Context: an optimization exercise on an open-source flow, tuned for small area, a short achievable clock period and few clock cycles per item. The choices shown serve that exercise and are no tape-out recipe. RTL that was checked went through simulation tests only; none was proved equivalent to the original. Not every run is shown, and edits may drop behaviour that the tests do not exercise. No functional check of the RTL was part of runs 2, 3, 5 and 6. The flow treats the clock pin as an ideal source. Dropping or thinning the clock tree relies on that and would not hold on a real chip. Power and IR drop assume default switching activity.

[flow/design.v]
`timescale 1ns / 1ns
module ram_dual_port
(
	clk,
	reset,
	clken,
	address_a,
	write_en_a,
	write_data_a,
	byte_en_a,
	read_data_a,
	address_b,
	write_en_b,
	write_data_b,
	byte_en_b,
	read_data_b
);
parameter  width_a = 1'd1;
parameter  widthad_a = 1'd1;
parameter  numwords_a = 1'd1;
parameter  width_be_a = 1'd1;
parameter  width_b = 1'd1;
parameter  widthad_b = 1'd1;
parameter  numwords_b = 1'd1;
parameter  width_be_b = 1'd1;
parameter  init_file = "";
parameter  latency = 1;
input  clk;
input  reset;
input  clken;
input [(widthad_a-1):0] address_a;
input  write_en_a;
input [(width_a-1):0] write_data_a;
input [width_be_a-1:0] byte_en_a;
output reg [(width_a-1):0] read_data_a;
input [(widthad_b-1):0] address_b;
input  write_en_b;
input [(width_b-1):0] write_data_b;
input [width_be_b-1:0] byte_en_b;
output reg [(width_b-1):0] read_data_b;
reg [width_a-1:0] ram [numwords_a-1:0];
always @(posedge clk) begin
	if (clken) begin
		if (write_en_a) ram[address_a] <= write_data_a;
		else read_data_a <= ram[address_a];
		if (write_en_b) ram[address_b] <= write_data_b;
		else read_data_b <= ram[address_b];
	end
end
endmodule
`timescale 1 ns / 1 ns
module gaussian_filter_pipelined_top
(
	clk,
	reset,
	start,
	ready,
	finish,
	on_switch,
	input_fifo,
	input_fifo_ready,
	input_fifo_valid,
	output_fifo,
	output_fifo_ready,
	output_fifo_valid
);
input  clk;
input  reset;
input  start;
output reg  ready;
output reg  finish;
input  on_switch;
input [7:0] input_fifo;
output reg  input_fifo_ready;
input  input_fifo_valid;
output reg [7:0] output_fifo;
input  output_fifo_ready;
output reg  output_fifo_valid;
reg  gaussian_filter_pipelined_inst_clk;
reg  gaussian_filter_pipelined_inst_reset;
reg  gaussian_filter_pipelined_inst_start;
wire  gaussian_filter_pipelined_inst_ready;
wire  gaussian_filter_pipelined_inst_finish;
reg  gaussian_filter_pipelined_inst_on_switch;
reg [7:0] gaussian_filter_pipelined_inst_input_fifo;
wire  gaussian_filter_pipelined_inst_input_fifo_ready;
reg  gaussian_filter_pipelined_inst_input_fifo_valid;
wire [7:0] gaussian_filter_pipelined_inst_output_fifo;
reg  gaussian_filter_pipelined_inst_output_fifo_ready;
wire  gaussian_filter_pipelined_inst_output_fifo_valid;
reg  gaussian_filter_pipelined_inst_finish_reg;
gaussian_filter_pipelined gaussian_filter_pipelined_inst (
	.clk (gaussian_filter_pipelined_inst_clk),
	.reset (gaussian_filter_pipelined_inst_reset),
	.start (gaussian_filter_pipelined_inst_start),
	.ready (gaussian_filter_pipelined_inst_ready),
	.finish (gaussian_filter_pipelined_inst_finish),
	.on_switch (gaussian_filter_pipelined_inst_on_switch),
	.input_fifo (gaussian_filter_pipelined_inst_input_fifo),
	.input_fifo_ready (gaussian_filter_pipelined_inst_input_fifo_ready),
	.input_fifo_valid (gaussian_filter_pipelined_inst_input_fifo_valid),
	.output_fifo (gaussian_filter_pipelined_inst_output_fifo),
	.output_fifo_ready (gaussian_filter_pipelined_inst_output_fifo_ready),
	.output_fifo_valid (gaussian_filter_pipelined_inst_output_fifo_valid)
);
always @(*) begin
	gaussian_filter_pipelined_inst_clk = clk;
end
always @(*) begin
	gaussian_filter_pipelined_inst_reset = reset;
end
always @(*) begin
	gaussian_filter_pipelined_inst_start = start;
end
always @(*) begin
	gaussian_filter_pipelined_inst_on_switch = on_switch;
end
always @(*) begin
	gaussian_filter_pipelined_inst_input_fifo = input_fifo;
end
always @(*) begin
	gaussian_filter_pipelined_inst_input_fifo_valid = input_fifo_valid;
end
always @(*) begin
	gaussian_filter_pipelined_inst_output_fifo_ready = output_fifo_ready;
end
always @(posedge clk) begin
	if ((reset | gaussian_filter_pipelined_inst_start)) begin
		gaussian_filter_pipelined_inst_finish_reg <= 1'd0;
	end
	if (gaussian_filter_pipelined_inst_finish) begin
		gaussian_filter_pipelined_inst_finish_reg <= 1'd1;
	end
end
always @(*) begin
	ready = gaussian_filter_pipelined_inst_ready;
end
always @(*) begin
	finish = gaussian_filter_pipelined_inst_finish;
end
always @(*) begin
	input_fifo_ready = gaussian_filter_pipelined_inst_input_fifo_ready;
end
always @(*) begin
	output_fifo = gaussian_filter_pipelined_inst_output_fifo;
end
always @(*) begin
	output_fifo_valid = gaussian_filter_pipelined_inst_output_fifo_valid;
end
endmodule
`timescale 1 ns / 1 ns
module gaussian_filter_pipelined
(
	clk,
	reset,
	start,
	ready,
	finish,
	on_switch,
	input_fifo,
	input_fifo_ready,
	input_fifo_valid,
	output_fifo,
	output_fifo_ready,
	output_fifo_valid
);
input  clk;
input  reset;
input  start;
output reg  ready;
output reg  finish;
input  on_switch;
input [7:0] input_fifo;
output reg  input_fifo_ready;
input  input_fifo_valid;
output reg [7:0] output_fifo;
input  output_fifo_ready;
output reg  output_fifo_valid;
reg  on_switch_reg;
reg [7:0] gaussian_filter_pipelined_entry_1;
reg [7:0] gaussian_filter_pipelined_entry_3;
reg [7:0] gaussian_filter_pipelined_entry_4;
reg [7:0] gaussian_filter_pipelined_entry_5;
reg [7:0] gaussian_filter_pipelined_entry_6;
reg [7:0] gaussian_filter_pipelined_entry_8;
reg [7:0] gaussian_filter_pipelined_entry_9;
reg [7:0] gaussian_filter_pipelined_entry_10;
reg [7:0] gaussian_filter_pipelined_entry_11;
reg [7:0] gaussian_filter_pipelined_entry_13;
reg [7:0] gaussian_filter_pipelined_entry_14;
reg [7:0] gaussian_filter_pipelined_entry_15;
reg [7:0] gaussian_filter_pipelined_entry_16;
reg [7:0] gaussian_filter_pipelined_entry_18;
reg [7:0] gaussian_filter_pipelined_entry_19;
reg [7:0] gaussian_filter_pipelined_entry_20;
reg [7:0] gaussian_filter_pipelined_entry_21;
reg [7:0] gaussian_filter_pipelined_entry_23;
reg [7:0] gaussian_filter_pipelined_entry_24;
reg [7:0] gaussian_filter_pipelined_entry_25;
reg [31:0] gaussian_filter_pipelined_entry_26;
reg [31:0] gaussian_filter_pipelined_entry_27;
reg [31:0] gaussian_filter_pipelined_entry_28;
reg [31:0] gaussian_filter_pipelined_entry_29;
wire  gaussian_filter_pipelined_entry_30;
reg  gaussian_filter_pipelined_entry_NotCondition;
reg [7:0] gaussian_filter_pipelined_entry_31;
reg [32-1:0] gaussian_filter_pipelined_entry_32;
reg [7:0] gaussian_filter_pipelined_entry_33;
reg [32-1:0] gaussian_filter_pipelined_entry_34;
reg [7:0] gaussian_filter_pipelined_entry_35;
reg [32-1:0] gaussian_filter_pipelined_entry_36;
reg [7:0] gaussian_filter_pipelined_entry_37;
reg [32-1:0] gaussian_filter_pipelined_entry_38;
reg [7:0] gaussian_filter_pipelined_entry_39;
reg  gaussian_filter_pipelined_entry_cmp46_i;
reg [31:0] gaussian_filter_pipelined_entry_add50_i;
reg [31:0] gaussian_filter_pipelined_entry_add50_i_var0;
reg  gaussian_filter_pipelined_entry_cmp_i;
reg  gaussian_filter_pipelined_entry_exitMask_T1;
reg [31:0] gaussian_filter_pipelined_entry_off;
reg  gaussian_filter_pipelined_entry_40;
reg [31:0] gaussian_filter_pipelined_entry_bit_concat43;
reg  gaussian_filter_pipelined_entry_cmp4_i;
reg [31:0] gaussian_filter_pipelined_entry_bit_concat42;
reg [31:0] gaussian_filter_pipelined_entry_or6_i;
reg  gaussian_filter_pipelined_entry_cmp9_i;
reg [31:0] gaussian_filter_pipelined_entry_bit_concat41;
reg [31:0] gaussian_filter_pipelined_entry_or11_i;
reg  gaussian_filter_pipelined_entry_tobool_i;
reg  gaussian_filter_pipelined_entry_cmp_i2;
reg  gaussian_filter_pipelined_entry_exitMask_T4;
reg [31:0] gaussian_filter_pipelined_entry_inc_i;
reg  gaussian_filter_pipelined_entry_cmp1_i;
reg  gaussian_filter_pipelined_entry_cmp2_i3;
reg  gaussian_filter_pipelined_entry_or_cond_i;
reg [31:0] gaussian_filter_pipelined_entry_inc5_i;
reg [31:0] gaussian_filter_pipelined_entry_inc5_i_var1;
reg [31:0] gaussian_filter_pipelined_entry_select11;
reg [31:0] gaussian_filter_pipelined_entry_select;
reg  gaussian_filter_pipelined_entry_41;
reg  gaussian_filter_pipelined_entry_brmerge;
reg  gaussian_filter_pipelined_entry_exitMask_T7;
reg  gaussian_filter_pipelined_entry_tobool_i_not;
reg  gaussian_filter_pipelined_entry_NotCondition8;
reg  gaussian_filter_pipelined_entry_exitMask_F9;
reg [31:0] gaussian_filter_pipelined_entry_bit_concat40;
reg [31:0] gaussian_filter_pipelined_entry_bit_concat39;
reg [31:0] gaussian_filter_pipelined_entry_bit_concat38;
reg [31:0] gaussian_filter_pipelined_entry_sr_add3;
reg [31:0] gaussian_filter_pipelined_entry_bit_concat37;
reg [31:0] gaussian_filter_pipelined_entry_newEarly_add_2;
reg [31:0] gaussian_filter_pipelined_entry_newCurOp_add_2;
reg [31:0] gaussian_filter_pipelined_entry_bit_concat36;
reg [31:0] gaussian_filter_pipelined_entry_bit_concat35;
reg [31:0] gaussian_filter_pipelined_entry_sr_add5;
reg [31:0] gaussian_filter_pipelined_entry_bit_concat34;
reg [31:0] gaussian_filter_pipelined_entry_bit_concat33;
reg [31:0] gaussian_filter_pipelined_entry_bit_concat32;
reg [31:0] gaussian_filter_pipelined_entry_sr_add8;
reg [31:0] gaussian_filter_pipelined_entry_bit_concat31;
reg [31:0] gaussian_filter_pipelined_entry_newEarly_newEarly_;
reg [31:0] gaussian_filter_pipelined_entry_bit_concat30;
reg [31:0] gaussian_filter_pipelined_entry_bit_concat29;
reg [31:0] gaussian_filter_pipelined_entry_sr_add11;
reg [31:0] gaussian_filter_pipelined_entry_newEarly_newEarly__var2;
reg [31:0] gaussian_filter_pipelined_entry_bit_concat28;
reg [31:0] gaussian_filter_pipelined_entry_bit_concat27;
reg [31:0] gaussian_filter_pipelined_entry_bit_concat26;
reg [31:0] gaussian_filter_pipelined_entry_sr_add13;
reg [31:0] gaussian_filter_pipelined_entry_bit_concat25;
reg [31:0] gaussian_filter_pipelined_entry_bit_concat24;
reg [31:0] gaussian_filter_pipelined_entry_bit_concat23;
reg [31:0] gaussian_filter_pipelined_entry_sr_add16;
reg [31:0] gaussian_filter_pipelined_entry_bit_concat22;
reg [31:0] gaussian_filter_pipelined_entry_bit_concat21;
reg [31:0] gaussian_filter_pipelined_entry_sr_add19;
reg [31:0] gaussian_filter_pipelined_entry_bit_concat20;
reg [31:0] gaussian_filter_pipelined_entry_bit_concat19;
reg [31:0] gaussian_filter_pipelined_entry_sr_add22;
reg [31:0] gaussian_filter_pipelined_entry_newEarly_add_1_1;
reg [31:0] gaussian_filter_pipelined_entry_bit_concat18;
reg [31:0] gaussian_filter_pipelined_entry_mul_291;
reg [31:0] gaussian_filter_pipelined_entry_bit_concat17;
reg [31:0] gaussian_filter_pipelined_entry_bit_concat16;
reg [31:0] gaussian_filter_pipelined_entry_sr_add24;
reg [31:0] gaussian_filter_pipelined_entry_newEarly_newEarly__var3;
reg [31:0] gaussian_filter_pipelined_entry_bit_concat15;
reg [31:0] gaussian_filter_pipelined_entry_bit_concat14;
reg [31:0] gaussian_filter_pipelined_entry_bit_concat13;
reg [31:0] gaussian_filter_pipelined_entry_sr_add28;
reg [31:0] gaussian_filter_pipelined_entry_newEarly_newEarly__var4;
reg [31:0] gaussian_filter_pipelined_entry_bit_concat12;
reg [31:0] gaussian_filter_pipelined_entry_newEarly_newEarly__var5;
reg [31:0] gaussian_filter_pipelined_entry_bit_concat11;
reg [31:0] gaussian_filter_pipelined_entry_bit_concat10;
reg [31:0] gaussian_filter_pipelined_entry_sr_add30;
reg [31:0] gaussian_filter_pipelined_entry_newEarly_newEarly__var6;
reg [31:0] gaussian_filter_pipelined_entry_bit_concat9;
reg [31:0] gaussian_filter_pipelined_entry_newEarly_newEarly__var7;
reg [31:0] gaussian_filter_pipelined_entry_newCurOp_newEarly_;
reg [31:0] gaussian_filter_pipelined_entry_bit_concat8;
reg [31:0] gaussian_filter_pipelined_entry_bit_concat7;
reg [31:0] gaussian_filter_pipelined_entry_sr_add32;
reg [31:0] gaussian_filter_pipelined_entry_newEarly_newEarly__var8;
reg [31:0] gaussian_filter_pipelined_entry_newCurOp_newEarly__var9;
reg [31:0] gaussian_filter_pipelined_entry_bit_concat6;
reg [31:0] gaussian_filter_pipelined_entry_newEarly_add_2302;
reg [29:0] gaussian_filter_pipelined_entry_bit_select4;
reg [31:0] gaussian_filter_pipelined_entry_bit_concat5;
reg [31:0] gaussian_filter_pipelined_entry_newCurOp_newEarly__var10;
reg [31:0] gaussian_filter_pipelined_entry_bit_concat3;
reg [31:0] gaussian_filter_pipelined_entry_bit_concat2;
reg [31:0] gaussian_filter_pipelined_entry_sr_add34;
reg [31:0] gaussian_filter_pipelined_entry_newEarly_newEarly__var11;
reg [31:0] gaussian_filter_pipelined_entry_newCurOp_newEarly__var12;
reg [31:0] gaussian_filter_pipelined_entry_newCurOp_newEarly__var13;
reg [31:0] gaussian_filter_pipelined_entry_bit_concat1;
reg [31:0] gaussian_filter_pipelined_entry_newEarly_newEarly__var14;
reg [31:0] gaussian_filter_pipelined_entry_newCurOp_newEarly__var15;
reg [31:0] gaussian_filter_pipelined_entry_newCurOp_newEarly__var16;
reg [31:0] gaussian_filter_pipelined_entry_newCurOp_newEarly__var17;
reg [31:0] gaussian_filter_pipelined_entry_newCurOp_add_4_4;
reg [7:0] gaussian_filter_pipelined_entry_bit_select;
reg  gaussian_filter_pipelined_entry_ORexitM180;
reg [7:0] gaussian_filter_pipelined_entry_select181;
reg [7:0] gaussian_filter_pipelined_entry_select185;
reg [7:0] gaussian_filter_pipelined_entry_select169;
reg [7:0] gaussian_filter_pipelined_entry_select173;
reg [7:0] gaussian_filter_pipelined_entry_select163;
reg [7:0] gaussian_filter_pipelined_entry_select167;
reg [7:0] gaussian_filter_pipelined_entry_select157;
reg [7:0] gaussian_filter_pipelined_entry_select161;
reg [7:0] gaussian_filter_pipelined_entry_select151;
reg [7:0] gaussian_filter_pipelined_entry_select155;
reg [7:0] gaussian_filter_pipelined_entry_select139;
reg [7:0] gaussian_filter_pipelined_entry_select143;
reg [7:0] gaussian_filter_pipelined_entry_select133;
reg [7:0] gaussian_filter_pipelined_entry_select137;
reg [7:0] gaussian_filter_pipelined_entry_select127;
reg [7:0] gaussian_filter_pipelined_entry_select131;
reg [7:0] gaussian_filter_pipelined_entry_select121;
reg [7:0] gaussian_filter_pipelined_entry_select125;
reg [7:0] gaussian_filter_pipelined_entry_select109;
reg [7:0] gaussian_filter_pipelined_entry_select113;
reg [7:0] gaussian_filter_pipelined_entry_select103;
reg [7:0] gaussian_filter_pipelined_entry_select107;
reg [7:0] gaussian_filter_pipelined_entry_select97;
reg [7:0] gaussian_filter_pipelined_entry_select101;
reg [7:0] gaussian_filter_pipelined_entry_select91;
reg [7:0] gaussian_filter_pipelined_entry_select95;
reg [7:0] gaussian_filter_pipelined_entry_select79;
reg [7:0] gaussian_filter_pipelined_entry_select83;
reg [7:0] gaussian_filter_pipelined_entry_select73;
reg [7:0] gaussian_filter_pipelined_entry_select77;
reg [7:0] gaussian_filter_pipelined_entry_select67;
reg [7:0] gaussian_filter_pipelined_entry_select71;
reg [7:0] gaussian_filter_pipelined_entry_select61;
reg [7:0] gaussian_filter_pipelined_entry_select65;
reg [7:0] gaussian_filter_pipelined_entry_select49;
reg [7:0] gaussian_filter_pipelined_entry_select53;
reg [7:0] gaussian_filter_pipelined_entry_select43;
reg [7:0] gaussian_filter_pipelined_entry_select47;
reg [7:0] gaussian_filter_pipelined_entry_select37;
reg [7:0] gaussian_filter_pipelined_entry_select41;
reg [31:0] gaussian_filter_pipelined_entry_select31;
reg [31:0] gaussian_filter_pipelined_entry_select35;
reg [31:0] gaussian_filter_pipelined_entry_bit_concat;
reg [31:0] gaussian_filter_pipelined_entry_inc;
reg [31:0] gaussian_filter_pipelined_entry_select27;
reg [31:0] gaussian_filter_pipelined_entry_select29;
reg [31:0] gaussian_filter_pipelined_entry_select19;
reg [31:0] gaussian_filter_pipelined_entry_select21;
reg [31:0] gaussian_filter_pipelined_entry_select23;
reg [31:0] gaussian_filter_pipelined_entry_select13;
reg [31:0] gaussian_filter_pipelined_entry_select15;
reg [31:0] gaussian_filter_pipelined_entry_select17;
reg [7:0] gaussian_filter_pipelined_line_buffer_window_a0_a1_inferred_reg;
reg [7:0] gaussian_filter_pipelined_line_buffer_window_a0_a2_inferred_reg;
reg [7:0] gaussian_filter_pipelined_line_buffer_window_a0_a3_inferred_reg;
reg [7:0] gaussian_filter_pipelined_line_buffer_window_a0_a4_inferred_reg;
reg [7:0] gaussian_filter_pipelined_line_buffer_window_a1_a1_inferred_reg;
reg [7:0] gaussian_filter_pipelined_line_buffer_window_a1_a2_inferred_reg;
reg [7:0] gaussian_filter_pipelined_line_buffer_window_a1_a3_inferred_reg;
reg [7:0] gaussian_filter_pipelined_line_buffer_window_a1_a4_inferred_reg;
reg [7:0] gaussian_filter_pipelined_line_buffer_window_a2_a1_inferred_reg;
reg [7:0] gaussian_filter_pipelined_line_buffer_window_a2_a2_inferred_reg;
reg [7:0] gaussian_filter_pipelined_line_buffer_window_a2_a3_inferred_reg;
reg [7:0] gaussian_filter_pipelined_line_buffer_window_a2_a4_inferred_reg;
reg [7:0] gaussian_filter_pipelined_line_buffer_window_a3_a1_inferred_reg;
reg [7:0] gaussian_filter_pipelined_line_buffer_window_a3_a2_inferred_reg;
reg [7:0] gaussian_filter_pipelined_line_buffer_window_a3_a3_inferred_reg;
reg [7:0] gaussian_filter_pipelined_line_buffer_window_a3_a4_inferred_reg;
reg [7:0] gaussian_filter_pipelined_line_buffer_window_a4_a1_inferred_reg;
reg [7:0] gaussian_filter_pipelined_line_buffer_window_a4_a2_inferred_reg;
reg [7:0] gaussian_filter_pipelined_line_buffer_window_a4_a3_inferred_reg;
reg [7:0] gaussian_filter_pipelined_line_buffer_window_a4_a4_inferred_reg;
reg [31:0] gaussian_filter_pipelined_line_buffer_prev_row_ind_inferred_reg;
reg  gaussian_filter_pipelined_line_buffer_prev_row_a0__clken;
reg [10:0] gaussian_filter_pipelined_line_buffer_prev_row_a0__address_a;
wire  gaussian_filter_pipelined_line_buffer_prev_row_a0__write_en_a;
wire [7:0] gaussian_filter_pipelined_line_buffer_prev_row_a0__write_data_a;
wire [7:0] gaussian_filter_pipelined_line_buffer_prev_row_a0__read_data_a;
reg  gaussian_filter_pipelined_line_buffer_prev_row_a0__read_en_a;
reg [10:0] gaussian_filter_pipelined_line_buffer_prev_row_a0__address_b;
reg  gaussian_filter_pipelined_line_buffer_prev_row_a0__write_en_b;
reg [7:0] gaussian_filter_pipelined_line_buffer_prev_row_a0__write_data_b;
wire [7:0] gaussian_filter_pipelined_line_buffer_prev_row_a0__read_data_b;
wire  gaussian_filter_pipelined_line_buffer_prev_row_a0__read_en_b;
reg  gaussian_filter_pipelined_line_buffer_prev_row_a1__clken;
reg [10:0] gaussian_filter_pipelined_line_buffer_prev_row_a1__address_a;
wire  gaussian_filter_pipelined_line_buffer_prev_row_a1__write_en_a;
wire [7:0] gaussian_filter_pipelined_line_buffer_prev_row_a1__write_data_a;
wire [7:0] gaussian_filter_pipelined_line_buffer_prev_row_a1__read_data_a;
reg  gaussian_filter_pipelined_line_buffer_prev_row_a1__read_en_a;
reg [10:0] gaussian_filter_pipelined_line_buffer_prev_row_a1__address_b;
reg  gaussian_filter_pipelined_line_buffer_prev_row_a1__write_en_b;
reg [7:0] gaussian_filter_pipelined_line_buffer_prev_row_a1__write_data_b;
wire [7:0] gaussian_filter_pipelined_line_buffer_prev_row_a1__read_data_b;
wire  gaussian_filter_pipelined_line_buffer_prev_row_a1__read_en_b;
reg  gaussian_filter_pipelined_line_buffer_prev_row_a2__clken;
reg [10:0] gaussian_filter_pipelined_line_buffer_prev_row_a2__address_a;
wire  gaussian_filter_pipelined_line_buffer_prev_row_a2__write_en_a;
wire [7:0] gaussian_filter_pipelined_line_buffer_prev_row_a2__write_data_a;
wire [7:0] gaussian_filter_pipelined_line_buffer_prev_row_a2__read_data_a;
reg  gaussian_filter_pipelined_line_buffer_prev_row_a2__read_en_a;
reg [10:0] gaussian_filter_pipelined_line_buffer_prev_row_a2__address_b;
reg  gaussian_filter_pipelined_line_buffer_prev_row_a2__write_en_b;
reg [7:0] gaussian_filter_pipelined_line_buffer_prev_row_a2__write_data_b;
wire [7:0] gaussian_filter_pipelined_line_buffer_prev_row_a2__read_data_b;
wire  gaussian_filter_pipelined_line_buffer_prev_row_a2__read_en_b;
reg  gaussian_filter_pipelined_line_buffer_prev_row_a3__clken;
reg [10:0] gaussian_filter_pipelined_line_buffer_prev_row_a3__address_a;
wire  gaussian_filter_pipelined_line_buffer_prev_row_a3__write_en_a;
wire [7:0] gaussian_filter_pipelined_line_buffer_prev_row_a3__write_data_a;
wire [7:0] gaussian_filter_pipelined_line_buffer_prev_row_a3__read_data_a;
reg  gaussian_filter_pipelined_line_buffer_prev_row_a3__read_en_a;
reg [10:0] gaussian_filter_pipelined_line_buffer_prev_row_a3__address_b;
reg  gaussian_filter_pipelined_line_buffer_prev_row_a3__write_en_b;
reg [7:0] gaussian_filter_pipelined_line_buffer_prev_row_a3__write_data_b;
wire [7:0] gaussian_filter_pipelined_line_buffer_prev_row_a3__read_data_b;
wire  gaussian_filter_pipelined_line_buffer_prev_row_a3__read_en_b;
reg [31:0] gaussian_filter_pipelined_count_inferred_reg;
reg [31:0] gaussian_filter_pipelined_i_inferred_reg;
reg [31:0] gaussian_filter_pipelined_j_inferred_reg;
reg  gaussian_filter_pipelined_valid_bit_0;
reg  gaussian_filter_pipelined_state_stall_0;
reg  gaussian_filter_pipelined_state_enable_0;
reg  gaussian_filter_pipelined_valid_bit_1;
reg  gaussian_filter_pipelined_state_stall_1;
reg  gaussian_filter_pipelined_state_enable_1;
reg  gaussian_filter_pipelined_valid_bit_2;
reg  gaussian_filter_pipelined_state_stall_2;
reg  gaussian_filter_pipelined_state_enable_2;
reg  gaussian_filter_pipelined_valid_bit_3;
reg  gaussian_filter_pipelined_state_stall_3;
reg  gaussian_filter_pipelined_state_enable_3;
reg  gaussian_filter_pipelined_valid_bit_4;
reg  gaussian_filter_pipelined_state_stall_4;
reg  gaussian_filter_pipelined_state_enable_4;
reg  gaussian_filter_pipelined_valid_bit_5;
wire  gaussian_filter_pipelined_state_stall_5;
reg  gaussian_filter_pipelined_state_enable_5;
reg  gaussian_filter_pipelined_II_counter;
reg [7:0] gaussian_filter_pipelined_entry_14_reg_stage3;
reg [7:0] gaussian_filter_pipelined_entry_14_reg_stage4;
reg  gaussian_filter_pipelined_entry_30_reg_stage1;
reg  gaussian_filter_pipelined_entry_30_reg_stage2;
reg  gaussian_filter_pipelined_entry_30_reg_stage3;
reg  gaussian_filter_pipelined_entry_30_reg_stage4;
reg  gaussian_filter_pipelined_entry_NotCondition_reg_stage1;
reg  gaussian_filter_pipelined_entry_NotCondition_reg_stage2;
reg  gaussian_filter_pipelined_entry_NotCondition_reg_stage3;
reg [32-1:0] gaussian_filter_pipelined_entry_32_reg_stage1;
reg [32-1:0] gaussian_filter_pipelined_entry_32_reg_stage2;
reg [32-1:0] gaussian_filter_pipelined_entry_32_reg_stage3;
reg [32-1:0] gaussian_filter_pipelined_entry_34_reg_stage1;
reg [32-1:0] gaussian_filter_pipelined_entry_34_reg_stage2;
reg [32-1:0] gaussian_filter_pipelined_entry_36_reg_stage1;
reg  gaussian_filter_pipelined_entry_exitMask_T7_reg_stage1;
reg  gaussian_filter_pipelined_entry_exitMask_T7_reg_stage2;
reg  gaussian_filter_pipelined_entry_exitMask_T7_reg_stage3;
reg  gaussian_filter_pipelined_entry_exitMask_T7_reg_stage4;
reg  gaussian_filter_pipelined_entry_exitMask_F9_reg_stage1;
reg  gaussian_filter_pipelined_entry_exitMask_F9_reg_stage2;
reg  gaussian_filter_pipelined_entry_exitMask_F9_reg_stage3;
reg  gaussian_filter_pipelined_entry_exitMask_F9_reg_stage4;
reg [31:0] gaussian_filter_pipelined_entry_bit_concat31_reg_stage4;
reg [31:0] gaussian_filter_pipelined_entry_sr_add22_reg_stage3;
reg [31:0] gaussian_filter_pipelined_entry_sr_add24_reg_stage2;
reg [31:0] gaussian_filter_pipelined_entry_sr_add28_reg_stage2;
reg [31:0] gaussian_filter_pipelined_entry_sr_add28_reg_stage3;
reg [31:0] gaussian_filter_pipelined_entry_sr_add28_reg_stage4;
reg [31:0] gaussian_filter_pipelined_entry_bit_concat12_reg_stage2;
reg [31:0] gaussian_filter_pipelined_entry_bit_concat12_reg_stage3;
reg [31:0] gaussian_filter_pipelined_entry_bit_concat12_reg_stage4;
reg [31:0] gaussian_filter_pipelined_entry_sr_add30_reg_stage2;
reg [31:0] gaussian_filter_pipelined_entry_sr_add30_reg_stage3;
reg [31:0] gaussian_filter_pipelined_entry_bit_concat9_reg_stage1;
reg [31:0] gaussian_filter_pipelined_entry_bit_concat9_reg_stage2;
reg [31:0] gaussian_filter_pipelined_entry_bit_concat9_reg_stage3;
reg [31:0] gaussian_filter_pipelined_entry_newEarly_newEarly__var7_reg_stage4;
reg [31:0] gaussian_filter_pipelined_entry_sr_add32_reg_stage1;
reg [31:0] gaussian_filter_pipelined_entry_sr_add32_reg_stage2;
reg [31:0] gaussian_filter_pipelined_entry_sr_add32_reg_stage3;
reg [31:0] gaussian_filter_pipelined_entry_newEarly_newEarly__var8_reg_stage4;
reg [31:0] gaussian_filter_pipelined_entry_bit_concat6_reg_stage1;
reg [31:0] gaussian_filter_pipelined_entry_bit_concat6_reg_stage2;
reg [31:0] gaussian_filter_pipelined_entry_bit_concat5_reg_stage3;
reg [31:0] gaussian_filter_pipelined_entry_bit_concat5_reg_stage4;
reg [31:0] gaussian_filter_pipelined_entry_sr_add34_reg_stage1;
reg [31:0] gaussian_filter_pipelined_entry_sr_add34_reg_stage2;
reg [31:0] gaussian_filter_pipelined_entry_newEarly_newEarly__var11_reg_stage3;
reg [31:0] gaussian_filter_pipelined_entry_newCurOp_newEarly__var12_reg_stage4;
reg [31:0] gaussian_filter_pipelined_entry_bit_concat1_reg_stage1;
reg [31:0] gaussian_filter_pipelined_entry_newEarly_newEarly__var14_reg_stage2;
reg [31:0] gaussian_filter_pipelined_entry_newCurOp_newEarly__var15_reg_stage3;
reg [31:0] gaussian_filter_pipelined_entry_newCurOp_newEarly__var15_reg_stage4;
reg  gaussian_filter_pipelined_entry_ORexitM180_reg_stage1;
reg  gaussian_filter_pipelined_entry_ORexitM180_reg_stage2;
reg  gaussian_filter_pipelined_entry_ORexitM180_reg_stage3;
reg  gaussian_filter_pipelined_entry_ORexitM180_reg_stage4;
reg  input_fifo_consumed_valid;
reg [7:0] input_fifo_consumed_data;
reg  input_fifo_consumed_taken;
reg [7:0] gaussian_filter_pipelined_line_buffer_prev_row_a3__read_data_wire_a;
reg  gaussian_filter_pipelined_line_buffer_prev_row_a3__clken_pipeline_cond;
reg [7:0] gaussian_filter_pipelined_line_buffer_prev_row_a2__read_data_wire_a;
reg  gaussian_filter_pipelined_line_buffer_prev_row_a2__clken_pipeline_cond;
reg [7:0] gaussian_filter_pipelined_line_buffer_prev_row_a1__read_data_wire_a;
reg  gaussian_filter_pipelined_line_buffer_prev_row_a1__clken_pipeline_cond;
reg [7:0] gaussian_filter_pipelined_line_buffer_prev_row_a0__read_data_wire_a;
reg  gaussian_filter_pipelined_line_buffer_prev_row_a0__clken_pipeline_cond;
wire [30:0] gaussian_filter_pipelined_entry_bit_concat43_bit_select_operand_0;
wire [30:0] gaussian_filter_pipelined_entry_bit_concat42_bit_select_operand_0;
wire [30:0] gaussian_filter_pipelined_entry_bit_concat41_bit_select_operand_0;
wire [12:0] gaussian_filter_pipelined_entry_cmp_i2_op1_temp;
reg  output_fifo_gaussian_filter_pipelined_state_4_not_accessed_due_to_stall_a;
reg  output_fifo_gaussian_filter_pipelined_state_4_stalln_reg;
reg  output_fifo_gaussian_filter_pipelined_state_4_enable_cond_a;
wire [23:0] gaussian_filter_pipelined_entry_bit_concat40_bit_select_operand_0;
wire [23:0] gaussian_filter_pipelined_entry_bit_concat39_bit_select_operand_0;
wire [22:0] gaussian_filter_pipelined_entry_bit_concat38_bit_select_operand_0;
wire  gaussian_filter_pipelined_entry_bit_concat38_bit_select_operand_4;
wire [21:0] gaussian_filter_pipelined_entry_bit_concat37_bit_select_operand_0;
wire [1:0] gaussian_filter_pipelined_entry_bit_concat37_bit_select_operand_4;
wire [23:0] gaussian_filter_pipelined_entry_bit_concat36_bit_select_operand_0;
wire [22:0] gaussian_filter_pipelined_entry_bit_concat35_bit_select_operand_0;
wire  gaussian_filter_pipelined_entry_bit_concat35_bit_select_operand_4;
wire [23:0] gaussian_filter_pipelined_entry_bit_concat34_bit_select_operand_0;
wire [23:0] gaussian_filter_pipelined_entry_bit_concat33_bit_select_operand_0;
wire [22:0] gaussian_filter_pipelined_entry_bit_concat32_bit_select_operand_0;
wire  gaussian_filter_pipelined_entry_bit_concat32_bit_select_operand_4;
wire [20:0] gaussian_filter_pipelined_entry_bit_concat31_bit_select_operand_0;
wire [2:0] gaussian_filter_pipelined_entry_bit_concat31_bit_select_operand_4;
wire [22:0] gaussian_filter_pipelined_entry_bit_concat30_bit_select_operand_0;
wire  gaussian_filter_pipelined_entry_bit_concat30_bit_select_operand_4;
wire [20:0] gaussian_filter_pipelined_entry_bit_concat29_bit_select_operand_0;
wire [2:0] gaussian_filter_pipelined_entry_bit_concat29_bit_select_operand_4;
wire [20:0] gaussian_filter_pipelined_entry_bit_concat28_bit_select_operand_0;
wire [2:0] gaussian_filter_pipelined_entry_bit_concat28_bit_select_operand_4;
wire [23:0] gaussian_filter_pipelined_entry_bit_concat27_bit_select_operand_0;
wire [22:0] gaussian_filter_pipelined_entry_bit_concat26_bit_select_operand_0;
wire  gaussian_filter_pipelined_entry_bit_concat26_bit_select_operand_4;
wire [23:0] gaussian_filter_pipelined_entry_bit_concat25_bit_select_operand_0;
wire [22:0] gaussian_filter_pipelined_entry_bit_concat24_bit_select_operand_0;
wire  gaussian_filter_pipelined_entry_bit_concat24_bit_select_operand_4;
wire [20:0] gaussian_filter_pipelined_entry_bit_concat23_bit_select_operand_0;
wire [2:0] gaussian_filter_pipelined_entry_bit_concat23_bit_select_operand_4;
wire [21:0] gaussian_filter_pipelined_entry_bit_concat22_bit_select_operand_0;
wire [1:0] gaussian_filter_pipelined_entry_bit_concat22_bit_select_operand_4;
wire [20:0] gaussian_filter_pipelined_entry_bit_concat21_bit_select_operand_0;
wire [2:0] gaussian_filter_pipelined_entry_bit_concat21_bit_select_operand_4;
wire [22:0] gaussian_filter_pipelined_entry_bit_concat20_bit_select_operand_0;
wire  gaussian_filter_pipelined_entry_bit_concat20_bit_select_operand_4;
wire [20:0] gaussian_filter_pipelined_entry_bit_concat19_bit_select_operand_0;
wire [2:0] gaussian_filter_pipelined_entry_bit_concat19_bit_select_operand_4;
wire [23:0] gaussian_filter_pipelined_entry_bit_concat18_bit_select_operand_0;
wire [23:0] gaussian_filter_pipelined_entry_bit_concat17_bit_select_operand_0;
wire [22:0] gaussian_filter_pipelined_entry_bit_concat16_bit_select_operand_0;
wire  gaussian_filter_pipelined_entry_bit_concat16_bit_select_operand_4;
wire [20:0] gaussian_filter_pipelined_entry_bit_concat15_bit_select_operand_0;
wire [2:0] gaussian_filter_pipelined_entry_bit_concat15_bit_select_operand_4;
wire [22:0] gaussian_filter_pipelined_entry_bit_concat14_bit_select_operand_0;
wire  gaussian_filter_pipelined_entry_bit_concat14_bit_select_operand_4;
wire [20:0] gaussian_filter_pipelined_entry_bit_concat13_bit_select_operand_0;
wire [2:0] gaussian_filter_pipelined_entry_bit_concat13_bit_select_operand_4;
wire [20:0] gaussian_filter_pipelined_entry_bit_concat12_bit_select_operand_0;
wire [2:0] gaussian_filter_pipelined_entry_bit_concat12_bit_select_operand_4;
wire [23:0] gaussian_filter_pipelined_entry_bit_concat11_bit_select_operand_0;
wire [22:0] gaussian_filter_pipelined_entry_bit_concat10_bit_select_operand_0;
wire  gaussian_filter_pipelined_entry_bit_concat10_bit_select_operand_4;
wire [23:0] gaussian_filter_pipelined_entry_bit_concat9_bit_select_operand_0;
wire [23:0] gaussian_filter_pipelined_entry_bit_concat8_bit_select_operand_0;
wire [22:0] gaussian_filter_pipelined_entry_bit_concat7_bit_select_operand_0;
wire  gaussian_filter_pipelined_entry_bit_concat7_bit_select_operand_4;
wire [23:0] gaussian_filter_pipelined_entry_bit_concat6_bit_select_operand_0;
wire [1:0] gaussian_filter_pipelined_entry_bit_concat5_bit_select_operand_2;
wire [23:0] gaussian_filter_pipelined_entry_bit_concat3_bit_select_operand_0;
wire [22:0] gaussian_filter_pipelined_entry_bit_concat2_bit_select_operand_0;
wire  gaussian_filter_pipelined_entry_bit_concat2_bit_select_operand_4;
wire [23:0] gaussian_filter_pipelined_entry_bit_concat1_bit_select_operand_0;
wire [30:0] gaussian_filter_pipelined_entry_bit_concat_bit_select_operand_0;
ram_dual_port gaussian_filter_pipelined_line_buffer_prev_row_a0_ (
	.clk( clk ),
	.reset( reset ),
	.clken( gaussian_filter_pipelined_line_buffer_prev_row_a0__clken ),
	.address_a( gaussian_filter_pipelined_line_buffer_prev_row_a0__address_a ),
	.write_en_a( gaussian_filter_pipelined_line_buffer_prev_row_a0__write_en_a ),
	.write_data_a( gaussian_filter_pipelined_line_buffer_prev_row_a0__write_data_a ),
	.byte_en_a( {1{1'b1}} ),
	.read_data_a( gaussian_filter_pipelined_line_buffer_prev_row_a0__read_data_a ),
	.address_b( gaussian_filter_pipelined_line_buffer_prev_row_a0__address_b ),
	.write_en_b( gaussian_filter_pipelined_line_buffer_prev_row_a0__write_en_b ),
	.write_data_b( gaussian_filter_pipelined_line_buffer_prev_row_a0__write_data_b ),
	.byte_en_b( {1{1'b1}} ),
	.read_data_b( gaussian_filter_pipelined_line_buffer_prev_row_a0__read_data_b )
);
defparam gaussian_filter_pipelined_line_buffer_prev_row_a0_.width_a = 8;
defparam gaussian_filter_pipelined_line_buffer_prev_row_a0_.widthad_a = 11;
defparam gaussian_filter_pipelined_line_buffer_prev_row_a0_.width_be_a = 1;
defparam gaussian_filter_pipelined_line_buffer_prev_row_a0_.numwords_a = 64;
defparam gaussian_filter_pipelined_line_buffer_prev_row_a0_.width_b = 8;
defparam gaussian_filter_pipelined_line_buffer_prev_row_a0_.widthad_b = 11;
defparam gaussian_filter_pipelined_line_buffer_prev_row_a0_.width_be_b = 1;
defparam gaussian_filter_pipelined_line_buffer_prev_row_a0_.numwords_b = 64;
defparam gaussian_filter_pipelined_line_buffer_prev_row_a0_.latency = 1;
defparam gaussian_filter_pipelined_line_buffer_prev_row_a0_.init_file = {"../mem_init/", "gaussian_filter_pipelined_line_buffer_prev_row_a0_.mem"};
ram_dual_port gaussian_filter_pipelined_line_buffer_prev_row_a1_ (
	.clk( clk ),
	.reset( reset ),
	.clken( gaussian_filter_pipelined_line_buffer_prev_row_a1__clken ),
	.address_a( gaussian_filter_pipelined_line_buffer_prev_row_a1__address_a ),
	.write_en_a( gaussian_filter_pipelined_line_buffer_prev_row_a1__write_en_a ),
	.write_data_a( gaussian_filter_pipelined_line_buffer_prev_row_a1__write_data_a ),
	.byte_en_a( {1{1'b1}} ),
	.read_data_a( gaussian_filter_pipelined_line_buffer_prev_row_a1__read_data_a ),
	.address_b( gaussian_filter_pipelined_line_buffer_prev_row_a1__address_b ),
	.write_en_b( gaussian_filter_pipelined_line_buffer_prev_row_a1__write_en_b ),
	.write_data_b( gaussian_filter_pipelined_line_buffer_prev_row_a1__write_data_b ),
	.byte_en_b( {1{1'b1}} ),
	.read_data_b( gaussian_filter_pipelined_line_buffer_prev_row_a1__read_data_b )
);
defparam gaussian_filter_pipelined_line_buffer_prev_row_a1_.width_a = 8;
defparam gaussian_filter_pipelined_line_buffer_prev_row_a1_.widthad_a = 11;
defparam gaussian_filter_pipelined_line_buffer_prev_row_a1_.width_be_a = 1;
defparam gaussian_filter_pipelined_line_buffer_prev_row_a1_.numwords_a = 64;
defparam gaussian_filter_pipelined_line_buffer_prev_row_a1_.width_b = 8;
defparam gaussian_filter_pipelined_line_buffer_prev_row_a1_.widthad_b = 11;
defparam gaussian_filter_pipelined_line_buffer_prev_row_a1_.width_be_b = 1;
defparam gaussian_filter_pipelined_line_buffer_prev_row_a1_.numwords_b = 64;
defparam gaussian_filter_pipelined_line_buffer_prev_row_a1_.latency = 1;
defparam gaussian_filter_pipelined_line_buffer_prev_row_a1_.init_file = {"../mem_init/", "gaussian_filter_pipelined_line_buffer_prev_row_a1_.mem"};
ram_dual_port gaussian_filter_pipelined_line_buffer_prev_row_a2_ (
	.clk( clk ),
	.reset( reset ),
	.clken( gaussian_filter_pipelined_line_buffer_prev_row_a2__clken ),
	.address_a( gaussian_filter_pipelined_line_buffer_prev_row_a2__address_a ),
	.write_en_a( gaussian_filter_pipelined_line_buffer_prev_row_a2__write_en_a ),
	.write_data_a( gaussian_filter_pipelined_line_buffer_prev_row_a2__write_data_a ),
	.byte_en_a( {1{1'b1}} ),
	.read_data_a( gaussian_filter_pipelined_line_buffer_prev_row_a2__read_data_a ),
	.address_b( gaussian_filter_pipelined_line_buffer_prev_row_a2__address_b ),
	.write_en_b( gaussian_filter_pipelined_line_buffer_prev_row_a2__write_en_b ),
	.write_data_b( gaussian_filter_pipelined_line_buffer_prev_row_a2__write_data_b ),
	.byte_en_b( {1{1'b1}} ),
	.read_data_b( gaussian_filter_pipelined_line_buffer_prev_row_a2__read_data_b )
);
defparam gaussian_filter_pipelined_line_buffer_prev_row_a2_.width_a = 8;
defparam gaussian_filter_pipelined_line_buffer_prev_row_a2_.widthad_a = 11;
defparam gaussian_filter_pipelined_line_buffer_prev_row_a2_.width_be_a = 1;
defparam gaussian_filter_pipelined_line_buffer_prev_row_a2_.numwords_a = 64;
defparam gaussian_filter_pipelined_line_buffer_prev_row_a2_.width_b = 8;
defparam gaussian_filter_pipelined_line_buffer_prev_row_a2_.widthad_b = 11;
defparam gaussian_filter_pipelined_line_buffer_prev_row_a2_.width_be_b = 1;
defparam gaussian_filter_pipelined_line_buffer_prev_row_a2_.numwords_b = 64;
defparam gaussian_filter_pipelined_line_buffer_prev_row_a2_.latency = 1;
defparam gaussian_filter_pipelined_line_buffer_prev_row_a2_.init_file = {"../mem_init/", "gaussian_filter_pipelined_line_buffer_prev_row_a2_.mem"};
ram_dual_port gaussian_filter_pipelined_line_buffer_prev_row_a3_ (
	.clk( clk ),
	.reset( reset ),
	.clken( gaussian_filter_pipelined_line_buffer_prev_row_a3__clken ),
	.address_a( gaussian_filter_pipelined_line_buffer_prev_row_a3__address_a ),
	.write_en_a( gaussian_filter_pipelined_line_buffer_prev_row_a3__write_en_a ),
	.write_data_a( gaussian_filter_pipelined_line_buffer_prev_row_a3__write_data_a ),
	.byte_en_a( {1{1'b1}} ),
	.read_data_a( gaussian_filter_pipelined_line_buffer_prev_row_a3__read_data_a ),
	.address_b( gaussian_filter_pipelined_line_buffer_prev_row_a3__address_b ),
	.write_en_b( gaussian_filter_pipelined_line_buffer_prev_row_a3__write_en_b ),
	.write_data_b( gaussian_filter_pipelined_line_buffer_prev_row_a3__write_data_b ),
	.byte_en_b( {1{1'b1}} ),
	.read_data_b( gaussian_filter_pipelined_line_buffer_prev_row_a3__read_data_b )
);
defparam gaussian_filter_pipelined_line_buffer_prev_row_a3_.width_a = 8;
defparam gaussian_filter_pipelined_line_buffer_prev_row_a3_.widthad_a = 11;
defparam gaussian_filter_pipelined_line_buffer_prev_row_a3_.width_be_a = 1;
defparam gaussian_filter_pipelined_line_buffer_prev_row_a3_.numwords_a = 64;
defparam gaussian_filter_pipelined_line_buffer_prev_row_a3_.width_b = 8;
defparam gaussian_filter_pipelined_line_buffer_prev_row_a3_.widthad_b = 11;
defparam gaussian_filter_pipelined_line_buffer_prev_row_a3_.width_be_b = 1;
defparam gaussian_filter_pipelined_line_buffer_prev_row_a3_.numwords_b = 64;
defparam gaussian_filter_pipelined_line_buffer_prev_row_a3_.latency = 1;
defparam gaussian_filter_pipelined_line_buffer_prev_row_a3_.init_file = {"../mem_init/", "gaussian_filter_pipelined_line_buffer_prev_row_a3_.mem"};
always @(posedge clk) begin
	if ((start & ready)) begin
		on_switch_reg <= on_switch;
	end
end
always @(*) begin
		gaussian_filter_pipelined_entry_1 = gaussian_filter_pipelined_line_buffer_window_a0_a1_inferred_reg;
end
always @(*) begin
		gaussian_filter_pipelined_entry_3 = gaussian_filter_pipelined_line_buffer_window_a0_a2_inferred_reg;
end
always @(*) begin
		gaussian_filter_pipelined_entry_4 = gaussian_filter_pipelined_line_buffer_window_a0_a3_inferred_reg;
end
always @(*) begin
		gaussian_filter_pipelined_entry_5 = gaussian_filter_pipelined_line_buffer_window_a0_a4_inferred_reg;
end
always @(*) begin
		gaussian_filter_pipelined_entry_6 = gaussian_filter_pipelined_line_buffer_window_a1_a1_inferred_reg;
end
always @(*) begin
		gaussian_filter_pipelined_entry_8 = gaussian_filter_pipelined_line_buffer_window_a1_a2_inferred_reg;
end
always @(*) begin
		gaussian_filter_pipelined_entry_9 = gaussian_filter_pipelined_line_buffer_window_a1_a3_inferred_reg;
end
always @(*) begin
		gaussian_filter_pipelined_entry_10 = gaussian_filter_pipelined_line_buffer_window_a1_a4_inferred_reg;
end
always @(*) begin
		gaussian_filter_pipelined_entry_11 = gaussian_filter_pipelined_line_buffer_window_a2_a1_inferred_reg;
end
always @(*) begin
		gaussian_filter_pipelined_entry_13 = gaussian_filter_pipelined_line_buffer_window_a2_a2_inferred_reg;
end
always @(*) begin
		gaussian_filter_pipelined_entry_14 = gaussian_filter_pipelined_line_buffer_window_a2_a3_inferred_reg;
end
always @(*) begin
		gaussian_filter_pipelined_entry_15 = gaussian_filter_pipelined_line_buffer_window_a2_a4_inferred_reg;
end
always @(*) begin
		gaussian_filter_pipelined_entry_16 = gaussian_filter_pipelined_line_buffer_window_a3_a1_inferred_reg;
end
always @(*) begin
		gaussian_filter_pipelined_entry_18 = gaussian_filter_pipelined_line_buffer_window_a3_a2_inferred_reg;
end
always @(*) begin
		gaussian_filter_pipelined_entry_19 = gaussian_filter_pipelined_line_buffer_window_a3_a3_inferred_reg;
end
always @(*) begin
		gaussian_filter_pipelined_entry_20 = gaussian_filter_pipelined_line_buffer_window_a3_a4_inferred_reg;
end
always @(*) begin
		gaussian_filter_pipelined_entry_21 = gaussian_filter_pipelined_line_buffer_window_a4_a1_inferred_reg;
end
always @(*) begin
		gaussian_filter_pipelined_entry_23 = gaussian_filter_pipelined_line_buffer_window_a4_a2_inferred_reg;
end
always @(*) begin
		gaussian_filter_pipelined_entry_24 = gaussian_filter_pipelined_line_buffer_window_a4_a3_inferred_reg;
end
always @(*) begin
		gaussian_filter_pipelined_entry_25 = gaussian_filter_pipelined_line_buffer_window_a4_a4_inferred_reg;
end
always @(*) begin
		gaussian_filter_pipelined_entry_26 = gaussian_filter_pipelined_line_buffer_prev_row_ind_inferred_reg;
end
always @(*) begin
		gaussian_filter_pipelined_entry_27 = gaussian_filter_pipelined_count_inferred_reg;
end
always @(*) begin
		gaussian_filter_pipelined_entry_28 = gaussian_filter_pipelined_i_inferred_reg;
end
always @(*) begin
		gaussian_filter_pipelined_entry_29 = gaussian_filter_pipelined_j_inferred_reg;
end
assign gaussian_filter_pipelined_entry_30 = ~(input_fifo_consumed_valid);
always @(*) begin
		gaussian_filter_pipelined_entry_NotCondition = (gaussian_filter_pipelined_entry_30 ^ 1'd1);
end
always @(*) begin
	gaussian_filter_pipelined_entry_31 = input_fifo_consumed_data;
end
always @(*) begin
		gaussian_filter_pipelined_entry_32 = (1'd0 + (1 * gaussian_filter_pipelined_entry_26));
end
always @(*) begin
		gaussian_filter_pipelined_entry_33 = gaussian_filter_pipelined_line_buffer_prev_row_a3__read_data_wire_a;
end
always @(*) begin
		gaussian_filter_pipelined_entry_34 = (1'd0 + (1 * gaussian_filter_pipelined_entry_26));
end
always @(*) begin
		gaussian_filter_pipelined_entry_35 = gaussian_filter_pipelined_line_buffer_prev_row_a2__read_data_wire_a;
end
always @(*) begin
		gaussian_filter_pipelined_entry_36 = (1'd0 + (1 * gaussian_filter_pipelined_entry_26));
end
always @(*) begin
		gaussian_filter_pipelined_entry_37 = gaussian_filter_pipelined_line_buffer_prev_row_a1__read_data_wire_a;
end
always @(*) begin
		gaussian_filter_pipelined_entry_38 = (1'd0 + (1 * gaussian_filter_pipelined_entry_26));
end
always @(*) begin
		gaussian_filter_pipelined_entry_39 = gaussian_filter_pipelined_line_buffer_prev_row_a0__read_data_wire_a;
end
always @(*) begin
		gaussian_filter_pipelined_entry_cmp46_i = (gaussian_filter_pipelined_entry_26 == 32'd63);
end
always @(*) begin
		gaussian_filter_pipelined_entry_add50_i = (gaussian_filter_pipelined_entry_26 + 32'd1);
end
always @(*) begin
		gaussian_filter_pipelined_entry_add50_i_var0 = (gaussian_filter_pipelined_entry_cmp46_i ? 32'd0 : gaussian_filter_pipelined_entry_add50_i);
end
always @(*) begin
		gaussian_filter_pipelined_entry_cmp_i = (gaussian_filter_pipelined_entry_27 > 32'd129);
end
always @(*) begin
		gaussian_filter_pipelined_entry_exitMask_T1 = (gaussian_filter_pipelined_entry_cmp_i & gaussian_filter_pipelined_entry_NotCondition);
end
always @(*) begin
		gaussian_filter_pipelined_entry_off = (gaussian_filter_pipelined_entry_28 + $signed(-32'd2));
end
always @(*) begin
		gaussian_filter_pipelined_entry_40 = (gaussian_filter_pipelined_entry_off > 32'd27);
end
always @(*) begin
		gaussian_filter_pipelined_entry_bit_concat43 = {gaussian_filter_pipelined_entry_bit_concat43_bit_select_operand_0[30:0], gaussian_filter_pipelined_entry_40};
end
always @(*) begin
		gaussian_filter_pipelined_entry_cmp4_i = (gaussian_filter_pipelined_entry_29 < 32'd2);
end
always @(*) begin
		gaussian_filter_pipelined_entry_bit_concat42 = {gaussian_filter_pipelined_entry_bit_concat42_bit_select_operand_0[30:0], gaussian_filter_pipelined_entry_cmp4_i};
end
always @(*) begin
		gaussian_filter_pipelined_entry_or6_i = (gaussian_filter_pipelined_entry_bit_concat43 | gaussian_filter_pipelined_entry_bit_concat42);
end
always @(*) begin
		gaussian_filter_pipelined_entry_cmp9_i = (gaussian_filter_pipelined_entry_29 > 32'd61);
end
always @(*) begin
		gaussian_filter_pipelined_entry_bit_concat41 = {gaussian_filter_pipelined_entry_bit_concat41_bit_select_operand_0[30:0], gaussian_filter_pipelined_entry_cmp9_i};
end
always @(*) begin
		gaussian_filter_pipelined_entry_or11_i = (gaussian_filter_pipelined_entry_or6_i | gaussian_filter_pipelined_entry_bit_concat41);
end
always @(*) begin
		gaussian_filter_pipelined_entry_tobool_i = (gaussian_filter_pipelined_entry_or11_i != 32'd0);
end
always @(*) begin
		gaussian_filter_pipelined_entry_cmp_i2 = ($signed(gaussian_filter_pipelined_entry_29) < $signed({19'd0,gaussian_filter_pipelined_entry_cmp_i2_op1_temp}));
end
always @(*) begin
		gaussian_filter_pipelined_entry_exitMask_T4 = (gaussian_filter_pipelined_entry_exitMask_T1 & gaussian_filter_pipelined_entry_cmp_i2);
end
always @(*) begin
		gaussian_filter_pipelined_entry_inc_i = (gaussian_filter_pipelined_entry_29 + 32'd1);
end
always @(*) begin
		gaussian_filter_pipelined_entry_cmp1_i = (gaussian_filter_pipelined_entry_28 == 32'd31);
end
always @(*) begin
		gaussian_filter_pipelined_entry_cmp2_i3 = (gaussian_filter_pipelined_entry_29 == 32'd63);
end
always @(*) begin
		gaussian_filter_pipelined_entry_or_cond_i = (gaussian_filter_pipelined_entry_cmp1_i & gaussian_filter_pipelined_entry_cmp2_i3);
end
always @(*) begin
		gaussian_filter_pipelined_entry_inc5_i = (gaussian_filter_pipelined_entry_28 + 32'd1);
end
always @(*) begin
		gaussian_filter_pipelined_entry_inc5_i_var1 = (gaussian_filter_pipelined_entry_or_cond_i ? 32'd0 : gaussian_filter_pipelined_entry_inc5_i);
end
always @(*) begin
		gaussian_filter_pipelined_entry_select11 = (gaussian_filter_pipelined_entry_exitMask_T4 ? gaussian_filter_pipelined_entry_28 : gaussian_filter_pipelined_entry_inc5_i_var1);
end
always @(*) begin
		gaussian_filter_pipelined_entry_select = (gaussian_filter_pipelined_entry_exitMask_T4 ? gaussian_filter_pipelined_entry_inc_i : 32'd0);
end
always @(*) begin
		gaussian_filter_pipelined_entry_41 = (on_switch_reg ^ 1'd1);
end
always @(*) begin
		gaussian_filter_pipelined_entry_brmerge = (gaussian_filter_pipelined_entry_tobool_i | gaussian_filter_pipelined_entry_41);
end
always @(*) begin
		gaussian_filter_pipelined_entry_exitMask_T7 = (gaussian_filter_pipelined_entry_exitMask_T1 & gaussian_filter_pipelined_entry_brmerge);
end
always @(*) begin
		gaussian_filter_pipelined_entry_tobool_i_not = (gaussian_filter_pipelined_entry_tobool_i ^ 1'd1);
end
always @(*) begin
		gaussian_filter_pipelined_entry_NotCondition8 = (on_switch_reg & gaussian_filter_pipelined_entry_tobool_i_not);
end
always @(*) begin
		gaussian_filter_pipelined_entry_exitMask_F9 = (gaussian_filter_pipelined_entry_exitMask_T1 & gaussian_filter_pipelined_entry_NotCondition8);
end
always @(*) begin
		gaussian_filter_pipelined_entry_bit_concat40 = {gaussian_filter_pipelined_entry_bit_concat40_bit_select_operand_0[23:0], gaussian_filter_pipelined_entry_1[7:0]};
end
always @(*) begin
		gaussian_filter_pipelined_entry_bit_concat39 = {gaussian_filter_pipelined_entry_bit_concat39_bit_select_operand_0[23:0], gaussian_filter_pipelined_entry_3[7:0]};
end
always @(*) begin
		gaussian_filter_pipelined_entry_bit_concat38 = {{gaussian_filter_pipelined_entry_bit_concat38_bit_select_operand_0[22:0], gaussian_filter_pipelined_entry_3[7:0]}, gaussian_filter_pipelined_entry_bit_concat38_bit_select_operand_4};
end
always @(*) begin
		gaussian_filter_pipelined_entry_sr_add3 = (gaussian_filter_pipelined_entry_bit_concat39 + gaussian_filter_pipelined_entry_bit_concat38);
end
always @(*) begin
		gaussian_filter_pipelined_entry_bit_concat37 = {{gaussian_filter_pipelined_entry_bit_concat37_bit_select_operand_0[21:0], gaussian_filter_pipelined_entry_4[7:0]}, gaussian_filter_pipelined_entry_bit_concat37_bit_select_operand_4[1:0]};
end
always @(*) begin
		gaussian_filter_pipelined_entry_newEarly_add_2 = (gaussian_filter_pipelined_entry_bit_concat40 + gaussian_filter_pipelined_entry_bit_concat37);
end
always @(*) begin
		gaussian_filter_pipelined_entry_newCurOp_add_2 = (gaussian_filter_pipelined_entry_newEarly_add_2 + gaussian_filter_pipelined_entry_sr_add3);
end
always @(*) begin
		gaussian_filter_pipelined_entry_bit_concat36 = {gaussian_filter_pipelined_entry_bit_concat36_bit_select_operand_0[23:0], gaussian_filter_pipelined_entry_5[7:0]};
end
always @(*) begin
		gaussian_filter_pipelined_entry_bit_concat35 = {{gaussian_filter_pipelined_entry_bit_concat35_bit_select_operand_0[22:0], gaussian_filter_pipelined_entry_5[7:0]}, gaussian_filter_pipelined_entry_bit_concat35_bit_select_operand_4};
end
always @(*) begin
		gaussian_filter_pipelined_entry_sr_add5 = (gaussian_filter_pipelined_entry_bit_concat36 + gaussian_filter_pipelined_entry_bit_concat35);
end
always @(*) begin
		gaussian_filter_pipelined_entry_bit_concat34 = {gaussian_filter_pipelined_entry_bit_concat34_bit_select_operand_0[23:0], gaussian_filter_pipelined_entry_33[7:0]};
end
always @(*) begin
		gaussian_filter_pipelined_entry_bit_concat33 = {gaussian_filter_pipelined_entry_bit_concat33_bit_select_operand_0[23:0], gaussian_filter_pipelined_entry_6[7:0]};
end
always @(*) begin
		gaussian_filter_pipelined_entry_bit_concat32 = {{gaussian_filter_pipelined_entry_bit_concat32_bit_select_operand_0[22:0], gaussian_filter_pipelined_entry_6[7:0]}, gaussian_filter_pipelined_entry_bit_concat32_bit_select_operand_4};
end
always @(*) begin
		gaussian_filter_pipelined_entry_sr_add8 = (gaussian_filter_pipelined_entry_bit_concat33 + gaussian_filter_pipelined_entry_bit_concat32);
end
always @(*) begin
		gaussian_filter_pipelined_entry_bit_concat31 = {{gaussian_filter_pipelined_entry_bit_concat31_bit_select_operand_0[20:0], gaussian_filter_pipelined_entry_8[7:0]}, gaussian_filter_pipelined_entry_bit_concat31_bit_select_operand_4[2:0]};
end
always @(*) begin
		gaussian_filter_pipelined_entry_newEarly_newEarly_ = (gaussian_filter_pipelined_entry_bit_concat34 + gaussian_filter_pipelined_entry_bit_concat31_reg_stage4);
end
always @(*) begin
		gaussian_filter_pipelined_entry_bit_concat30 = {{gaussian_filter_pipelined_entry_bit_concat30_bit_select_operand_0[22:0], gaussian_filter_pipelined_entry_9[7:0]}, gaussian_filter_pipelined_entry_bit_concat30_bit_select_operand_4};
end
always @(*) begin
		gaussian_filter_pipelined_entry_bit_concat29 = {{gaussian_filter_pipelined_entry_bit_concat29_bit_select_operand_0[20:0], gaussian_filter_pipelined_entry_9[7:0]}, gaussian_filter_pipelined_entry_bit_concat29_bit_select_operand_4[2:0]};
end
always @(*) begin
		gaussian_filter_pipelined_entry_sr_add11 = (gaussian_filter_pipelined_entry_bit_concat30 + gaussian_filter_pipelined_entry_bit_concat29);
end
always @(*) begin
		gaussian_filter_pipelined_entry_newEarly_newEarly__var2 = (gaussian_filter_pipelined_entry_sr_add8 + gaussian_filter_pipelined_entry_sr_add11);
end
always @(*) begin
		gaussian_filter_pipelined_entry_bit_concat28 = {{gaussian_filter_pipelined_entry_bit_concat28_bit_select_operand_0[20:0], gaussian_filter_pipelined_entry_10[7:0]}, gaussian_filter_pipelined_entry_bit_concat28_bit_select_operand_4[2:0]};
end
always @(*) begin
		gaussian_filter_pipelined_entry_bit_concat27 = {gaussian_filter_pipelined_entry_bit_concat27_bit_select_operand_0[23:0], gaussian_filter_pipelined_entry_35[7:0]};
end
always @(*) begin
		gaussian_filter_pipelined_entry_bit_concat26 = {{gaussian_filter_pipelined_entry_bit_concat26_bit_select_operand_0[22:0], gaussian_filter_pipelined_entry_35[7:0]}, gaussian_filter_pipelined_entry_bit_concat26_bit_select_operand_4};
end
always @(*) begin
		gaussian_filter_pipelined_entry_sr_add13 = (gaussian_filter_pipelined_entry_bit_concat27 + gaussian_filter_pipelined_entry_bit_concat26);
end
always @(*) begin
		gaussian_filter_pipelined_entry_bit_concat25 = {gaussian_filter_pipelined_entry_bit_concat25_bit_select_operand_0[23:0], gaussian_filter_pipelined_entry_11[7:0]};
end
always @(*) begin
		gaussian_filter_pipelined_entry_bit_concat24 = {{gaussian_filter_pipelined_entry_bit_concat24_bit_select_operand_0[22:0], gaussian_filter_pipelined_entry_13[7:0]}, gaussian_filter_pipelined_entry_bit_concat24_bit_select_operand_4};
end
always @(*) begin
		gaussian_filter_pipelined_entry_bit_concat23 = {{gaussian_filter_pipelined_entry_bit_concat23_bit_select_operand_0[20:0], gaussian_filter_pipelined_entry_13[7:0]}, gaussian_filter_pipelined_entry_bit_concat23_bit_select_operand_4[2:0]};
end
always @(*) begin
		gaussian_filter_pipelined_entry_sr_add16 = (gaussian_filter_pipelined_entry_bit_concat24 + gaussian_filter_pipelined_entry_bit_concat23);
end
always @(*) begin
		gaussian_filter_pipelined_entry_bit_concat22 = {{gaussian_filter_pipelined_entry_bit_concat22_bit_select_operand_0[21:0], gaussian_filter_pipelined_entry_14[7:0]}, gaussian_filter_pipelined_entry_bit_concat22_bit_select_operand_4[1:0]};
end
always @(*) begin
		gaussian_filter_pipelined_entry_bit_concat21 = {{gaussian_filter_pipelined_entry_bit_concat21_bit_select_operand_0[20:0], gaussian_filter_pipelined_entry_14[7:0]}, gaussian_filter_pipelined_entry_bit_concat21_bit_select_operand_4[2:0]};
end
always @(*) begin
		gaussian_filter_pipelined_entry_sr_add19 = (gaussian_filter_pipelined_entry_bit_concat22 + gaussian_filter_pipelined_entry_bit_concat21);
end
always @(*) begin
		gaussian_filter_pipelined_entry_bit_concat20 = {{gaussian_filter_pipelined_entry_bit_concat20_bit_select_operand_0[22:0], gaussian_filter_pipelined_entry_15[7:0]}, gaussian_filter_pipelined_entry_bit_concat20_bit_select_operand_4};
end
always @(*) begin
		gaussian_filter_pipelined_entry_bit_concat19 = {{gaussian_filter_pipelined_entry_bit_concat19_bit_select_operand_0[20:0], gaussian_filter_pipelined_entry_15[7:0]}, gaussian_filter_pipelined_entry_bit_concat19_bit_select_operand_4[2:0]};
end
always @(*) begin
		gaussian_filter_pipelined_entry_sr_add22 = (gaussian_filter_pipelined_entry_bit_concat20 + gaussian_filter_pipelined_entry_bit_concat19);
end
always @(*) begin
		gaussian_filter_pipelined_entry_newEarly_add_1_1 = (gaussian_filter_pipelined_entry_sr_add13 + gaussian_filter_pipelined_entry_sr_add22_reg_stage3);
end
always @(*) begin
		gaussian_filter_pipelined_entry_bit_concat18 = {gaussian_filter_pipelined_entry_bit_concat18_bit_select_operand_0[23:0], gaussian_filter_pipelined_entry_37[7:0]};
end
always @(*) begin
		gaussian_filter_pipelined_entry_mul_291 = (gaussian_filter_pipelined_entry_bit_concat25 + gaussian_filter_pipelined_entry_bit_concat18);
end
always @(*) begin
		gaussian_filter_pipelined_entry_bit_concat17 = {gaussian_filter_pipelined_entry_bit_concat17_bit_select_operand_0[23:0], gaussian_filter_pipelined_entry_16[7:0]};
end
always @(*) begin
		gaussian_filter_pipelined_entry_bit_concat16 = {{gaussian_filter_pipelined_entry_bit_concat16_bit_select_operand_0[22:0], gaussian_filter_pipelined_entry_16[7:0]}, gaussian_filter_pipelined_entry_bit_concat16_bit_select_operand_4};
end
always @(*) begin
		gaussian_filter_pipelined_entry_sr_add24 = (gaussian_filter_pipelined_entry_bit_concat17 + gaussian_filter_pipelined_entry_bit_concat16);
end
always @(*) begin
		gaussian_filter_pipelined_entry_newEarly_newEarly__var3 = (gaussian_filter_pipelined_entry_sr_add16 + gaussian_filter_pipelined_entry_sr_add24_reg_stage2);
end
always @(*) begin
		gaussian_filter_pipelined_entry_bit_concat15 = {{gaussian_filter_pipelined_entry_bit_concat15_bit_select_operand_0[20:0], gaussian_filter_pipelined_entry_18[7:0]}, gaussian_filter_pipelined_entry_bit_concat15_bit_select_operand_4[2:0]};
end
always @(*) begin
		gaussian_filter_pipelined_entry_bit_concat14 = {{gaussian_filter_pipelined_entry_bit_concat14_bit_select_operand_0[22:0], gaussian_filter_pipelined_entry_19[7:0]}, gaussian_filter_pipelined_entry_bit_concat14_bit_select_operand_4};
end
always @(*) begin
		gaussian_filter_pipelined_entry_bit_concat13 = {{gaussian_filter_pipelined_entry_bit_concat13_bit_select_operand_0[20:0], gaussian_filter_pipelined_entry_19[7:0]}, gaussian_filter_pipelined_entry_bit_concat13_bit_select_operand_4[2:0]};
end
always @(*) begin
		gaussian_filter_pipelined_entry_sr_add28 = (gaussian_filter_pipelined_entry_bit_concat14 + gaussian_filter_pipelined_entry_bit_concat13);
end
always @(*) begin
		gaussian_filter_pipelined_entry_newEarly_newEarly__var4 = (gaussian_filter_pipelined_entry_newCurOp_add_2 + gaussian_filter_pipelined_entry_sr_add28_reg_stage4);
end
always @(*) begin
		gaussian_filter_pipelined_entry_bit_concat12 = {{gaussian_filter_pipelined_entry_bit_concat12_bit_select_operand_0[20:0], gaussian_filter_pipelined_entry_20[7:0]}, gaussian_filter_pipelined_entry_bit_concat12_bit_select_operand_4[2:0]};
end
always @(*) begin
		gaussian_filter_pipelined_entry_newEarly_newEarly__var5 = (gaussian_filter_pipelined_entry_newEarly_newEarly_ + gaussian_filter_pipelined_entry_bit_concat12_reg_stage4);
end
always @(*) begin
		gaussian_filter_pipelined_entry_bit_concat11 = {gaussian_filter_pipelined_entry_bit_concat11_bit_select_operand_0[23:0], gaussian_filter_pipelined_entry_39[7:0]};
end
always @(*) begin
		gaussian_filter_pipelined_entry_bit_concat10 = {{gaussian_filter_pipelined_entry_bit_concat10_bit_select_operand_0[22:0], gaussian_filter_pipelined_entry_39[7:0]}, gaussian_filter_pipelined_entry_bit_concat10_bit_select_operand_4};
end
always @(*) begin
		gaussian_filter_pipelined_entry_sr_add30 = (gaussian_filter_pipelined_entry_bit_concat11 + gaussian_filter_pipelined_entry_bit_concat10);
end
always @(*) begin
		gaussian_filter_pipelined_entry_newEarly_newEarly__var6 = (gaussian_filter_pipelined_entry_newEarly_newEarly__var2 + gaussian_filter_pipelined_entry_sr_add30_reg_stage3);
end
always @(*) begin
		gaussian_filter_pipelined_entry_bit_concat9 = {gaussian_filter_pipelined_entry_bit_concat9_bit_select_operand_0[23:0], gaussian_filter_pipelined_entry_21[7:0]};
end
always @(*) begin
		gaussian_filter_pipelined_entry_newEarly_newEarly__var7 = (gaussian_filter_pipelined_entry_bit_concat28 + gaussian_filter_pipelined_entry_bit_concat9_reg_stage3);
end
always @(*) begin
		gaussian_filter_pipelined_entry_newCurOp_newEarly_ = (gaussian_filter_pipelined_entry_sr_add5 + gaussian_filter_pipelined_entry_newEarly_newEarly__var7_reg_stage4);
end
always @(*) begin
		gaussian_filter_pipelined_entry_bit_concat8 = {gaussian_filter_pipelined_entry_bit_concat8_bit_select_operand_0[23:0], gaussian_filter_pipelined_entry_23[7:0]};
end
always @(*) begin
		gaussian_filter_pipelined_entry_bit_concat7 = {{gaussian_filter_pipelined_entry_bit_concat7_bit_select_operand_0[22:0], gaussian_filter_pipelined_entry_23[7:0]}, gaussian_filter_pipelined_entry_bit_concat7_bit_select_operand_4};
end
always @(*) begin
		gaussian_filter_pipelined_entry_sr_add32 = (gaussian_filter_pipelined_entry_bit_concat8 + gaussian_filter_pipelined_entry_bit_concat7);
end
always @(*) begin
		gaussian_filter_pipelined_entry_newEarly_newEarly__var8 = (gaussian_filter_pipelined_entry_newEarly_add_1_1 + gaussian_filter_pipelined_entry_sr_add32_reg_stage3);
end
always @(*) begin
		gaussian_filter_pipelined_entry_newCurOp_newEarly__var9 = (gaussian_filter_pipelined_entry_newEarly_newEarly__var4 + gaussian_filter_pipelined_entry_newEarly_newEarly__var8_reg_stage4);
end
always @(*) begin
		gaussian_filter_pipelined_entry_bit_concat6 = {gaussian_filter_pipelined_entry_bit_concat6_bit_select_operand_0[23:0], gaussian_filter_pipelined_entry_24[7:0]};
end
always @(*) begin
		gaussian_filter_pipelined_entry_newEarly_add_2302 = (gaussian_filter_pipelined_entry_mul_291 + gaussian_filter_pipelined_entry_bit_concat6_reg_stage2);
end
always @(*) begin
		gaussian_filter_pipelined_entry_bit_select4 = gaussian_filter_pipelined_entry_newEarly_add_2302[29:0];
end
always @(*) begin
		gaussian_filter_pipelined_entry_bit_concat5 = {gaussian_filter_pipelined_entry_bit_select4[29:0], gaussian_filter_pipelined_entry_bit_concat5_bit_select_operand_2[1:0]};
end
always @(*) begin
		gaussian_filter_pipelined_entry_newCurOp_newEarly__var10 = (gaussian_filter_pipelined_entry_newEarly_newEarly__var5 + gaussian_filter_pipelined_entry_bit_concat5_reg_stage4);
end
always @(*) begin
		gaussian_filter_pipelined_entry_bit_concat3 = {gaussian_filter_pipelined_entry_bit_concat3_bit_select_operand_0[23:0], gaussian_filter_pipelined_entry_25[7:0]};
end
always @(*) begin
		gaussian_filter_pipelined_entry_bit_concat2 = {{gaussian_filter_pipelined_entry_bit_concat2_bit_select_operand_0[22:0], gaussian_filter_pipelined_entry_25[7:0]}, gaussian_filter_pipelined_entry_bit_concat2_bit_select_operand_4};
end
always @(*) begin
		gaussian_filter_pipelined_entry_sr_add34 = (gaussian_filter_pipelined_entry_bit_concat3 + gaussian_filter_pipelined_entry_bit_concat2);
end
always @(*) begin
		gaussian_filter_pipelined_entry_newEarly_newEarly__var11 = (gaussian_filter_pipelined_entry_newEarly_newEarly__var3 + gaussian_filter_pipelined_entry_sr_add34_reg_stage2);
end
always @(*) begin
		gaussian_filter_pipelined_entry_newCurOp_newEarly__var12 = (gaussian_filter_pipelined_entry_newEarly_newEarly__var6 + gaussian_filter_pipelined_entry_newEarly_newEarly__var11_reg_stage3);
end
always @(*) begin
		gaussian_filter_pipelined_entry_newCurOp_newEarly__var13 = (gaussian_filter_pipelined_entry_newCurOp_newEarly__var9 + gaussian_filter_pipelined_entry_newCurOp_newEarly__var12_reg_stage4);
end
always @(*) begin
		gaussian_filter_pipelined_entry_bit_concat1 = {gaussian_filter_pipelined_entry_bit_concat1_bit_select_operand_0[23:0], gaussian_filter_pipelined_entry_31[7:0]};
end
always @(*) begin
		gaussian_filter_pipelined_entry_newEarly_newEarly__var14 = (gaussian_filter_pipelined_entry_bit_concat15 + gaussian_filter_pipelined_entry_bit_concat1_reg_stage1);
end
always @(*) begin
		gaussian_filter_pipelined_entry_newCurOp_newEarly__var15 = (gaussian_filter_pipelined_entry_sr_add19 + gaussian_filter_pipelined_entry_newEarly_newEarly__var14_reg_stage2);
end
always @(*) begin
		gaussian_filter_pipelined_entry_newCurOp_newEarly__var16 = (gaussian_filter_pipelined_entry_newCurOp_newEarly_ + gaussian_filter_pipelined_entry_newCurOp_newEarly__var15_reg_stage4);
end
always @(*) begin
		gaussian_filter_pipelined_entry_newCurOp_newEarly__var17 = (gaussian_filter_pipelined_entry_newCurOp_newEarly__var16 + gaussian_filter_pipelined_entry_newCurOp_newEarly__var10);
end
always @(*) begin
		gaussian_filter_pipelined_entry_newCurOp_add_4_4 = (gaussian_filter_pipelined_entry_newCurOp_newEarly__var13 + gaussian_filter_pipelined_entry_newCurOp_newEarly__var17);
end
always @(*) begin
		gaussian_filter_pipelined_entry_bit_select = gaussian_filter_pipelined_entry_newCurOp_add_4_4[14:7];
end
always @(*) begin
		gaussian_filter_pipelined_entry_ORexitM180 = (gaussian_filter_pipelined_entry_30 | gaussian_filter_pipelined_entry_exitMask_T7);
end
always @(*) begin
		gaussian_filter_pipelined_entry_select181 = (gaussian_filter_pipelined_entry_30_reg_stage4 ? gaussian_filter_pipelined_entry_1 : gaussian_filter_pipelined_entry_3);
end
always @(*) begin
		gaussian_filter_pipelined_entry_select185 = (gaussian_filter_pipelined_entry_ORexitM180_reg_stage4 ? gaussian_filter_pipelined_entry_select181 : gaussian_filter_pipelined_entry_3);
end
always @(*) begin
		gaussian_filter_pipelined_entry_select169 = (gaussian_filter_pipelined_entry_30_reg_stage4 ? gaussian_filter_pipelined_entry_3 : gaussian_filter_pipelined_entry_4);
end
always @(*) begin
		gaussian_filter_pipelined_entry_select173 = (gaussian_filter_pipelined_entry_ORexitM180_reg_stage4 ? gaussian_filter_pipelined_entry_select169 : gaussian_filter_pipelined_entry_4);
end
always @(*) begin
		gaussian_filter_pipelined_entry_select163 = (gaussian_filter_pipelined_entry_30_reg_stage4 ? gaussian_filter_pipelined_entry_4 : gaussian_filter_pipelined_entry_5);
end
always @(*) begin
		gaussian_filter_pipelined_entry_select167 = (gaussian_filter_pipelined_entry_ORexitM180_reg_stage4 ? gaussian_filter_pipelined_entry_select163 : gaussian_filter_pipelined_entry_5);
end
always @(*) begin
		gaussian_filter_pipelined_entry_select157 = (gaussian_filter_pipelined_entry_30_reg_stage4 ? gaussian_filter_pipelined_entry_5 : gaussian_filter_pipelined_entry_33);
end
always @(*) begin
		gaussian_filter_pipelined_entry_select161 = (gaussian_filter_pipelined_entry_ORexitM180_reg_stage4 ? gaussian_filter_pipelined_entry_select157 : gaussian_filter_pipelined_entry_33);
end
always @(*) begin
		gaussian_filter_pipelined_entry_select151 = (gaussian_filter_pipelined_entry_30_reg_stage3 ? gaussian_filter_pipelined_entry_6 : gaussian_filter_pipelined_entry_8);
end
always @(*) begin
		gaussian_filter_pipelined_entry_select155 = (gaussian_filter_pipelined_entry_ORexitM180_reg_stage3 ? gaussian_filter_pipelined_entry_select151 : gaussian_filter_pipelined_entry_8);
end
always @(*) begin
		gaussian_filter_pipelined_entry_select139 = (gaussian_filter_pipelined_entry_30_reg_stage3 ? gaussian_filter_pipelined_entry_8 : gaussian_filter_pipelined_entry_9);
end
always @(*) begin
		gaussian_filter_pipelined_entry_select143 = (gaussian_filter_pipelined_entry_ORexitM180_reg_stage3 ? gaussian_filter_pipelined_entry_select139 : gaussian_filter_pipelined_entry_9);
end
always @(*) begin
		gaussian_filter_pipelined_entry_select133 = (gaussian_filter_pipelined_entry_30_reg_stage3 ? gaussian_filter_pipelined_entry_9 : gaussian_filter_pipelined_entry_10);
end
always @(*) begin
		gaussian_filter_pipelined_entry_select137 = (gaussian_filter_pipelined_entry_ORexitM180_reg_stage3 ? gaussian_filter_pipelined_entry_select133 : gaussian_filter_pipelined_entry_10);
end
always @(*) begin
		gaussian_filter_pipelined_entry_select127 = (gaussian_filter_pipelined_entry_30_reg_stage3 ? gaussian_filter_pipelined_entry_10 : gaussian_filter_pipelined_entry_35);
end
always @(*) begin
		gaussian_filter_pipelined_entry_select131 = (gaussian_filter_pipelined_entry_ORexitM180_reg_stage3 ? gaussian_filter_pipelined_entry_select127 : gaussian_filter_pipelined_entry_35);
end
always @(*) begin
		gaussian_filter_pipelined_entry_select121 = (gaussian_filter_pipelined_entry_30_reg_stage2 ? gaussian_filter_pipelined_entry_11 : gaussian_filter_pipelined_entry_13);
end
always @(*) begin
		gaussian_filter_pipelined_entry_select125 = (gaussian_filter_pipelined_entry_ORexitM180_reg_stage2 ? gaussian_filter_pipelined_entry_select121 : gaussian_filter_pipelined_entry_13);
end
always @(*) begin
		gaussian_filter_pipelined_entry_select109 = (gaussian_filter_pipelined_entry_30_reg_stage2 ? gaussian_filter_pipelined_entry_13 : gaussian_filter_pipelined_entry_14);
end
always @(*) begin
		gaussian_filter_pipelined_entry_select113 = (gaussian_filter_pipelined_entry_ORexitM180_reg_stage2 ? gaussian_filter_pipelined_entry_select109 : gaussian_filter_pipelined_entry_14);
end
always @(*) begin
		gaussian_filter_pipelined_entry_select103 = (gaussian_filter_pipelined_entry_30_reg_stage2 ? gaussian_filter_pipelined_entry_14 : gaussian_filter_pipelined_entry_15);
end
always @(*) begin
		gaussian_filter_pipelined_entry_select107 = (gaussian_filter_pipelined_entry_ORexitM180_reg_stage2 ? gaussian_filter_pipelined_entry_select103 : gaussian_filter_pipelined_entry_15);
end
always @(*) begin
		gaussian_filter_pipelined_entry_select97 = (gaussian_filter_pipelined_entry_30_reg_stage2 ? gaussian_filter_pipelined_entry_15 : gaussian_filter_pipelined_entry_37);
end
always @(*) begin
		gaussian_filter_pipelined_entry_select101 = (gaussian_filter_pipelined_entry_ORexitM180_reg_stage2 ? gaussian_filter_pipelined_entry_select97 : gaussian_filter_pipelined_entry_37);
end
always @(*) begin
		gaussian_filter_pipelined_entry_select91 = (gaussian_filter_pipelined_entry_30_reg_stage1 ? gaussian_filter_pipelined_entry_16 : gaussian_filter_pipelined_entry_18);
end
always @(*) begin
		gaussian_filter_pipelined_entry_select95 = (gaussian_filter_pipelined_entry_ORexitM180_reg_stage1 ? gaussian_filter_pipelined_entry_select91 : gaussian_filter_pipelined_entry_18);
end
always @(*) begin
		gaussian_filter_pipelined_entry_select79 = (gaussian_filter_pipelined_entry_30_reg_stage1 ? gaussian_filter_pipelined_entry_18 : gaussian_filter_pipelined_entry_19);
end
always @(*) begin
		gaussian_filter_pipelined_entry_select83 = (gaussian_filter_pipelined_entry_ORexitM180_reg_stage1 ? gaussian_filter_pipelined_entry_select79 : gaussian_filter_pipelined_entry_19);
end
always @(*) begin
		gaussian_filter_pipelined_entry_select73 = (gaussian_filter_pipelined_entry_30_reg_stage1 ? gaussian_filter_pipelined_entry_19 : gaussian_filter_pipelined_entry_20);
end
always @(*) begin
		gaussian_filter_pipelined_entry_select77 = (gaussian_filter_pipelined_entry_ORexitM180_reg_stage1 ? gaussian_filter_pipelined_entry_select73 : gaussian_filter_pipelined_entry_20);
end
always @(*) begin
		gaussian_filter_pipelined_entry_select67 = (gaussian_filter_pipelined_entry_30_reg_stage1 ? gaussian_filter_pipelined_entry_20 : gaussian_filter_pipelined_entry_39);
end
always @(*) begin
		gaussian_filter_pipelined_entry_select71 = (gaussian_filter_pipelined_entry_ORexitM180_reg_stage1 ? gaussian_filter_pipelined_entry_select67 : gaussian_filter_pipelined_entry_39);
end
always @(*) begin
		gaussian_filter_pipelined_entry_select61 = (gaussian_filter_pipelined_entry_30 ? gaussian_filter_pipelined_entry_21 : gaussian_filter_pipelined_entry_23);
end
always @(*) begin
		gaussian_filter_pipelined_entry_select65 = (gaussian_filter_pipelined_entry_ORexitM180 ? gaussian_filter_pipelined_entry_select61 : gaussian_filter_pipelined_entry_23);
end
always @(*) begin
		gaussian_filter_pipelined_entry_select49 = (gaussian_filter_pipelined_entry_30 ? gaussian_filter_pipelined_entry_23 : gaussian_filter_pipelined_entry_24);
end
always @(*) begin
		gaussian_filter_pipelined_entry_select53 = (gaussian_filter_pipelined_entry_ORexitM180 ? gaussian_filter_pipelined_entry_select49 : gaussian_filter_pipelined_entry_24);
end
always @(*) begin
		gaussian_filter_pipelined_entry_select43 = (gaussian_filter_pipelined_entry_30 ? gaussian_filter_pipelined_entry_24 : gaussian_filter_pipelined_entry_25);
end
always @(*) begin
		gaussian_filter_pipelined_entry_select47 = (gaussian_filter_pipelined_entry_ORexitM180 ? gaussian_filter_pipelined_entry_select43 : gaussian_filter_pipelined_entry_25);
end
always @(*) begin
		gaussian_filter_pipelined_entry_select37 = (gaussian_filter_pipelined_entry_30 ? gaussian_filter_pipelined_entry_25 : gaussian_filter_pipelined_entry_31);
end
always @(*) begin
		gaussian_filter_pipelined_entry_select41 = (gaussian_filter_pipelined_entry_ORexitM180 ? gaussian_filter_pipelined_entry_select37 : gaussian_filter_pipelined_entry_31);
end
always @(*) begin
		gaussian_filter_pipelined_entry_select31 = (gaussian_filter_pipelined_entry_30 ? gaussian_filter_pipelined_entry_26 : gaussian_filter_pipelined_entry_add50_i_var0);
end
always @(*) begin
		gaussian_filter_pipelined_entry_select35 = (gaussian_filter_pipelined_entry_ORexitM180 ? gaussian_filter_pipelined_entry_select31 : gaussian_filter_pipelined_entry_add50_i_var0);
end
always @(*) begin
		gaussian_filter_pipelined_entry_bit_concat = {gaussian_filter_pipelined_entry_bit_concat_bit_select_operand_0[30:0], gaussian_filter_pipelined_entry_exitMask_F9};
end
always @(*) begin
		gaussian_filter_pipelined_entry_inc = (gaussian_filter_pipelined_entry_bit_concat ^ 32'd1);
end
always @(*) begin
		gaussian_filter_pipelined_entry_select27 = (gaussian_filter_pipelined_entry_ORexitM180 ? 32'd0 : gaussian_filter_pipelined_entry_inc);
end
always @(*) begin
		gaussian_filter_pipelined_entry_select29 = (gaussian_filter_pipelined_entry_27 + gaussian_filter_pipelined_entry_select27);
end
always @(*) begin
		gaussian_filter_pipelined_entry_select19 = (gaussian_filter_pipelined_entry_30 ? gaussian_filter_pipelined_entry_28 : gaussian_filter_pipelined_entry_select11);
end
always @(*) begin
		gaussian_filter_pipelined_entry_select21 = (gaussian_filter_pipelined_entry_exitMask_F9 ? gaussian_filter_pipelined_entry_select11 : gaussian_filter_pipelined_entry_28);
end
always @(*) begin
		gaussian_filter_pipelined_entry_select23 = (gaussian_filter_pipelined_entry_ORexitM180 ? gaussian_filter_pipelined_entry_select19 : gaussian_filter_pipelined_entry_select21);
end
always @(*) begin
		gaussian_filter_pipelined_entry_select13 = (gaussian_filter_pipelined_entry_30 ? gaussian_filter_pipelined_entry_29 : gaussian_filter_pipelined_entry_select);
end
always @(*) begin
		gaussian_filter_pipelined_entry_select15 = (gaussian_filter_pipelined_entry_exitMask_F9 ? gaussian_filter_pipelined_entry_select : gaussian_filter_pipelined_entry_29);
end
always @(*) begin
		gaussian_filter_pipelined_entry_select17 = (gaussian_filter_pipelined_entry_ORexitM180 ? gaussian_filter_pipelined_entry_select13 : gaussian_filter_pipelined_entry_select15);
end
always @(posedge clk) begin
	if (reset) begin
		gaussian_filter_pipelined_line_buffer_window_a0_a1_inferred_reg <= 8'd0;
	end
	if ((gaussian_filter_pipelined_state_enable_4 & 1'd1)) begin
		gaussian_filter_pipelined_line_buffer_window_a0_a1_inferred_reg <= gaussian_filter_pipelined_entry_select185;
	end
end
always @(posedge clk) begin
	if (reset) begin
		gaussian_filter_pipelined_line_buffer_window_a0_a2_inferred_reg <= 8'd0;
	end
	if ((gaussian_filter_pipelined_state_enable_4 & 1'd1)) begin
		gaussian_filter_pipelined_line_buffer_window_a0_a2_inferred_reg <= gaussian_filter_pipelined_entry_select173;
	end
end
always @(posedge clk) begin
	if (reset) begin
		gaussian_filter_pipelined_line_buffer_window_a0_a3_inferred_reg <= 8'd0;
	end
	if ((gaussian_filter_pipelined_state_enable_4 & 1'd1)) begin
		gaussian_filter_pipelined_line_buffer_window_a0_a3_inferred_reg <= gaussian_filter_pipelined_entry_select167;
	end
end
always @(posedge clk) begin
	if (reset) begin
		gaussian_filter_pipelined_line_buffer_window_a0_a4_inferred_reg <= 8'd0;
	end
	if ((gaussian_filter_pipelined_state_enable_4 & 1'd1)) begin
		gaussian_filter_pipelined_line_buffer_window_a0_a4_inferred_reg <= gaussian_filter_pipelined_entry_select161;
	end
end
always @(posedge clk) begin
	if (reset) begin
		gaussian_filter_pipelined_line_buffer_window_a1_a1_inferred_reg <= 8'd0;
	end
	if ((gaussian_filter_pipelined_state_enable_3 & 1'd1)) begin
		gaussian_filter_pipelined_line_buffer_window_a1_a1_inferred_reg <= gaussian_filter_pipelined_entry_select155;
	end
end
always @(posedge clk) begin
	if (reset) begin
		gaussian_filter_pipelined_line_buffer_window_a1_a2_inferred_reg <= 8'd0;
	end
	if ((gaussian_filter_pipelined_state_enable_3 & 1'd1)) begin
		gaussian_filter_pipelined_line_buffer_window_a1_a2_inferred_reg <= gaussian_filter_pipelined_entry_select143;
	end
end
always @(posedge clk) begin
	if (reset) begin
		gaussian_filter_pipelined_line_buffer_window_a1_a3_inferred_reg <= 8'd0;
	end
	if ((gaussian_filter_pipelined_state_enable_3 & 1'd1)) begin
		gaussian_filter_pipelined_line_buffer_window_a1_a3_inferred_reg <= gaussian_filter_pipelined_entry_select137;
	end
end
always @(posedge clk) begin
	if (reset) begin
		gaussian_filter_pipelined_line_buffer_window_a1_a4_inferred_reg <= 8'd0;
	end
	if ((gaussian_filter_pipelined_state_enable_3 & 1'd1)) begin
		gaussian_filter_pipelined_line_buffer_window_a1_a4_inferred_reg <= gaussian_filter_pipelined_entry_select131;
	end
end
always @(posedge clk) begin
	if (reset) begin
		gaussian_filter_pipelined_line_buffer_window_a2_a1_inferred_reg <= 8'd0;
	end
	if ((gaussian_filter_pipelined_state_enable_2 & 1'd1)) begin
		gaussian_filter_pipelined_line_buffer_window_a2_a1_inferred_reg <= gaussian_filter_pipelined_entry_select125;
	end
end
always @(posedge clk) begin
	if (reset) begin
		gaussian_filter_pipelined_line_buffer_window_a2_a2_inferred_reg <= 8'd0;
	end
	if ((gaussian_filter_pipelined_state_enable_2 & 1'd1)) begin
		gaussian_filter_pipelined_line_buffer_window_a2_a2_inferred_reg <= gaussian_filter_pipelined_entry_select113;
	end
end
always @(posedge clk) begin
	if (reset) begin
		gaussian_filter_pipelined_line_buffer_window_a2_a3_inferred_reg <= 8'd0;
	end
	if ((gaussian_filter_pipelined_state_enable_2 & 1'd1)) begin
		gaussian_filter_pipelined_line_buffer_window_a2_a3_inferred_reg <= gaussian_filter_pipelined_entry_select107;
	end
end
always @(posedge clk) begin
	if (reset) begin
		gaussian_filter_pipelined_line_buffer_window_a2_a4_inferred_reg <= 8'd0;
	end
	if ((gaussian_filter_pipelined_state_enable_2 & 1'd1)) begin
		gaussian_filter_pipelined_line_buffer_window_a2_a4_inferred_reg <= gaussian_filter_pipelined_entry_select101;
	end
end
always @(posedge clk) begin
	if (reset) begin
		gaussian_filter_pipelined_line_buffer_window_a3_a1_inferred_reg <= 8'd0;
	end
	if ((gaussian_filter_pipelined_state_enable_1 & 1'd1)) begin
		gaussian_filter_pipelined_line_buffer_window_a3_a1_inferred_reg <= gaussian_filter_pipelined_entry_select95;
	end
end
always @(posedge clk) begin
	if (reset) begin
		gaussian_filter_pipelined_line_buffer_window_a3_a2_inferred_reg <= 8'd0;
	end
	if ((gaussian_filter_pipelined_state_enable_1 & 1'd1)) begin
		gaussian_filter_pipelined_line_buffer_window_a3_a2_inferred_reg <= gaussian_filter_pipelined_entry_select83;
	end
end
always @(posedge clk) begin
	if (reset) begin
		gaussian_filter_pipelined_line_buffer_window_a3_a3_inferred_reg <= 8'd0;
	end
	if ((gaussian_filter_pipelined_state_enable_1 & 1'd1)) begin
		gaussian_filter_pipelined_line_buffer_window_a3_a3_inferred_reg <= gaussian_filter_pipelined_entry_select77;
	end
end
always @(posedge clk) begin
	if (reset) begin
		gaussian_filter_pipelined_line_buffer_window_a3_a4_inferred_reg <= 8'd0;
	end
	if ((gaussian_filter_pipelined_state_enable_1 & 1'd1)) begin
		gaussian_filter_pipelined_line_buffer_window_a3_a4_inferred_reg <= gaussian_filter_pipelined_entry_select71;
	end
end
always @(posedge clk) begin
	if (reset) begin
		gaussian_filter_pipelined_line_buffer_window_a4_a1_inferred_reg <= 8'd0;
	end
	if ((gaussian_filter_pipelined_state_enable_0 & 1'd1)) begin
		gaussian_filter_pipelined_line_buffer_window_a4_a1_inferred_reg <= gaussian_filter_pipelined_entry_select65;
	end
end
always @(posedge clk) begin
	if (reset) begin
		gaussian_filter_pipelined_line_buffer_window_a4_a2_inferred_reg <= 8'd0;
	end
	if ((gaussian_filter_pipelined_state_enable_0 & 1'd1)) begin
		gaussian_filter_pipelined_line_buffer_window_a4_a2_inferred_reg <= gaussian_filter_pipelined_entry_select53;
	end
end
always @(posedge clk) begin
	if (reset) begin
		gaussian_filter_pipelined_line_buffer_window_a4_a3_inferred_reg <= 8'd0;
	end
	if ((gaussian_filter_pipelined_state_enable_0 & 1'd1)) begin
		gaussian_filter_pipelined_line_buffer_window_a4_a3_inferred_reg <= gaussian_filter_pipelined_entry_select47;
	end
end
always @(posedge clk) begin
	if (reset) begin
		gaussian_filter_pipelined_line_buffer_window_a4_a4_inferred_reg <= 8'd0;
	end
	if ((gaussian_filter_pipelined_state_enable_0 & 1'd1)) begin
		gaussian_filter_pipelined_line_buffer_window_a4_a4_inferred_reg <= gaussian_filter_pipelined_entry_select41;
	end
end
always @(posedge clk) begin
	if (reset) begin
		gaussian_filter_pipelined_line_buffer_prev_row_ind_inferred_reg <= 32'd0;
	end
	if ((gaussian_filter_pipelined_state_enable_0 & 1'd1)) begin
		gaussian_filter_pipelined_line_buffer_prev_row_ind_inferred_reg <= gaussian_filter_pipelined_entry_select35;
	end
end
always @(*) begin
	gaussian_filter_pipelined_line_buffer_prev_row_a0__clken = gaussian_filter_pipelined_line_buffer_prev_row_a0__clken_pipeline_cond;
end
always @(*) begin
	gaussian_filter_pipelined_line_buffer_prev_row_a0__address_a = 'dx;
	if ((gaussian_filter_pipelined_state_enable_0 & gaussian_filter_pipelined_entry_NotCondition)) begin
		gaussian_filter_pipelined_line_buffer_prev_row_a0__address_a = (gaussian_filter_pipelined_entry_38 >>> 1'd0);
	end
end
assign gaussian_filter_pipelined_line_buffer_prev_row_a0__write_en_a = 'd0;
assign gaussian_filter_pipelined_line_buffer_prev_row_a0__write_data_a = 'dx;
always @(*) begin
	gaussian_filter_pipelined_line_buffer_prev_row_a0__read_en_a = 'd0;
	if (gaussian_filter_pipelined_state_enable_0) begin
		gaussian_filter_pipelined_line_buffer_prev_row_a0__read_en_a = 1'd1;
	end
end
always @(*) begin
	gaussian_filter_pipelined_line_buffer_prev_row_a0__address_b = 'dx;
	if ((gaussian_filter_pipelined_valid_bit_0 & gaussian_filter_pipelined_entry_NotCondition)) begin
		gaussian_filter_pipelined_line_buffer_prev_row_a0__address_b = (gaussian_filter_pipelined_entry_38 >>> 1'd0);
	end
end
always @(*) begin
	gaussian_filter_pipelined_line_buffer_prev_row_a0__write_en_b = 'd0;
	if ((gaussian_filter_pipelined_state_enable_0 & gaussian_filter_pipelined_entry_NotCondition)) begin
		gaussian_filter_pipelined_line_buffer_prev_row_a0__write_en_b = 1'd1;
	end
end
always @(*) begin
	gaussian_filter_pipelined_line_buffer_prev_row_a0__write_data_b = 'dx;
	if ((gaussian_filter_pipelined_valid_bit_0 & gaussian_filter_pipelined_entry_NotCondition)) begin
		gaussian_filter_pipelined_line_buffer_prev_row_a0__write_data_b = gaussian_filter_pipelined_entry_31;
	end
end
assign gaussian_filter_pipelined_line_buffer_prev_row_a0__read_en_b = 'd0;
always @(*) begin
	gaussian_filter_pipelined_line_buffer_prev_row_a1__clken = gaussian_filter_pipelined_line_buffer_prev_row_a1__clken_pipeline_cond;
end
always @(*) begin
	gaussian_filter_pipelined_line_buffer_prev_row_a1__address_a = 'dx;
	if ((gaussian_filter_pipelined_state_enable_1 & gaussian_filter_pipelined_entry_NotCondition_reg_stage1)) begin
		gaussian_filter_pipelined_line_buffer_prev_row_a1__address_a = (gaussian_filter_pipelined_entry_36_reg_stage1 >>> 1'd0);
	end
end
assign gaussian_filter_pipelined_line_buffer_prev_row_a1__write_en_a = 'd0;
assign gaussian_filter_pipelined_line_buffer_prev_row_a1__write_data_a = 'dx;
always @(*) begin
	gaussian_filter_pipelined_line_buffer_prev_row_a1__read_en_a = 'd0;
	if (gaussian_filter_pipelined_state_enable_1) begin
		gaussian_filter_pipelined_line_buffer_prev_row_a1__read_en_a = 1'd1;
	end
end
always @(*) begin
	gaussian_filter_pipelined_line_buffer_prev_row_a1__address_b = 'dx;
	if ((gaussian_filter_pipelined_valid_bit_1 & gaussian_filter_pipelined_entry_NotCondition_reg_stage1)) begin
		gaussian_filter_pipelined_line_buffer_prev_row_a1__address_b = (gaussian_filter_pipelined_entry_36_reg_stage1 >>> 1'd0);
	end
end
always @(*) begin
	gaussian_filter_pipelined_line_buffer_prev_row_a1__write_en_b = 'd0;
	if ((gaussian_filter_pipelined_state_enable_1 & gaussian_filter_pipelined_entry_NotCondition_reg_stage1)) begin
		gaussian_filter_pipelined_line_buffer_prev_row_a1__write_en_b = 1'd1;
	end
end
always @(*) begin
	gaussian_filter_pipelined_line_buffer_prev_row_a1__write_data_b = 'dx;
	if ((gaussian_filter_pipelined_valid_bit_1 & gaussian_filter_pipelined_entry_NotCondition_reg_stage1)) begin
		gaussian_filter_pipelined_line_buffer_prev_row_a1__write_data_b = gaussian_filter_pipelined_entry_39;
	end
end
assign gaussian_filter_pipelined_line_buffer_prev_row_a1__read_en_b = 'd0;
always @(*) begin
	gaussian_filter_pipelined_line_buffer_prev_row_a2__clken = gaussian_filter_pipelined_line_buffer_prev_row_a2__clken_pipeline_cond;
end
always @(*) begin
	gaussian_filter_pipelined_line_buffer_prev_row_a2__address_a = 'dx;
	if ((gaussian_filter_pipelined_state_enable_2 & gaussian_filter_pipelined_entry_NotCondition_reg_stage2)) begin
		gaussian_filter_pipelined_line_buffer_prev_row_a2__address_a = (gaussian_filter_pipelined_entry_34_reg_stage2 >>> 1'd0);
	end
end
assign gaussian_filter_pipelined_line_buffer_prev_row_a2__write_en_a = 'd0;
assign gaussian_filter_pipelined_line_buffer_prev_row_a2__write_data_a = 'dx;
always @(*) begin
	gaussian_filter_pipelined_line_buffer_prev_row_a2__read_en_a = 'd0;
	if (gaussian_filter_pipelined_state_enable_2) begin
		gaussian_filter_pipelined_line_buffer_prev_row_a2__read_en_a = 1'd1;
	end
end
always @(*) begin
	gaussian_filter_pipelined_line_buffer_prev_row_a2__address_b = 'dx;
	if ((gaussian_filter_pipelined_valid_bit_2 & gaussian_filter_pipelined_entry_NotCondition_reg_stage2)) begin
		gaussian_filter_pipelined_line_buffer_prev_row_a2__address_b = (gaussian_filter_pipelined_entry_34_reg_stage2 >>> 1'd0);
	end
end
always @(*) begin
	gaussian_filter_pipelined_line_buffer_prev_row_a2__write_en_b = 'd0;
	if ((gaussian_filter_pipelined_state_enable_2 & gaussian_filter_pipelined_entry_NotCondition_reg_stage2)) begin
		gaussian_filter_pipelined_line_buffer_prev_row_a2__write_en_b = 1'd1;
	end
end
always @(*) begin
	gaussian_filter_pipelined_line_buffer_prev_row_a2__write_data_b = 'dx;
	if ((gaussian_filter_pipelined_valid_bit_2 & gaussian_filter_pipelined_entry_NotCondition_reg_stage2)) begin
		gaussian_filter_pipelined_line_buffer_prev_row_a2__write_data_b = gaussian_filter_pipelined_entry_37;
	end
end
assign gaussian_filter_pipelined_line_buffer_prev_row_a2__read_en_b = 'd0;
always @(*) begin
	gaussian_filter_pipelined_line_buffer_prev_row_a3__clken = gaussian_filter_pipelined_line_buffer_prev_row_a3__clken_pipeline_cond;
end
always @(*) begin
	gaussian_filter_pipelined_line_buffer_prev_row_a3__address_a = 'dx;
	if ((gaussian_filter_pipelined_state_enable_3 & gaussian_filter_pipelined_entry_NotCondition_reg_stage3)) begin
		gaussian_filter_pipelined_line_buffer_prev_row_a3__address_a = (gaussian_filter_pipelined_entry_32_reg_stage3 >>> 1'd0);
	end
end
assign gaussian_filter_pipelined_line_buffer_prev_row_a3__write_en_a = 'd0;
assign gaussian_filter_pipelined_line_buffer_prev_row_a3__write_data_a = 'dx;
always @(*) begin
	gaussian_filter_pipelined_line_buffer_prev_row_a3__read_en_a = 'd0;
	if (gaussian_filter_pipelined_state_enable_3) begin
		gaussian_filter_pipelined_line_buffer_prev_row_a3__read_en_a = 1'd1;
	end
end
always @(*) begin
	gaussian_filter_pipelined_line_buffer_prev_row_a3__address_b = 'dx;
	if ((gaussian_filter_pipelined_valid_bit_3 & gaussian_filter_pipelined_entry_NotCondition_reg_stage3)) begin
		gaussian_filter_pipelined_line_buffer_prev_row_a3__address_b = (gaussian_filter_pipelined_entry_32_reg_stage3 >>> 1'd0);
	end
end
always @(*) begin
	gaussian_filter_pipelined_line_buffer_prev_row_a3__write_en_b = 'd0;
	if ((gaussian_filter_pipelined_state_enable_3 & gaussian_filter_pipelined_entry_NotCondition_reg_stage3)) begin
		gaussian_filter_pipelined_line_buffer_prev_row_a3__write_en_b = 1'd1;
	end
end
always @(*) begin
	gaussian_filter_pipelined_line_buffer_prev_row_a3__write_data_b = 'dx;
	if ((gaussian_filter_pipelined_valid_bit_3 & gaussian_filter_pipelined_entry_NotCondition_reg_stage3)) begin
		gaussian_filter_pipelined_line_buffer_prev_row_a3__write_data_b = gaussian_filter_pipelined_entry_35;
	end
end
assign gaussian_filter_pipelined_line_buffer_prev_row_a3__read_en_b = 'd0;
always @(posedge clk) begin
	if (reset) begin
		gaussian_filter_pipelined_count_inferred_reg <= 32'd0;
	end
	if ((gaussian_filter_pipelined_state_enable_0 & 1'd1)) begin
		gaussian_filter_pipelined_count_inferred_reg <= gaussian_filter_pipelined_entry_select29;
	end
end
always @(posedge clk) begin
	if (reset) begin
		gaussian_filter_pipelined_i_inferred_reg <= 32'd0;
	end
	if ((gaussian_filter_pipelined_state_enable_0 & 1'd1)) begin
		gaussian_filter_pipelined_i_inferred_reg <= gaussian_filter_pipelined_entry_select23;
	end
end
always @(posedge clk) begin
	if (reset) begin
		gaussian_filter_pipelined_j_inferred_reg <= 32'd0;
	end
	if ((gaussian_filter_pipelined_state_enable_0 & 1'd1)) begin
		gaussian_filter_pipelined_j_inferred_reg <= gaussian_filter_pipelined_entry_select17;
	end
end
always @(posedge clk) begin
	if (~(gaussian_filter_pipelined_state_stall_0)) begin
		gaussian_filter_pipelined_valid_bit_0 <= (gaussian_filter_pipelined_II_counter & start);
	end
	if (reset) begin
		gaussian_filter_pipelined_valid_bit_0 <= 1'd0;
	end
end
always @(*) begin
	gaussian_filter_pipelined_state_stall_0 = 1'd0;
	if (gaussian_filter_pipelined_state_stall_1) begin
		gaussian_filter_pipelined_state_stall_0 = 1'd1;
	end
	if (((gaussian_filter_pipelined_valid_bit_0 & gaussian_filter_pipelined_entry_NotCondition) & ~(input_fifo_consumed_valid))) begin
		gaussian_filter_pipelined_state_stall_0 = 1'd1;
	end
end
always @(*) begin
	gaussian_filter_pipelined_state_enable_0 = (gaussian_filter_pipelined_valid_bit_0 & ~(gaussian_filter_pipelined_state_stall_0));
end
always @(posedge clk) begin
	if (~(gaussian_filter_pipelined_state_stall_1)) begin
		gaussian_filter_pipelined_valid_bit_1 <= gaussian_filter_pipelined_state_enable_0;
	end
	if (reset) begin
		gaussian_filter_pipelined_valid_bit_1 <= 1'd0;
	end
end
always @(*) begin
	gaussian_filter_pipelined_state_stall_1 = 1'd0;
	if (gaussian_filter_pipelined_state_stall_2) begin
		gaussian_filter_pipelined_state_stall_1 = 1'd1;
	end
end
always @(*) begin
	gaussian_filter_pipelined_state_enable_1 = (gaussian_filter_pipelined_valid_bit_1 & ~(gaussian_filter_pipelined_state_stall_1));
end
always @(posedge clk) begin
	if (~(gaussian_filter_pipelined_state_stall_2)) begin
		gaussian_filter_pipelined_valid_bit_2 <= gaussian_filter_pipelined_state_enable_1;
	end
	if (reset) begin
		gaussian_filter_pipelined_valid_bit_2 <= 1'd0;
	end
end
always @(*) begin
	gaussian_filter_pipelined_state_stall_2 = 1'd0;
	if (gaussian_filter_pipelined_state_stall_3) begin
		gaussian_filter_pipelined_state_stall_2 = 1'd1;
	end
end
always @(*) begin
	gaussian_filter_pipelined_state_enable_2 = (gaussian_filter_pipelined_valid_bit_2 & ~(gaussian_filter_pipelined_state_stall_2));
end
always @(posedge clk) begin
	if (~(gaussian_filter_pipelined_state_stall_3)) begin
		gaussian_filter_pipelined_valid_bit_3 <= gaussian_filter_pipelined_state_enable_2;
	end
	if (reset) begin
		gaussian_filter_pipelined_valid_bit_3 <= 1'd0;
	end
end
always @(*) begin
	gaussian_filter_pipelined_state_stall_3 = 1'd0;
	if (gaussian_filter_pipelined_state_stall_4) begin
		gaussian_filter_pipelined_state_stall_3 = 1'd1;
	end
end
always @(*) begin
	gaussian_filter_pipelined_state_enable_3 = (gaussian_filter_pipelined_valid_bit_3 & ~(gaussian_filter_pipelined_state_stall_3));
end
always @(posedge clk) begin
	if (~(gaussian_filter_pipelined_state_stall_4)) begin
		gaussian_filter_pipelined_valid_bit_4 <= gaussian_filter_pipelined_state_enable_3;
	end
	if (reset) begin
		gaussian_filter_pipelined_valid_bit_4 <= 1'd0;
	end
end
always @(*) begin
	gaussian_filter_pipelined_state_stall_4 = 1'd0;
	if (gaussian_filter_pipelined_state_stall_5) begin
		gaussian_filter_pipelined_state_stall_4 = 1'd1;
	end
	if ((((gaussian_filter_pipelined_valid_bit_4 & output_fifo_valid) & ~(output_fifo_ready)) & (output_fifo_gaussian_filter_pipelined_state_4_not_accessed_due_to_stall_a | output_fifo_gaussian_filter_pipelined_state_4_stalln_reg))) begin
		gaussian_filter_pipelined_state_stall_4 = 1'd1;
	end
	if ((((gaussian_filter_pipelined_valid_bit_4 & output_fifo_valid) & ~(output_fifo_ready)) & (output_fifo_gaussian_filter_pipelined_state_4_not_accessed_due_to_stall_a | output_fifo_gaussian_filter_pipelined_state_4_stalln_reg))) begin
		gaussian_filter_pipelined_state_stall_4 = 1'd1;
	end
end
always @(*) begin
	gaussian_filter_pipelined_state_enable_4 = (gaussian_filter_pipelined_valid_bit_4 & ~(gaussian_filter_pipelined_state_stall_4));
end
always @(posedge clk) begin
	if (~(gaussian_filter_pipelined_state_stall_5)) begin
		gaussian_filter_pipelined_valid_bit_5 <= gaussian_filter_pipelined_state_enable_4;
	end
	if (reset) begin
		gaussian_filter_pipelined_valid_bit_5 <= 1'd0;
	end
end
assign gaussian_filter_pipelined_state_stall_5 = 1'd0;
always @(*) begin
	gaussian_filter_pipelined_state_enable_5 = (gaussian_filter_pipelined_valid_bit_5 & ~(gaussian_filter_pipelined_state_stall_5));
end
always @(posedge clk) begin
	gaussian_filter_pipelined_II_counter <= 1'd1;
end
always @(posedge clk) begin
	if (gaussian_filter_pipelined_state_enable_2) begin
		gaussian_filter_pipelined_entry_14_reg_stage3 <= gaussian_filter_pipelined_entry_14;
	end
end
always @(posedge clk) begin
	if (gaussian_filter_pipelined_state_enable_3) begin
		gaussian_filter_pipelined_entry_14_reg_stage4 <= gaussian_filter_pipelined_entry_14_reg_stage3;
	end
end
always @(posedge clk) begin
	if (gaussian_filter_pipelined_state_enable_0) begin
		gaussian_filter_pipelined_entry_30_reg_stage1 <= gaussian_filter_pipelined_entry_30;
	end
end
always @(posedge clk) begin
	if (gaussian_filter_pipelined_state_enable_1) begin
		gaussian_filter_pipelined_entry_30_reg_stage2 <= gaussian_filter_pipelined_entry_30_reg_stage1;
	end
end
always @(posedge clk) begin
	if (gaussian_filter_pipelined_state_enable_2) begin
		gaussian_filter_pipelined_entry_30_reg_stage3 <= gaussian_filter_pipelined_entry_30_reg_stage2;
	end
end
always @(posedge clk) begin
	if (gaussian_filter_pipelined_state_enable_3) begin
		gaussian_filter_pipelined_entry_30_reg_stage4 <= gaussian_filter_pipelined_entry_30_reg_stage3;
	end
end
always @(posedge clk) begin
	if (gaussian_filter_pipelined_state_enable_0) begin
		gaussian_filter_pipelined_entry_NotCondition_reg_stage1 <= gaussian_filter_pipelined_entry_NotCondition;
	end
end
always @(posedge clk) begin
	if (gaussian_filter_pipelined_state_enable_1) begin
		gaussian_filter_pipelined_entry_NotCondition_reg_stage2 <= gaussian_filter_pipelined_entry_NotCondition_reg_stage1;
	end
end
always @(posedge clk) begin
	if (gaussian_filter_pipelined_state_enable_2) begin
		gaussian_filter_pipelined_entry_NotCondition_reg_stage3 <= gaussian_filter_pipelined_entry_NotCondition_reg_stage2;
	end
end
always @(posedge clk) begin
	if (gaussian_filter_pipelined_state_enable_0) begin
		gaussian_filter_pipelined_entry_32_reg_stage1 <= gaussian_filter_pipelined_entry_32;
	end
end
always @(posedge clk) begin
	if (gaussian_filter_pipelined_state_enable_1) begin
		gaussian_filter_pipelined_entry_32_reg_stage2 <= gaussian_filter_pipelined_entry_32_reg_stage1;
	end
end
always @(posedge clk) begin
	if (gaussian_filter_pipelined_state_enable_2) begin
		gaussian_filter_pipelined_entry_32_reg_stage3 <= gaussian_filter_pipelined_entry_32_reg_stage2;
	end
end
always @(posedge clk) begin
	if (gaussian_filter_pipelined_state_enable_0) begin
		gaussian_filter_pipelined_entry_34_reg_stage1 <= gaussian_filter_pipelined_entry_34;
	end
end
always @(posedge clk) begin
	if (gaussian_filter_pipelined_state_enable_1) begin
		gaussian_filter_pipelined_entry_34_reg_stage2 <= gaussian_filter_pipelined_entry_34_reg_stage1;
	end
end
always @(posedge clk) begin
	if (gaussian_filter_pipelined_state_enable_0) begin
		gaussian_filter_pipelined_entry_36_reg_stage1 <= gaussian_filter_pipelined_entry_36;
	end
end
always @(posedge clk) begin
	if (gaussian_filter_pipelined_state_enable_0) begin
		gaussian_filter_pipelined_entry_exitMask_T7_reg_stage1 <= gaussian_filter_pipelined_entry_exitMask_T7;
	end
end
always @(posedge clk) begin
	if (gaussian_filter_pipelined_state_enable_1) begin
		gaussian_filter_pipelined_entry_exitMask_T7_reg_stage2 <= gaussian_filter_pipelined_entry_exitMask_T7_reg_stage1;
	end
end
always @(posedge clk) begin
	if (gaussian_filter_pipelined_state_enable_2) begin
		gaussian_filter_pipelined_entry_exitMask_T7_reg_stage3 <= gaussian_filter_pipelined_entry_exitMask_T7_reg_stage2;
	end
end
always @(posedge clk) begin
	if (gaussian_filter_pipelined_state_enable_3) begin
		gaussian_filter_pipelined_entry_exitMask_T7_reg_stage4 <= gaussian_filter_pipelined_entry_exitMask_T7_reg_stage3;
	end
end
always @(posedge clk) begin
	if (gaussian_filter_pipelined_state_enable_0) begin
		gaussian_filter_pipelined_entry_exitMask_F9_reg_stage1 <= gaussian_filter_pipelined_entry_exitMask_F9;
	end
end
always @(posedge clk) begin
	if (gaussian_filter_pipelined_state_enable_1) begin
		gaussian_filter_pipelined_entry_exitMask_F9_reg_stage2 <= gaussian_filter_pipelined_entry_exitMask_F9_reg_stage1;
	end
end
always @(posedge clk) begin
	if (gaussian_filter_pipelined_state_enable_2) begin
		gaussian_filter_pipelined_entry_exitMask_F9_reg_stage3 <= gaussian_filter_pipelined_entry_exitMask_F9_reg_stage2;
	end
end
always @(posedge clk) begin
	if (gaussian_filter_pipelined_state_enable_3) begin
		gaussian_filter_pipelined_entry_exitMask_F9_reg_stage4 <= gaussian_filter_pipelined_entry_exitMask_F9_reg_stage3;
	end
end
always @(posedge clk) begin
	if (gaussian_filter_pipelined_state_enable_3) begin
		gaussian_filter_pipelined_entry_bit_concat31_reg_stage4 <= gaussian_filter_pipelined_entry_bit_concat31;
	end
end
always @(posedge clk) begin
	if (gaussian_filter_pipelined_state_enable_2) begin
		gaussian_filter_pipelined_entry_sr_add22_reg_stage3 <= gaussian_filter_pipelined_entry_sr_add22;
	end
end
always @(posedge clk) begin
	if (gaussian_filter_pipelined_state_enable_1) begin
		gaussian_filter_pipelined_entry_sr_add24_reg_stage2 <= gaussian_filter_pipelined_entry_sr_add24;
	end
end
always @(posedge clk) begin
	if (gaussian_filter_pipelined_state_enable_1) begin
		gaussian_filter_pipelined_entry_sr_add28_reg_stage2 <= gaussian_filter_pipelined_entry_sr_add28;
	end
end
always @(posedge clk) begin
	if (gaussian_filter_pipelined_state_enable_2) begin
		gaussian_filter_pipelined_entry_sr_add28_reg_stage3 <= gaussian_filter_pipelined_entry_sr_add28_reg_stage2;
	end
end
always @(posedge clk) begin
	if (gaussian_filter_pipelined_state_enable_3) begin
		gaussian_filter_pipelined_entry_sr_add28_reg_stage4 <= gaussian_filter_pipelined_entry_sr_add28_reg_stage3;
	end
end
always @(posedge clk) begin
	if (gaussian_filter_pipelined_state_enable_1) begin
		gaussian_filter_pipelined_entry_bit_concat12_reg_stage2 <= gaussian_filter_pipelined_entry_bit_concat12;
	end
end
always @(posedge clk) begin
	if (gaussian_filter_pipelined_state_enable_2) begin
		gaussian_filter_pipelined_entry_bit_concat12_reg_stage3 <= gaussian_filter_pipelined_entry_bit_concat12_reg_stage2;
	end
end
always @(posedge clk) begin
	if (gaussian_filter_pipelined_state_enable_3) begin
		gaussian_filter_pipelined_entry_bit_concat12_reg_stage4 <= gaussian_filter_pipelined_entry_bit_concat12_reg_stage3;
	end
end
always @(posedge clk) begin
	if (gaussian_filter_pipelined_state_enable_1) begin
		gaussian_filter_pipelined_entry_sr_add30_reg_stage2 <= gaussian_filter_pipelined_entry_sr_add30;
	end
end
always @(posedge clk) begin
	if (gaussian_filter_pipelined_state_enable_2) begin
		gaussian_filter_pipelined_entry_sr_add30_reg_stage3 <= gaussian_filter_pipelined_entry_sr_add30_reg_stage2;
	end
end
always @(posedge clk) begin
	if (gaussian_filter_pipelined_state_enable_0) begin
		gaussian_filter_pipelined_entry_bit_concat9_reg_stage1 <= gaussian_filter_pipelined_entry_bit_concat9;
	end
end
always @(posedge clk) begin
	if (gaussian_filter_pipelined_state_enable_1) begin
		gaussian_filter_pipelined_entry_bit_concat9_reg_stage2 <= gaussian_filter_pipelined_entry_bit_concat9_reg_stage1;
	end
end
always @(posedge clk) begin
	if (gaussian_filter_pipelined_state_enable_2) begin
		gaussian_filter_pipelined_entry_bit_concat9_reg_stage3 <= gaussian_filter_pipelined_entry_bit_concat9_reg_stage2;
	end
end
always @(posedge clk) begin
	if (gaussian_filter_pipelined_state_enable_3) begin
		gaussian_filter_pipelined_entry_newEarly_newEarly__var7_reg_stage4 <= gaussian_filter_pipelined_entry_newEarly_newEarly__var7;
	end
end
always @(posedge clk) begin
	if (gaussian_filter_pipelined_state_enable_0) begin
		gaussian_filter_pipelined_entry_sr_add32_reg_stage1 <= gaussian_filter_pipelined_entry_sr_add32;
	end
end
always @(posedge clk) begin
	if (gaussian_filter_pipelined_state_enable_1) begin
		gaussian_filter_pipelined_entry_sr_add32_reg_stage2 <= gaussian_filter_pipelined_entry_sr_add32_reg_stage1;
	end
end
always @(posedge clk) begin
	if (gaussian_filter_pipelined_state_enable_2) begin
		gaussian_filter_pipelined_entry_sr_add32_reg_stage3 <= gaussian_filter_pipelined_entry_sr_add32_reg_stage2;
	end
end
always @(posedge clk) begin
	if (gaussian_filter_pipelined_state_enable_3) begin
		gaussian_filter_pipelined_entry_newEarly_newEarly__var8_reg_stage4 <= gaussian_filter_pipelined_entry_newEarly_newEarly__var8;
	end
end
always @(posedge clk) begin
	if (gaussian_filter_pipelined_state_enable_0) begin
		gaussian_filter_pipelined_entry_bit_concat6_reg_stage1 <= gaussian_filter_pipelined_entry_bit_concat6;
	end
end
always @(posedge clk) begin
	if (gaussian_filter_pipelined_state_enable_1) begin
		gaussian_filter_pipelined_entry_bit_concat6_reg_stage2 <= gaussian_filter_pipelined_entry_bit_concat6_reg_stage1;
	end
end
always @(posedge clk) begin
	if (gaussian_filter_pipelined_state_enable_2) begin
		gaussian_filter_pipelined_entry_bit_concat5_reg_stage3 <= gaussian_filter_pipelined_entry_bit_concat5;
	end
end
always @(posedge clk) begin
	if (gaussian_filter_pipelined_state_enable_3) begin
		gaussian_filter_pipelined_entry_bit_concat5_reg_stage4 <= gaussian_filter_pipelined_entry_bit_concat5_reg_stage3;
	end
end
always @(posedge clk) begin
	if (gaussian_filter_pipelined_state_enable_0) begin
		gaussian_filter_pipelined_entry_sr_add34_reg_stage1 <= gaussian_filter_pipelined_entry_sr_add34;
	end
end
always @(posedge clk) begin
	if (gaussian_filter_pipelined_state_enable_1) begin
		gaussian_filter_pipelined_entry_sr_add34_reg_stage2 <= gaussian_filter_pipelined_entry_sr_add34_reg_stage1;
	end
end
always @(posedge clk) begin
	if (gaussian_filter_pipelined_state_enable_2) begin
		gaussian_filter_pipelined_entry_newEarly_newEarly__var11_reg_stage3 <= gaussian_filter_pipelined_entry_newEarly_newEarly__var11;
	end
end
always @(posedge clk) begin
	if (gaussian_filter_pipelined_state_enable_3) begin
		gaussian_filter_pipelined_entry_newCurOp_newEarly__var12_reg_stage4 <= gaussian_filter_pipelined_entry_newCurOp_newEarly__var12;
	end
end
always @(posedge clk) begin
	if (gaussian_filter_pipelined_state_enable_0) begin
		gaussian_filter_pipelined_entry_bit_concat1_reg_stage1 <= gaussian_filter_pipelined_entry_bit_concat1;
	end
end
always @(posedge clk) begin
	if (gaussian_filter_pipelined_state_enable_1) begin
		gaussian_filter_pipelined_entry_newEarly_newEarly__var14_reg_stage2 <= gaussian_filter_pipelined_entry_newEarly_newEarly__var14;
	end
end
always @(posedge clk) begin
	if (gaussian_filter_pipelined_state_enable_2) begin
		gaussian_filter_pipelined_entry_newCurOp_newEarly__var15_reg_stage3 <= gaussian_filter_pipelined_entry_newCurOp_newEarly__var15;
	end
end
always @(posedge clk) begin
	if (gaussian_filter_pipelined_state_enable_3) begin
		gaussian_filter_pipelined_entry_newCurOp_newEarly__var15_reg_stage4 <= gaussian_filter_pipelined_entry_newCurOp_newEarly__var15_reg_stage3;
	end
end
always @(posedge clk) begin
	if (gaussian_filter_pipelined_state_enable_0) begin
		gaussian_filter_pipelined_entry_ORexitM180_reg_stage1 <= gaussian_filter_pipelined_entry_ORexitM180;
	end
end
always @(posedge clk) begin
	if (gaussian_filter_pipelined_state_enable_1) begin
		gaussian_filter_pipelined_entry_ORexitM180_reg_stage2 <= gaussian_filter_pipelined_entry_ORexitM180_reg_stage1;
	end
end
always @(posedge clk) begin
	if (gaussian_filter_pipelined_state_enable_2) begin
		gaussian_filter_pipelined_entry_ORexitM180_reg_stage3 <= gaussian_filter_pipelined_entry_ORexitM180_reg_stage2;
	end
end
always @(posedge clk) begin
	if (gaussian_filter_pipelined_state_enable_3) begin
		gaussian_filter_pipelined_entry_ORexitM180_reg_stage4 <= gaussian_filter_pipelined_entry_ORexitM180_reg_stage3;
	end
end
always @(posedge clk) begin
	if (input_fifo_consumed_taken) begin
		input_fifo_consumed_valid <= 1'd0;
	end
	if ((input_fifo_ready & input_fifo_valid)) begin
		input_fifo_consumed_valid <= 1'd1;
	end
	if (reset) begin
		input_fifo_consumed_valid <= 1'd0;
	end
end
always @(posedge clk) begin
	if ((input_fifo_ready & input_fifo_valid)) begin
		input_fifo_consumed_data <= input_fifo;
	end
	if (reset) begin
		input_fifo_consumed_data <= 1'd0;
	end
end
always @(*) begin
	input_fifo_consumed_taken = 1'd0;
	if ((gaussian_filter_pipelined_valid_bit_0 & gaussian_filter_pipelined_entry_NotCondition)) begin
		input_fifo_consumed_taken = ~(gaussian_filter_pipelined_state_stall_0);
	end
end
always @(*) begin
	gaussian_filter_pipelined_line_buffer_prev_row_a3__read_data_wire_a = gaussian_filter_pipelined_line_buffer_prev_row_a3__read_data_a;
end
always @(*) begin
	gaussian_filter_pipelined_line_buffer_prev_row_a3__clken_pipeline_cond = ~(gaussian_filter_pipelined_state_stall_4);
end
always @(*) begin
	gaussian_filter_pipelined_line_buffer_prev_row_a2__read_data_wire_a = gaussian_filter_pipelined_line_buffer_prev_row_a2__read_data_a;
end
always @(*) begin
	gaussian_filter_pipelined_line_buffer_prev_row_a2__clken_pipeline_cond = ~(gaussian_filter_pipelined_state_stall_3);
end
always @(*) begin
	gaussian_filter_pipelined_line_buffer_prev_row_a1__read_data_wire_a = gaussian_filter_pipelined_line_buffer_prev_row_a1__read_data_a;
end
always @(*) begin
	gaussian_filter_pipelined_line_buffer_prev_row_a1__clken_pipeline_cond = ~(gaussian_filter_pipelined_state_stall_2);
end
always @(*) begin
	gaussian_filter_pipelined_line_buffer_prev_row_a0__read_data_wire_a = gaussian_filter_pipelined_line_buffer_prev_row_a0__read_data_a;
end
always @(*) begin
	gaussian_filter_pipelined_line_buffer_prev_row_a0__clken_pipeline_cond = ~(gaussian_filter_pipelined_state_stall_1);
end
assign gaussian_filter_pipelined_entry_bit_concat43_bit_select_operand_0 = 31'd0;
assign gaussian_filter_pipelined_entry_bit_concat42_bit_select_operand_0 = 31'd0;
assign gaussian_filter_pipelined_entry_bit_concat41_bit_select_operand_0 = 31'd0;
assign gaussian_filter_pipelined_entry_cmp_i2_op1_temp = 32'd63;
always @(posedge clk) begin
	output_fifo_gaussian_filter_pipelined_state_4_not_accessed_due_to_stall_a <= ((gaussian_filter_pipelined_state_stall_4 & output_fifo_valid) & ~(output_fifo_ready));
end
always @(posedge clk) begin
	output_fifo_gaussian_filter_pipelined_state_4_stalln_reg <= ~(gaussian_filter_pipelined_state_stall_4);
end
always @(*) begin
	output_fifo_gaussian_filter_pipelined_state_4_enable_cond_a = (gaussian_filter_pipelined_valid_bit_4 & (output_fifo_gaussian_filter_pipelined_state_4_not_accessed_due_to_stall_a | output_fifo_gaussian_filter_pipelined_state_4_stalln_reg));
end
assign gaussian_filter_pipelined_entry_bit_concat40_bit_select_operand_0 = 24'd0;
assign gaussian_filter_pipelined_entry_bit_concat39_bit_select_operand_0 = 24'd0;
assign gaussian_filter_pipelined_entry_bit_concat38_bit_select_operand_0 = 23'd0;
assign gaussian_filter_pipelined_entry_bit_concat38_bit_select_operand_4 = 1'd0;
assign gaussian_filter_pipelined_entry_bit_concat37_bit_select_operand_0 = 22'd0;
assign gaussian_filter_pipelined_entry_bit_concat37_bit_select_operand_4 = 2'd0;
assign gaussian_filter_pipelined_entry_bit_concat36_bit_select_operand_0 = 24'd0;
assign gaussian_filter_pipelined_entry_bit_concat35_bit_select_operand_0 = 23'd0;
assign gaussian_filter_pipelined_entry_bit_concat35_bit_select_operand_4 = 1'd0;
assign gaussian_filter_pipelined_entry_bit_concat34_bit_select_operand_0 = 24'd0;
assign gaussian_filter_pipelined_entry_bit_concat33_bit_select_operand_0 = 24'd0;
assign gaussian_filter_pipelined_entry_bit_concat32_bit_select_operand_0 = 23'd0;
assign gaussian_filter_pipelined_entry_bit_concat32_bit_select_operand_4 = 1'd0;
assign gaussian_filter_pipelined_entry_bit_concat31_bit_select_operand_0 = 21'd0;
assign gaussian_filter_pipelined_entry_bit_concat31_bit_select_operand_4 = 3'd0;
assign gaussian_filter_pipelined_entry_bit_concat30_bit_select_operand_0 = 23'd0;
assign gaussian_filter_pipelined_entry_bit_concat30_bit_select_operand_4 = 1'd0;
assign gaussian_filter_pipelined_entry_bit_concat29_bit_select_operand_0 = 21'd0;
assign gaussian_filter_pipelined_entry_bit_concat29_bit_select_operand_4 = 3'd0;
assign gaussian_filter_pipelined_entry_bit_concat28_bit_select_operand_0 = 21'd0;
assign gaussian_filter_pipelined_entry_bit_concat28_bit_select_operand_4 = 3'd0;
assign gaussian_filter_pipelined_entry_bit_concat27_bit_select_operand_0 = 24'd0;
assign gaussian_filter_pipelined_entry_bit_concat26_bit_select_operand_0 = 23'd0;
assign gaussian_filter_pipelined_entry_bit_concat26_bit_select_operand_4 = 1'd0;
assign gaussian_filter_pipelined_entry_bit_concat25_bit_select_operand_0 = 24'd0;
assign gaussian_filter_pipelined_entry_bit_concat24_bit_select_operand_0 = 23'd0;
assign gaussian_filter_pipelined_entry_bit_concat24_bit_select_operand_4 = 1'd0;
assign gaussian_filter_pipelined_entry_bit_concat23_bit_select_operand_0 = 21'd0;
assign gaussian_filter_pipelined_entry_bit_concat23_bit_select_operand_4 = 3'd0;
assign gaussian_filter_pipelined_entry_bit_concat22_bit_select_operand_0 = 22'd0;
assign gaussian_filter_pipelined_entry_bit_concat22_bit_select_operand_4 = 2'd0;
assign gaussian_filter_pipelined_entry_bit_concat21_bit_select_operand_0 = 21'd0;
assign gaussian_filter_pipelined_entry_bit_concat21_bit_select_operand_4 = 3'd0;
assign gaussian_filter_pipelined_entry_bit_concat20_bit_select_operand_0 = 23'd0;
assign gaussian_filter_pipelined_entry_bit_concat20_bit_select_operand_4 = 1'd0;
assign gaussian_filter_pipelined_entry_bit_concat19_bit_select_operand_0 = 21'd0;
assign gaussian_filter_pipelined_entry_bit_concat19_bit_select_operand_4 = 3'd0;
assign gaussian_filter_pipelined_entry_bit_concat18_bit_select_operand_0 = 24'd0;
assign gaussian_filter_pipelined_entry_bit_concat17_bit_select_operand_0 = 24'd0;
assign gaussian_filter_pipelined_entry_bit_concat16_bit_select_operand_0 = 23'd0;
assign gaussian_filter_pipelined_entry_bit_concat16_bit_select_operand_4 = 1'd0;
assign gaussian_filter_pipelined_entry_bit_concat15_bit_select_operand_0 = 21'd0;
assign gaussian_filter_pipelined_entry_bit_concat15_bit_select_operand_4 = 3'd0;
assign gaussian_filter_pipelined_entry_bit_concat14_bit_select_operand_0 = 23'd0;
assign gaussian_filter_pipelined_entry_bit_concat14_bit_select_operand_4 = 1'd0;
assign gaussian_filter_pipelined_entry_bit_concat13_bit_select_operand_0 = 21'd0;
assign gaussian_filter_pipelined_entry_bit_concat13_bit_select_operand_4 = 3'd0;
assign gaussian_filter_pipelined_entry_bit_concat12_bit_select_operand_0 = 21'd0;
assign gaussian_filter_pipelined_entry_bit_concat12_bit_select_operand_4 = 3'd0;
assign gaussian_filter_pipelined_entry_bit_concat11_bit_select_operand_0 = 24'd0;
assign gaussian_filter_pipelined_entry_bit_concat10_bit_select_operand_0 = 23'd0;
assign gaussian_filter_pipelined_entry_bit_concat10_bit_select_operand_4 = 1'd0;
assign gaussian_filter_pipelined_entry_bit_concat9_bit_select_operand_0 = 24'd0;
assign gaussian_filter_pipelined_entry_bit_concat8_bit_select_operand_0 = 24'd0;
assign gaussian_filter_pipelined_entry_bit_concat7_bit_select_operand_0 = 23'd0;
assign gaussian_filter_pipelined_entry_bit_concat7_bit_select_operand_4 = 1'd0;
assign gaussian_filter_pipelined_entry_bit_concat6_bit_select_operand_0 = 24'd0;
assign gaussian_filter_pipelined_entry_bit_concat5_bit_select_operand_2 = 2'd0;
assign gaussian_filter_pipelined_entry_bit_concat3_bit_select_operand_0 = 24'd0;
assign gaussian_filter_pipelined_entry_bit_concat2_bit_select_operand_0 = 23'd0;
assign gaussian_filter_pipelined_entry_bit_concat2_bit_select_operand_4 = 1'd0;
assign gaussian_filter_pipelined_entry_bit_concat1_bit_select_operand_0 = 24'd0;
assign gaussian_filter_pipelined_entry_bit_concat_bit_select_operand_0 = 31'd0;
always @(*) begin
	ready = ~(gaussian_filter_pipelined_state_stall_0);
end
always @(posedge clk) begin
	finish <= gaussian_filter_pipelined_state_enable_5;
end
always @(*) begin
	input_fifo_ready = (~(input_fifo_consumed_valid) | input_fifo_consumed_taken);
	if (reset) begin
		input_fifo_ready = 1'd0;
	end
end
always @(*) begin
	if ((gaussian_filter_pipelined_valid_bit_4 & gaussian_filter_pipelined_entry_exitMask_T7_reg_stage4)) begin
		output_fifo = gaussian_filter_pipelined_entry_14_reg_stage4;
	end
	else   begin
		output_fifo = gaussian_filter_pipelined_entry_bit_select;
	end
end
always @(*) begin
	output_fifo_valid = 1'd0;
	if ((output_fifo_gaussian_filter_pipelined_state_4_enable_cond_a & gaussian_filter_pipelined_entry_exitMask_T7_reg_stage4)) begin
		output_fifo_valid = 1'd1;
	end
	if ((output_fifo_gaussian_filter_pipelined_state_4_enable_cond_a & gaussian_filter_pipelined_entry_exitMask_F9_reg_stage4)) begin
		output_fifo_valid = 1'd1;
	end
end
endmodule
`timescale 1 ns / 1 ns
module gaussian_stream
(
	input        clk,
	input        reset,
	input        on_switch,
	input  [7:0] input_fifo,
	input        input_fifo_valid,
	output       input_fifo_ready,
	output [7:0] output_fifo,
	output       output_fifo_valid,
	input        output_fifo_ready
);
wire unused_ready;
wire unused_finish;
gaussian_filter_pipelined_top core (
	.clk (clk),
	.reset (reset),
	.start (1'b1),
	.ready (unused_ready),
	.finish (unused_finish),
	.on_switch (on_switch),
	.input_fifo (input_fifo),
	.input_fifo_ready (input_fifo_ready),
	.input_fifo_valid (input_fifo_valid),
	.output_fifo (output_fifo),
	.output_fifo_ready (output_fifo_ready),
	.output_fifo_valid (output_fifo_valid)
);
endmodule
[flow/config.mk]
export PLATFORM = sky130hd
export DESIGN_NAME = gaussian_stream
export DESIGN_NICKNAME = gaussian_stream
export VERILOG_FILES = /design/flow/design.v
export SDC_FILE = /design/flow/constraint.sdc
export NUM_CORES = 4
export LEC_CHECK = 0
export CAP_MARGIN = 20
export CORE_MARGIN = 2
export CORE_UTILIZATION = 40
export PLACE_DENSITY = 0.6
export SLEW_MARGIN = 20
[flow/constraint.sdc]
create_clock -name core_clock -period 10.0 [get_ports {clk}]
set_input_delay 2.0000 -clock core_clock [delete_from_list [all_inputs] [get_ports {clk}]]
set_output_delay 2.0000 -clock core_clock [all_outputs]
set_load 0.01 [all_outputs]
[flow/run.sh]
#!/bin/bash
# synth_recipe.tcl (not shown) runs the flow's synth.tcl, then flattens the netlist and writes it again
# the make line also repeats each setting of config.mk as NAME=value (left out here)
make -C /OpenROAD-flow-scripts/flow DESIGN_CONFIG=/design/flow/config.mk WORK_HOME=/design/flow/orfs CLKGATE_MAP_FILE= SYNTH_SCRIPT=/design/flow/synth_recipe.tcl finish
==> metrics.yaml, run 1 <==
critical_path:
  worstSetupEndpoint: "output_fifo[7]"
  cp_num_cells: 28
  r2r_slack_ns: 5.12
  crit_path_top_delay_cell: "fa_1"
  cpLargestDelayFamily: "adder cells"
  cp-start-kind: "flop"
  critPathMaxStageDelay_ns: 0.54
  path_class: "reg -> out"
  cp_num_buf_inv: 8
  crit_path_frequent_cell: "fa_1"
cells_and_area:
  layout_common_cells: "edfxtp_1, a22oi_1, nor2_1, clkbuf_16, inv_1"
  sh_seq_area: 0.660
  final_common_cell: "edfxtp_1"
  multi_input_gates: 3387
  buffers: 146
  design_area_um2: 125000
  biggestCellCategory: "registers"
  diodes: 2
  area_growth_pct: 13.2
  inverters_excl_clock: 247
  fin_nets: 7227
  multi_input_area_share: 0.209
  nFlopsAndLatches: 2752
  utilization: 0.456
sta:
  hold_viol: 0
  worstMarginPinSlew_ns: 1.09
  setup_tns_ns: 0
placement:
  dpl.hpwl_um: 163000
  dpl.cell_count: 10200
die:
  fp.dieH_um: 530
  coreArea_um2: 274000
  io_pins: 23
  taps: 3686
pwr:
  total_power_mw: 30.0
  comb_cell_power_mw: 5.48
  p_sw_mw: 7.85
  p_clk_mw: 11.0
  internal-power_mw: 22.1
  maxPowerGroup: "sequential cells"
drt:
  ant_nets: 0
  drt_pass1_iterations: 6
  drc_errors: 0
  drt-initial-drc-count: 6917
  vias_per_cell: 5.72
flow_run:
  drv_cap: 0
synth:
  syn_avg_cell_area_um2: 16.4
  syn_inst: 6731
  synth_largest_area_cell: "edfxtp_1"
  synth.top_cell.area_share: 0.744
  syn-num-nets: 7119
cts:
  clockBufferDepth: 4
  cts_tree: "yes"
  clkTransAtPathRegs_ns: 0.06
  ctsRootBufferMaster: "clkbuf_16"
  cts_resized: 26
grt:
  grt_antenna_before_repair: 6
  track_usage: 0.194
worst_hold_path:
  holdPathStages: 0
  holdCritPathClass: "reg -> reg"
run_status:
  status: "finished clean"
Testbench counts for the RTL of run 1, summed over its fixed seeds: cycles 49,192, items 49,152.
==> run 1: synth_stat cells (all sizes together), types with 16 or more instances <==
cell and count:
edfxtp 2736, a22oi 650, nor2 475, clkbuf 292
inv 247, ha 199, a22o 191, a221oi 189
and3 186, a31oi 179, fa 176, a21oi 152
xnor2 129, nand2 117, nand4 115, nand3 100
xor2 97, nor4 69, o21ai 56, buf 53
a21o 45, o21bai 34, nor3 30, or3 26
and2 17, nor3b 17, dfxtp 16
==> run 1: layer usage <==
metal,vias to the layer above,routed length (um),track usage
met5,-,13,0
met4,2,7550,0.0569
met3,471,18100,0.0272
met2,2318,130000,0.310
met1,31600,120000,0.276
li1,27000,-,-
==> run 1: kinds of logic after synthesis <==
group | after synthesis | share of synthesized area
flip-flops | 2752 | 0.746
AO/OA/AOI/OAI | 1555 | 0.104
AND/OR/NAND/NOR | 1224 | 0.0558
buffers and inverters | 592 | 0.0203
adder cells (fa/ha/maj) | 375 | 0.0544
XOR/XNOR | 226 | 0.0179
multiplexers | 7 | 0.00132
==> run_1/layer_met2.png <==
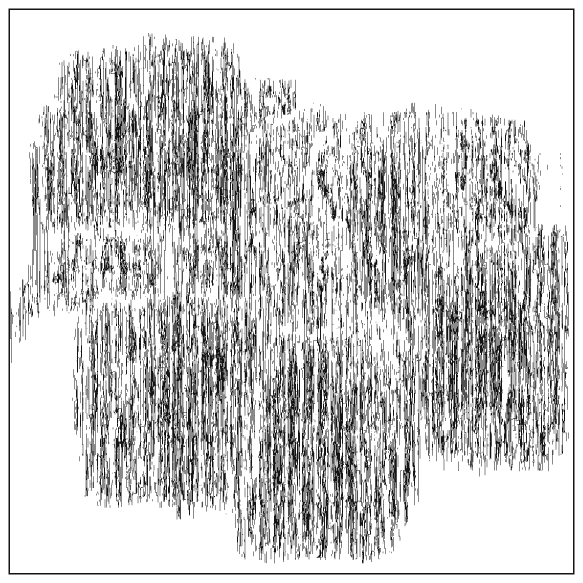
longest straight run: 109 um
share of all routed wire: 47%
main direction: vertical
wire length on this layer: 130 mm
nets with wire on the layer: 6017

==> run_1/layer_met4.png <==
Scale bar: 200 um. Supply wires on this layer in grey.
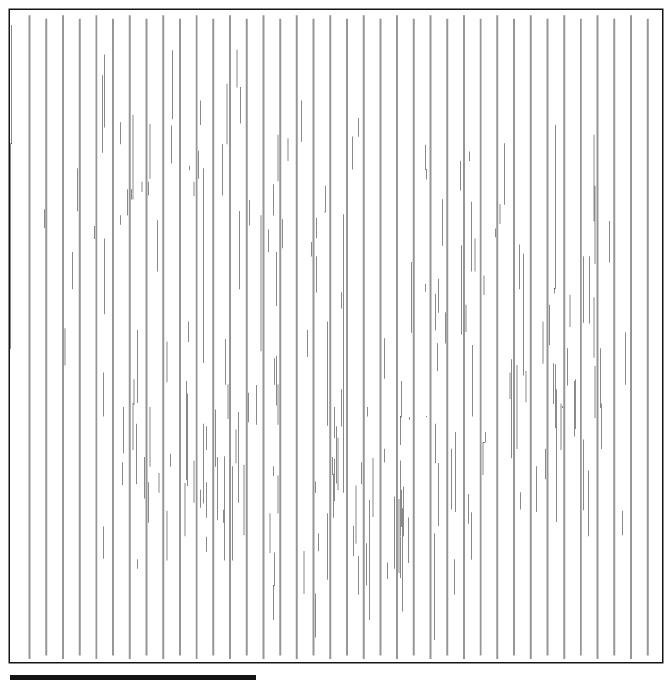
longest straight run: 226 um
main direction: vertical
vias: 61400
total wire length: 275000 um

==> run_1/layer_met1.png <==
Supply wires on this layer in grey.
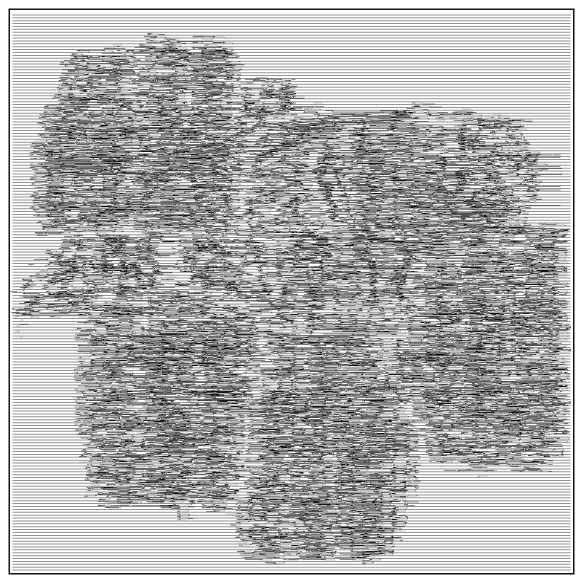
longest straight run: 73.6 um
nets with wire on the layer: 6998
main direction: horizontal

==> run_1/layer_met3.png <==
Scale bar: 200 um.
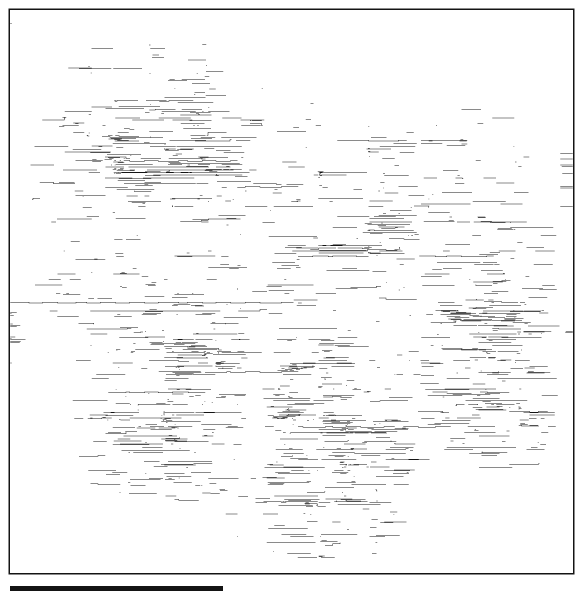
nets with wire on the layer: 550
wire length on this layer: 18100 um
longest straight run: 122 um
met3 global-route usage: 0.0272

--- run 2 (changed files replaced; the others as in run 1) ---
==> flow/design.v <==
`timescale 1 ns / 1 ns
module gaussian_stream
(
	input        clk,
	input        reset,
	input        on_switch,
	input  [7:0] input_fifo,
	input        input_fifo_valid,
	output       input_fifo_ready,
	output [7:0] output_fifo,
	output       output_fifo_valid,
	input        output_fifo_ready
);
localparam integer DEPTH = 260;    
localparam integer SLOTS = 5;      
reg        rdy;
reg  [7:0] in_reg;
reg        sh;
wire       take = input_fifo_valid & rdy & ~reset;
always @(posedge clk) begin
	in_reg <= input_fifo;
	sh <= take;
end
reg [8*DEPTH-1:0] chain;
always @(posedge clk)
	if (sh) chain <= {chain[8*DEPTH-9:0], in_reg};
function [7:0] tap;
	input integer d;
	begin
		if (d == 0) tap = in_reg;
		else tap = chain[8*(d-1) +: 8];
	end
endfunction
reg [10:0] pos;
reg        primed;
wire [5:0] px = pos[5:0];
wire [4:0] py = pos[10:6];
wire border = ~on_switch | (px < 6'd2) | (px > 6'd61) | (py < 5'd2) | (py > 5'd29);
always @(posedge clk) begin
	if (reset) begin
		pos <= 11'd1918;       
		primed <= 1'b0;
	end else if (sh) begin
		pos <= pos + 11'd1;
		if (pos == 11'd2047) primed <= 1'b1;
	end
end
reg        v1, b1;
reg  [7:0] ctr1;
reg  [9:0] c1, c3a, c3b, c4, c8, c10;
always @(posedge clk) begin
	v1 <= ~reset & sh & primed;
	b1 <= border;
	ctr1 <= tap(260 - 64*(2) - (2));
	c1  <= tap(260 - 64*(0) - (0)) + tap(260 - 64*(0) - (4)) + tap(260 - 64*(4) - (0)) + tap(260 - 64*(4) - (4));
	c3a <= tap(260 - 64*(0) - (1)) + tap(260 - 64*(0) - (3)) + tap(260 - 64*(1) - (0)) + tap(260 - 64*(3) - (0));
	c3b <= tap(260 - 64*(4) - (1)) + tap(260 - 64*(4) - (3)) + tap(260 - 64*(1) - (4)) + tap(260 - 64*(3) - (4));
	c4  <= tap(260 - 64*(0) - (2)) + tap(260 - 64*(2) - (0)) + tap(260 - 64*(4) - (2)) + tap(260 - 64*(2) - (4));
	c8  <= tap(260 - 64*(1) - (1)) + tap(260 - 64*(1) - (3)) + tap(260 - 64*(3) - (1)) + tap(260 - 64*(3) - (3));
	c10 <= tap(260 - 64*(1) - (2)) + tap(260 - 64*(2) - (1)) + tap(260 - 64*(3) - (2)) + tap(260 - 64*(2) - (3));
end
reg        v2, b2;
reg  [7:0] ctr2;
reg [13:0] sx, sy;      
always @(posedge clk) begin
	v2 <= ~reset & v1;
	b2 <= b1;
	ctr2 <= ctr1;
	sx <= c1 + c3a + c3b + {c3a, 1'b0} + {c3b, 1'b0} + {c4, 2'b00};
	sy <= {c8, 2'b00} + c10 + {c10, 2'b00} + {ctr1, 1'b0} + {ctr1, 2'b00};
end
wire [14:0] s = sx + {sy, 1'b0};
wire  [7:0] res = b2 ? ctr2 : s[14:7];
reg        ovalid;
reg  [7:0] odata;
reg  [7:0] mem [0:SLOTS-2];
reg  [1:0] wp, rp;
reg  [2:0] fcnt;
reg  [2:0] occ;
wire head_free = ~ovalid | output_fifo_ready;
wire otake = ovalid & output_fifo_ready;
wire pop = head_free & (fcnt != 3'd0);
wire push = v2 & ~(head_free & (fcnt == 3'd0));
wire drop = sh & ~primed;
wire [2:0] occ_n = occ + {2'b00, take} - {2'b00, drop} - {2'b00, otake};
always @(posedge clk) begin
	if (push) mem[wp] <= res;
	if (reset) begin
		ovalid <= 1'b0;
		wp <= 2'd0;
		rp <= 2'd0;
		fcnt <= 3'd0;
		occ <= 3'd0;
		rdy <= 1'b1;
	end else begin
		if (head_free) begin
			if (pop) begin
				odata <= mem[rp];
				ovalid <= 1'b1;
			end else if (v2) begin
				odata <= res;
				ovalid <= 1'b1;
			end else begin
				ovalid <= 1'b0;
			end
		end
		if (push) wp <= wp + 2'd1;
		if (pop) rp <= rp + 2'd1;
		fcnt <= fcnt + {2'b00, push} - {2'b00, pop};
		occ <= occ_n;
		rdy <= occ_n < SLOTS;
	end
end
assign input_fifo_ready = rdy;
assign output_fifo = odata;
assign output_fifo_valid = ovalid;
endmodule
==> flow/config.mk <==
export PLATFORM = sky130hd
export DESIGN_NAME = gaussian_stream
export DESIGN_NICKNAME = gaussian_stream
export VERILOG_FILES = /design/flow/design.v
export SDC_FILE = /design/flow/constraint.sdc
export NUM_CORES = 4
export LEC_CHECK = 0
export CAP_MARGIN = 20
export CORE_MARGIN = 2
export CORE_UTILIZATION = 60
export CTS_CLUSTER_DIAMETER = 80
export CTS_CLUSTER_SIZE = 30
export PLACE_DENSITY = 0.7
export SETUP_SLACK_MARGIN = 5
export SLEW_MARGIN = 20
==> run_2/layer_met1.png <==
Supply wires on this layer in grey.
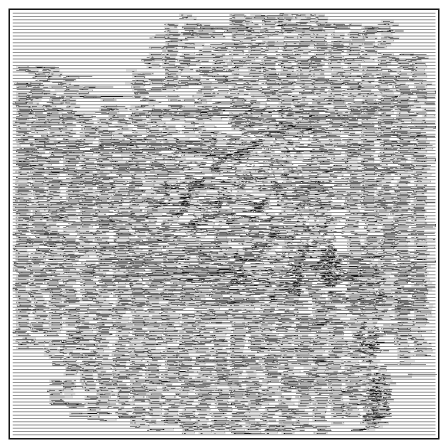
nets with wire on the layer: 3513
wire length on this layer: 46.3 mm
share of all routed wire: 50%

==> run 2 against run 1 <==
  * Still clean on timing, DRC and antenna
  * Synthesized cell count down 53%
  * Fmax rose by 130%
  * Utilization grew 19 points
  * Sequential power shrank 18%
  * Routed wire length fell by 66%
  * Power decreased by 41%
  * Clock power down about 60%
  * Critical endpoint is now sy[13]
  * Largest power group unchanged
==> metrics.yaml, run 2 <==
run_status:
  status: "finished clean"
placement:
  dpl.cell_count: 4813  # -53%
  dpl.hpwl_um: 52700  # -68%
  place.gp.congestion: 0.842
critical_path:
  path_class: "reg -> reg"
  r2r_cells: 15
  cp_num_cells: 15  # -46%
  critPathMaxStageDelay_ns: 0.53  # about the same
  r2r_slack_ns: 5.69  # +0.57 ns
  cp_max_fo: 3
  crit_path_top_delay_cell: "fa_1"
  r2r_start: "ctr1[1]"
  critPathRequiredTime_ns: 10.59
  cpLargestDelayFamily: "adder cells"
  cp_num_buf_inv: 4  # -4
  worstSetupEndpoint: "sy[13]"
  cp-start-kind: "flop"
cts:
  ctsRootBufferMaster: "clkbuf_16"
  clockBufferDepth: 3  # -1
  clock-sinks: 2262
  cts.hold.buffers_added: 0
  clk_latency_ns: 0.70
  clkTransAtPathRegs_ns: 0.11  # +0.05 ns
  cts_resized: 0  # -100%
  cts_tree: "yes"
cells_and_area:
  fin_nets: 3556  # -51%
  layout_common_cells: "edfxtp_1, inv_1, fa_1, dfxtp_1, ha_1"
  seq_area_um2: 66500
  reg.largest.list: "chain: 2080 flops, mem: 32 flops, sy: 14 flops"
  area_growth_pct: 7.00
  utilization: 0.645  # +0.189
  final_common_cell: "edfxtp_1"
  design_area_um2: 79700  # -36%
pwr:
  total_power_mw: 17.8  # -41%
  powerDensity_nw_per_um2: 223
  comb_cell_power_mw: 2.31  # -58%
  p_sw_frac: 0.238
  internal-power_mw: 13.5  # -39%
  maxPowerGroup: "sequential cells"
  p_clk_mw: 4.38  # -60%
  p_sw_mw: 4.24  # -46%
grt:
  grt_max_degree: 231
  track_usage: 0.149  # -0.0452
  grt_antenna_before_repair: 3  # -3
synth:
  synth.area.top_cells: "edfxtp_1, fa_1, dfxtp_1"
  synth_commonest_cells: "edfxtp_1, inv_1, fa_1, dfxtp_1, ha_1"
  ys_async_sr_fraction: 0
  ys_types: 48
  synth.top_cell.area_share: 0.855  # +0.111
  syn-cell-area_um2: 74500
  syn_avg_cell_area_um2: 23.7  # +44%
  syn-num-nets: 3431  # -52%
  synth_largest_area_cell: "edfxtp_1"
  syn_inst: 3145  # -53%
  synth_most_common_cell: "edfxtp_1"
sta:
  setup_viol: 0
  rsz0062_at_grt: "false"
  setup_tns_ns: 0  # unchanged
  max_freq_ghz: 0.232
  hold_viol: 0  # unchanged
  worstMarginPinSlew_ns: 1.12  # +0.0324 ns
  fin_hold_ws_ns: 0.342
  timing.final.crit_period_ns: 4.31
drt:
  drc_errors: 0  # unchanged
  vias_per_cell: 5.26  # -7.9%
  drt-initial-drc-count: 2609  # -62%
  drt_pass1_iterations: 5  # -1
  ant_nets: 0  # unchanged
die:
  io_pins: 23  # unchanged
  coreArea_um2: 123000  # -55%
  fp.dieH_um: 356  # -33%
worst_hold_path:
  holdCritPathClass: "reg -> reg"
  hp-start: "b1"
  holdPathStages: 0  # unchanged
flow_run:
  drv_cap: 0  # unchanged
==> run_2/layer_met4.png <==
Scale bar: 100 um. Supply wires on this layer in grey.
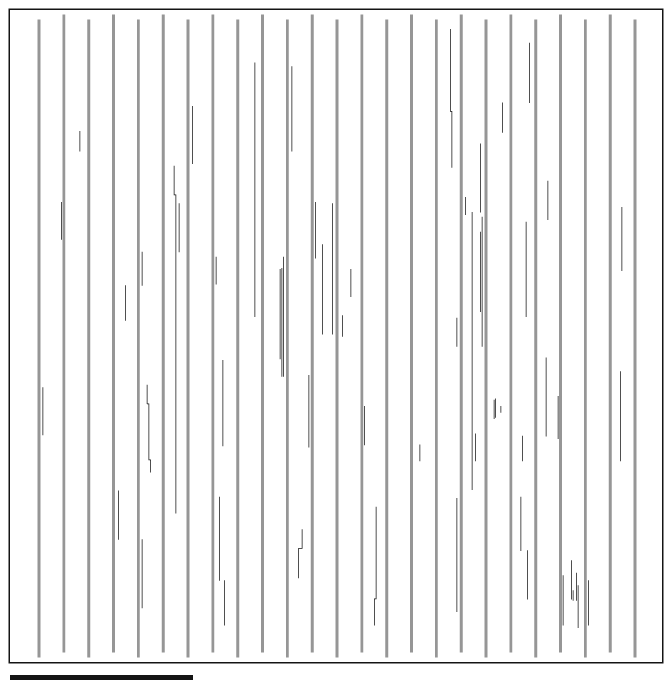
share of all routed wire: 2.4%
longest straight run: 174 um
nets with wire on the layer: 29
wire length on this layer: 2250 um
vias: 26100
total wire length: 93200 um

run 2: cell types whose count changed after synthesis, sizes merged, moves of 126 or more:
cell / delta
clkbuf: -283
a221oi: -189
nor2: -415
and3: -180
a31oi: -177
a22oi: -650
a22o: -191
edfxtp: -616
dfxtp: +126
run 2: cell families after synthesis:
logic type                 synth area share
muxes                               0.00348
and+or+nand+nor                      0.0120
adders and majority gates            0.0620
buffers and inverters                0.0105
xor gates and xnor gates            0.00800
DFF                                   0.893
AOI/OAI and AO/OA                    0.0110
run 2: routing by layer:
layer | GRT usage | up-vias | wire (um)
met2 | 0.216 | 334 | 41700
met1 | 0.240 | 13500 | 46300
met3 | 0.0208 | 145 | 2950
li1 | - | 12100 | -
met5 | 0 | - | 0
met4 | 0.0436 | 0 | 2250
run 2: area by class of cell:
cell class                 instances  area share
antenna                            1   0.0000314
clock buffer                     124      0.0308
clock inverter                    20     0.00275
inverter                         198     0.00933
multi-input combinational        675      0.0904
sequential                      2262       0.835
tap                             1637      0.0257
timing repair buffer              43     0.00628
==> run 3, diff against run 2 <==
==> flow/flow/run.sh (new file) <==
#!/bin/bash
set -euo pipefail
bash standard.sh SETUP_SLACK_MARGIN=7 finish > standard_flow.log 2>&1
==> flow/standard.sh (new file) <==
#!/bin/bash
# synth_recipe.tcl (not shown) runs the flow's synth.tcl, then flattens the netlist and writes it again
# the make line also repeats each setting of config.mk as NAME=value (left out here)
make -C /OpenROAD-flow-scripts/flow DESIGN_CONFIG=/design/flow/config.mk WORK_HOME=/design/flow/orfs CLKGATE_MAP_FILE= SYNTH_SCRIPT=/design/flow/synth_recipe.tcl "${@:-finish}"
--- a/flow/config.mk
+++ b/flow/config.mk
@@ -12,4 +12,3 @@
 export CTS_CLUSTER_SIZE = 30
 export PLACE_DENSITY = 0.7
-export SETUP_SLACK_MARGIN = 5
 export SLEW_MARGIN = 20
removed: flow/run.sh
==> run_3/layer_met2.png <==
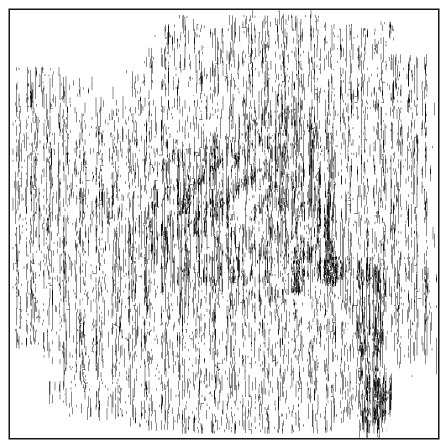
met2 usage: 0.222
vias: 26400
total wire length: 95200 um

==> run 3 against run 2 <==
  * Sequential power hardly changed
  * Combinational power up 33%
  * Routed wire length grew 2.1%
  * Die area is the same
  * Clock skew up 0.00089 ns
  * Non-clock buffer count up 54
  * Power up 4.3%
  * Critical endpoint unchanged
  * Critical path type unchanged
  * Fmax rose by 4.1%
  * Setup slack improved by 0.17 ns
  * Final cell count is 1.1% higher
  * Global-route usage up 0.24 points
  * Critical path depth stayed put
==> metrics.yaml, run 3 <==
critical_path:
  cp_num_cells: 15  # unchanged
  crit_path_top_delay_cell: "fa_1"
  worstReg2RegEnd: "sy[13]"
  critPathLaunch: "ctr1[1]"
  crit_path_cell_trace: "inv_2, fa_1, inv_2, fa_1, inv_2, fa_1, inv_1, ha_2, fa_2, a21oi_2, nor2b_1, o31a_1, or4_4, a2111o_1, o311ai_1"
  r2r_cells: 15  # unchanged
  cp_num_buf_inv: 4  # unchanged
  r2r_slack_ns: 5.87  # +0.17 ns
  arrival_ns: 4.73
  cpLargestDelayFamily: "adder cells"
  worstSetupEndpoint: "sy[13]"
  end_kind: "flop"
  critPathRequiredTime_ns: 10.60  # about the same
  critPathMaxStageDelay_ns: 0.54  # about the same
  path_class: "reg -> reg"
  cp_max_fo: 2  # -1
  r2r_start: "ctr1[1]"
  cp-start-kind: "flop"
cells_and_area:
  fin_nets: 3610  # +1.5%
  largest_register: "chain"
  reg.largest.list: "chain: 2080 flops, mem: 32 flops, sy: 14 flops"
  seq_area_um2: 66500  # about the same
  largest_reg_flops: 2080
  drive_gt1_frac: 0.102
  diodes: 0  # -1
  area_growth_pct: 8.32
  final_common_cell: "edfxtp_1"
  layout_common_cells: "edfxtp_1, inv_1, fa_1, dfxtp_1, ha_1"
synth:
  syn_inst: 3145  # unchanged
  syn-num-nets: 3431  # unchanged
  synth_commonest_cells: "edfxtp_1, inv_1, fa_1, dfxtp_1, ha_1"
  syn_avg_cell_area_um2: 23.7  # unchanged
  syn-cell-area_um2: 74500  # unchanged
  synth_edf_count: 2120
  synth_most_common_cell: "edfxtp_1"
  ys_async_sr_fraction: 0  # unchanged
  synth.area.top_cells: "edfxtp_1, fa_1, dfxtp_1"
  ys_types: 48  # unchanged
  synth_largest_area_cell: "edfxtp_1"
  ys_seq_area_frac: 0.893
  synth.top_cell.area_share: 0.855  # unchanged
  ys_ff_latch: 2262
pwr:
  internal-power_mw: 14.0  # +3.5%
  p_leak_nw: 21.0
  maxPowerGroup: "sequential cells"
  pwr-share-clk: 0.236
  total_power_mw: 18.6  # +4.3%
  pg_seq_mw: 11.1
  comb_cell_power_mw: 3.08  # +33%
  combPwrFrac: 0.166
  powerDensity_nw_per_um2: 230  # +3.1%
  p_sw_mw: 4.54  # +7.0%
  p_seq_frac: 0.597
  p_sw_frac: 0.244  # +0.00609
  p_clk_mw: 4.39  # about the same
  vdd_drop_max_mv: 0.343
die:
  die-area_um2: 127000
  io_pins: 23  # unchanged
  fp.dieH_um: 356  # unchanged
  start_util: 0.603
  coreArea_um2: 123000  # unchanged
cts:
  cts_tree: "yes"
  cts_resized: 162  # +162
  clkTransAtPathRegs_ns: 0.11  # about the same
  clock-sinks: 2262  # unchanged
  cts_buffers: 90
  ctsRootBufferMaster: "clkbuf_16"
  clockBufferDepth: 3  # unchanged
  cts.hold.buffers_added: 0  # unchanged
  clk_latency_ns: 0.70  # about the same
worst_hold_path:
  min_to: "b2"
  holdCritPathClass: "reg -> reg"
  hp-start: "b1"
  holdPathStages: 0  # unchanged
sta:
  setup_viol: 0  # unchanged
  skew_ns: 0.0353
  rsz0062_at_grt: "true"
  worstMarginPinSlew_ns: 1.09  # -0.0340 ns
  slew_violations: 0
  slew_headroom: 0.273
  fin_crit_sh: 0.413
  max_freq_ghz: 0.242  # +4.1%
  hold_viol: 0  # unchanged
flow_run:
  drv_cap: 0  # unchanged
grt:
  grt_first_pass_wirelength_um: 150000
  track_usage: 0.151  # +0.00241
  grt_antenna_before_repair: 3  # unchanged
  grt.overflow.total: 0
  grt_max_degree: 231  # unchanged
drt:
  drt_pass1_iterations: 5  # unchanged
  drt-initial-drc-count: 2454  # -5.9%
  drc_errors: 0  # unchanged
  ant_nets: 0  # unchanged
  vias_per_cell: 5.27  # +0.21%
placement:
  place.gp.congestion: 0.842  # unchanged
  dpl.hpwl_um: 52700  # unchanged
run_status:
  status: "finished clean"
==> run_3/worst_path.png <==
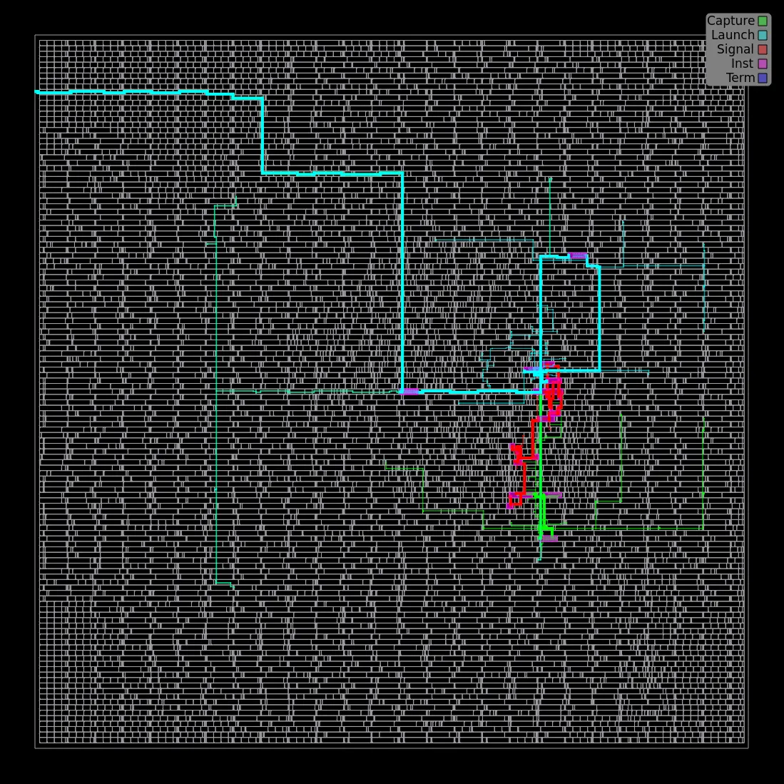
min Tclk post-route: 4.13 ns
Final Util: 0.653
Setup WS post-layout: 5.87 ns
Setup TNS: 0 ns

[run 3: per-layer routing]
layer,global-route usage,part of all wire
met1,0.243,0.49
met2,0.222,0.45
met3,0.0210,0.032
met4,0.0434,0.024
met5,0,0
[run 3: kinds of logic after synthesis]
kind of cell             Yosys count  synth area share
buffers and inverters            208            0.0105
multiplexers                      15           0.00348
XOR/XNOR                          68           0.00800
AO/OA/AOI/OAI                    128            0.0110
AND/OR/NAND/NOR                  191            0.0120
flip-flops                      2262             0.893
adder cells (fa/ha/maj)          273            0.0620
[run 3: metrics by stage]
stage / cell area, um^2 / util / std cells / hold slack, ns
2_1_floorplan: 74500 / - / 3145 / 0.310
3_3_place_gp: 76900 / 0.623 / 4813 / 0.325
3_5_place_dp: 76900 / 0.623 / 4813 / 0.315
4_1_cts: 80200 / 0.650 / 4987 / 0.340
5_1_grt: 80700 / 0.653 / 5013 / 0.348
6_report: 80700 / 0.653 / 5013 / 0.344
[run 3: layout make-up]
class                      count  area share
clock inverter                20     0.00271
inverter                     198     0.00926
tap                         1637      0.0254
multi-input combinational    675      0.0946
sequential                  2262       0.825
timing repair buffer          97      0.0129
clock buffer                 124      0.0304
==> run 4, diff against run 3 <==
--- a/flow/design.v
+++ b/flow/design.v
@@ -19,5 +19,5 @@
 wire       take = input_fifo_valid & rdy & ~reset;
 always @(posedge clk) begin
-	in_reg <= input_fifo;
+	if (take) in_reg <= input_fifo;
 	sh <= take;
 end
==> flow/run.sh (new file) <==
#!/bin/bash
# synth_recipe.tcl (not shown) runs the flow's synth.tcl, then flattens the netlist and writes it again
# the make line also repeats each setting of config.mk as NAME=value (left out here)
make -C /OpenROAD-flow-scripts/flow DESIGN_CONFIG=/design/flow/config.mk WORK_HOME=/design/flow/orfs CLKGATE_MAP_FILE= SYNTH_SCRIPT=/design/flow/synth_recipe.tcl finish
--- a/flow/config.mk
+++ b/flow/config.mk
@@ -8,7 +8,5 @@
 export CAP_MARGIN = 20
 export CORE_MARGIN = 2
-export CORE_UTILIZATION = 60
-export CTS_CLUSTER_DIAMETER = 80
-export CTS_CLUSTER_SIZE = 30
-export PLACE_DENSITY = 0.7
+export CORE_UTILIZATION = 40
+export PLACE_DENSITY = 0.6
 export SLEW_MARGIN = 20
removed: flow/flow/run.sh
removed: flow/standard.sh
==> run_4/layer_met2.png <==
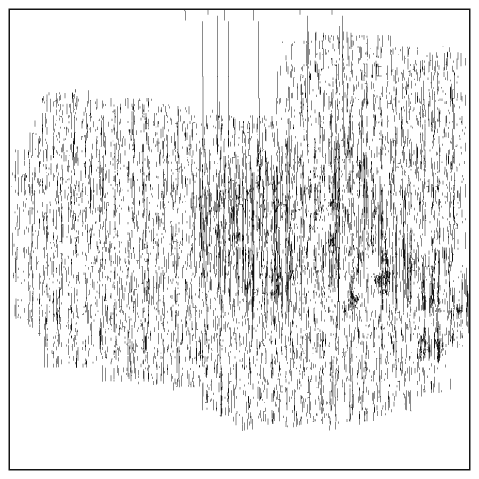
vias: 26800
total wire length: 98300 um
met2 usage: 0.136

==> run 4 against run 3 <==
  * Final cell count rose by 20%
  * Register-to-register slack lost 0.095 ns
  * Utilization down 20 points
  * Area after synthesis grew 0.11%
  * Non-clock buffer count down 57
  * Sequential power is essentially flat
  * Sequential share of layout area decreased by 3.9 points
  * Routed wire length increased by 3.3%
  * First-iteration DRC count is 2.8% lower
  * Clock skew is 0.0069 ns lower
  * Clock power grew 74%
  * Critical path depth is 6 lower
  * Critical path type is now in -> reg
==> metrics.yaml, run 4 <==
drt:
  wl_met3_um: 3790  # +24%
  dr.max_layer_used: "met4"
  vias_per_cell: 4.43  # -16%
  drc_errors: 0  # unchanged
  dr_wl_met2_um: 41000  # -4.5%
synth:
  syn_inst: 3145  # unchanged
  syn_avg_cell_area_um2: 23.7  # +0.11%
  ys_types: 48  # unchanged
  syn-cell-area_um2: 74500  # +0.11%
  synth_edf_count: 2128  # +0.38%
  synth.area.top_cells: "edfxtp_1, fa_1, dfxtp_1"
  synth.top_cell.area_share: 0.857  # +0.00230
  ys_seq_area_frac: 0.893  # about the same
  ys_async_sr_fraction: 0  # unchanged
  synth_most_common_cell: "edfxtp_1"
  syn-num-nets: 3431  # unchanged
cts:
  clock-sinks: 2262  # unchanged
  clockBufferDepth: 3  # unchanged
  clkTransAtPathRegs_ns: 0.06  # -0.05 ns
  cts_tree: "yes"
cells_and_area:
  largest_reg_flops: 2080  # unchanged
  design_area_um2: 84700  # +5.1%
  biggestCellCategory: "registers"
  layout_common_cells: "edfxtp_1, clkbuf_16, inv_1, fa_1, dfxtp_1"
  stdcell_count: 6037  # +20%
  final_common_cell: "edfxtp_1"
  buffers: 40  # -59%
  area_growth_pct: 13.7
  multi_input_area_share: 0.0849  # -0.00968
  diodes: 1  # +1
  drive_gt1_frac: 0.0917  # -0.0108
  inverters_excl_clock: 198  # unchanged
  seq_area_um2: 66600  # about the same
  nFlopsAndLatches: 2262  # unchanged
  utilization: 0.457  # -0.196
  reg.largest.list: "chain: 2080 flops, mem: 32 flops, sy: 14 flops"
  largest_register: "chain"
sta:
  hold_viol: 0  # unchanged
  setup_viol: 0  # unchanged
  worstMarginPinSlew_ns: 1.16  # +0.0741 ns
  timing.final.crit_period_ns: 4.67  # +0.531 ns
  rsz0062_at_grt: "false"
  skew_ns: 0.0284  # -0.00693 ns
  slew_headroom: 0.224  # -0.0494
  setup_tns_ns: 0  # unchanged
critical_path:
  crit_path_cell_trace: "clkdlybuf4s50_1, inv_1, and3_1, fa_1, ha_2, ha_4, xnor2_1, nor2_1, o21ai_1"
  r2r_cells: 15  # unchanged
  cp_num_buf_inv: 2  # -2
  cpLargestDelayFamily: "buffers and inverters"
  critPathMaxStageDelay_ns: 0.91  # +0.37 ns
  path_class: "in -> reg"
  r2r_slack_ns: 5.77  # -0.10 ns
die:
  start_util: 0.402  # -0.201
  io_pins: 23  # unchanged
  fp.dieH_um: 436  # +22%
worst_hold_path:
  hp-start: "b1"
  holdPathStages: 0  # unchanged
  min_to: "b2"
grt:
  top_usage_layer: "met1"
  grtUsageMet1: 0.165  # -0.0783
  grt_max_degree: 220  # -4.8%
  track_usage: 0.103  # -0.0482
  grt_first_pass_wirelength_um: 154000  # +2.7%
  grt.overflow.total: 0  # unchanged
pwr:
  total_power_mw: 21.2  # +14%
  internal-power_mw: 16.2  # +15%
  pwr-share-clk: 0.360  # +0.124
  vdd_drop_max_mv: 0.232  # -32%
  p_seq_frac: 0.524  # -0.073
  powerDensity_nw_per_um2: 251  # +8.9%
  combPwrFrac: 0.116  # -0.050
  p_sw_frac: 0.238  # -0.00645
  p_sw_mw: 5.05  # +11%
placement:
  dpl.hpwl_um: 52900  # +0.29%
  dpl.cell_count: 5652  # +17%
  place.gp.congestion: 0.759  # -9.8%
  dpl_cell_area_um2: 78100  # +1.5%
run_status:
  status: "finished clean"
Testbench counts for the RTL of run 4, summed over its fixed seeds: cycles 49,184, items 49,152.
==> run_4/layer_met3.png <==
Scale bar: 100 um.
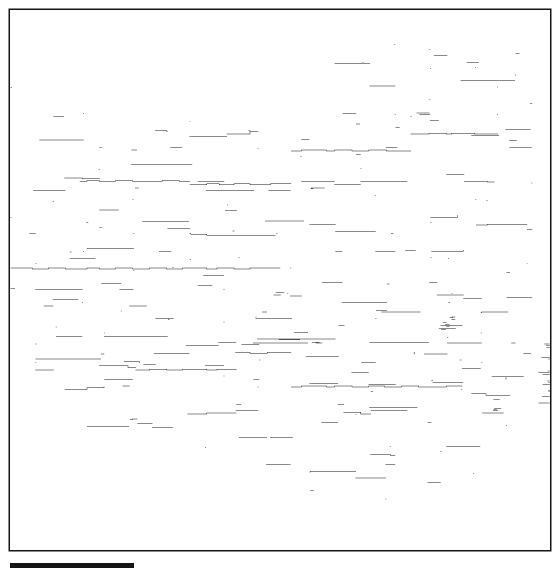
main direction: horizontal
wire length on this layer: 3790 um
met3 global-route usage: 0.0244

-- run 4: cell types whose count changed after synthesis --
cell	change
edfxtp_1	+8
dfxtp_1	-8
-- run 4: worst max path at each step --
stage	to	slack (ns)	cells after the start
finish	rdy	5.33	9
global route	rdy	5.17	9
CTS	rdy	5.35	9
detailed placement	rdy	4.45	9
global placement	rdy	4.46	9
floorplan	rdy	-5.86	8
-- run 4: cells by family (layout without fill, tap and decap cells) --
kind of cell    Yosys count  count (layout)  share of synthesized area
fa+ha+maj               273             273                     0.0619
other cells               0               1                          0
xor+xnor                 68              68                    0.00799
compound gates          128             128                     0.0110
buf+inv                 208             619                     0.0105
flops                  2262            2262                      0.893
simple gates            191             191                     0.0120
mux                      15              15                    0.00347
-- run 4: power by group through the flow --
stage	Combinational [mW]	Sequential (mW)	Clock, mW
floorplan	1.44	12.4	0
global placement	2.43	11.3	0
detailed placement	2.48	11.3	0
CTS	2.49	11.1	7.90
global route	2.80	11.2	8.27
finish	2.47	11.1	7.64
## Run 5: files that changed since run 4, shown whole
==> flow/design.v <==
`timescale 1 ns / 1 ns
module gaussian_stream
(
	input        clk,
	input        reset,
	input        on_switch,
	input  [7:0] input_fifo,
	input        input_fifo_valid,
	output       input_fifo_ready,
	output [7:0] output_fifo,
	output       output_fifo_valid,
	input        output_fifo_ready
);
localparam integer SLOTS = 6;      
reg        rdy;
reg  [7:0] in_reg;
reg        sh;            
wire       take = input_fifo_valid & rdy & ~reset;
always @(posedge clk) begin
	in_reg <= input_fifo;
	sh <= take;
end
reg [511:0] ring0, ring1, ring2, ring3;
reg  [31:0] ev;           
wire [7:0] out0 = ring0[511:504];
wire [7:0] out1 = ring1[511:504];
wire [7:0] out2 = ring2[511:504];
wire [7:0] out3 = ring3[511:504];
always @(posedge clk) begin
	ring0 <= {ring0[503:0], sh ? in_reg : out0};
	ring1 <= {ring1[503:0], sh ? out0 : out1};
	ring2 <= {ring2[503:0], sh ? out1 : out2};
	ring3 <= {ring3[503:0], sh ? out2 : out3};
	if (sh) ev <= {ev[23:0], out3};
end
function [7:0] win;
	input integer m, n;
	reg [511:0] r;
	begin
		if (n == 4) begin
			case (m)
			4: win = in_reg;
			3: win = out0;
			2: win = out1;
			1: win = out2;
			default: win = out3;
			endcase
		end else begin
			case (m)
			4: r = ring0;
			3: r = ring1;
			2: r = ring2;
			default: r = ring3;
			endcase
			if (m == 0) win = ev[8*(3-n) +: 8];
			else win = r[8*(3-n) +: 8];
		end
	end
endfunction
reg  [5:0] ph, nx;
reg [10:0] pos;
reg        primed;
wire [5:0] px = pos[5:0];
wire [4:0] py = pos[10:6];
wire border = ~on_switch | (px < 6'd2) | (px > 6'd61) | (py < 5'd2) | (py > 5'd29);
always @(posedge clk) begin
	if (reset) begin
		ph <= 6'd63;
		nx <= 6'd0;
		pos <= 11'd1918;       
		primed <= 1'b0;
	end else begin
		ph <= ph + 6'd1;
		if (take) nx <= nx + 6'd1;
		if (sh) begin
			pos <= pos + 11'd1;
			if (pos == 11'd2047) primed <= 1'b1;
		end
	end
end
reg        v1, b1;
reg  [7:0] ctr1;
reg  [9:0] c1, c3a, c3b, c4, c8, c10;
always @(posedge clk) begin
	v1 <= ~reset & sh & primed;
	b1 <= border;
	ctr1 <= win(2, 2);
	c1  <= win(0, 0) + win(0, 4) + win(4, 0) + win(4, 4);
	c3a <= win(0, 1) + win(0, 3) + win(1, 0) + win(3, 0);
	c3b <= win(4, 1) + win(4, 3) + win(1, 4) + win(3, 4);
	c4  <= win(0, 2) + win(2, 0) + win(4, 2) + win(2, 4);
	c8  <= win(1, 1) + win(1, 3) + win(3, 1) + win(3, 3);
	c10 <= win(1, 2) + win(2, 1) + win(3, 2) + win(2, 3);
end
reg        v2, b2;
reg  [7:0] ctr2;
reg [11:0] sa;            
reg [11:0] sb, sd;        
reg [10:0] se;            
wire [11:0] a_sum = c1 + c3a + c3b;
always @(posedge clk) begin
	v2 <= ~reset & v1;
	b2 <= b1;
	ctr2 <= ctr1;
	sa <= a_sum;
	sb <= c3a + c3b + {c4, 1'b0};
	sd <= c8 + c10 + ctr1;
	se <= c10 + {ctr1, 1'b0};
end
reg        v3, b3;
reg  [7:0] ctr3;
reg [10:0] sf;            
reg [11:0] sd3;
wire [12:0] f_sum = sa[11:1] + sb + se;
always @(posedge clk) begin
	v3 <= ~reset & v2;
	b3 <= b2;
	ctr3 <= ctr2;
	sf <= f_sum[12:2];
	sd3 <= sd;
end
wire [11:0] t = sf + sd3;     
wire  [7:0] res = b3 ? ctr3 : t[11:4];
reg        ovalid;
reg  [7:0] odata;
reg  [7:0] mem [0:SLOTS-2];
reg  [2:0] wp, rp;
reg  [2:0] fcnt;
reg  [2:0] occ;
wire head_free = ~ovalid | output_fifo_ready;
wire otake = ovalid & output_fifo_ready;
wire pop = head_free & (fcnt != 3'd0);
wire push = v3 & ~(head_free & (fcnt == 3'd0));
wire drop = sh & ~primed;
wire [2:0] occ_n = occ + {2'b00, take} - {2'b00, drop} - {2'b00, otake};
wire [5:0] nx_n = nx + {5'd0, take};
always @(posedge clk) begin
	if (push) mem[wp] <= res;
	if (reset) begin
		ovalid <= 1'b0;
		wp <= 3'd0;
		rp <= 3'd0;
		fcnt <= 3'd0;
		occ <= 3'd0;
		rdy <= 1'b1;
	end else begin
		if (head_free) begin
			if (pop) begin
				odata <= mem[rp];
				ovalid <= 1'b1;
			end else if (v3) begin
				odata <= res;
				ovalid <= 1'b1;
			end else begin
				ovalid <= 1'b0;
			end
		end
		if (push) wp <= (wp == SLOTS - 2) ? 3'd0 : wp + 3'd1;
		if (pop) rp <= (rp == SLOTS - 2) ? 3'd0 : rp + 3'd1;
		fcnt <= fcnt + {2'b00, push} - {2'b00, pop};
		occ <= occ_n;
		rdy <= (occ_n < SLOTS) & (ph + 6'd2 == nx_n);
	end
end
assign input_fifo_ready = rdy;
assign output_fifo = odata;
assign output_fifo_valid = ovalid;
endmodule
==> flow/config.mk <==
export PLATFORM = sky130hd
export DESIGN_NAME = gaussian_stream
export DESIGN_NICKNAME = gaussian_stream
export VERILOG_FILES = /design/flow/design.v
export SDC_FILE = /design/flow/constraint.sdc
export NUM_CORES = 4
export LEC_CHECK = 0
export CAP_MARGIN = 20
export CORE_MARGIN = 2
export CORE_UTILIZATION = 60
export CTS_CLUSTER_DIAMETER = 80
export CTS_CLUSTER_SIZE = 30
export PLACE_DENSITY = 0.7
export SETUP_SLACK_MARGIN = 5
export SLEW_MARGIN = 20
==> run_5/layer_met2.png <==
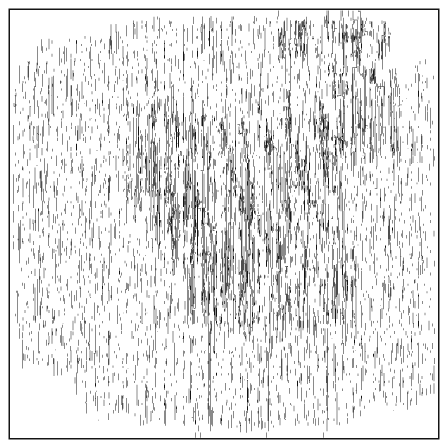
longest straight run: 85.7 um
wire length on this layer: 28.0 mm
share of all routed wire: 41%
nets with wire on the layer: 3281

==> run 5 against run 4 <==
  * Sequential share of layout area fell by 1.1 points
  * Clock power is 45% lower
  * Register-to-register slack better by 0.97 ns
  * Via count is 20% lower
  * Fmax up 5.8%
  * Final cell count fell by 20%
  * Clock skew up 0.0011 ns
  * Utilization is 19 points higher
==> metrics.yaml, run 5 <==
cells_and_area:
  seq_area_um2: 47100  # -29%
  final_common_cell: "dfxtp_1"
  stdcell_count: 4854  # -20%
  diodes: 0  # -1
  nFillCells: 6557
  layout_common_cells: "dfxtp_1, inv_1, fa_1, ha_1, clkbuf_16"
  utilization: 0.651  # +0.194
  design_area_um2: 60800  # -28%
  multi_input_area_um2: 8320
  area_growth_pct: 7.54
placement:
  place.gp.congestion: 0.792  # +4.3%
  dpl.hpwl_um: 42300  # -20%
  dpl.cell_count: 4735  # -16%
  dpl_cell_area_um2: 58300  # -25%
synth:
  synth_most_common_cell: "dfxtp_1"
  synth_edf_count: 80  # -96%
  syn_inst: 3473  # +10%
  synth.area.top_cells: "dfxtp_1, fa_1, edfxtp_1"
  syn_avg_cell_area_um2: 16.3  # -31%
  ys_async_sr_fraction: 0  # unchanged
  synth.top_cell.area_share: 0.791  # -0.0661
  syn-num-nets: 3757  # +9.5%
  syn-cell-area_um2: 56500  # -24%
grt:
  grt.overflow.total: 0  # unchanged
  grt_first_pass_wirelength_um: 112000  # -27%
  grt_max_degree: 53  # -76%
critical_path:
  r2r_slack_ns: 6.74  # +0.97 ns
  cp_num_cells: 12  # +3
  critPathMaxStageDelay_ns: 0.45  # -0.46 ns
  path_class: "in -> reg"
  worstSetupEndpoint: "rdy"
  cp_num_buf_inv: 4  # +2
  cpLargestDelayFamily: "adder cells"
pwr:
  vdd_drop_max_mv: 0.218  # -6.2%
  powerDensity_nw_per_um2: 275  # +9.6%
worst_hold_path:
  holdPathStages: 0  # unchanged
  min_to: "ring0[273]"
  hp-start: "ring0[265]"
die:
  start_util: 0.605  # +0.203
sta:
  worstMarginPinSlew_ns: 0.837  # -0.327 ns
  skew_ns: 0.0295  # +0.00111 ns
  slew_headroom: 0.442  # +0.218
  setup_tns_ns: 0  # unchanged
  hold_viol: 0  # unchanged
  rsz0062_at_grt: "false"
  setup_viol: 0  # unchanged
  timing.final.crit_period_ns: 4.41  # -0.257 ns
run_status:
  status: "finished clean"
cts:
  clock-sinks: 2313  # +2.3%
  cts_tree: "yes"
  cts.hold.buffers_added: 0
  clockBufferDepth: 3  # unchanged
  clkTransAtPathRegs_ns: 0.11  # +0.05 ns
drt:
  vias_per_cell: 4.41  # -0.59%
  drc_errors: 0  # unchanged
==> run_5/layer_met1.png <==
Supply wires on this layer in grey.
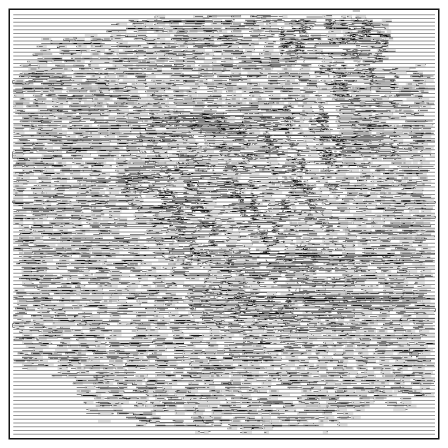
total wire length: 67600 um
vias: 21400

[run 5: layer usage]
metal,global-route usage,share of wire,up-vias
met2,0.212,0.41,187
met4,0.0406,0.024,6
li1,-,-,11000
met5,0,0.00055,-
met3,0.0289,0.031,104
met1,0.219,0.53,10100
[run 5: layout make-up]
class                      instances  share of cell area
clock buffer                     107              0.0383
clock inverter                    12             0.00282
inverter                         264              0.0163
multi-input combinational        874               0.137
sequential                      2313               0.775
tap                             1254              0.0258
timing repair buffer              30             0.00461
[run 5: where the power goes]
part | switching (mW) | internal, mW
logic | 1.29 | 1.17
registers | 0.217 | 9.77
clock network | 2.54 | 1.69
total | 4.05 | 12.6
[run 5: cells by family (layout without fill, tap and decap cells)]
group	after synthesis	after routing	synth area share
buf+inv	286	413	0.0191
flops	2313	2313	0.834
mux	32	32	0.00775
simple gates	239	239	0.0197
xor+xnor	111	111	0.0172
fa+ha+maj	271	271	0.0785
compound gates	221	221	0.0242
==> run 6, diff against run 5 <==
==> flow/flow/run.sh (new file) <==
#!/bin/bash
set -euo pipefail
bash standard.sh SETUP_SLACK_MARGIN=7 finish > standard_flow.log 2>&1
==> flow/standard.sh (new file) <==
#!/bin/bash
# synth_recipe.tcl (not shown) runs the flow's synth.tcl, then flattens the netlist and writes it again
# the make line also repeats each setting of config.mk as NAME=value (left out here)
make -C /OpenROAD-flow-scripts/flow DESIGN_CONFIG=/design/flow/config.mk WORK_HOME=/design/flow/orfs CLKGATE_MAP_FILE= SYNTH_SCRIPT=/design/flow/synth_recipe.tcl "${@:-finish}"
--- a/flow/config.mk
+++ b/flow/config.mk
@@ -12,4 +12,3 @@
 export CTS_CLUSTER_SIZE = 30
 export PLACE_DENSITY = 0.7
-export SETUP_SLACK_MARGIN = 5
 export SLEW_MARGIN = 20
removed: flow/run.sh
==> run_6/layer_met2.png <==
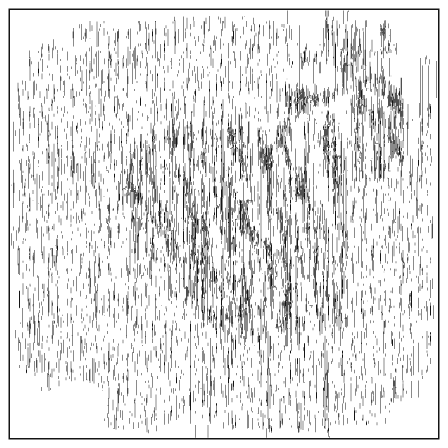
wire length on this layer: 30.7 mm
share of all routed wire: 43%
vias: 21800
met2 usage: 0.228
total wire length: 71600 um

==> run 6 against run 5 <==
  * Count of clock-buffer cells in the layout shrank 1
  * Hold slack gained 0.016 ns
  * First-iteration DRC count shrank 14%
  * Combinational power grew 6%
  * Clock skew shrank 0.0011 ns
  * Power grew 1.3%
  * Global-route usage grew 0.68 points
  * Sequential cell count is the same
  * Synthesized cell count is the same
  * Final area grew 1.0%
==> metrics.yaml, run 6 <==
pwr:
  p_clk_mw: 4.29  # +1%
  maxPowerGroup: "sequential cells"
  internal-power_mw: 12.7  # +0.78%
  comb_cell_power_mw: 2.61  # +6%
  p_sw_frac: 0.247  # +0.00375
  p_seq_frac: 0.592  # -0.007
  powerDensity_nw_per_um2: 275  # +0.27%
  pwr-share-clk: 0.254  # about the same
cells_and_area:
  nonClkBufAreaFrac: 0.00546  # +0.000851
  diodes: 1  # +1
  multi_input_area_um2: 8790  # +5.6%
  buffers: 38  # +27%
  multi_input_gates: 875  # +0.11%
  clkbuf_count: 106  # -0.93%
  clock_cell_area_share: 0.0417  # +0.000651
  seq_area_um2: 47100  # about the same
  final_common_cell: "dfxtp_1"
  stdcell_count: 4864  # +0.21%
  nFillCells: 6460  # -1.5%
cts:
  clockBufferDepth: 3  # unchanged
  clock-sinks: 2313  # unchanged
grt:
  grt.overflow.total: 0  # unchanged
  top_usage_layer: "met2"
  grt_max_degree: 85  # +60%
  grt_first_pass_wirelength_um: 119000  # +6.1%
  grtUsageMet3: 0.0247  # -0.00427
  grtUsageMet1: 0.225  # +0.00625
die:
  taps: 1254  # unchanged
  start_util: 0.605  # unchanged
drt:
  dr.max_layer_used: "met4"
  dr_wl_met2_um: 30700  # +9.6%
  vias_per_cell: 4.48  # +1.7%
  wl_met3_um: 2330  # +12%
  drc_errors: 0  # unchanged
placement:
  dpl.cell_count: 4729  # -0.13%
  place.gp.congestion: 0.826  # +4.4%
  dpl_cell_area_um2: 58400  # +0.24%
synth:
  ys_async_sr_fraction: 0  # unchanged
  synth_most_common_cell: "dfxtp_1"
  syn-num-nets: 3757  # unchanged
  synth.area.top_cells: "dfxtp_1, fa_1, edfxtp_1"
  syn_inst: 3473  # unchanged
critical_path:
  cp_num_buf_inv: 4  # unchanged
  cpLargestDelayFamily: "adder cells"
run_status:
  status: "finished clean"
sta:
  setup_viol: 0  # unchanged
  worstMarginPinSlew_ns: 1.08  # +0.239 ns
  slew_headroom: 0.283  # -0.159
  setup_tns_ns: 0  # unchanged
  skew_ns: 0.0284  # -0.00107 ns
==> run_6/layer_met3.png <==
Scale bar: 100 um.
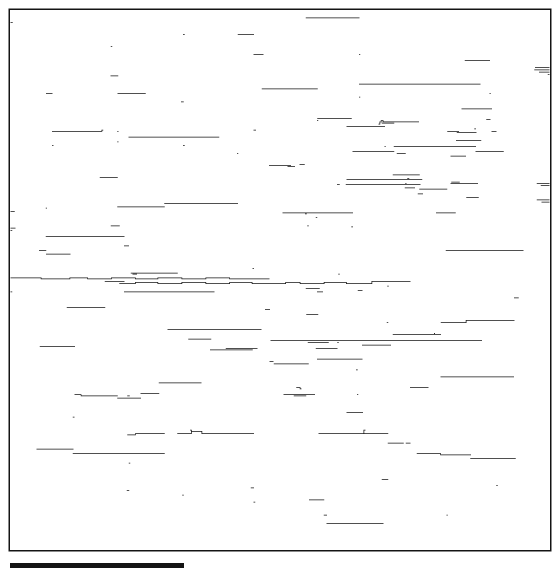
longest straight run: 121 um
share of all routed wire: 3.3%
wire length on this layer: 2330 um
nets with wire on the layer: 65

run 6: changes by cell type in the layout (fill, tap and decap cells not counted), sizes merged:
cell	delta
clkdlybuf4s50	-13
clkbuf	-1
diode	+1
and2	+1
clkinv	+5
buf	+20
clkinvlp	+1
inv	-6
bufinv	+1
bufbuf	+1
run 6: final timing paths:
check	start	endpoint	slack, ns	cells after the start
setup / recovery	reset	rdy	6.56	12
hold / removal	ring2[132]	ring2[140]	0.31	0
setup reg to reg	ring1[1]	c8[7]	7.04	11
hold reg to reg	ring2[132]	ring2[140]	0.31	0
run 6: cell families after synthesis:
logic type / Yosys count / share of synthesized area
AOI/OAI and AO/OA: 221 / 0.0242
xor gates and xnor gates: 111 / 0.0172
and+or+nand+nor: 239 / 0.0197
muxes: 32 / 0.00775
buffers and inverters: 286 / 0.0191
adders and majority gates: 271 / 0.0785
DFF: 2313 / 0.834
run 6: worst register-to-register path, cell delays in order (launching register included):
cell and delay (ns):
dfxtp_2 0.35, inv_2 0.04, fa_1 0.55, inv_2 0.05, fa_1 0.46, ha_2 0.22, fa_2 0.35, a21o_1 0.22
a21oi_2 0.21, o21bai_2 0.10, a21oi_2 0.22, xnor2_2 0.14
==> run 7, diff against run 6 <==
--- a/flow/design.v
+++ b/flow/design.v
@@ -67,10 +67,8 @@
 	if (reset) begin
 		ph <= 6'd63;
-		nx <= 6'd0;
 		pos <= 11'd1918;       
 		primed <= 1'b0;
 	end else begin
 		ph <= ph + 6'd1;
-		if (take) nx <= nx + 6'd1;
 		if (sh) begin
 			pos <= pos + 11'd1;
@@ -124,41 +122,42 @@
 reg        ovalid;
 reg  [7:0] odata;
-reg  [7:0] mem [0:SLOTS-2];
+reg  [7:0] mem [0:SLOTS-1];
 reg  [2:0] wp, rp;
-reg  [2:0] fcnt;
+reg  [2:0] cnt;
 reg  [2:0] occ;
-wire head_free = ~ovalid | output_fifo_ready;
-wire otake = ovalid & output_fifo_ready;
-wire pop = head_free & (fcnt != 3'd0);
-wire push = v3 & ~(head_free & (fcnt == 3'd0));
-wire drop = sh & ~primed;
-wire [2:0] occ_n = occ + {2'b00, take} - {2'b00, drop} - {2'b00, otake};
-wire [5:0] nx_n = nx + {5'd0, take};
+wire       push = v3;
+wire       pop = ovalid & output_fifo_ready;
+wire [2:0] wp1 = (wp == SLOTS - 1) ? 3'd0 : wp + 3'd1;
+wire [2:0] rp1 = (rp == SLOTS - 1) ? 3'd0 : rp + 3'd1;
+wire [7:0] head0 = mem[rp];
+wire [7:0] head1 = mem[rp1];
+wire       empty0 = cnt == 3'd0;
+wire       empty1 = cnt == 3'd1;
+wire       left_empty = empty0 | (empty1 & pop);    
+wire       drop = sh & ~primed;                     
+wire [2:0] occ_b = occ - {2'b00, drop};
+wire       room_p = occ_b < SLOTS - 1;
+wire       room_0 = occ_b < SLOTS;
+wire       eq0 = (ph + 6'd2) == nx;
+wire       eq1 = (ph + 6'd1) == nx;
 always @(posedge clk) begin
 	if (push) mem[wp] <= res;
+	odata <= left_empty ? res : pop ? head1 : head0;
 	if (reset) begin
 		ovalid <= 1'b0;
 		wp <= 3'd0;
 		rp <= 3'd0;
-		fcnt <= 3'd0;
+		cnt <= 3'd0;
 		occ <= 3'd0;
+		nx <= 6'd0;
 		rdy <= 1'b1;
 	end else begin
-		if (head_free) begin
-			if (pop) begin
-				odata <= mem[rp];
-				ovalid <= 1'b1;
-			end else if (v3) begin
-				odata <= res;
-				ovalid <= 1'b1;
-			end else begin
-				ovalid <= 1'b0;
-			end
-		end
-		if (push) wp <= (wp == SLOTS - 2) ? 3'd0 : wp + 3'd1;
-		if (pop) rp <= (rp == SLOTS - 2) ? 3'd0 : rp + 3'd1;
-		fcnt <= fcnt + {2'b00, push} - {2'b00, pop};
-		occ <= occ_n;
-		rdy <= (occ_n < SLOTS) & (ph + 6'd2 == nx_n);
+		ovalid <= push | ~left_empty;
+		if (push) wp <= wp1;
+		if (pop) rp <= rp1;
+		cnt <= pop ? (push ? cnt : cnt - 3'd1) : (push ? cnt + 3'd1 : cnt);
+		occ <= take ? (pop ? occ_b : occ_b + 3'd1) : (pop ? occ_b - 3'd1 : occ_b);
+		if (take) nx <= nx + 6'd1;
+		rdy <= take ? (eq1 & (pop ? room_0 : room_p)) : (eq0 & (pop | room_0));
 	end
 end
==> flow/run.sh (new file) <==
#!/bin/bash
# synth_recipe.tcl (not shown) runs the flow's synth.tcl, then flattens the netlist and writes it again
# the make line also repeats each setting of config.mk as NAME=value (left out here)
make -C /OpenROAD-flow-scripts/flow DESIGN_CONFIG=/design/flow/config.mk WORK_HOME=/design/flow/orfs CLKGATE_MAP_FILE= SYNTH_SCRIPT=/design/flow/synth_recipe.tcl finish
--- a/flow/config.mk
+++ b/flow/config.mk
@@ -12,3 +12,4 @@
 export CTS_CLUSTER_SIZE = 30
 export PLACE_DENSITY = 0.7
+export SETUP_SLACK_MARGIN = 5
 export SLEW_MARGIN = 20
removed: flow/flow/run.sh
removed: flow/standard.sh
==> run_7/worst_path.png <==
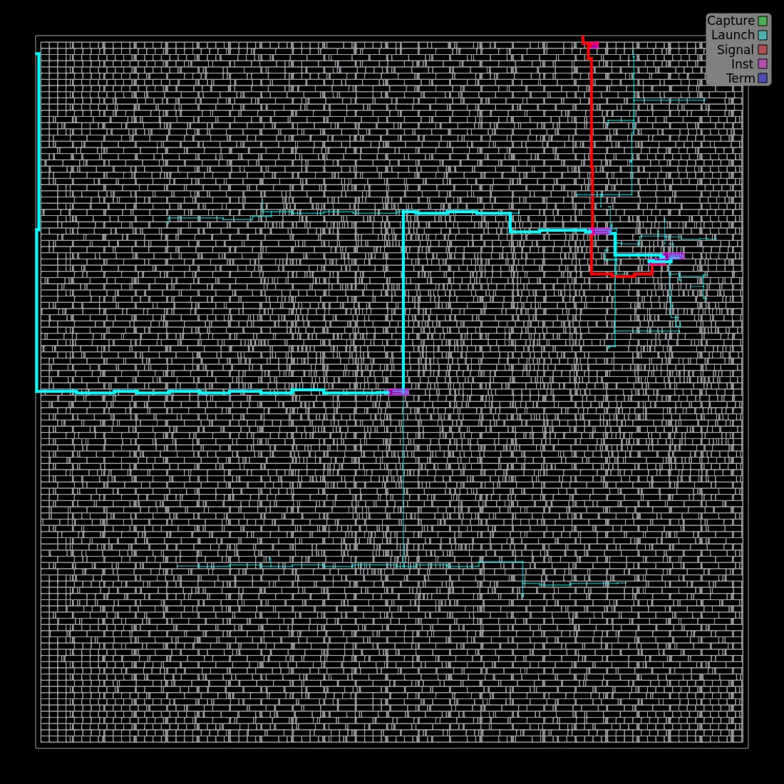
non-filler cells, final: 4951
Final Util: 0.650

==> run 7 against run 6 <==
  * Still clean
  * Power is 0.86% lower
  * Sequential cell count is 8 higher
  * Register-to-register slack worse by 0.23 ns
  * Setup slack worse by 0.28 ns
  * Die area is 1.3% higher
  * Count of clock-buffer cells in the layout is 2 lower
  * Final cell count is 1.8% higher
  * Utilization is 0.78 points lower
  * Highest routed layer unchanged
==> metrics.yaml, run 7 <==
cells_and_area:
  multi_input_gates: 965  # +10%
  multi_input_area_um2: 8930  # +1.6%
  nonClkBufAreaFrac: 0.00443  # -0.00103
  clkbuf_count: 104  # -1.9%
  buffers: 29  # -24%
  diodes: 0  # -1
  seq_area_um2: 47300  # +0.29%
  nFlopsAndLatches: 2321
  final_common_cell: "dfxtp_1"
  clock_cell_area_share: 0.0417  # -0.0000604
  inverters_excl_clock: 250
  nFillCells: 6702  # +3.7%
critical_path:
  cp_num_cells: 1  # -11
  worstReg2RegEnd: "c10[9]"
  critPathLaunch: "odata[4]"
  crit_path_cell_trace: "clkdlybuf4s50_1"
  r2r_cells: 11  # unchanged
  r2r_start: "ring2[17]"
  r2r_slack_ns: 6.81  # -0.23 ns
  path_class: "reg -> out"
  cpLargestDelayFamily: "buffers and inverters"
  cp_num_buf_inv: 1  # -3
cts:
  cts_tree: "yes"
  clockBufferDepth: 3  # unchanged
  ctsRootBufferMaster: "clkbuf_16"
  clock-sinks: 2321  # +0.35%
pwr:
  internal-power_mw: 12.7  # -0.54%
  p_leak_nw: 25.3
  p_clk_mw: 4.33  # +0.9%
  pwr-share-clk: 0.258  # +0.004
  powerDensity_nw_per_um2: 272  # -1.2%
  p_seq_frac: 0.597  # +0.005
  p_sw_frac: 0.244  # -0.00248
  comb_cell_power_mw: 2.42  # -7%
  maxPowerGroup: "sequential cells"
sta:
  slew_headroom: 0.274  # -0.00827
  setup_tns_ns: 0  # unchanged
  timing.final.crit_period_ns: 3.72
  worstMarginPinSlew_ns: 1.09  # +0.0124 ns
  slew_violations: 0
  setup_viol: 0  # unchanged
  skew_ns: 0.0202  # -0.00822 ns
grt:
  grt.overflow.total: 0  # unchanged
  grt_first_pass_wirelength_um: 118000  # -0.63%
  grt_max_degree: 87  # +2.4%
drt:
  drc_errors: 0  # unchanged
  post_drt_wl_per_cell_um: 14.6
  vias_per_cell: 4.52  # +0.88%
  drt_pass1_iterations: 5
synth:
  synth_xor_area_frac: 0.0171  # -0.0000748
  ys_ff_latch: 2321
  synth_compound_area_frac: 0.0263  # +0.00210
  synth_mux_area_frac: 0.0112  # +0.00341
  syn_inst: 3570  # +2.8%
  synth.top_cell.area_share: 0.783
  syn-num-nets: 3849  # +2.4%
  synth_most_common_cell: "dfxtp_1"
  synth_top_family_by_area: "adder cells"
  yosys.area_share.adder: 0.0761  # -0.00239
  synthSimpleGateAreaFrac: 0.0250  # +0.00529
  syn-cell-area_um2: 57300
  synth.area.top_cells: "dfxtp_1, fa_1, edfxtp_1"
  ys_async_sr_fraction: 0  # unchanged
worst_hold_path:
  holdPathStages: 0  # unchanged
  hp-start: "ring0[63]"
  min_to: "ring0[71]"
placement:
  place.gp.congestion: 0.795  # -3.7%
  dpl.hpwl_um: 44900
  dpl_cell_area_um2: 59000  # +1.0%
run_status:
  status: "finished clean"
die:
  taps: 1265  # +0.88%
  fp.dieH_um: 313
  start_util: 0.605  # -0.000937
  row_count: 113
  io_pins: 23
Testbench counts for the RTL of run 7, summed over its fixed seeds: cycles 49,192, items 49,152.
==> run_7/layer_met4.png <==
Scale bar: 100 um. Supply wires on this layer in grey.
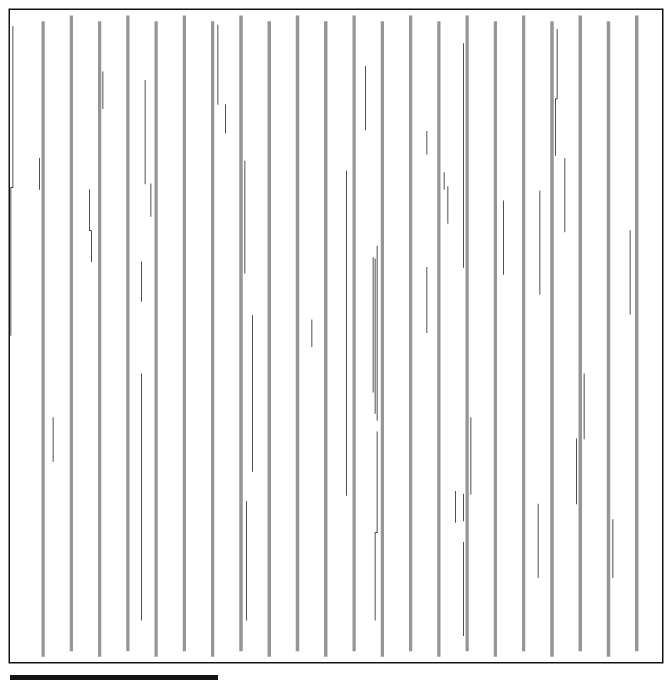
share of all routed wire: 2.5%
nets with wire on the layer: 17
vias: 22400
total wire length: 72000 um

run 7: cell types whose count changed in the layout (fill, tap and decap cells not counted), sizes merged, moves of 8 or more:
cell	delta
nor2	+16
buf	-21
nand2	+15
nand3	+12
mux4	+8
nor3	+18
o21bai	-8
clkdlybuf4s50	+13
dfxtp	+8
run 7: worst max path at each step:
| stage | to | slack (ns) |
|---|---|---|
| detailed placement | rdy | 5.64 |
| floorplan | rdy | 6.48 |
| global placement | rdy | 5.67 |
| global route | output_fifo[4] | 6.22 |
| CTS | output_fifo[4] | 6.22 |
| finish | output_fifo[4] | 6.28 |
run 7: per-stage QoR:
step | worst slack, ns | power (mW) | std cells
3_3_place_gp | 5.67 | 12.6 | 4830
4_1_cts | 6.22 | 16.9 | 4951
3_5_place_dp | 5.64 | 12.6 | 4830
6_report | 6.28 | 16.8 | 4951
5_1_grt | 6.22 | 17.6 | 4951
2_1_floorplan | 6.48 | 12.1 | 3570
run 7: layer usage:
layer,vias up,track usage,wire length (um)
met5,-,0,0
met1,10600,0.225,37500
li1,11400,-,-
met3,110,0.0264,2170
met2,216,0.229,30600
met4,0,0.0450,1820
==> run 8, diff against run 7 <==
==> flow/flow/run.sh (new file) <==
#!/bin/bash
set -euo pipefail
bash standard.sh SETUP_SLACK_MARGIN=7 finish > standard_flow.log 2>&1
==> flow/standard.sh (new file) <==
#!/bin/bash
# synth_recipe.tcl (not shown) runs the flow's synth.tcl, then flattens the netlist and writes it again
# the make line also repeats each setting of config.mk as NAME=value (left out here)
make -C /OpenROAD-flow-scripts/flow DESIGN_CONFIG=/design/flow/config.mk WORK_HOME=/design/flow/orfs CLKGATE_MAP_FILE= SYNTH_SCRIPT=/design/flow/synth_recipe.tcl "${@:-finish}"
--- a/flow/config.mk
+++ b/flow/config.mk
@@ -12,4 +12,3 @@
 export CTS_CLUSTER_SIZE = 30
 export PLACE_DENSITY = 0.7
-export SETUP_SLACK_MARGIN = 5
 export SLEW_MARGIN = 20
removed: flow/run.sh
==> run_8/layer_met2.png <==
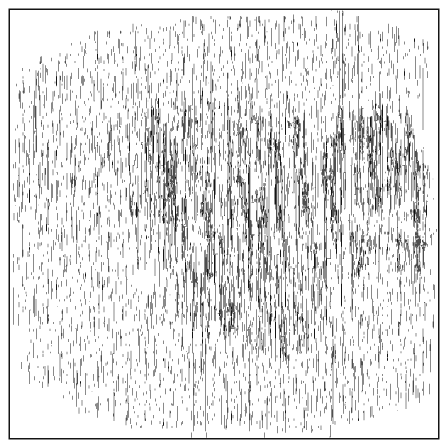
main direction: vertical
longest straight run: 84.3 um
share of all routed wire: 42%
wire length on this layer: 30.7 mm
nets with wire on the layer: 3350

==> run 8 against run 7 <==
  * Global-route usage up 0.14 points
  * Combinational power is 2% higher
  * Routed wire length increased by 0.59%
  * Still clean
  * Critical path type unchanged
==> metrics.yaml, run 8 <==
run_status:
  status: "finished clean"
sta:
  timing.final.crit_period_ns: 3.19  # -0.535 ns
  worstMarginPinSlew_ns: 0.971  # -0.117 ns
  slew_headroom: 0.346  # +0.0714
  setup_viol: 0  # unchanged
  setup_tns_ns: 0  # unchanged
  slew_violations: 0  # unchanged
  hold_viol: 0
  skew_ns: 0.0210  # +0.000795 ns
drt:
  vias: 22500  # +0.32%
  drt_pass1_iterations: 5  # unchanged
  wirelength_um: 72500  # +0.59%
  drc_errors: 0  # unchanged
  post_drt_wl_per_cell_um: 14.6  # +0.49%
  vias_per_cell: 4.53  # +0.22%
cells_and_area:
  nFlopsAndLatches: 2321  # unchanged
  diodes: 0  # unchanged
  inverters_excl_clock: 250  # unchanged
  buffers: 39  # +34%
  multi_input_area_share: 0.148
  clock_cell_area_share: 0.0401  # -0.00157
  clkbuf_count: 101  # -2.9%
  multi_input_area_um2: 9180  # +2.9%
  seq_area_um2: 47300  # about the same
  multi_input_gates: 965  # unchanged
  nFillCells: 6642  # -0.90%
  nonClkBufAreaFrac: 0.00633  # +0.00190
  final_common_cell: "dfxtp_1"
die:
  fp.dieH_um: 313  # unchanged
  start_util: 0.605  # unchanged
  row_count: 113  # unchanged
  io_pins: 23  # unchanged
  taps: 1265  # unchanged
synth:
  synth_top_family_by_area: "adder cells"
  syn_inst: 3570  # unchanged
  syn-num-nets: 3849  # unchanged
  synth_compound_area_frac: 0.0263  # unchanged
  synthSimpleGateAreaFrac: 0.0250  # unchanged
  ys_async_sr_fraction: 0  # unchanged
  ys_ff_latch: 2321  # unchanged
  synth.top_cell.area_share: 0.783  # unchanged
  synth.area.top_cells: "dfxtp_1, fa_1, edfxtp_1"
  synth_mux_area_frac: 0.0112  # unchanged
  syn-cell-area_um2: 57300  # unchanged
  synth_most_common_cell: "dfxtp_1"
  synth_edf_count: 80
  yosys.area_share.adder: 0.0761  # unchanged
  synth_xor_area_frac: 0.0171  # unchanged
worst_hold_path:
  hp-start: "ring0[274]"
  holdPathStages: 0  # unchanged
  min_to: "ring0[282]"
critical_path:
  worstSetupEndpoint: "output_fifo[6]"
  r2r_cells: 11  # unchanged
  critPathMaxStageDelay_ns: 0.38
  critPathRequiredTime_ns: 8.00
  r2r_start: "in_reg[1]"
  cp_num_buf_inv: 1  # unchanged
  worstReg2RegEnd: "c1[9]"
  path_class: "reg -> out"
  cp_num_cells: 1  # unchanged
  crit_path_top_delay_cell: "dfxtp_4"
  critPathLaunch: "odata[6]"
  cpLargestDelayFamily: "flip-flops"
  crit_path_cell_trace: "buf_6"
  r2r_slack_ns: 7.11  # +0.30 ns
pwr:
  total_power_mw: 16.7  # about the same
  p_leak_nw: 25.4  # +0.33%
  powerDensity_nw_per_um2: 271  # -0.60%
grt:
  grt_pass1_vias: 22800
  grt.overflow.total: 0  # unchanged
  track_usage: 0.153
  grt_max_degree: 50  # -43%
  grt_first_pass_wirelength_um: 119000  # +0.80%
placement:
  dpl.hpwl_um: 45200  # +0.61%
  place.gp.congestion: 0.796  # about the same
flow_run:
  drv_cap: 0
cts:
  ctsRootBufferMaster: "clkbuf_16"
  clk_latency_ns: 0.70
  cts.hold.buffers_added: 0
  clkTransAtPathRegs_ns: 0.11
  cts_tree: "yes"
  clock-sinks: 2321  # unchanged
  clockBufferDepth: 3  # unchanged
==> run_8/worst_path.png <==
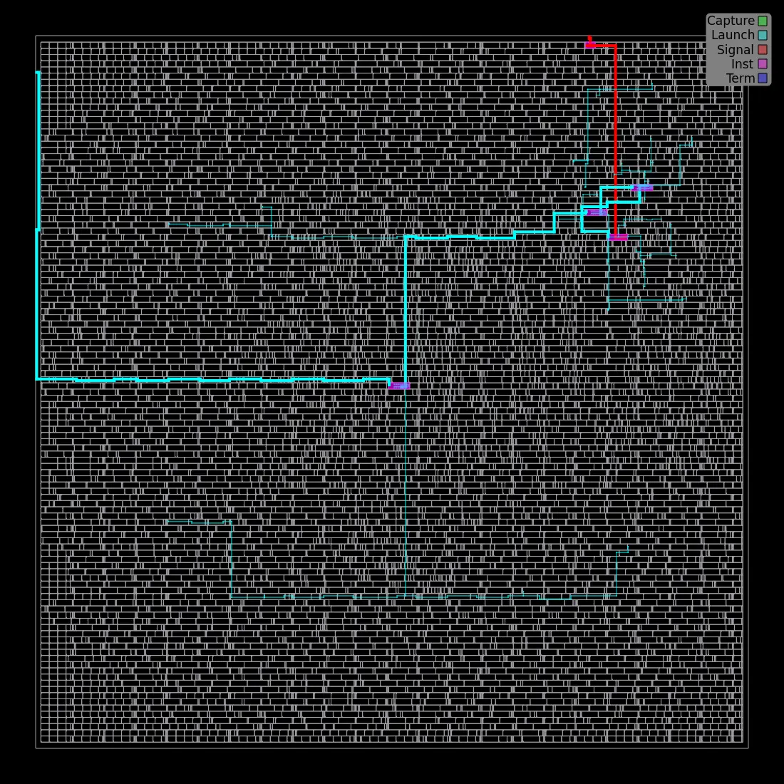
Setup WS post-layout: 6.81 ns
non-filler cells, final: 4956

run 8: cell counts after synthesis:
No cell type changed its count.
run 8: per-stage QoR:
| step | util | instance area, um^2 | std cells | setup slack [ns] | hold slack [ns] |
|---|---|---|---|---|---|
| 2_1_floorplan | - | 57400 | 3570 | 6.60 | 0.310 |
| 3_3_place_gp | 0.623 | 59000 | 4829 | 5.80 | 0.310 |
| 3_5_place_dp | 0.623 | 59000 | 4829 | 5.79 | 0.312 |
| 4_1_cts | 0.651 | 61700 | 4952 | 6.76 | 0.324 |
| 5_1_grt | 0.653 | 61900 | 4956 | 6.75 | 0.327 |
| 6_report | 0.653 | 61900 | 4956 | 6.81 | 0.319 |
run 8: per-layer routing:
layer,track usage,routed length [um],up-vias
met4,0.0499,2110,0
met2,0.230,30700,226
met3,0.0279,2180,126
li1,-,-,11500
met5,0,0,-
met1,0.225,37500,10700
run 8: timing repair:
| item | 4_1_cts | 5_1_grt |
|---|---|---|
| resized for setup | 94 | 38 |
| cloned | 1 | 0 |
| endpoints found under the setup margin | 37 | 32 |
| buffers inserted | 6 | 4 |
| pin swaps | 14 | 26 |
run 8: power breakdown:
group	switching, mW	internal (mW)
registers	0.207	9.80
logic	1.32	1.16
clock network	2.57	1.69
==> run 9, diff against run 8 <==
--- a/flow/config.mk
+++ b/flow/config.mk
@@ -8,7 +8,7 @@
 export CAP_MARGIN = 20
 export CORE_MARGIN = 2
-export CORE_UTILIZATION = 60
+export CORE_UTILIZATION = 70
 export CTS_CLUSTER_DIAMETER = 80
 export CTS_CLUSTER_SIZE = 30
-export PLACE_DENSITY = 0.7
+export PLACE_DENSITY = 0.8
 export SLEW_MARGIN = 20
==> run_9/layer_met2.png <==
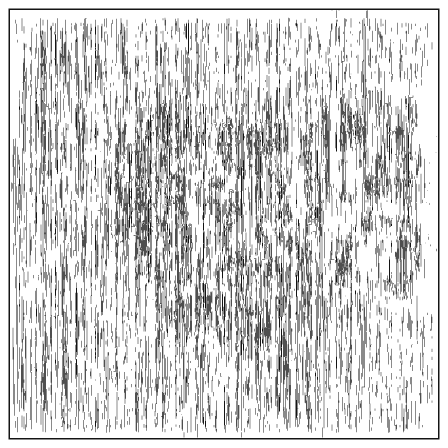
longest straight run: 89.4 um
main direction: vertical
nets with wire on the layer: 3615
wire length on this layer: 46.5 mm

==> run 9 against run 8 <==
  * Power is 1.6% higher
  * Hold slack worse by 0.014 ns
  * Non-clock buffer count is 16 higher
  * Sequential share of layout area is 0.052 points higher
  * Fmax is 1.2% higher
  * Highest routed layer unchanged
==> metrics.yaml, run 9 <==
cells_and_area:
  nonClkBufAreaFrac: 0.00840  # +0.00207
  final_common_cell: "dfxtp_1"
  buffers: 55  # +41%
  nFlopsAndLatches: 2321  # unchanged
  inverters_excl_clock: 250  # unchanged
  multi_input_area_um2: 9200  # +0.22%
  biggestCellCategory: "registers"
  diodes: 0  # unchanged
  seq_area_um2: 47300  # about the same
  fin_nets: 3961
  area_growth_pct: 8.01
  drive_gt1_frac: 0.0753
  nFillCells: 4296  # -35%
  clock_cell_area_share: 0.0413  # +0.00115
  stdcell_count: 4767  # -3.8%
  clkbuf_count: 105  # +4.0%
  multi_input_gates: 965  # unchanged
  multi_input_area_share: 0.149  # +0.000393
sta:
  slew_headroom: 0.266  # -0.0797
  skew_ns: 0.0389  # +0.0179 ns
  max_freq_ghz: 0.317
  hold_viol: 0  # unchanged
  fin_hold_ws_ns: 0.304  # -0.0144 ns
  timing.final.crit_period_ns: 3.15  # -0.0364 ns
  worstMarginPinSlew_ns: 1.09  # +0.118 ns
  slew_violations: 0  # unchanged
  setup_viol: 0  # unchanged
  setup_tns_ns: 0  # unchanged
placement:
  dpl.hpwl_um: 51600  # +14%
  place.gp.congestion: 0.850  # +6.7%
  portBuffers: 22
  dpl.cell_count: 4624  # -4.2%
pwr:
  vdd_drop_max_mv: 0.199
  maxPowerGroup: "sequential cells"
  pwr-share-clk: 0.258  # +0.003
  total_power_mw: 17.0  # +1.6%
  comb_cell_power_mw: 2.59  # +4%
  p_sw_frac: 0.253  # +0.00839
  p_clk_mw: 4.39  # +3%
  p_seq_frac: 0.590  # -0.008
  combPwrFrac: 0.153  # +0.005
  p_sw_mw: 4.30  # +5.1%
  p_leak_nw: 25.5  # +0.40%
  pg_seq_mw: 10.0  # about the same
  internal-power_mw: 12.7  # +0.46%
  powerDensity_nw_per_um2: 275  # +1.6%
synth:
  synth_largest_area_cell: "dfxtp_1"
  synth_most_common_cell: "dfxtp_1"
  syn-cell-area_um2: 57300  # unchanged
  synth.area.top_cells: "dfxtp_1, fa_1, edfxtp_1"
  synth_edf_count: 80  # unchanged
  synth_commonest_cells: "dfxtp_1, inv_1, fa_1, ha_1, nand2_1"
  syn_avg_cell_area_um2: 16.0
  syn_inst: 3570  # unchanged
  synth.top_cell.area_share: 0.783  # unchanged
  ys_ff_latch: 2321  # unchanged
  synth_top_flop_cell: "dfxtp_1"
  syn-num-nets: 3849  # unchanged
  ys_async_sr_fraction: 0  # unchanged
cts:
  cts_buffers: 89
  ctsRootBufferMaster: "clkbuf_16"
  cts_tree: "yes"
  clockBufferDepth: 3  # unchanged
  clk_latency_ns: 0.69  # about the same
  clock-sinks: 2321  # unchanged
  clkTransAtPathRegs_ns: 0.11  # about the same
  cts_max_level: 3
die:
  die_x_um: 290
  taps: 1060  # -16%
  io_pins: 23  # unchanged
  start_util: 0.709  # +0.104
  die-area_um2: 84100
  row_count: 104  # -8.0%
  fp.dieH_um: 290  # -7.3%
critical_path:
  path_class: "reg -> out"
  critPathRequiredTime_ns: 8.00  # about the same
  crit_path_top_delay_cell: "dfxtp_4"
  cp-start-kind: "flop"
  cp_num_buf_inv: 1  # unchanged
  critPathMaxStageDelay_ns: 0.38  # about the same
  crit_path_cell_trace: "buf_6"
  cpLargestDelayFamily: "flip-flops"
  arrival_ns: 1.15
grt:
  grtUsageMet3: 0.0277  # -0.000271
  grt.overflow.total: 0  # unchanged
  grt_use_met2: 0.390  # +0.159
  grt_max_degree: 91  # +82%
  track_usage: 0.221  # +0.0687
  grt_pass1_vias: 25900  # +14%
  grt_first_pass_wirelength_um: 145000  # +22%
  top_usage_layer: "met2"
  grtUsageMet1: 0.291  # +0.0664
  grt_antenna_before_repair: 1
drt:
  post_drt_wl_per_cell_um: 19.1  # +31%
  vias_per_cell: 4.93  # +8.8%
  drt-initial-drc-count: 1255
  drc_errors: 0  # unchanged
  wl_met3_um: 2770  # +27%
  wl_met1_um: 39900  # +6.5%
  dr.max_layer_used: "met4"
  wirelength_um: 91200  # +26%
  drt_pass1_iterations: 5  # unchanged
  vias: 23500  # +4.6%
  dr_wl_met2_um: 46500  # +51%
run_status:
  status: "finished clean"
flow_run:
  drv_cap: 0  # unchanged
==> run_9/layer_met1.png <==
Supply wires on this layer in grey.
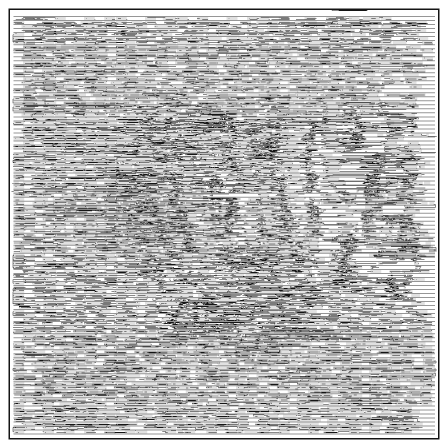
longest straight run: 88.8 um
main direction: horizontal
share of all routed wire: 44%

run 9: timing repair:
item / 4_1_cts / 5_1_grt
endpoints found under the setup margin: 44 / 34
hold buffers: 0 / 0
resized for setup: 104 / 50
buffers inserted: 10 / 15
cloned: 1 / 0
pin swaps: 15 / 45
run 9: cells by family after synthesis:
group / share of synthesized area
AND/OR/NAND/NOR: 0.0250
multiplexers: 0.0112
AO/OA/AOI/OAI: 0.0263
XOR/XNOR: 0.0171
buffers and inverters: 0.0190
adder cells (fa/ha/maj): 0.0761
flip-flops: 0.825
run 9: stage by stage:
stage               worst slack, ns  utilization  area, um^2
global placement               5.77        0.727       58800
detailed placement             5.77        0.727       58800
global route                   6.81        0.765       61900
floorplan                      6.60            -       57400
CTS                            6.81        0.762       61600
finish                         6.85        0.765       61900
run 9: path summary, 6_finish.rpt:
kind / startpoint / endpoint / cells past startpoint / slack [ns]
min reg2reg: ring2[45] / ring2[53] / 0 / 0.30
min: ring2[45] / ring2[53] / 0 / 0.30
max reg2reg: ev[2] / c3a[8] / 10 / 6.89
max: odata[4] / output_fifo[4] / 1 / 6.85
==> run 10, diff against run 9 <==
--- a/flow/design.v
+++ b/flow/design.v
@@ -58,7 +58,9 @@
 	end
 endfunction
-reg  [5:0] ph, nx;
+wire [7:0] ctr_1 = ring2[8*2 +: 8];
+wire [7:0] ctr_2 = ring2[8*3 +: 8];
 reg [10:0] pos;
 reg        primed;
+reg  [5:0] lead;
 wire [5:0] px = pos[5:0];
 wire [4:0] py = pos[10:6];
@@ -66,9 +68,9 @@
 always @(posedge clk) begin
 	if (reset) begin
-		ph <= 6'd63;
 		pos <= 11'd1918;       
 		primed <= 1'b0;
+		lead <= 6'd1;
 	end else begin
-		ph <= ph + 6'd1;
+		lead <= sh ? lead : lead + 6'd1;
 		if (sh) begin
 			pos <= pos + 11'd1;
@@ -78,10 +80,8 @@
 end
 reg        v1, b1;
-reg  [7:0] ctr1;
 reg  [9:0] c1, c3a, c3b, c4, c8, c10;
 always @(posedge clk) begin
 	v1 <= ~reset & sh & primed;
 	b1 <= border;
-	ctr1 <= win(2, 2);
 	c1  <= win(0, 0) + win(0, 4) + win(4, 0) + win(4, 4);
 	c3a <= win(0, 1) + win(0, 3) + win(1, 0) + win(3, 0);
@@ -92,6 +92,5 @@
 end
 reg        v2, b2;
-reg  [7:0] ctr2;
-reg [11:0] sa;            
+reg [10:0] sa;            
 reg [11:0] sb, sd;        
 reg [10:0] se;            
@@ -100,24 +99,16 @@
 	v2 <= ~reset & v1;
 	b2 <= b1;
-	ctr2 <= ctr1;
-	sa <= a_sum;
+	sa <= a_sum[11:1];
 	sb <= c3a + c3b + {c4, 1'b0};
-	sd <= c8 + c10 + ctr1;
-	se <= c10 + {ctr1, 1'b0};
+	sd <= c8 + c10 + ctr_1;
+	se <= c10 + {ctr_1, 1'b0};
 end
-reg        v3, b3;
-reg  [7:0] ctr3;
-reg [10:0] sf;            
-reg [11:0] sd3;
-wire [12:0] f_sum = sa[11:1] + sb + se;
+reg        v3;
+reg  [7:0] res;
+wire [13:0] h = sa + sb + se + {sd, 2'b00};     
 always @(posedge clk) begin
 	v3 <= ~reset & v2;
-	b3 <= b2;
-	ctr3 <= ctr2;
-	sf <= f_sum[12:2];
-	sd3 <= sd;
+	res <= b2 ? ctr_2 : h[13:6];
 end
-wire [11:0] t = sf + sd3;     
-wire  [7:0] res = b3 ? ctr3 : t[11:4];
 reg        ovalid;
 reg  [7:0] odata;
@@ -139,6 +130,6 @@
 wire       room_p = occ_b < SLOTS - 1;
 wire       room_0 = occ_b < SLOTS;
-wire       eq0 = (ph + 6'd2) == nx;
-wire       eq1 = (ph + 6'd1) == nx;
+wire       eq0 = lead == {5'd0, sh};
+wire       eq1 = lead == {5'd0, sh} + 6'd1;
 always @(posedge clk) begin
 	if (push) mem[wp] <= res;
@@ -150,5 +141,4 @@
 		cnt <= 3'd0;
 		occ <= 3'd0;
-		nx <= 6'd0;
 		rdy <= 1'b1;
 	end else begin
@@ -158,5 +148,4 @@
 		cnt <= pop ? (push ? cnt : cnt - 3'd1) : (push ? cnt + 3'd1 : cnt);
 		occ <= take ? (pop ? occ_b : occ_b + 3'd1) : (pop ? occ_b - 3'd1 : occ_b);
-		if (take) nx <= nx + 6'd1;
 		rdy <= take ? (eq1 & (pop ? room_0 : room_p)) : (eq0 & (pop | room_0));
 	end
--- a/flow/config.mk
+++ b/flow/config.mk
@@ -8,7 +8,7 @@
 export CAP_MARGIN = 20
 export CORE_MARGIN = 2
-export CORE_UTILIZATION = 70
+export CORE_UTILIZATION = 60
 export CTS_CLUSTER_DIAMETER = 80
 export CTS_CLUSTER_SIZE = 30
-export PLACE_DENSITY = 0.8
+export PLACE_DENSITY = 0.7
 export SLEW_MARGIN = 20
==> run_10/layer_met3.png <==
Scale bar: 100 um.
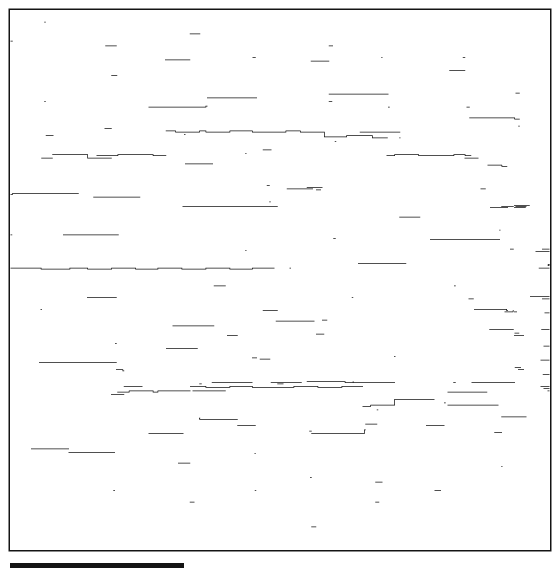
share of all routed wire: 2.7%
main direction: horizontal
longest straight run: 54.5 um
nets with wire on the layer: 59
vias: 21700
met3 global-route usage: 0.0257
total wire length: 69800 um

==> run 10 against run 9 <==
  * Still clean
  * First-iteration DRC count shrank 6.2%
  * Routed wire length shrank 23%
  * Non-clock buffer count shrank 6
  * Critical path depth is the same
  * Count of clock-buffer cells in the layout shrank 4
  * Combinational power grew 19%
  * Sequential share of layout area grew 0.20 points
  * Global-route usage shrank 7.4 points
  * Register-to-register slack is essentially flat
==> metrics.yaml, run 10 <==
sta:
  fin_hold_ws_ns: 0.321  # +0.0164 ns
  max_freq_ghz: 0.318  # +0.16%
  skew_ns: 0.0165  # -0.0224 ns
  setup_viol: 0  # unchanged
  hold_viol: 0  # unchanged
  setup_tns_ns: 0  # unchanged
  worstMarginPinSlew_ns: 1.06  # -0.0245 ns
  slew_headroom: 0.284  # +0.0181
  slew_violations: 0  # unchanged
  timing.final.crit_period_ns: 3.15  # -0.00510 ns
  setup_ws_ns: 6.85  # +0.00510 ns
  fin_crit_sh: 0.315
cts:
  cts_resized: 88  # -15%
  clockBufferDepth: 3  # unchanged
  cts_max_level: 3  # unchanged
  clk_latency_ns: 0.70  # about the same
  ctsRootBufferMaster: "clkbuf_16"
  cts_buffers: 88  # -1.1%
  cts.hold.buffers_added: 0  # unchanged
  cts_tree: "yes"
  post_cts_buffers: 6  # -4
  clkTransAtPathRegs_ns: 0.11  # about the same
grt:
  grt.overflow.total: 0  # unchanged
  grt_antenna_before_repair: 2  # +1
  top_usage_layer: "met1"
  grt_pass1_vias: 21700  # -16%
  grt_max_degree: 58  # -36%
  grt_use_met2: 0.218  # -0.172
  grt_first_pass_wirelength_um: 114000  # -21%
  track_usage: 0.147  # -0.0738
pwr:
  maxPowerGroup: "sequential cells"
  combPwrFrac: 0.179  # +0.026
  p_leak_nw: 25.3  # -0.94%
  p_sw_mw: 4.45  # +3.6%
  powerDensity_nw_per_um2: 283  # +2.8%
  vdd_drop_max_mv: 0.287  # +44%
  total_power_mw: 17.3  # +1.6%
  p_clk_mw: 4.27  # -3%
  comb_cell_power_mw: 3.09  # +19%
  p_sw_frac: 0.258  # +0.00488
  internal-power_mw: 12.8  # +0.93%
  pwr-share-clk: 0.247  # -0.011
  pg_seq_mw: 9.92  # about the same
  p_seq_frac: 0.574  # -0.016
synth:
  synth.area.top_cells: "dfxtp_1, fa_1, edfxtp_1"
  syn_avg_cell_area_um2: 16.1  # +0.31%
  synth_top_flop_cell: "dfxtp_1"
  ys_ff_latch: 2299  # -0.95%
  synth_edf_count: 80  # unchanged
  synth_commonest_cells: "dfxtp_1, inv_1, fa_1, ha_1, nor2_1"
  syn_inst: 3505  # -1.8%
  syn-num-nets: 3783  # -1.7%
  synth_largest_area_cell: "dfxtp_1"
  synth_most_common_cell: "dfxtp_1"
  syn-cell-area_um2: 56400  # -1.5%
  ys_async_sr_fraction: 0  # unchanged
  synth.top_cell.area_share: 0.788  # +0.00425
drt:
  post_drt_wl_per_cell_um: 14.3  # -25%
  vias_per_cell: 4.44  # -9.9%
  drt-initial-drc-count: 1177  # -6.2%
  drt_pass1_iterations: 5  # unchanged
  dr_wl_met2_um: 29500  # -37%
  drc_errors: 0  # unchanged
  wl_met1_um: 36700  # -8.1%
  dr.max_layer_used: "met4"
  wl_met3_um: 1880  # -32%
critical_path:
  critPathMaxStageDelay_ns: 0.34  # -0.04 ns
  crit_path_cell_trace: "buf_6"
  arrival_ns: 1.15  # about the same
  path_class: "reg -> out"
  cp_num_buf_inv: 1  # unchanged
  crit_path_top_delay_cell: "dfxtp_2"
  cpLargestDelayFamily: "flip-flops"
  critPathRequiredTime_ns: 8.00  # about the same
  cp-start-kind: "flop"
cells_and_area:
  diodes: 0  # unchanged
  utilization: 0.656  # -0.110
  nFillCells: 6459  # +50%
  multi_input_area_um2: 8750  # -4.9%
  fin_nets: 3891  # -1.8%
  design_area_um2: 61100  # -1.2%
  area_growth_pct: 8.37
  drive_gt1_frac: 0.0758  # +0.000582
  seq_area_um2: 46900  # -0.93%
flow_run:
  drv_cap: 0  # unchanged
placement:
  dpl_cell_area_um2: 58200  # -1.0%
  dpl.hpwl_um: 43700  # -15%
  portBuffers: 22  # unchanged
  place.gp.congestion: 0.793  # -6.6%
die:
  die_x_um: 311  # +7.1%
  start_util: 0.605  # -0.103
  io_pins: 23  # unchanged
  fp.dieH_um: 311  # +7.1%
  die-area_um2: 96500  # +15%
  row_count: 112  # +7.7%
run_status:
  status: "finished clean"
Testbench counts for the RTL of run 10, summed over its fixed seeds: cycles 49,192, items 49,152.
==> run_10/layer_met1.png <==
Supply wires on this layer in grey.
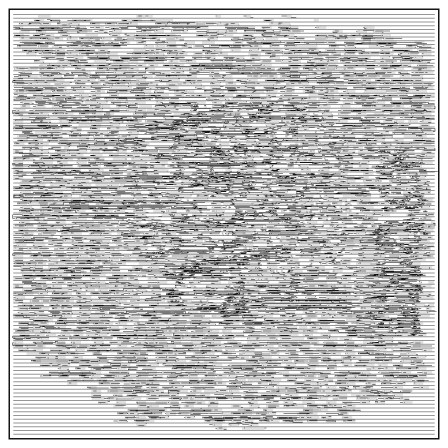
GR Layer Usage met1: 0.224

run 10: area by class of cell:
type / count / share of cell area
sequential: 2299 / 0.767
tap: 1254 / 0.0257
timing repair buffer: 49 / 0.00704
multi-input combinational: 914 / 0.143
clock buffer: 101 / 0.0368
clock inverter: 15 / 0.00440
inverter: 261 / 0.0160
run 10: final timing paths:
path               from  slack, ns               end  cells past startpoint
max                 rdy       6.85  input_fifo_ready                      1
min          ring1[418]       0.32        ring1[426]                      0
max reg2reg       sa[4]       6.89            res[6]                     11
min reg2reg  ring1[418]       0.32        ring1[426]                      0
run 10: cells by family (layout without fill, tap and decap cells):
family	after synthesis	count (layout)	share of synthesized area
AO/OA/AOI/OAI	219	219	0.0242
XOR/XNOR	85	85	0.0132
adder cells (fa/ha/maj)	265	265	0.0781
buffers and inverters	292	426	0.0196
flip-flops	2299	2299	0.830
multiplexers	44	44	0.0102
AND/OR/NAND/NOR	301	301	0.0246
run 10: worst register-to-register path: stages, from the launching register on:
cell and delay [ns]:
dfxtp_2 0.33, inv_2 0.03, fa_1 0.54, inv_2 0.04, fa_1 0.53, ha_4 0.22
a21oi_2 0.14, o21ai_2 0.09, a41o_2 0.27, o311a_1 0.31, or3_1 0.31, a31o_1 0.19
==> run 11, diff against run 10 <==
==> flow/flow/run.sh (replaced) <==
#!/bin/bash
set -euo pipefail
bash standard.sh SETUP_SLACK_MARGIN=7 "CTS_ARGS=-sink_clustering_enable -repair_clock_nets -sink_clustering_size 30 -sink_clustering_max_diameter 80 -apply_ndr full -dont_use_dummy_load" finish > standard_flow.log 2>&1
==> run_11/worst_path.png <==
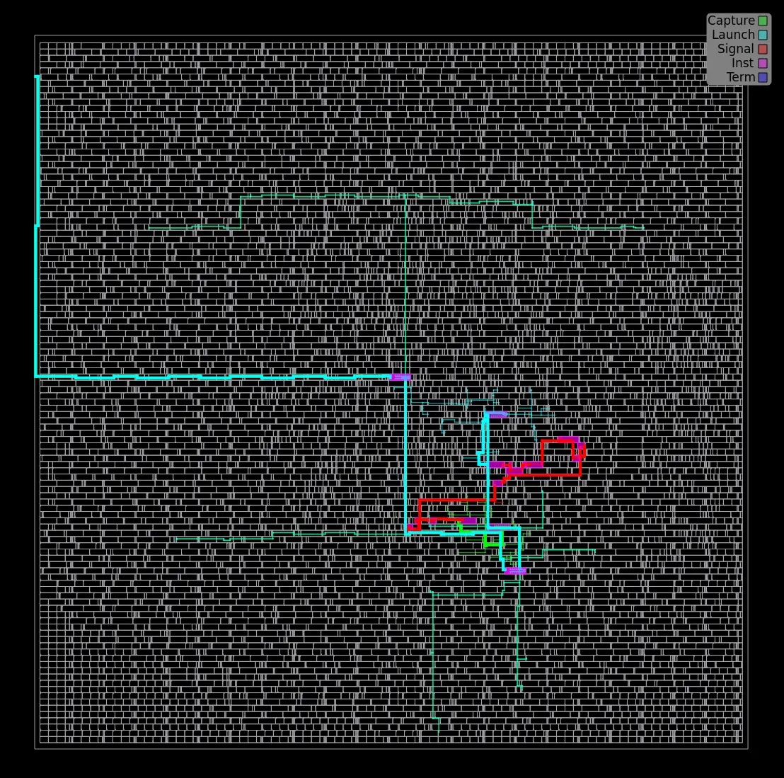
Final Util: 0.653
Setup WS post-layout: 6.87 ns
min Tclk post-route: 3.13 ns

==> run 11 against run 10 <==
  * Count of clock-buffer cells in the layout fell by 13
  * Clock power fell by 5.6%
  * First-iteration DRC count fell by 2.5%
  * Hold slack got worse by 0.030 ns
  * Fmax rose by 0.42%
  * Sequential cell count did not move
  * Still clean
  * Utilization fell by 0.29 points
  * Final area fell by 0.45%
  * Combinational power rose by 2%
  * Critical endpoint is now res[6]
  * Setup slack improved by 0.013 ns
  * Via count fell by 0.23%
==> metrics.yaml, run 11 <==
run_status:
  status: "finished clean"
cells_and_area:
  buffers: 53  # +8.2%
  clkbuf_count: 88  # -13%
  sh_seq_area: 0.770  # +0.00348
  multi_input_gates: 914  # unchanged
  multi_input_area_um2: 8770  # +0.14%
  seq_area_um2: 46900  # about the same
  nFlopsAndLatches: 2299  # unchanged
  design_area_um2: 60800  # -0.45%
  biggestCellCategory: "registers"
  inverters_excl_clock: 261  # unchanged
  diodes: 0  # unchanged
grt:
  grt_use_met2: 0.217  # -0.000659
  grt_max_degree: 58  # unchanged
  grt.overflow.total: 0  # unchanged
  grt_pass1_vias: 21600  # -0.42%
  top_usage_layer: "met1"
  track_usage: 0.147  # -0.000433
  grt_first_pass_wirelength_um: 114000  # -0.31%
  grt_antenna_before_repair: 2  # unchanged
cts:
  clockBufferDepth: 3  # unchanged
  cts_max_level: 3  # unchanged
  ctsRootBufferMaster: "clkbuf_16"
  cts_tree: "yes"
  clkTransAtPathRegs_ns: 0.10  # about the same
  cts_buffers: 88  # unchanged
  clk_latency_ns: 0.70  # about the same
drt:
  dr_wl_met2_um: 29400  # -0.26%
  wl_met3_um: 1830  # -2.7%
  post_drt_wl_per_cell_um: 14.3  # +0.36%
  dr.max_layer_used: "met4"
  drc_errors: 0  # unchanged
  drt-initial-drc-count: 1147  # -2.5%
  vias_per_cell: 4.45  # +0.26%
die:
  fp.dieH_um: 311  # unchanged
  row_count: 112  # unchanged
  taps: 1254  # unchanged
  io_pins: 23  # unchanged
  die_x_um: 311  # unchanged
  start_util: 0.605  # unchanged
synth:
  synth_edf_count: 80  # unchanged
  ys_async_sr_fraction: 0  # unchanged
  ys_ff_latch: 2299  # unchanged
  syn-num-nets: 3783  # unchanged
  synth_most_common_cell: "dfxtp_1"
  synth_top_flop_cell: "dfxtp_1"
  syn-cell-area_um2: 56400  # unchanged
sta:
  skew_ns: 0.0549  # +0.0384 ns
  slew_headroom: 0.289  # +0.00485
  setup_tns_ns: 0  # unchanged
  slew_violations: 0  # unchanged
  hold_viol: 0  # unchanged
  max_freq_ghz: 0.319  # +0.42%
  fin_crit_sh: 0.313  # -0.00133
  worstMarginPinSlew_ns: 1.06  # -0.00722 ns
critical_path:
  critPathRequiredTime_ns: 10.57  # +2.57 ns
  arrival_ns: 3.70  # +2.55 ns
  cp-start-kind: "flop"
  crit_path_cell_trace: "inv_2, fa_1, inv_2, fa_1, ha_4, a21oi_2, o21ai_2, a41o_2, o311a_1, or3_1, a31o_1"
  critPathMaxStageDelay_ns: 0.56  # +0.22 ns
  path_class: "reg -> reg"
  cp_num_buf_inv: 2  # +1
  cpLargestDelayFamily: "adder cells"
flow_run:
  drv_cap: 0  # unchanged
pwr:
  combPwrFrac: 0.184  # +0.005
  internal-power_mw: 12.7  # -0.66%
  total_power_mw: 17.1  # -1.0%
placement:
  dpl.hpwl_um: 43700  # unchanged
  portBuffers: 22  # unchanged
  place.gp.congestion: 0.793  # unchanged
==> run_11/layer_met3.png <==
Scale bar: 100 um.
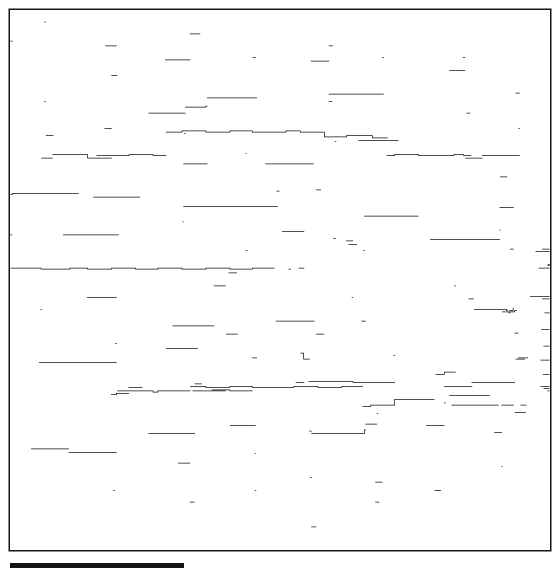
nets with wire on the layer: 54
main direction: horizontal
wire length on this layer: 1830 um
longest straight run: 54.1 um
vias: 21700
total wire length: 69700 um
met3 global-route usage: 0.0251

-- run 11: power by group through the flow --
stage	combinational, mW	sequential (mW)	clock (mW)
6_report	3.15	9.92	4.03
3_3_place_gp	2.61	10.1	0
2_1_floorplan	1.96	10.1	0
4_1_cts	2.86	9.92	4.16
5_1_grt	3.53	9.98	4.49
3_5_place_dp	2.66	10.1	0
-- run 11: final timing paths --
check                                 from    endpoint  slack, ns  depth (start not counted)
worst max-delay path                 sa[4]      res[6]       6.87                         11
worst min-delay path            ring3[461]  ring3[469]       0.29                          0
worst max register to register       sa[4]      res[6]       6.87                         11
worst min register to register  ring3[461]  ring3[469]       0.29                          0
-- run 11: logic make-up (layout without fill, tap and decap cells) --
| logic type | Yosys count | count (layout) | share of synthesized area |
|---|---|---|---|
| buf+inv | 292 | 402 | 0.0196 |
| simple gates | 301 | 301 | 0.0246 |
| fa+ha+maj | 265 | 265 | 0.0781 |
| xor+xnor | 85 | 85 | 0.0132 |
| compound gates | 219 | 219 | 0.0242 |
| mux | 44 | 44 | 0.0102 |
| flops | 2299 | 2299 | 0.830 |
-- run 11: what timing repair did --
item	CTS	global route
setup buffers	5	19
resized for setup	85	90
pin swaps	11	52
endpoints found under the setup margin	47	58
==> run 12, diff against run 11 <==
==> flow/flow/run.sh (replaced) <==
#!/bin/bash
set -euo pipefail
bash standard.sh SETUP_SLACK_MARGIN=7 "CTS_ARGS=-sink_clustering_enable -repair_clock_nets -sink_clustering_size 20 -sink_clustering_max_diameter 60 -sink_clustering_buffer sky130_fd_sc_hd__clkbuf_8 -dont_use_dummy_load" finish > standard_flow.log 2>&1
==> run_12/layer_met4.png <==
Scale bar: 100 um. Supply wires on this layer in grey.
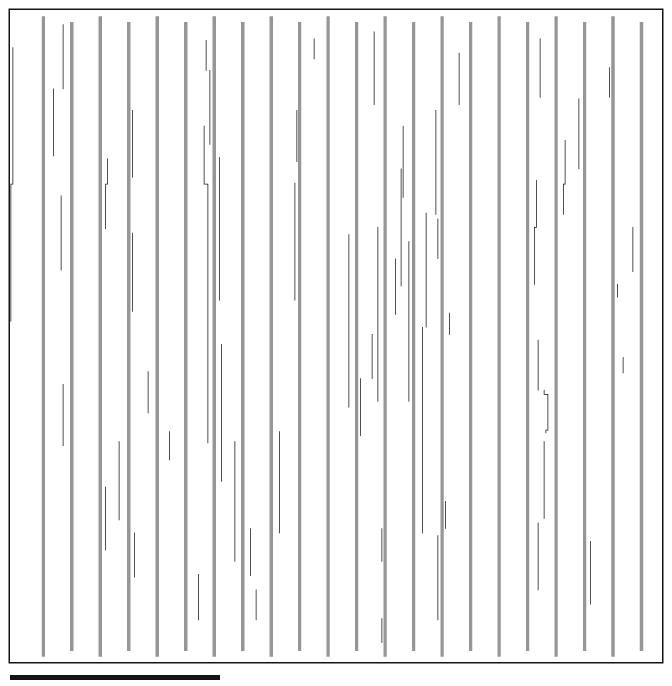
share of all routed wire: 3.1%
longest straight run: 123 um
total wire length: 70000 um
vias: 22000

==> run 12 against run 11 <==
  * Via count up 1.4%
  * Final area decreased by 0.19%
  * Power down 1.3%
  * Fmax fell by 0.51%
  * Critical path depth down 10
  * Utilization decreased by 0.13 points
  * Sequential cell count unchanged
  * Synthesized cell count stayed put
  * Sequential power about the same
  * Routed wire length is 0.40% higher
  * First-iteration DRC count decreased by 8.5%
  * Global-route usage rose by 0.32 points
  * Critical path type is now reg -> out
  * Critical endpoint is now output_fifo[4]
==> metrics.yaml, run 12 <==
cts:
  cts_resized: 88  # +3.5%
  cts.hold.buffers_added: 0
  ctsRootBufferMaster: "clkbuf_16"
  post_cts_buffers: 6  # +1
  cts_max_level: 4  # +1
  clkTransAtPathRegs_ns: 0.11  # about the same
  clockBufferDepth: 3  # unchanged
  cts_buffers: 140  # +59%
  cts_tree: "yes"
  clk_latency_ns: 0.71  # about the same
  clock-sinks: 2299
sta:
  fin_crit_sh: 0.315  # +0.00160
  slew_headroom: 0.295  # +0.00609
  hold_viol: 0  # unchanged
  setup_tns_ns: 0  # unchanged
  slew_violations: 0  # unchanged
  worstMarginPinSlew_ns: 1.05  # -0.00906 ns
  skew_ns: 0.0630  # +0.00809 ns
  timing.final.crit_period_ns: 3.15  # +0.0160 ns
  setup_ws_ns: 6.85  # -0.0160 ns
  max_freq_ghz: 0.318  # -0.51%
synth:
  synth_edf_count: 80  # unchanged
  synth_top_flop_cell: "dfxtp_1"
  synth_largest_area_cell: "dfxtp_1"
  ys_ff_latch: 2299  # unchanged
  ys_seq_area_frac: 0.830
  synth_commonest_cells: "dfxtp_1, inv_1, fa_1, ha_1, nor2_1"
  syn-num-nets: 3783  # unchanged
  syn-cell-area_um2: 56400  # unchanged
  syn_inst: 3505
  synth_most_common_cell: "dfxtp_1"
  ys_async_sr_fraction: 0  # unchanged
cells_and_area:
  nFillCells: 6485
  drive_gt1_frac: 0.0857
  fin_nets: 3945
  diodes: 0  # unchanged
  utilization: 0.652  # -0.00126
pwr:
  p_sw_frac: 0.258
  internal-power_mw: 12.5  # -1.7%
  p_leak_nw: 25.1
  combPwrFrac: 0.182  # -0.002
grt:
  grt_pass1_vias: 22200  # +2.6%
  grt_max_degree: 58  # unchanged
  grt.overflow.total: 0  # unchanged
  grtUsageMet3: 0.0297  # +0.00460
  grt_antenna_before_repair: 2  # unchanged
  track_usage: 0.150  # +0.00320
  top_usage_layer: "met1"
  grt_first_pass_wirelength_um: 115000  # +1.3%
  grt_use_met2: 0.218  # +0.000862
drt:
  drt_pass1_iterations: 6
  drc_errors: 0  # unchanged
  vias_per_cell: 4.47  # +0.37%
  drt-initial-drc-count: 1050  # -8.5%
  wl_met3_um: 2520  # +37%
  post_drt_wl_per_cell_um: 14.2  # -0.62%
  dr_wl_met2_um: 29400  # about the same
  dr.max_layer_used: "met4"
worst_hold_path:
  holdPathStages: 0  # unchanged
  min_to: "ring1[252]"
  hp-start: "ring1[244]"
die:
  die-area_um2: 96500
  row_count: 112  # unchanged
  fp.dieH_um: 311  # unchanged
  start_util: 0.605  # unchanged
  coreArea_um2: 93200
  die_x_um: 311  # unchanged
  io_pins: 23  # unchanged
critical_path:
  cpLargestDelayFamily: "flip-flops"
  cp_num_cells: 1  # -10
  r2r_start: "sa[4]"
  cp_max_fo: 1
  crit_path_cell_trace: "buf_6"
  worstSetupEndpoint: "output_fifo[4]"
  cp-start-kind: "flop"
  r2r_slack_ns: 6.90  # +0.03 ns
  critPathRequiredTime_ns: 8.00  # -2.57 ns
  r2r_cells: 11  # unchanged
  worstReg2RegEnd: "res[6]"
  critPathLaunch: "odata[4]"
  cp_num_buf_inv: 1  # -1
  arrival_ns: 1.15  # -2.55 ns
  path_class: "reg -> out"
  critPathMaxStageDelay_ns: 0.34  # -0.22 ns
placement:
  portBuffers: 22  # unchanged
  dpl.cell_count: 4757
  place.gp.congestion: 0.793  # unchanged
  dpl.hpwl_um: 43700  # unchanged
flow_run:
  drv_cap: 0  # unchanged
run_status:
  status: "finished clean"
==> run_12/layer_met1.png <==
Supply wires on this layer in grey.
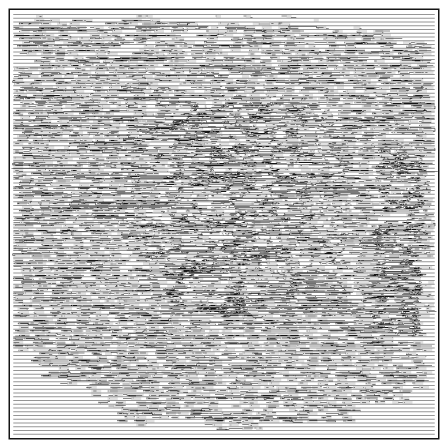
GR Layer Usage met1: 0.221

run 12: cell type report:
| cell class | instances | area, um^2 | share of cell area |
|---|---|---|---|
| tap | 1254 | 1570 | 0.0258 |
| clock buffer | 140 | 2120 | 0.0349 |
| timing repair buffer | 51 | 445 | 0.00733 |
| inverter | 261 | 982 | 0.0162 |
| multi-input combinational | 914 | 8750 | 0.144 |
| sequential | 2299 | 46900 | 0.772 |
run 12: through the flow:
step | power (mW) | cell area, um^2
final | 16.9 | 60700
after CTS | 16.9 | 60400
after detailed placement | 12.8 | 58200
after global routing | 17.8 | 60700
after floorplan | 12.0 | 56400
after global placement | 12.7 | 58100
run 12: power by group through the flow:
stage               Combinational, mW  Clock (mW)  Sequential (mW)
floorplan                        1.96           0             10.1
global placement                 2.61           0             10.1
detailed placement               2.66           0             10.1
CTS                              2.87        4.06             9.92
global route                     3.45        4.38             9.98
finish                           3.07        3.88             9.92
run 12: logic make-up (layout without fill, tap and decap cells):
family          Yosys count  after routing  share of synthesized area
simple gates            301            301                     0.0246
mux                      44             44                     0.0102
fa+ha+maj               265            265                     0.0781
xor+xnor                 85             85                     0.0132
compound gates          219            219                     0.0242
buf+inv                 292            452                     0.0196
flops                  2299           2299                      0.830
==> run 13, diff against run 12 <==
--- a/flow/design.v
+++ b/flow/design.v
@@ -21,46 +21,17 @@
 	sh <= take;
 end
-reg [511:0] ring0, ring1, ring2, ring3;
-reg  [31:0] ev;           
-wire [7:0] out0 = ring0[511:504];
-wire [7:0] out1 = ring1[511:504];
-wire [7:0] out2 = ring2[511:504];
-wire [7:0] out3 = ring3[511:504];
-always @(posedge clk) begin
-	ring0 <= {ring0[503:0], sh ? in_reg : out0};
-	ring1 <= {ring1[503:0], sh ? out0 : out1};
-	ring2 <= {ring2[503:0], sh ? out1 : out2};
-	ring3 <= {ring3[503:0], sh ? out2 : out3};
-	if (sh) ev <= {ev[23:0], out3};
-end
-function [7:0] win;
-	input integer m, n;
-	reg [511:0] r;
+localparam integer DEPTH = 260;    
+reg [8*DEPTH-1:0] chain;
+always @(posedge clk)
+	if (sh) chain <= {chain[8*DEPTH-9:0], in_reg};
+function [7:0] tap;
+	input integer d;
 	begin
-		if (n == 4) begin
-			case (m)
-			4: win = in_reg;
-			3: win = out0;
-			2: win = out1;
-			1: win = out2;
-			default: win = out3;
-			endcase
-		end else begin
-			case (m)
-			4: r = ring0;
-			3: r = ring1;
-			2: r = ring2;
-			default: r = ring3;
-			endcase
-			if (m == 0) win = ev[8*(3-n) +: 8];
-			else win = r[8*(3-n) +: 8];
-		end
+		if (d == 0) tap = in_reg;
+		else tap = chain[8*(d-1) +: 8];
 	end
 endfunction
-wire [7:0] ctr_1 = ring2[8*2 +: 8];
-wire [7:0] ctr_2 = ring2[8*3 +: 8];
 reg [10:0] pos;
 reg        primed;
-reg  [5:0] lead;
 wire [5:0] px = pos[5:0];
 wire [4:0] py = pos[10:6];
@@ -70,7 +41,5 @@
 		pos <= 11'd1918;       
 		primed <= 1'b0;
-		lead <= 6'd1;
 	end else begin
-		lead <= sh ? lead : lead + 6'd1;
 		if (sh) begin
 			pos <= pos + 11'd1;
@@ -80,14 +49,16 @@
 end
 reg        v1, b1;
+reg  [7:0] ctr_1, ctr_2;
 reg  [9:0] c1, c3a, c3b, c4, c8, c10;
 always @(posedge clk) begin
 	v1 <= ~reset & sh & primed;
 	b1 <= border;
-	c1  <= win(0, 0) + win(0, 4) + win(4, 0) + win(4, 4);
-	c3a <= win(0, 1) + win(0, 3) + win(1, 0) + win(3, 0);
-	c3b <= win(4, 1) + win(4, 3) + win(1, 4) + win(3, 4);
-	c4  <= win(0, 2) + win(2, 0) + win(4, 2) + win(2, 4);
-	c8  <= win(1, 1) + win(1, 3) + win(3, 1) + win(3, 3);
-	c10 <= win(1, 2) + win(2, 1) + win(3, 2) + win(2, 3);
+	ctr_1 <= tap(260 - 64*(2) - (2));
+	c1  <= tap(260 - 64*(0) - (0)) + tap(260 - 64*(0) - (4)) + tap(260 - 64*(4) - (0)) + tap(260 - 64*(4) - (4));
+	c3a <= tap(260 - 64*(0) - (1)) + tap(260 - 64*(0) - (3)) + tap(260 - 64*(1) - (0)) + tap(260 - 64*(3) - (0));
+	c3b <= tap(260 - 64*(4) - (1)) + tap(260 - 64*(4) - (3)) + tap(260 - 64*(1) - (4)) + tap(260 - 64*(3) - (4));
+	c4  <= tap(260 - 64*(0) - (2)) + tap(260 - 64*(2) - (0)) + tap(260 - 64*(4) - (2)) + tap(260 - 64*(2) - (4));
+	c8  <= tap(260 - 64*(1) - (1)) + tap(260 - 64*(1) - (3)) + tap(260 - 64*(3) - (1)) + tap(260 - 64*(3) - (3));
+	c10 <= tap(260 - 64*(1) - (2)) + tap(260 - 64*(2) - (1)) + tap(260 - 64*(3) - (2)) + tap(260 - 64*(2) - (3));
 end
 reg        v2, b2;
@@ -99,4 +70,5 @@
 	v2 <= ~reset & v1;
 	b2 <= b1;
+	ctr_2 <= ctr_1;
 	sa <= a_sum[11:1];
 	sb <= c3a + c3b + {c4, 1'b0};
@@ -130,6 +102,4 @@
 wire       room_p = occ_b < SLOTS - 1;
 wire       room_0 = occ_b < SLOTS;
-wire       eq0 = lead == {5'd0, sh};
-wire       eq1 = lead == {5'd0, sh} + 6'd1;
 always @(posedge clk) begin
 	if (push) mem[wp] <= res;
@@ -148,5 +118,5 @@
 		cnt <= pop ? (push ? cnt : cnt - 3'd1) : (push ? cnt + 3'd1 : cnt);
 		occ <= take ? (pop ? occ_b : occ_b + 3'd1) : (pop ? occ_b - 3'd1 : occ_b);
-		rdy <= take ? (eq1 & (pop ? room_0 : room_p)) : (eq0 & (pop | room_0));
+		rdy <= take ? (pop ? room_0 : room_p) : (pop | room_0);
 	end
 end
==> flow/flow/run.sh (replaced) <==
#!/bin/bash
set -euo pipefail
bash standard.sh SETUP_SLACK_MARGIN=7 finish > standard_flow.log 2>&1
==> run_13/worst_path.png <==
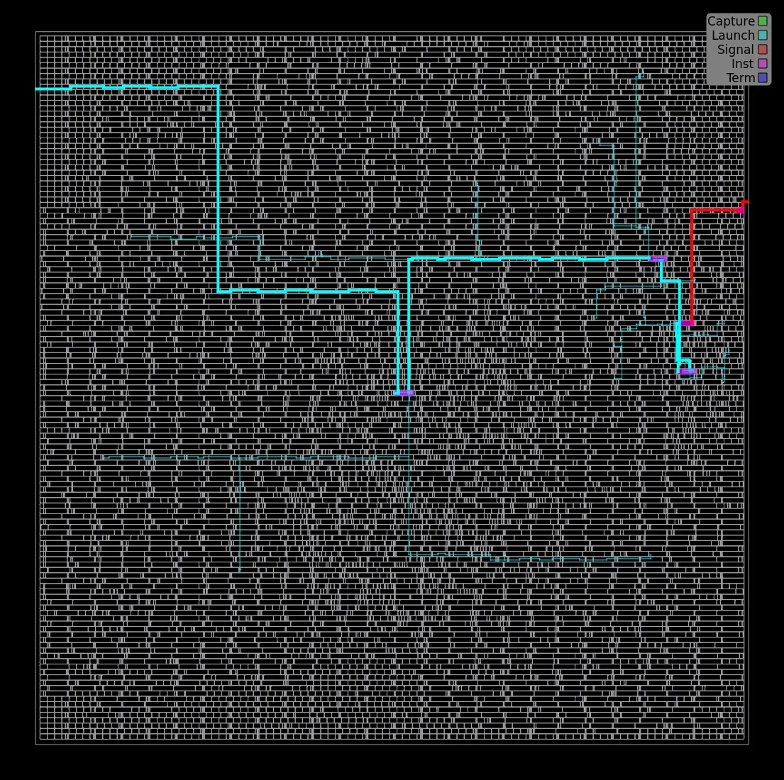
Final Util: 0.652
non-filler cells, final: 5265

==> run 13 against run 12 <==
  * Largest cell class unchanged
  * Area after synthesis increased by 36%
  * Die area increased by 35%
  * Critical endpoint is now output_fifo[6]
  * Largest power group unchanged
  * Clock skew decreased by 0.026 ns
  * Critical path type unchanged
  * Still clean on timing, DRC and antenna
  * Highest routed layer unchanged
==> metrics.yaml, run 13 <==
synth:
  ys_async_sr_fraction: 0  # unchanged
  ys_ff_latch: 2309  # +0.43%
  syn-num-nets: 3646  # -3.6%
  synth_commonest_cells: "edfxtp_1, inv_1, dfxtp_1, fa_1, ha_1"
  synth_largest_area_cell: "edfxtp_1"
  syn_inst: 3369  # -3.9%
  ys_seq_area_frac: 0.882  # +0.0520
  synth_most_common_cell: "edfxtp_1"
  syn-cell-area_um2: 76500  # +36%
  synth_top_flop_cell: "edfxtp_1"
  synth_edf_count: 2128  # +2600%
critical_path:
  r2r_cells: 13  # +2
  cp_num_cells: 1  # unchanged
  critPathRequiredTime_ns: 8.00  # about the same
  cp_max_fo: 1  # unchanged
  arrival_ns: 1.20  # +0.05 ns
  worstReg2RegEnd: "c8[7]"
  cp-start-kind: "flop"
  path_class: "reg -> out"
  cp_num_buf_inv: 1  # unchanged
  crit_path_cell_trace: "buf_6"
  worstSetupEndpoint: "output_fifo[6]"
  r2r_slack_ns: 7.07  # +0.17 ns
  critPathLaunch: "odata[6]"
  cpLargestDelayFamily: "flip-flops"
  critPathMaxStageDelay_ns: 0.37  # +0.03 ns
  r2r_start: "chain[1537]"
pwr:
  internal-power_mw: 13.7  # +9.3%
  comb_cell_power_mw: 2.19  # -29%
  combPwrFrac: 0.123  # -0.059
  powerDensity_nw_per_um2: 214
  pg_seq_mw: 11.0  # +11%
  maxPowerGroup: "sequential cells"
  p_sw_mw: 4.07
  p_clk_mw: 4.60  # +19%
  total_power_mw: 17.8  # +5.2%
  p_leak_nw: 22.5  # -10%
  p_sw_frac: 0.229  # -0.0288
grt:
  top_usage_layer: "met1"
  grt_first_pass_wirelength_um: 157000  # +36%
  grt_max_degree: 213  # +270%
  grtUsageMet3: 0.0244  # -0.00537
  grt_use_met2: 0.232  # +0.0145
  track_usage: 0.154  # +0.00388
  grtUsageMet1: 0.239  # +0.0178
  grt_antenna_before_repair: 2  # unchanged
  grt_pass1_vias: 27700  # +25%
  grt.overflow.total: 0  # unchanged
cts:
  clockBufferDepth: 3  # unchanged
  clk_latency_ns: 0.74  # +0.03 ns
  cts_buffers: 92  # -34%
  ctsRootBufferMaster: "clkbuf_16"
  clkTransAtPathRegs_ns: 0.11  # about the same
  cts.hold.buffers_added: 0  # unchanged
  cts_tree: "yes"
  cts_max_level: 3  # -1
  clock-sinks: 2309  # +0.43%
drt:
  dr_wl_met2_um: 46400  # +58%
  vias_per_cell: 5.27  # +18%
  drc_errors: 0  # unchanged
  post_drt_wl_per_cell_um: 19.0  # +33%
  wl_met3_um: 2840  # +13%
  drt-initial-drc-count: 2350  # +120%
  drt_pass1_iterations: 5  # -1
  wl_met1_um: 48100
  dr.max_layer_used: "met4"
cells_and_area:
  drive_gt1_frac: 0.0971  # +0.0115
  fin_nets: 3807  # -3.5%
  final_common_cell: "edfxtp_1"
  seq_area_um2: 67500  # +44%
  nFillCells: 8043  # +24%
  diodes: 0  # unchanged
  largest_reg_flops: 2080
  multi_input_area_um2: 8390  # -4.0%
  largest_register: "chain"
placement:
  dpl.cell_count: 5055  # +6.3%
  place.gp.congestion: 0.823  # +3.8%
  portBuffers: 22  # unchanged
  dpl.hpwl_um: 55100  # +26%
die:
  start_util: 0.603  # -0.00266
  die-area_um2: 130000  # +35%
  io_pins: 23  # unchanged
  fp.dieH_um: 361  # +16%
  die_x_um: 361  # +16%
  row_count: 131  # +17%
  coreArea_um2: 127000  # +36%
sta:
  max_freq_ghz: 0.312  # -1.8%
  slew_violations: 0  # unchanged
  timing.final.crit_period_ns: 3.20  # +0.0567 ns
  worstMarginPinSlew_ns: 1.10  # +0.0551 ns
  hold_viol: 0  # unchanged
  setup_tns_ns: 0  # unchanged
  skew_ns: 0.0373  # -0.0257 ns
  fin_crit_sh: 0.320  # +0.00567
  slew_headroom: 0.264  # -0.0309
  setup_viol: 0
worst_hold_path:
  holdPathStages: 0  # unchanged
  min_to: "b2"
  hp-start: "b1"
flow_run:
  drv_cap: 0  # unchanged
run_status:
  status: "finished clean"
Testbench counts for the RTL of run 13, summed over its fixed seeds: cycles 49,192, items 49,152.
==> run_13/layer_met4.png <==
Scale bar: 100 um. Supply wires on this layer in grey.
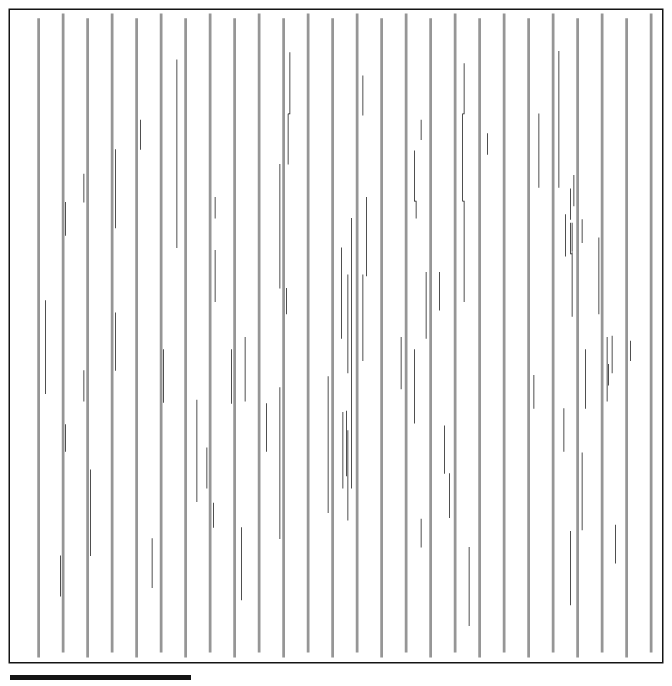
share of all routed wire: 2.5%
wire length on this layer: 2490 um
nets with wire on the layer: 27
vias: 27700
total wire length: 99900 um

==> run 13: layout make-up <==
| type | count | share of cell area |
|---|---|---|
| Tap cell | 1662 | 0.0251 |
| Clock buffer | 139 | 0.0308 |
| Sequential cell | 2309 | 0.815 |
| Clock inverter | 28 | 0.00399 |
| Inverter | 277 | 0.0125 |
| Multi-Input combinational cell | 763 | 0.101 |
| Timing Repair Buffer | 87 | 0.0112 |
==> run 13: what timing repair did <==
item / in CTS / in global routing
buffers inserted: 13 / 28
gates cloned: 0 / 2
pin swaps: 21 / 81
resized for setup: 127 / 82
setup endpoints to repair: 949 / 1208
==> run 13: stage by stage <==
stage / area [um^2] / setup slack [ns]
2_1_floorplan: 76600 / -5.79
3_3_place_gp: 79000 / 5.41
5_1_grt: 82900 / 6.73
3_5_place_dp: 79000 / 5.34
4_1_cts: 82300 / 6.73
6_report: 82900 / 6.80
==> run 13: cells by family after synthesis <==
group                      share of synthesized area
buffers and inverters                         0.0151
AOI/OAI and AO/OA                             0.0154
DFF                                            0.882
adders and majority gates                     0.0574
muxes                                        0.00860
xor gates and xnor gates                      0.0102
and+or+nand+nor                               0.0111
==> run 14, diff against run 13 <==
--- a/flow/design.v
+++ b/flow/design.v
@@ -49,5 +49,5 @@
 end
 reg        v1, b1;
-reg  [7:0] ctr_1, ctr_2;
+reg  [7:0] ctr_1, ctr_2, ctr_3;
 reg  [9:0] c1, c3a, c3b, c4, c8, c10;
 always @(posedge clk) begin
@@ -76,11 +76,26 @@
 	se <= c10 + {ctr_1, 1'b0};
 end
-reg        v3;
-reg  [7:0] res;
-wire [13:0] h = sa + sb + se + {sd, 2'b00};     
+wire [13:0] ta = {3'b000, sa};
+wire [13:0] tb = {2'b00, sb};
+wire [13:0] tc = {3'b000, se};
+wire [13:0] td = {sd, 2'b00};
+wire [13:0] x1 = ta ^ tb ^ tc;
+wire [13:0] y1 = {(ta[12:0] & tb[12:0]) | (ta[12:0] & tc[12:0]) | (tb[12:0] & tc[12:0]), 1'b0};
+wire [13:0] x2 = x1 ^ y1 ^ td;
+wire [13:0] y2 = {(x1[12:0] & y1[12:0]) | (x1[12:0] & td[12:0]) | (y1[12:0] & td[12:0]), 1'b0};
+wire  [6:0] low = x2[5:0] + y2[5:0];
+reg        v3, b3;
+reg  [7:0] hx, hy;
+reg        hc;
 always @(posedge clk) begin
 	v3 <= ~reset & v2;
-	res <= b2 ? ctr_2 : h[13:6];
+	b3 <= b2;
+	ctr_3 <= ctr_2;
+	hx <= x2[13:6];
+	hy <= y2[13:6];
+	hc <= low[6];
 end
+wire [7:0] h = hx + hy + {7'd0, hc};
+wire [7:0] res = b3 ? ctr_3 : h;
 reg        ovalid;
 reg  [7:0] odata;
==> flow/flow/run.sh (replaced) <==
#!/bin/bash
set -euo pipefail
here=$(pwd)
bash standard.sh SETUP_SLACK_MARGIN=7.2 \
  "CTS_ARGS=-sink_clustering_enable -repair_clock_nets -sink_clustering_size 30 -sink_clustering_max_diameter 80 -dont_use_dummy_load" \
  POST_CTS_TCL="$here/flow/clktop.tcl" finish > standard_flow.log 2>&1
==> flow/flow/clktop.tcl (new file) <==
# POST_CTS hook: rebuild the top of the clock tree as two buffer levels.
# The clock port drives 4 new root buffers (clkbuf_16), one per quadrant of
# the leaf buffers, and each root drives the leaf buffers of its quadrant;
# the leaf level that CTS built is kept. Every register still gets its clock
# through two buffers, so the tree stays balanced, with a shorter insertion
# delay than the three-level tree.
set nroot [expr {[info exists ::env(NROOT)] ? $::env(NROOT) : 4}]
set block [ord::get_db_block]
set db [ord::get_db]
set master [$db findMaster sky130_fd_sc_hd__clkbuf_16]
set clkport [$block findBTerm clk]
set clknet [$clkport getNet]
# the old upper tree: every buffer between the port and the leaf buffers
# (CTS names the leaf buffers clkbuf_leaf_*)
proc upstream {inst} {
  foreach it [$inst getITerms] { if {[$it isInputSignal]} { return [$it getNet] } }
  return NULL
}
set leaves {}
set oldinsts {}
set oldnets {}
set todo [list $clknet]
while {[llength $todo]} {
  set net [lindex $todo 0]
  set todo [lrange $todo 1 end]
  foreach it [$net getITerms] {
    if {![$it isInputSignal]} continue
    set inst [$it getInst]
    set n [$inst getName]
    if {[string match "clkbuf_leaf_*" $n]} { lappend leaves $inst; continue }
    if {[string match "clkload*" $n]} { lappend oldinsts $n; continue }
    if {![string match "*clkbuf*" [[$inst getMaster] getName]]} {
      error "clktop: $n, a [[$inst getMaster] getName], sits above the leaf buffers"
    }
    lappend oldinsts $n
    foreach ot [$inst getITerms] {
      if {[$ot isOutputSignal] && [$ot getNet] ne "NULL"} {
        lappend oldnets [[$ot getNet] getName]
        lappend todo [$ot getNet]
      }
    }
  }
}
puts "clktop: [llength $leaves] leaf buffers; old upper tree: $oldinsts"
# leaf locations, k-means into nroot groups
set pts {}
foreach l $leaves { set loc [$l getLocation]; lappend pts [list [lindex $loc 0] [lindex $loc 1]] }
set xs [lmap p $pts {lindex $p 0}]; set ys [lmap p $pts {lindex $p 1}]
set xmin [tcl::mathfunc::min {*}$xs]; set xmax [tcl::mathfunc::max {*}$xs]
set ymin [tcl::mathfunc::min {*}$ys]; set ymax [tcl::mathfunc::max {*}$ys]
set cents {}
if {$nroot == 4} {
  foreach fx {0.25 0.75} { foreach fy {0.25 0.75} { lappend cents [list [expr {$xmin + $fx*($xmax-$xmin)}] [expr {$ymin + $fy*($ymax-$ymin)}]] } }
} else {
  foreach fx {0.5} { foreach fy {0.25 0.75} { lappend cents [list [expr {$xmin + $fx*($xmax-$xmin)}] [expr {$ymin + $fy*($ymax-$ymin)}]] } }
}
for {set it 0} {$it < 20} {incr it} {
  set asg {}
  foreach p $pts {
    set best 0; set bd 1e18; set k 0
    foreach c $cents { set d [expr {abs([lindex $p 0]-[lindex $c 0]) + abs([lindex $p 1]-[lindex $c 1])}]; if {$d < $bd} {set bd $d; set best $k}; incr k }
    lappend asg $best
  }
  set nc {}
  for {set k 0} {$k < [llength $cents]} {incr k} {
    set sx 0; set sy 0; set cnt 0
    foreach p $pts a $asg { if {$a == $k} { set sx [expr {$sx+[lindex $p 0]}]; set sy [expr {$sy+[lindex $p 1]}]; incr cnt } }
    if {$cnt > 0} { lappend nc [list [expr {$sx/$cnt}] [expr {$sy/$cnt}]] } else { lappend nc [lindex $cents $k] }
  }
  set cents $nc
}
# disconnect port net from the old root, delete old tree
foreach nn $oldinsts { odb::dbInst_destroy [$block findInst $nn] }
foreach nn $oldnets { set net [$block findNet $nn]; if {$net ne "NULL"} { odb::dbNet_destroy $net } }
# also dummy loads left without a net are harmless; remove instances whose input is unconnected
foreach inst [$block getInsts] {
  if {[string match "clkload*" [$inst getName]] && [upstream $inst] eq "NULL"} {
    odb::dbInst_destroy $inst
  }
}
# new roots
set k 0
foreach c $cents {
  set inst [odb::dbInst_create $block $master "clkroot_$k"]
  set net [odb::dbNet_create $block "clkroot_net_$k"]
  $net setSigType CLOCK
  [$inst findITerm A] connect $clknet
  [$inst findITerm X] connect $net
  $inst setLocation [expr {int([lindex $c 0])}] [expr {int([lindex $c 1])}]
  $inst setPlacementStatus PLACED
  incr k
}
foreach l $leaves a $asg {
  set it [$l findITerm A]
  $it disconnect
  $it connect [$block findNet "clkroot_net_$a"]
}
set cnts {}
for {set k 0} {$k < [llength $cents]} {incr k} { lappend cnts [llength [lsearch -all $asg $k]] }
puts "clktop: roots at $cents with leaves $cnts"
detailed_placement
check_placement -verbose
estimate_parasitics -placement
report_clock_latency
repair_timing_helper
detailed_placement
check_placement -verbose
estimate_parasitics -placement
report_clock_latency
report_worst_slack -max
report_worst_slack -min
==> run_14/layer_met3.png <==
Scale bar: 100 um.
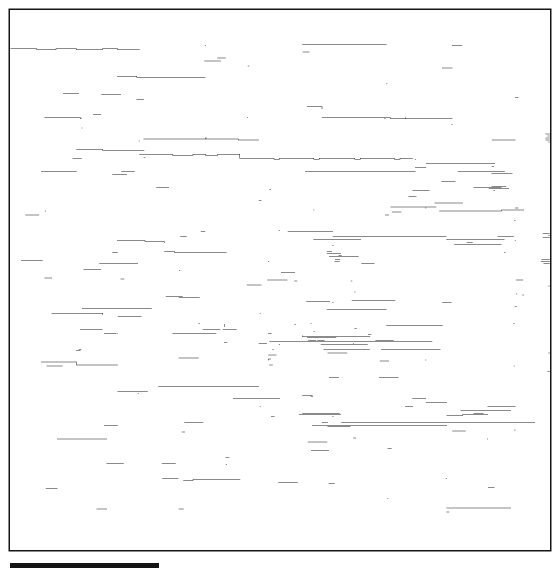
share of all routed wire: 3.2%
longest straight run: 130 um
nets with wire on the layer: 105
wire length on this layer: 3210 um
main direction: horizontal
total wire length: 100000 um
met3 global-route usage: 0.0179
vias: 27800

==> run 14 against run 13 <==
  * Final cell count is 0.15% lower
  * Clock power is 12% lower
  * Utilization decreased by 0.42 points
  * Sequential share of layout area is 0.63 points higher
  * First-iteration DRC count increased by 13%
  * Sequential power is essentially flat
  * Fmax grew 4.4%
  * Setup slack better by 0.14 ns
  * Register-to-register slack worse by 0.11 ns
  * Global-route usage decreased by 0.15 points
  * Critical path depth unchanged
  * Power shrank 6.5%
==> metrics.yaml, run 14 <==
run_status:
  status: "finished clean"
pwr:
  p_sw_mw: 3.56  # -12%
  comb_cell_power_mw: 1.51  # -31%
  powerDensity_nw_per_um2: 201  # -6.3%
  total_power_mw: 16.6  # -6.5%
  combPwrFrac: 0.091  # -0.032
  internal-power_mw: 13.0  # -4.8%
  pg_seq_mw: 11.1  # about the same
sta:
  timing.final.crit_period_ns: 3.07  # -0.136 ns
  slew_violations: 0  # unchanged
  setup_ws_ns: 6.93  # +0.136 ns
  setup_tns_ns: 0  # unchanged
  hold_viol: 0  # unchanged
  skew_ns: 0.0691  # +0.0317 ns
  fin_crit_sh: 0.307  # -0.0136
synth:
  syn_inst: 3435  # +2.0%
  ys_seq_area_frac: 0.881  # -0.00131
  synth_top_flop_cell: "edfxtp_1"
  synth_largest_area_cell: "edfxtp_1"
  syn-num-nets: 3710  # +1.8%
  synth_commonest_cells: "edfxtp_1, inv_1, dfxtp_1, fa_1, ha_1"
  syn-cell-area_um2: 77000  # +0.65%
cells_and_area:
  final_common_cell: "edfxtp_1"
  biggestCellCategory: "registers"
  stdcell_count: 5257  # -0.15%
  inverters_excl_clock: 294  # +6.1%
  drive_gt1_frac: 0.0876  # -0.00952
  sh_seq_area: 0.821  # +0.00625
  nFillCells: 8225  # +2.3%
  largest_register: "chain"
  seq_area_um2: 67900  # +0.50%
  multi_input_area_share: 0.102  # +0.000629
  nFlopsAndLatches: 2326  # +0.74%
  fin_nets: 3872  # +1.7%
  largest_reg_flops: 2080  # unchanged
die:
  die-area_um2: 131000  # +0.65%
  start_util: 0.604  # +0.00160
  row_count: 131  # unchanged
  taps: 1662  # unchanged
  fp.dieH_um: 362  # +0.32%
  die_x_um: 362  # +0.32%
critical_path:
  crit_path_cell_trace: "buf_6"
  cpLargestDelayFamily: "flip-flops"
  cp-start-kind: "flop"
  arrival_ns: 1.07  # -0.13 ns
  critPathMaxStageDelay_ns: 0.40  # +0.03 ns
placement:
  pre_cts_slack_ns: 6.05  # +0.712 ns
  portBuffers: 22  # unchanged
  place.gp.congestion: 0.809  # -1.7%
  dpl.hpwl_um: 57500  # +4.4%
drt:
  post_drt_wl_per_cell_um: 19.1  # +0.50%
  vias_per_cell: 5.29  # +0.37%
  drc_errors: 0  # unchanged
cts:
  clk_latency_ns: 0.56  # -0.18 ns
  clkTransAtPathRegs_ns: 0.10  # about the same
  clock-sinks: 2326  # +0.74%
grt:
  grt_pass1_vias: 27000  # -2.6%
  grt.overflow.total: 0  # unchanged
  grt_antenna_before_repair: 1  # -1
  top_usage_layer: "met1"
Testbench counts for the RTL of run 14, summed over its fixed seeds: cycles 49,192, items 49,152.
==> run_14/layer_met1.png <==
Supply wires on this layer in grey.
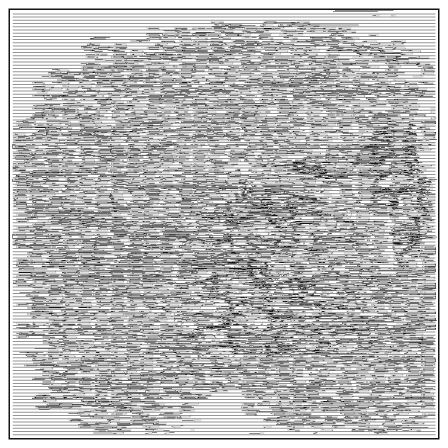
nets with wire on the layer: 3818
share of all routed wire: 50%

[run 14: changes by cell type in the layout (fill, tap and decap cells not counted), sizes merged, moves of 11 or more]
cell and change:
dfxtp +17, nand2 -11, xnor2 -13, clkbuf -52, nor2 +19, clkinv -15, o21bai -11
[run 14: metal layers]
metal / up-vias / part of all wire
met3: 139 / 0.032
met2: 336 / 0.45
met4: 0 / 0.024
met5: - / 0
li1: 13100 / -
met1: 14300 / 0.50
[run 14: kinds of logic (layout without fill, tap and decap cells)]
| kind of cell | after synthesis | in the layout | share of synthesized area |
|---|---|---|---|
| AOI/OAI and AO/OA | 199 | 199 | 0.0167 |
| xor gates and xnor gates | 74 | 74 | 0.00841 |
| adders and majority gates | 262 | 262 | 0.0570 |
| buffers and inverters | 312 | 472 | 0.0153 |
| DFF | 2326 | 2326 | 0.881 |
| muxes | 40 | 40 | 0.00788 |
| and+or+nand+nor | 222 | 222 | 0.0138 |
[run 14: final timing paths]
check	startpoint	end	slack, ns	cells after the start
worst min-delay path	sd[11]	hx[7]	0.32	0
worst max register to register	chain[537]	c3a[7]	6.96	11
worst max-delay path	odata[5]	output_fifo[5]	6.93	1
worst min register to register	sd[11]	hx[7]	0.32	0
==> run 15, diff against run 14 <==
--- a/flow/design.v
+++ b/flow/design.v
@@ -12,5 +12,5 @@
 	input        output_fifo_ready
 );
-localparam integer SLOTS = 6;      
+localparam integer SLOTS = 7;      
 reg        rdy;
 reg  [7:0] in_reg;
@@ -21,17 +21,46 @@
 	sh <= take;
 end
-localparam integer DEPTH = 260;    
-reg [8*DEPTH-1:0] chain;
-always @(posedge clk)
-	if (sh) chain <= {chain[8*DEPTH-9:0], in_reg};
-function [7:0] tap;
-	input integer d;
+reg [511:0] ring0, ring1, ring2, ring3;
+reg  [31:0] ev;           
+wire [7:0] out0 = ring0[511:504];
+wire [7:0] out1 = ring1[511:504];
+wire [7:0] out2 = ring2[511:504];
+wire [7:0] out3 = ring3[511:504];
+always @(posedge clk) begin
+	ring0 <= {ring0[503:0], sh ? in_reg : out0};
+	ring1 <= {ring1[503:0], sh ? out0 : out1};
+	ring2 <= {ring2[503:0], sh ? out1 : out2};
+	ring3 <= {ring3[503:0], sh ? out2 : out3};
+	if (sh) ev <= {ev[23:0], out3};
+end
+function [7:0] win;
+	input integer m, n;
+	reg [511:0] r;
 	begin
-		if (d == 0) tap = in_reg;
-		else tap = chain[8*(d-1) +: 8];
+		if (n == 4) begin
+			case (m)
+			4: win = in_reg;
+			3: win = out0;
+			2: win = out1;
+			1: win = out2;
+			default: win = out3;
+			endcase
+		end else begin
+			case (m)
+			4: r = ring0;
+			3: r = ring1;
+			2: r = ring2;
+			default: r = ring3;
+			endcase
+			if (m == 0) win = ev[8*(3-n) +: 8];
+			else win = r[8*(3-n) +: 8];
+		end
 	end
 endfunction
+wire [7:0] ctr_1 = ring2[8*2 +: 8];
+wire [7:0] ctr_3 = ring2[8*4 +: 8];
 reg [10:0] pos;
 reg        primed;
+reg  [5:0] lead;
 wire [5:0] px = pos[5:0];
 wire [4:0] py = pos[10:6];
@@ -41,5 +70,7 @@
 		pos <= 11'd1918;       
 		primed <= 1'b0;
+		lead <= 6'd1;
 	end else begin
+		lead <= sh ? lead : lead + 6'd1;
 		if (sh) begin
 			pos <= pos + 11'd1;
@@ -49,16 +80,14 @@
 end
 reg        v1, b1;
-reg  [7:0] ctr_1, ctr_2, ctr_3;
 reg  [9:0] c1, c3a, c3b, c4, c8, c10;
 always @(posedge clk) begin
 	v1 <= ~reset & sh & primed;
 	b1 <= border;
-	ctr_1 <= tap(260 - 64*(2) - (2));
-	c1  <= tap(260 - 64*(0) - (0)) + tap(260 - 64*(0) - (4)) + tap(260 - 64*(4) - (0)) + tap(260 - 64*(4) - (4));
-	c3a <= tap(260 - 64*(0) - (1)) + tap(260 - 64*(0) - (3)) + tap(260 - 64*(1) - (0)) + tap(260 - 64*(3) - (0));
-	c3b <= tap(260 - 64*(4) - (1)) + tap(260 - 64*(4) - (3)) + tap(260 - 64*(1) - (4)) + tap(260 - 64*(3) - (4));
-	c4  <= tap(260 - 64*(0) - (2)) + tap(260 - 64*(2) - (0)) + tap(260 - 64*(4) - (2)) + tap(260 - 64*(2) - (4));
-	c8  <= tap(260 - 64*(1) - (1)) + tap(260 - 64*(1) - (3)) + tap(260 - 64*(3) - (1)) + tap(260 - 64*(3) - (3));
-	c10 <= tap(260 - 64*(1) - (2)) + tap(260 - 64*(2) - (1)) + tap(260 - 64*(3) - (2)) + tap(260 - 64*(2) - (3));
+	c1  <= win(0, 0) + win(0, 4) + win(4, 0) + win(4, 4);
+	c3a <= win(0, 1) + win(0, 3) + win(1, 0) + win(3, 0);
+	c3b <= win(4, 1) + win(4, 3) + win(1, 4) + win(3, 4);
+	c4  <= win(0, 2) + win(2, 0) + win(4, 2) + win(2, 4);
+	c8  <= win(1, 1) + win(1, 3) + win(3, 1) + win(3, 3);
+	c10 <= win(1, 2) + win(2, 1) + win(3, 2) + win(2, 3);
 end
 reg        v2, b2;
@@ -70,5 +99,4 @@
 	v2 <= ~reset & v1;
 	b2 <= b1;
-	ctr_2 <= ctr_1;
 	sa <= a_sum[11:1];
 	sb <= c3a + c3b + {c4, 1'b0};
@@ -91,11 +119,15 @@
 	v3 <= ~reset & v2;
 	b3 <= b2;
-	ctr_3 <= ctr_2;
 	hx <= x2[13:6];
 	hy <= y2[13:6];
 	hc <= low[6];
 end
+reg        v4;
+reg  [7:0] res;
 wire [7:0] h = hx + hy + {7'd0, hc};
-wire [7:0] res = b3 ? ctr_3 : h;
+always @(posedge clk) begin
+	v4 <= ~reset & v3;
+	res <= b3 ? ctr_3 : h;
+end
 reg        ovalid;
 reg  [7:0] odata;
@@ -104,5 +136,5 @@
 reg  [2:0] cnt;
 reg  [2:0] occ;
-wire       push = v3;
+wire       push = v4;
 wire       pop = ovalid & output_fifo_ready;
 wire [2:0] wp1 = (wp == SLOTS - 1) ? 3'd0 : wp + 3'd1;
@@ -117,4 +149,6 @@
 wire       room_p = occ_b < SLOTS - 1;
 wire       room_0 = occ_b < SLOTS;
+wire       eq0 = lead == {5'd0, sh};
+wire       eq1 = lead == {5'd0, sh} + 6'd1;
 always @(posedge clk) begin
 	if (push) mem[wp] <= res;
@@ -133,5 +167,5 @@
 		cnt <= pop ? (push ? cnt : cnt - 3'd1) : (push ? cnt + 3'd1 : cnt);
 		occ <= take ? (pop ? occ_b : occ_b + 3'd1) : (pop ? occ_b - 3'd1 : occ_b);
-		rdy <= take ? (pop ? room_0 : room_p) : (pop | room_0);
+		rdy <= take ? (eq1 & (pop ? room_0 : room_p)) : (eq0 & (pop | room_0));
 	end
 end
==> run_15/worst_path.png <==
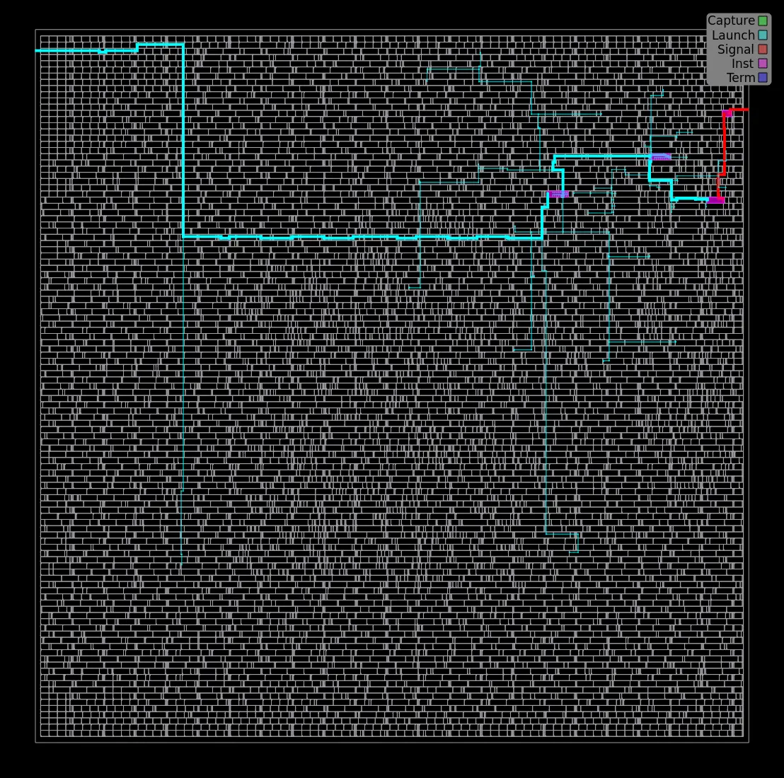
Final Util: 0.652
min Tclk post-route: 2.98 ns
non-filler cells, final: 4922
Setup WS post-layout: 7.02 ns

==> run 15 against run 14 <==
  * Area after synthesis fell by 26%
  * Fmax rose by 3.1%
  * Clock power fell by 2%
  * Sequential share of layout area fell by 5.2 points
  * Via count fell by 20%
  * Register-to-register slack improved by 0.16 ns
  * Final cell count fell by 6.4%
==> metrics.yaml, run 15 <==
run_status:
  status: "finished clean"
cells_and_area:
  final_common_cell: "dfxtp_1"
  inverters_excl_clock: 283  # -3.7%
  nFlopsAndLatches: 2325  # -0.043%
  fin_nets: 3933  # +1.6%
  multi_input_area_share: 0.146  # +0.0439
drt:
  wl_met3_um: 2210  # -31%
  post_drt_wl_per_cell_um: 14.7  # -23%
  drc_errors: 0  # unchanged
  dr_wl_met2_um: 31200  # -30%
pwr:
  powerDensity_nw_per_um2: 277  # +38%
  p_sw_mw: 4.27  # +20%
  combPwrFrac: 0.167  # +0.076
placement:
  portBuffers: 22  # unchanged
  dpl.hpwl_um: 45200  # -21%
critical_path:
  crit_path_cell_trace: "buf_6"
  critPathMaxStageDelay_ns: 0.37  # -0.03 ns
  arrival_ns: 0.98  # -0.09 ns
grt:
  grt.overflow.total: 0  # unchanged
synth:
  synth_largest_area_cell: "dfxtp_1"
  synth_top_flop_cell: "dfxtp_1"
  ys_seq_area_frac: 0.828  # -0.0524
cts:
  clock-sinks: 2325  # -0.043%
die:
  taps: 1265  # -24%
  die-area_um2: 97900  # -25%
Testbench counts for the RTL of run 15, summed over its fixed seeds: cycles 49,200, items 49,152.
==> run_15/layer_met1.png <==
Supply wires on this layer in grey.
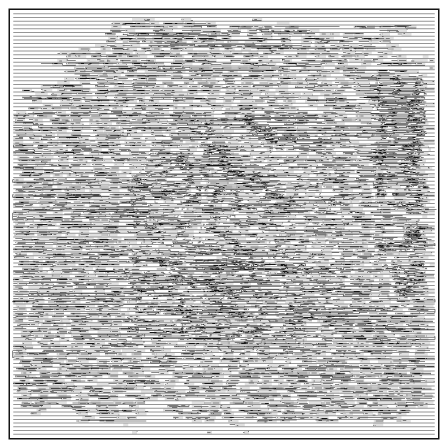
share of all routed wire: 51%
main direction: horizontal
vias: 22300
GR Layer Usage met1: 0.224

## run 15: final timing paths
path	start	to	slack (ns)	cells after the start
max	odata[7]	output_fifo[7]	7.02	1
min	ring0[142]	ring0[150]	0.26	0
max reg2reg	ring0[1]	c3b[9]	7.12	11
min reg2reg	ring0[142]	ring0[150]	0.26	0
## run 15: cell families (layout without fill, tap and decap cells)
logic type               after synthesis  count (layout)  synth area share
buffers and inverters                314             420            0.0212
flip-flops                          2325            2325             0.828
XOR/XNOR                              85              85            0.0130
AO/OA/AOI/OAI                        251             251            0.0290
AND/OR/NAND/NOR                      263             264            0.0211
multiplexers                          46              46            0.0102
other                                  0               2                 0
adder cells (fa/ha/maj)              264             264            0.0771
## run 15: worst register-to-register path, delay by kind of cell (launching register included)
| family | cells | cell delay (ns) |
|---|---|---|
| compound gates | 3 | 0.48 |
| fa+ha+maj | 4 | 1.59 |
| buf+inv | 2 | 0.08 |
| flops | 1 | 0.35 |
| simple gates | 2 | 0.27 |
## run 15: metrics by stage
step	worst slack, ns	area (um^2)	total power [mW]	util
floorplan	7.13	57300	12.5	-
global placement	5.98	59000	13.2	0.623
detailed placement	5.97	59000	13.3	0.623
global route	6.97	61700	18.0	0.652
finish	7.02	61700	17.1	0.652

Re-timed with assumed drivers on the ports (clkbuf_16 on the clock, buf_2 on other inputs), run 15 has 6.881 ns of setup slack against 7.023 ns with ideal ports, and 6.656 ns once port delays also move by the mid clock arrival of 0.654 ns.
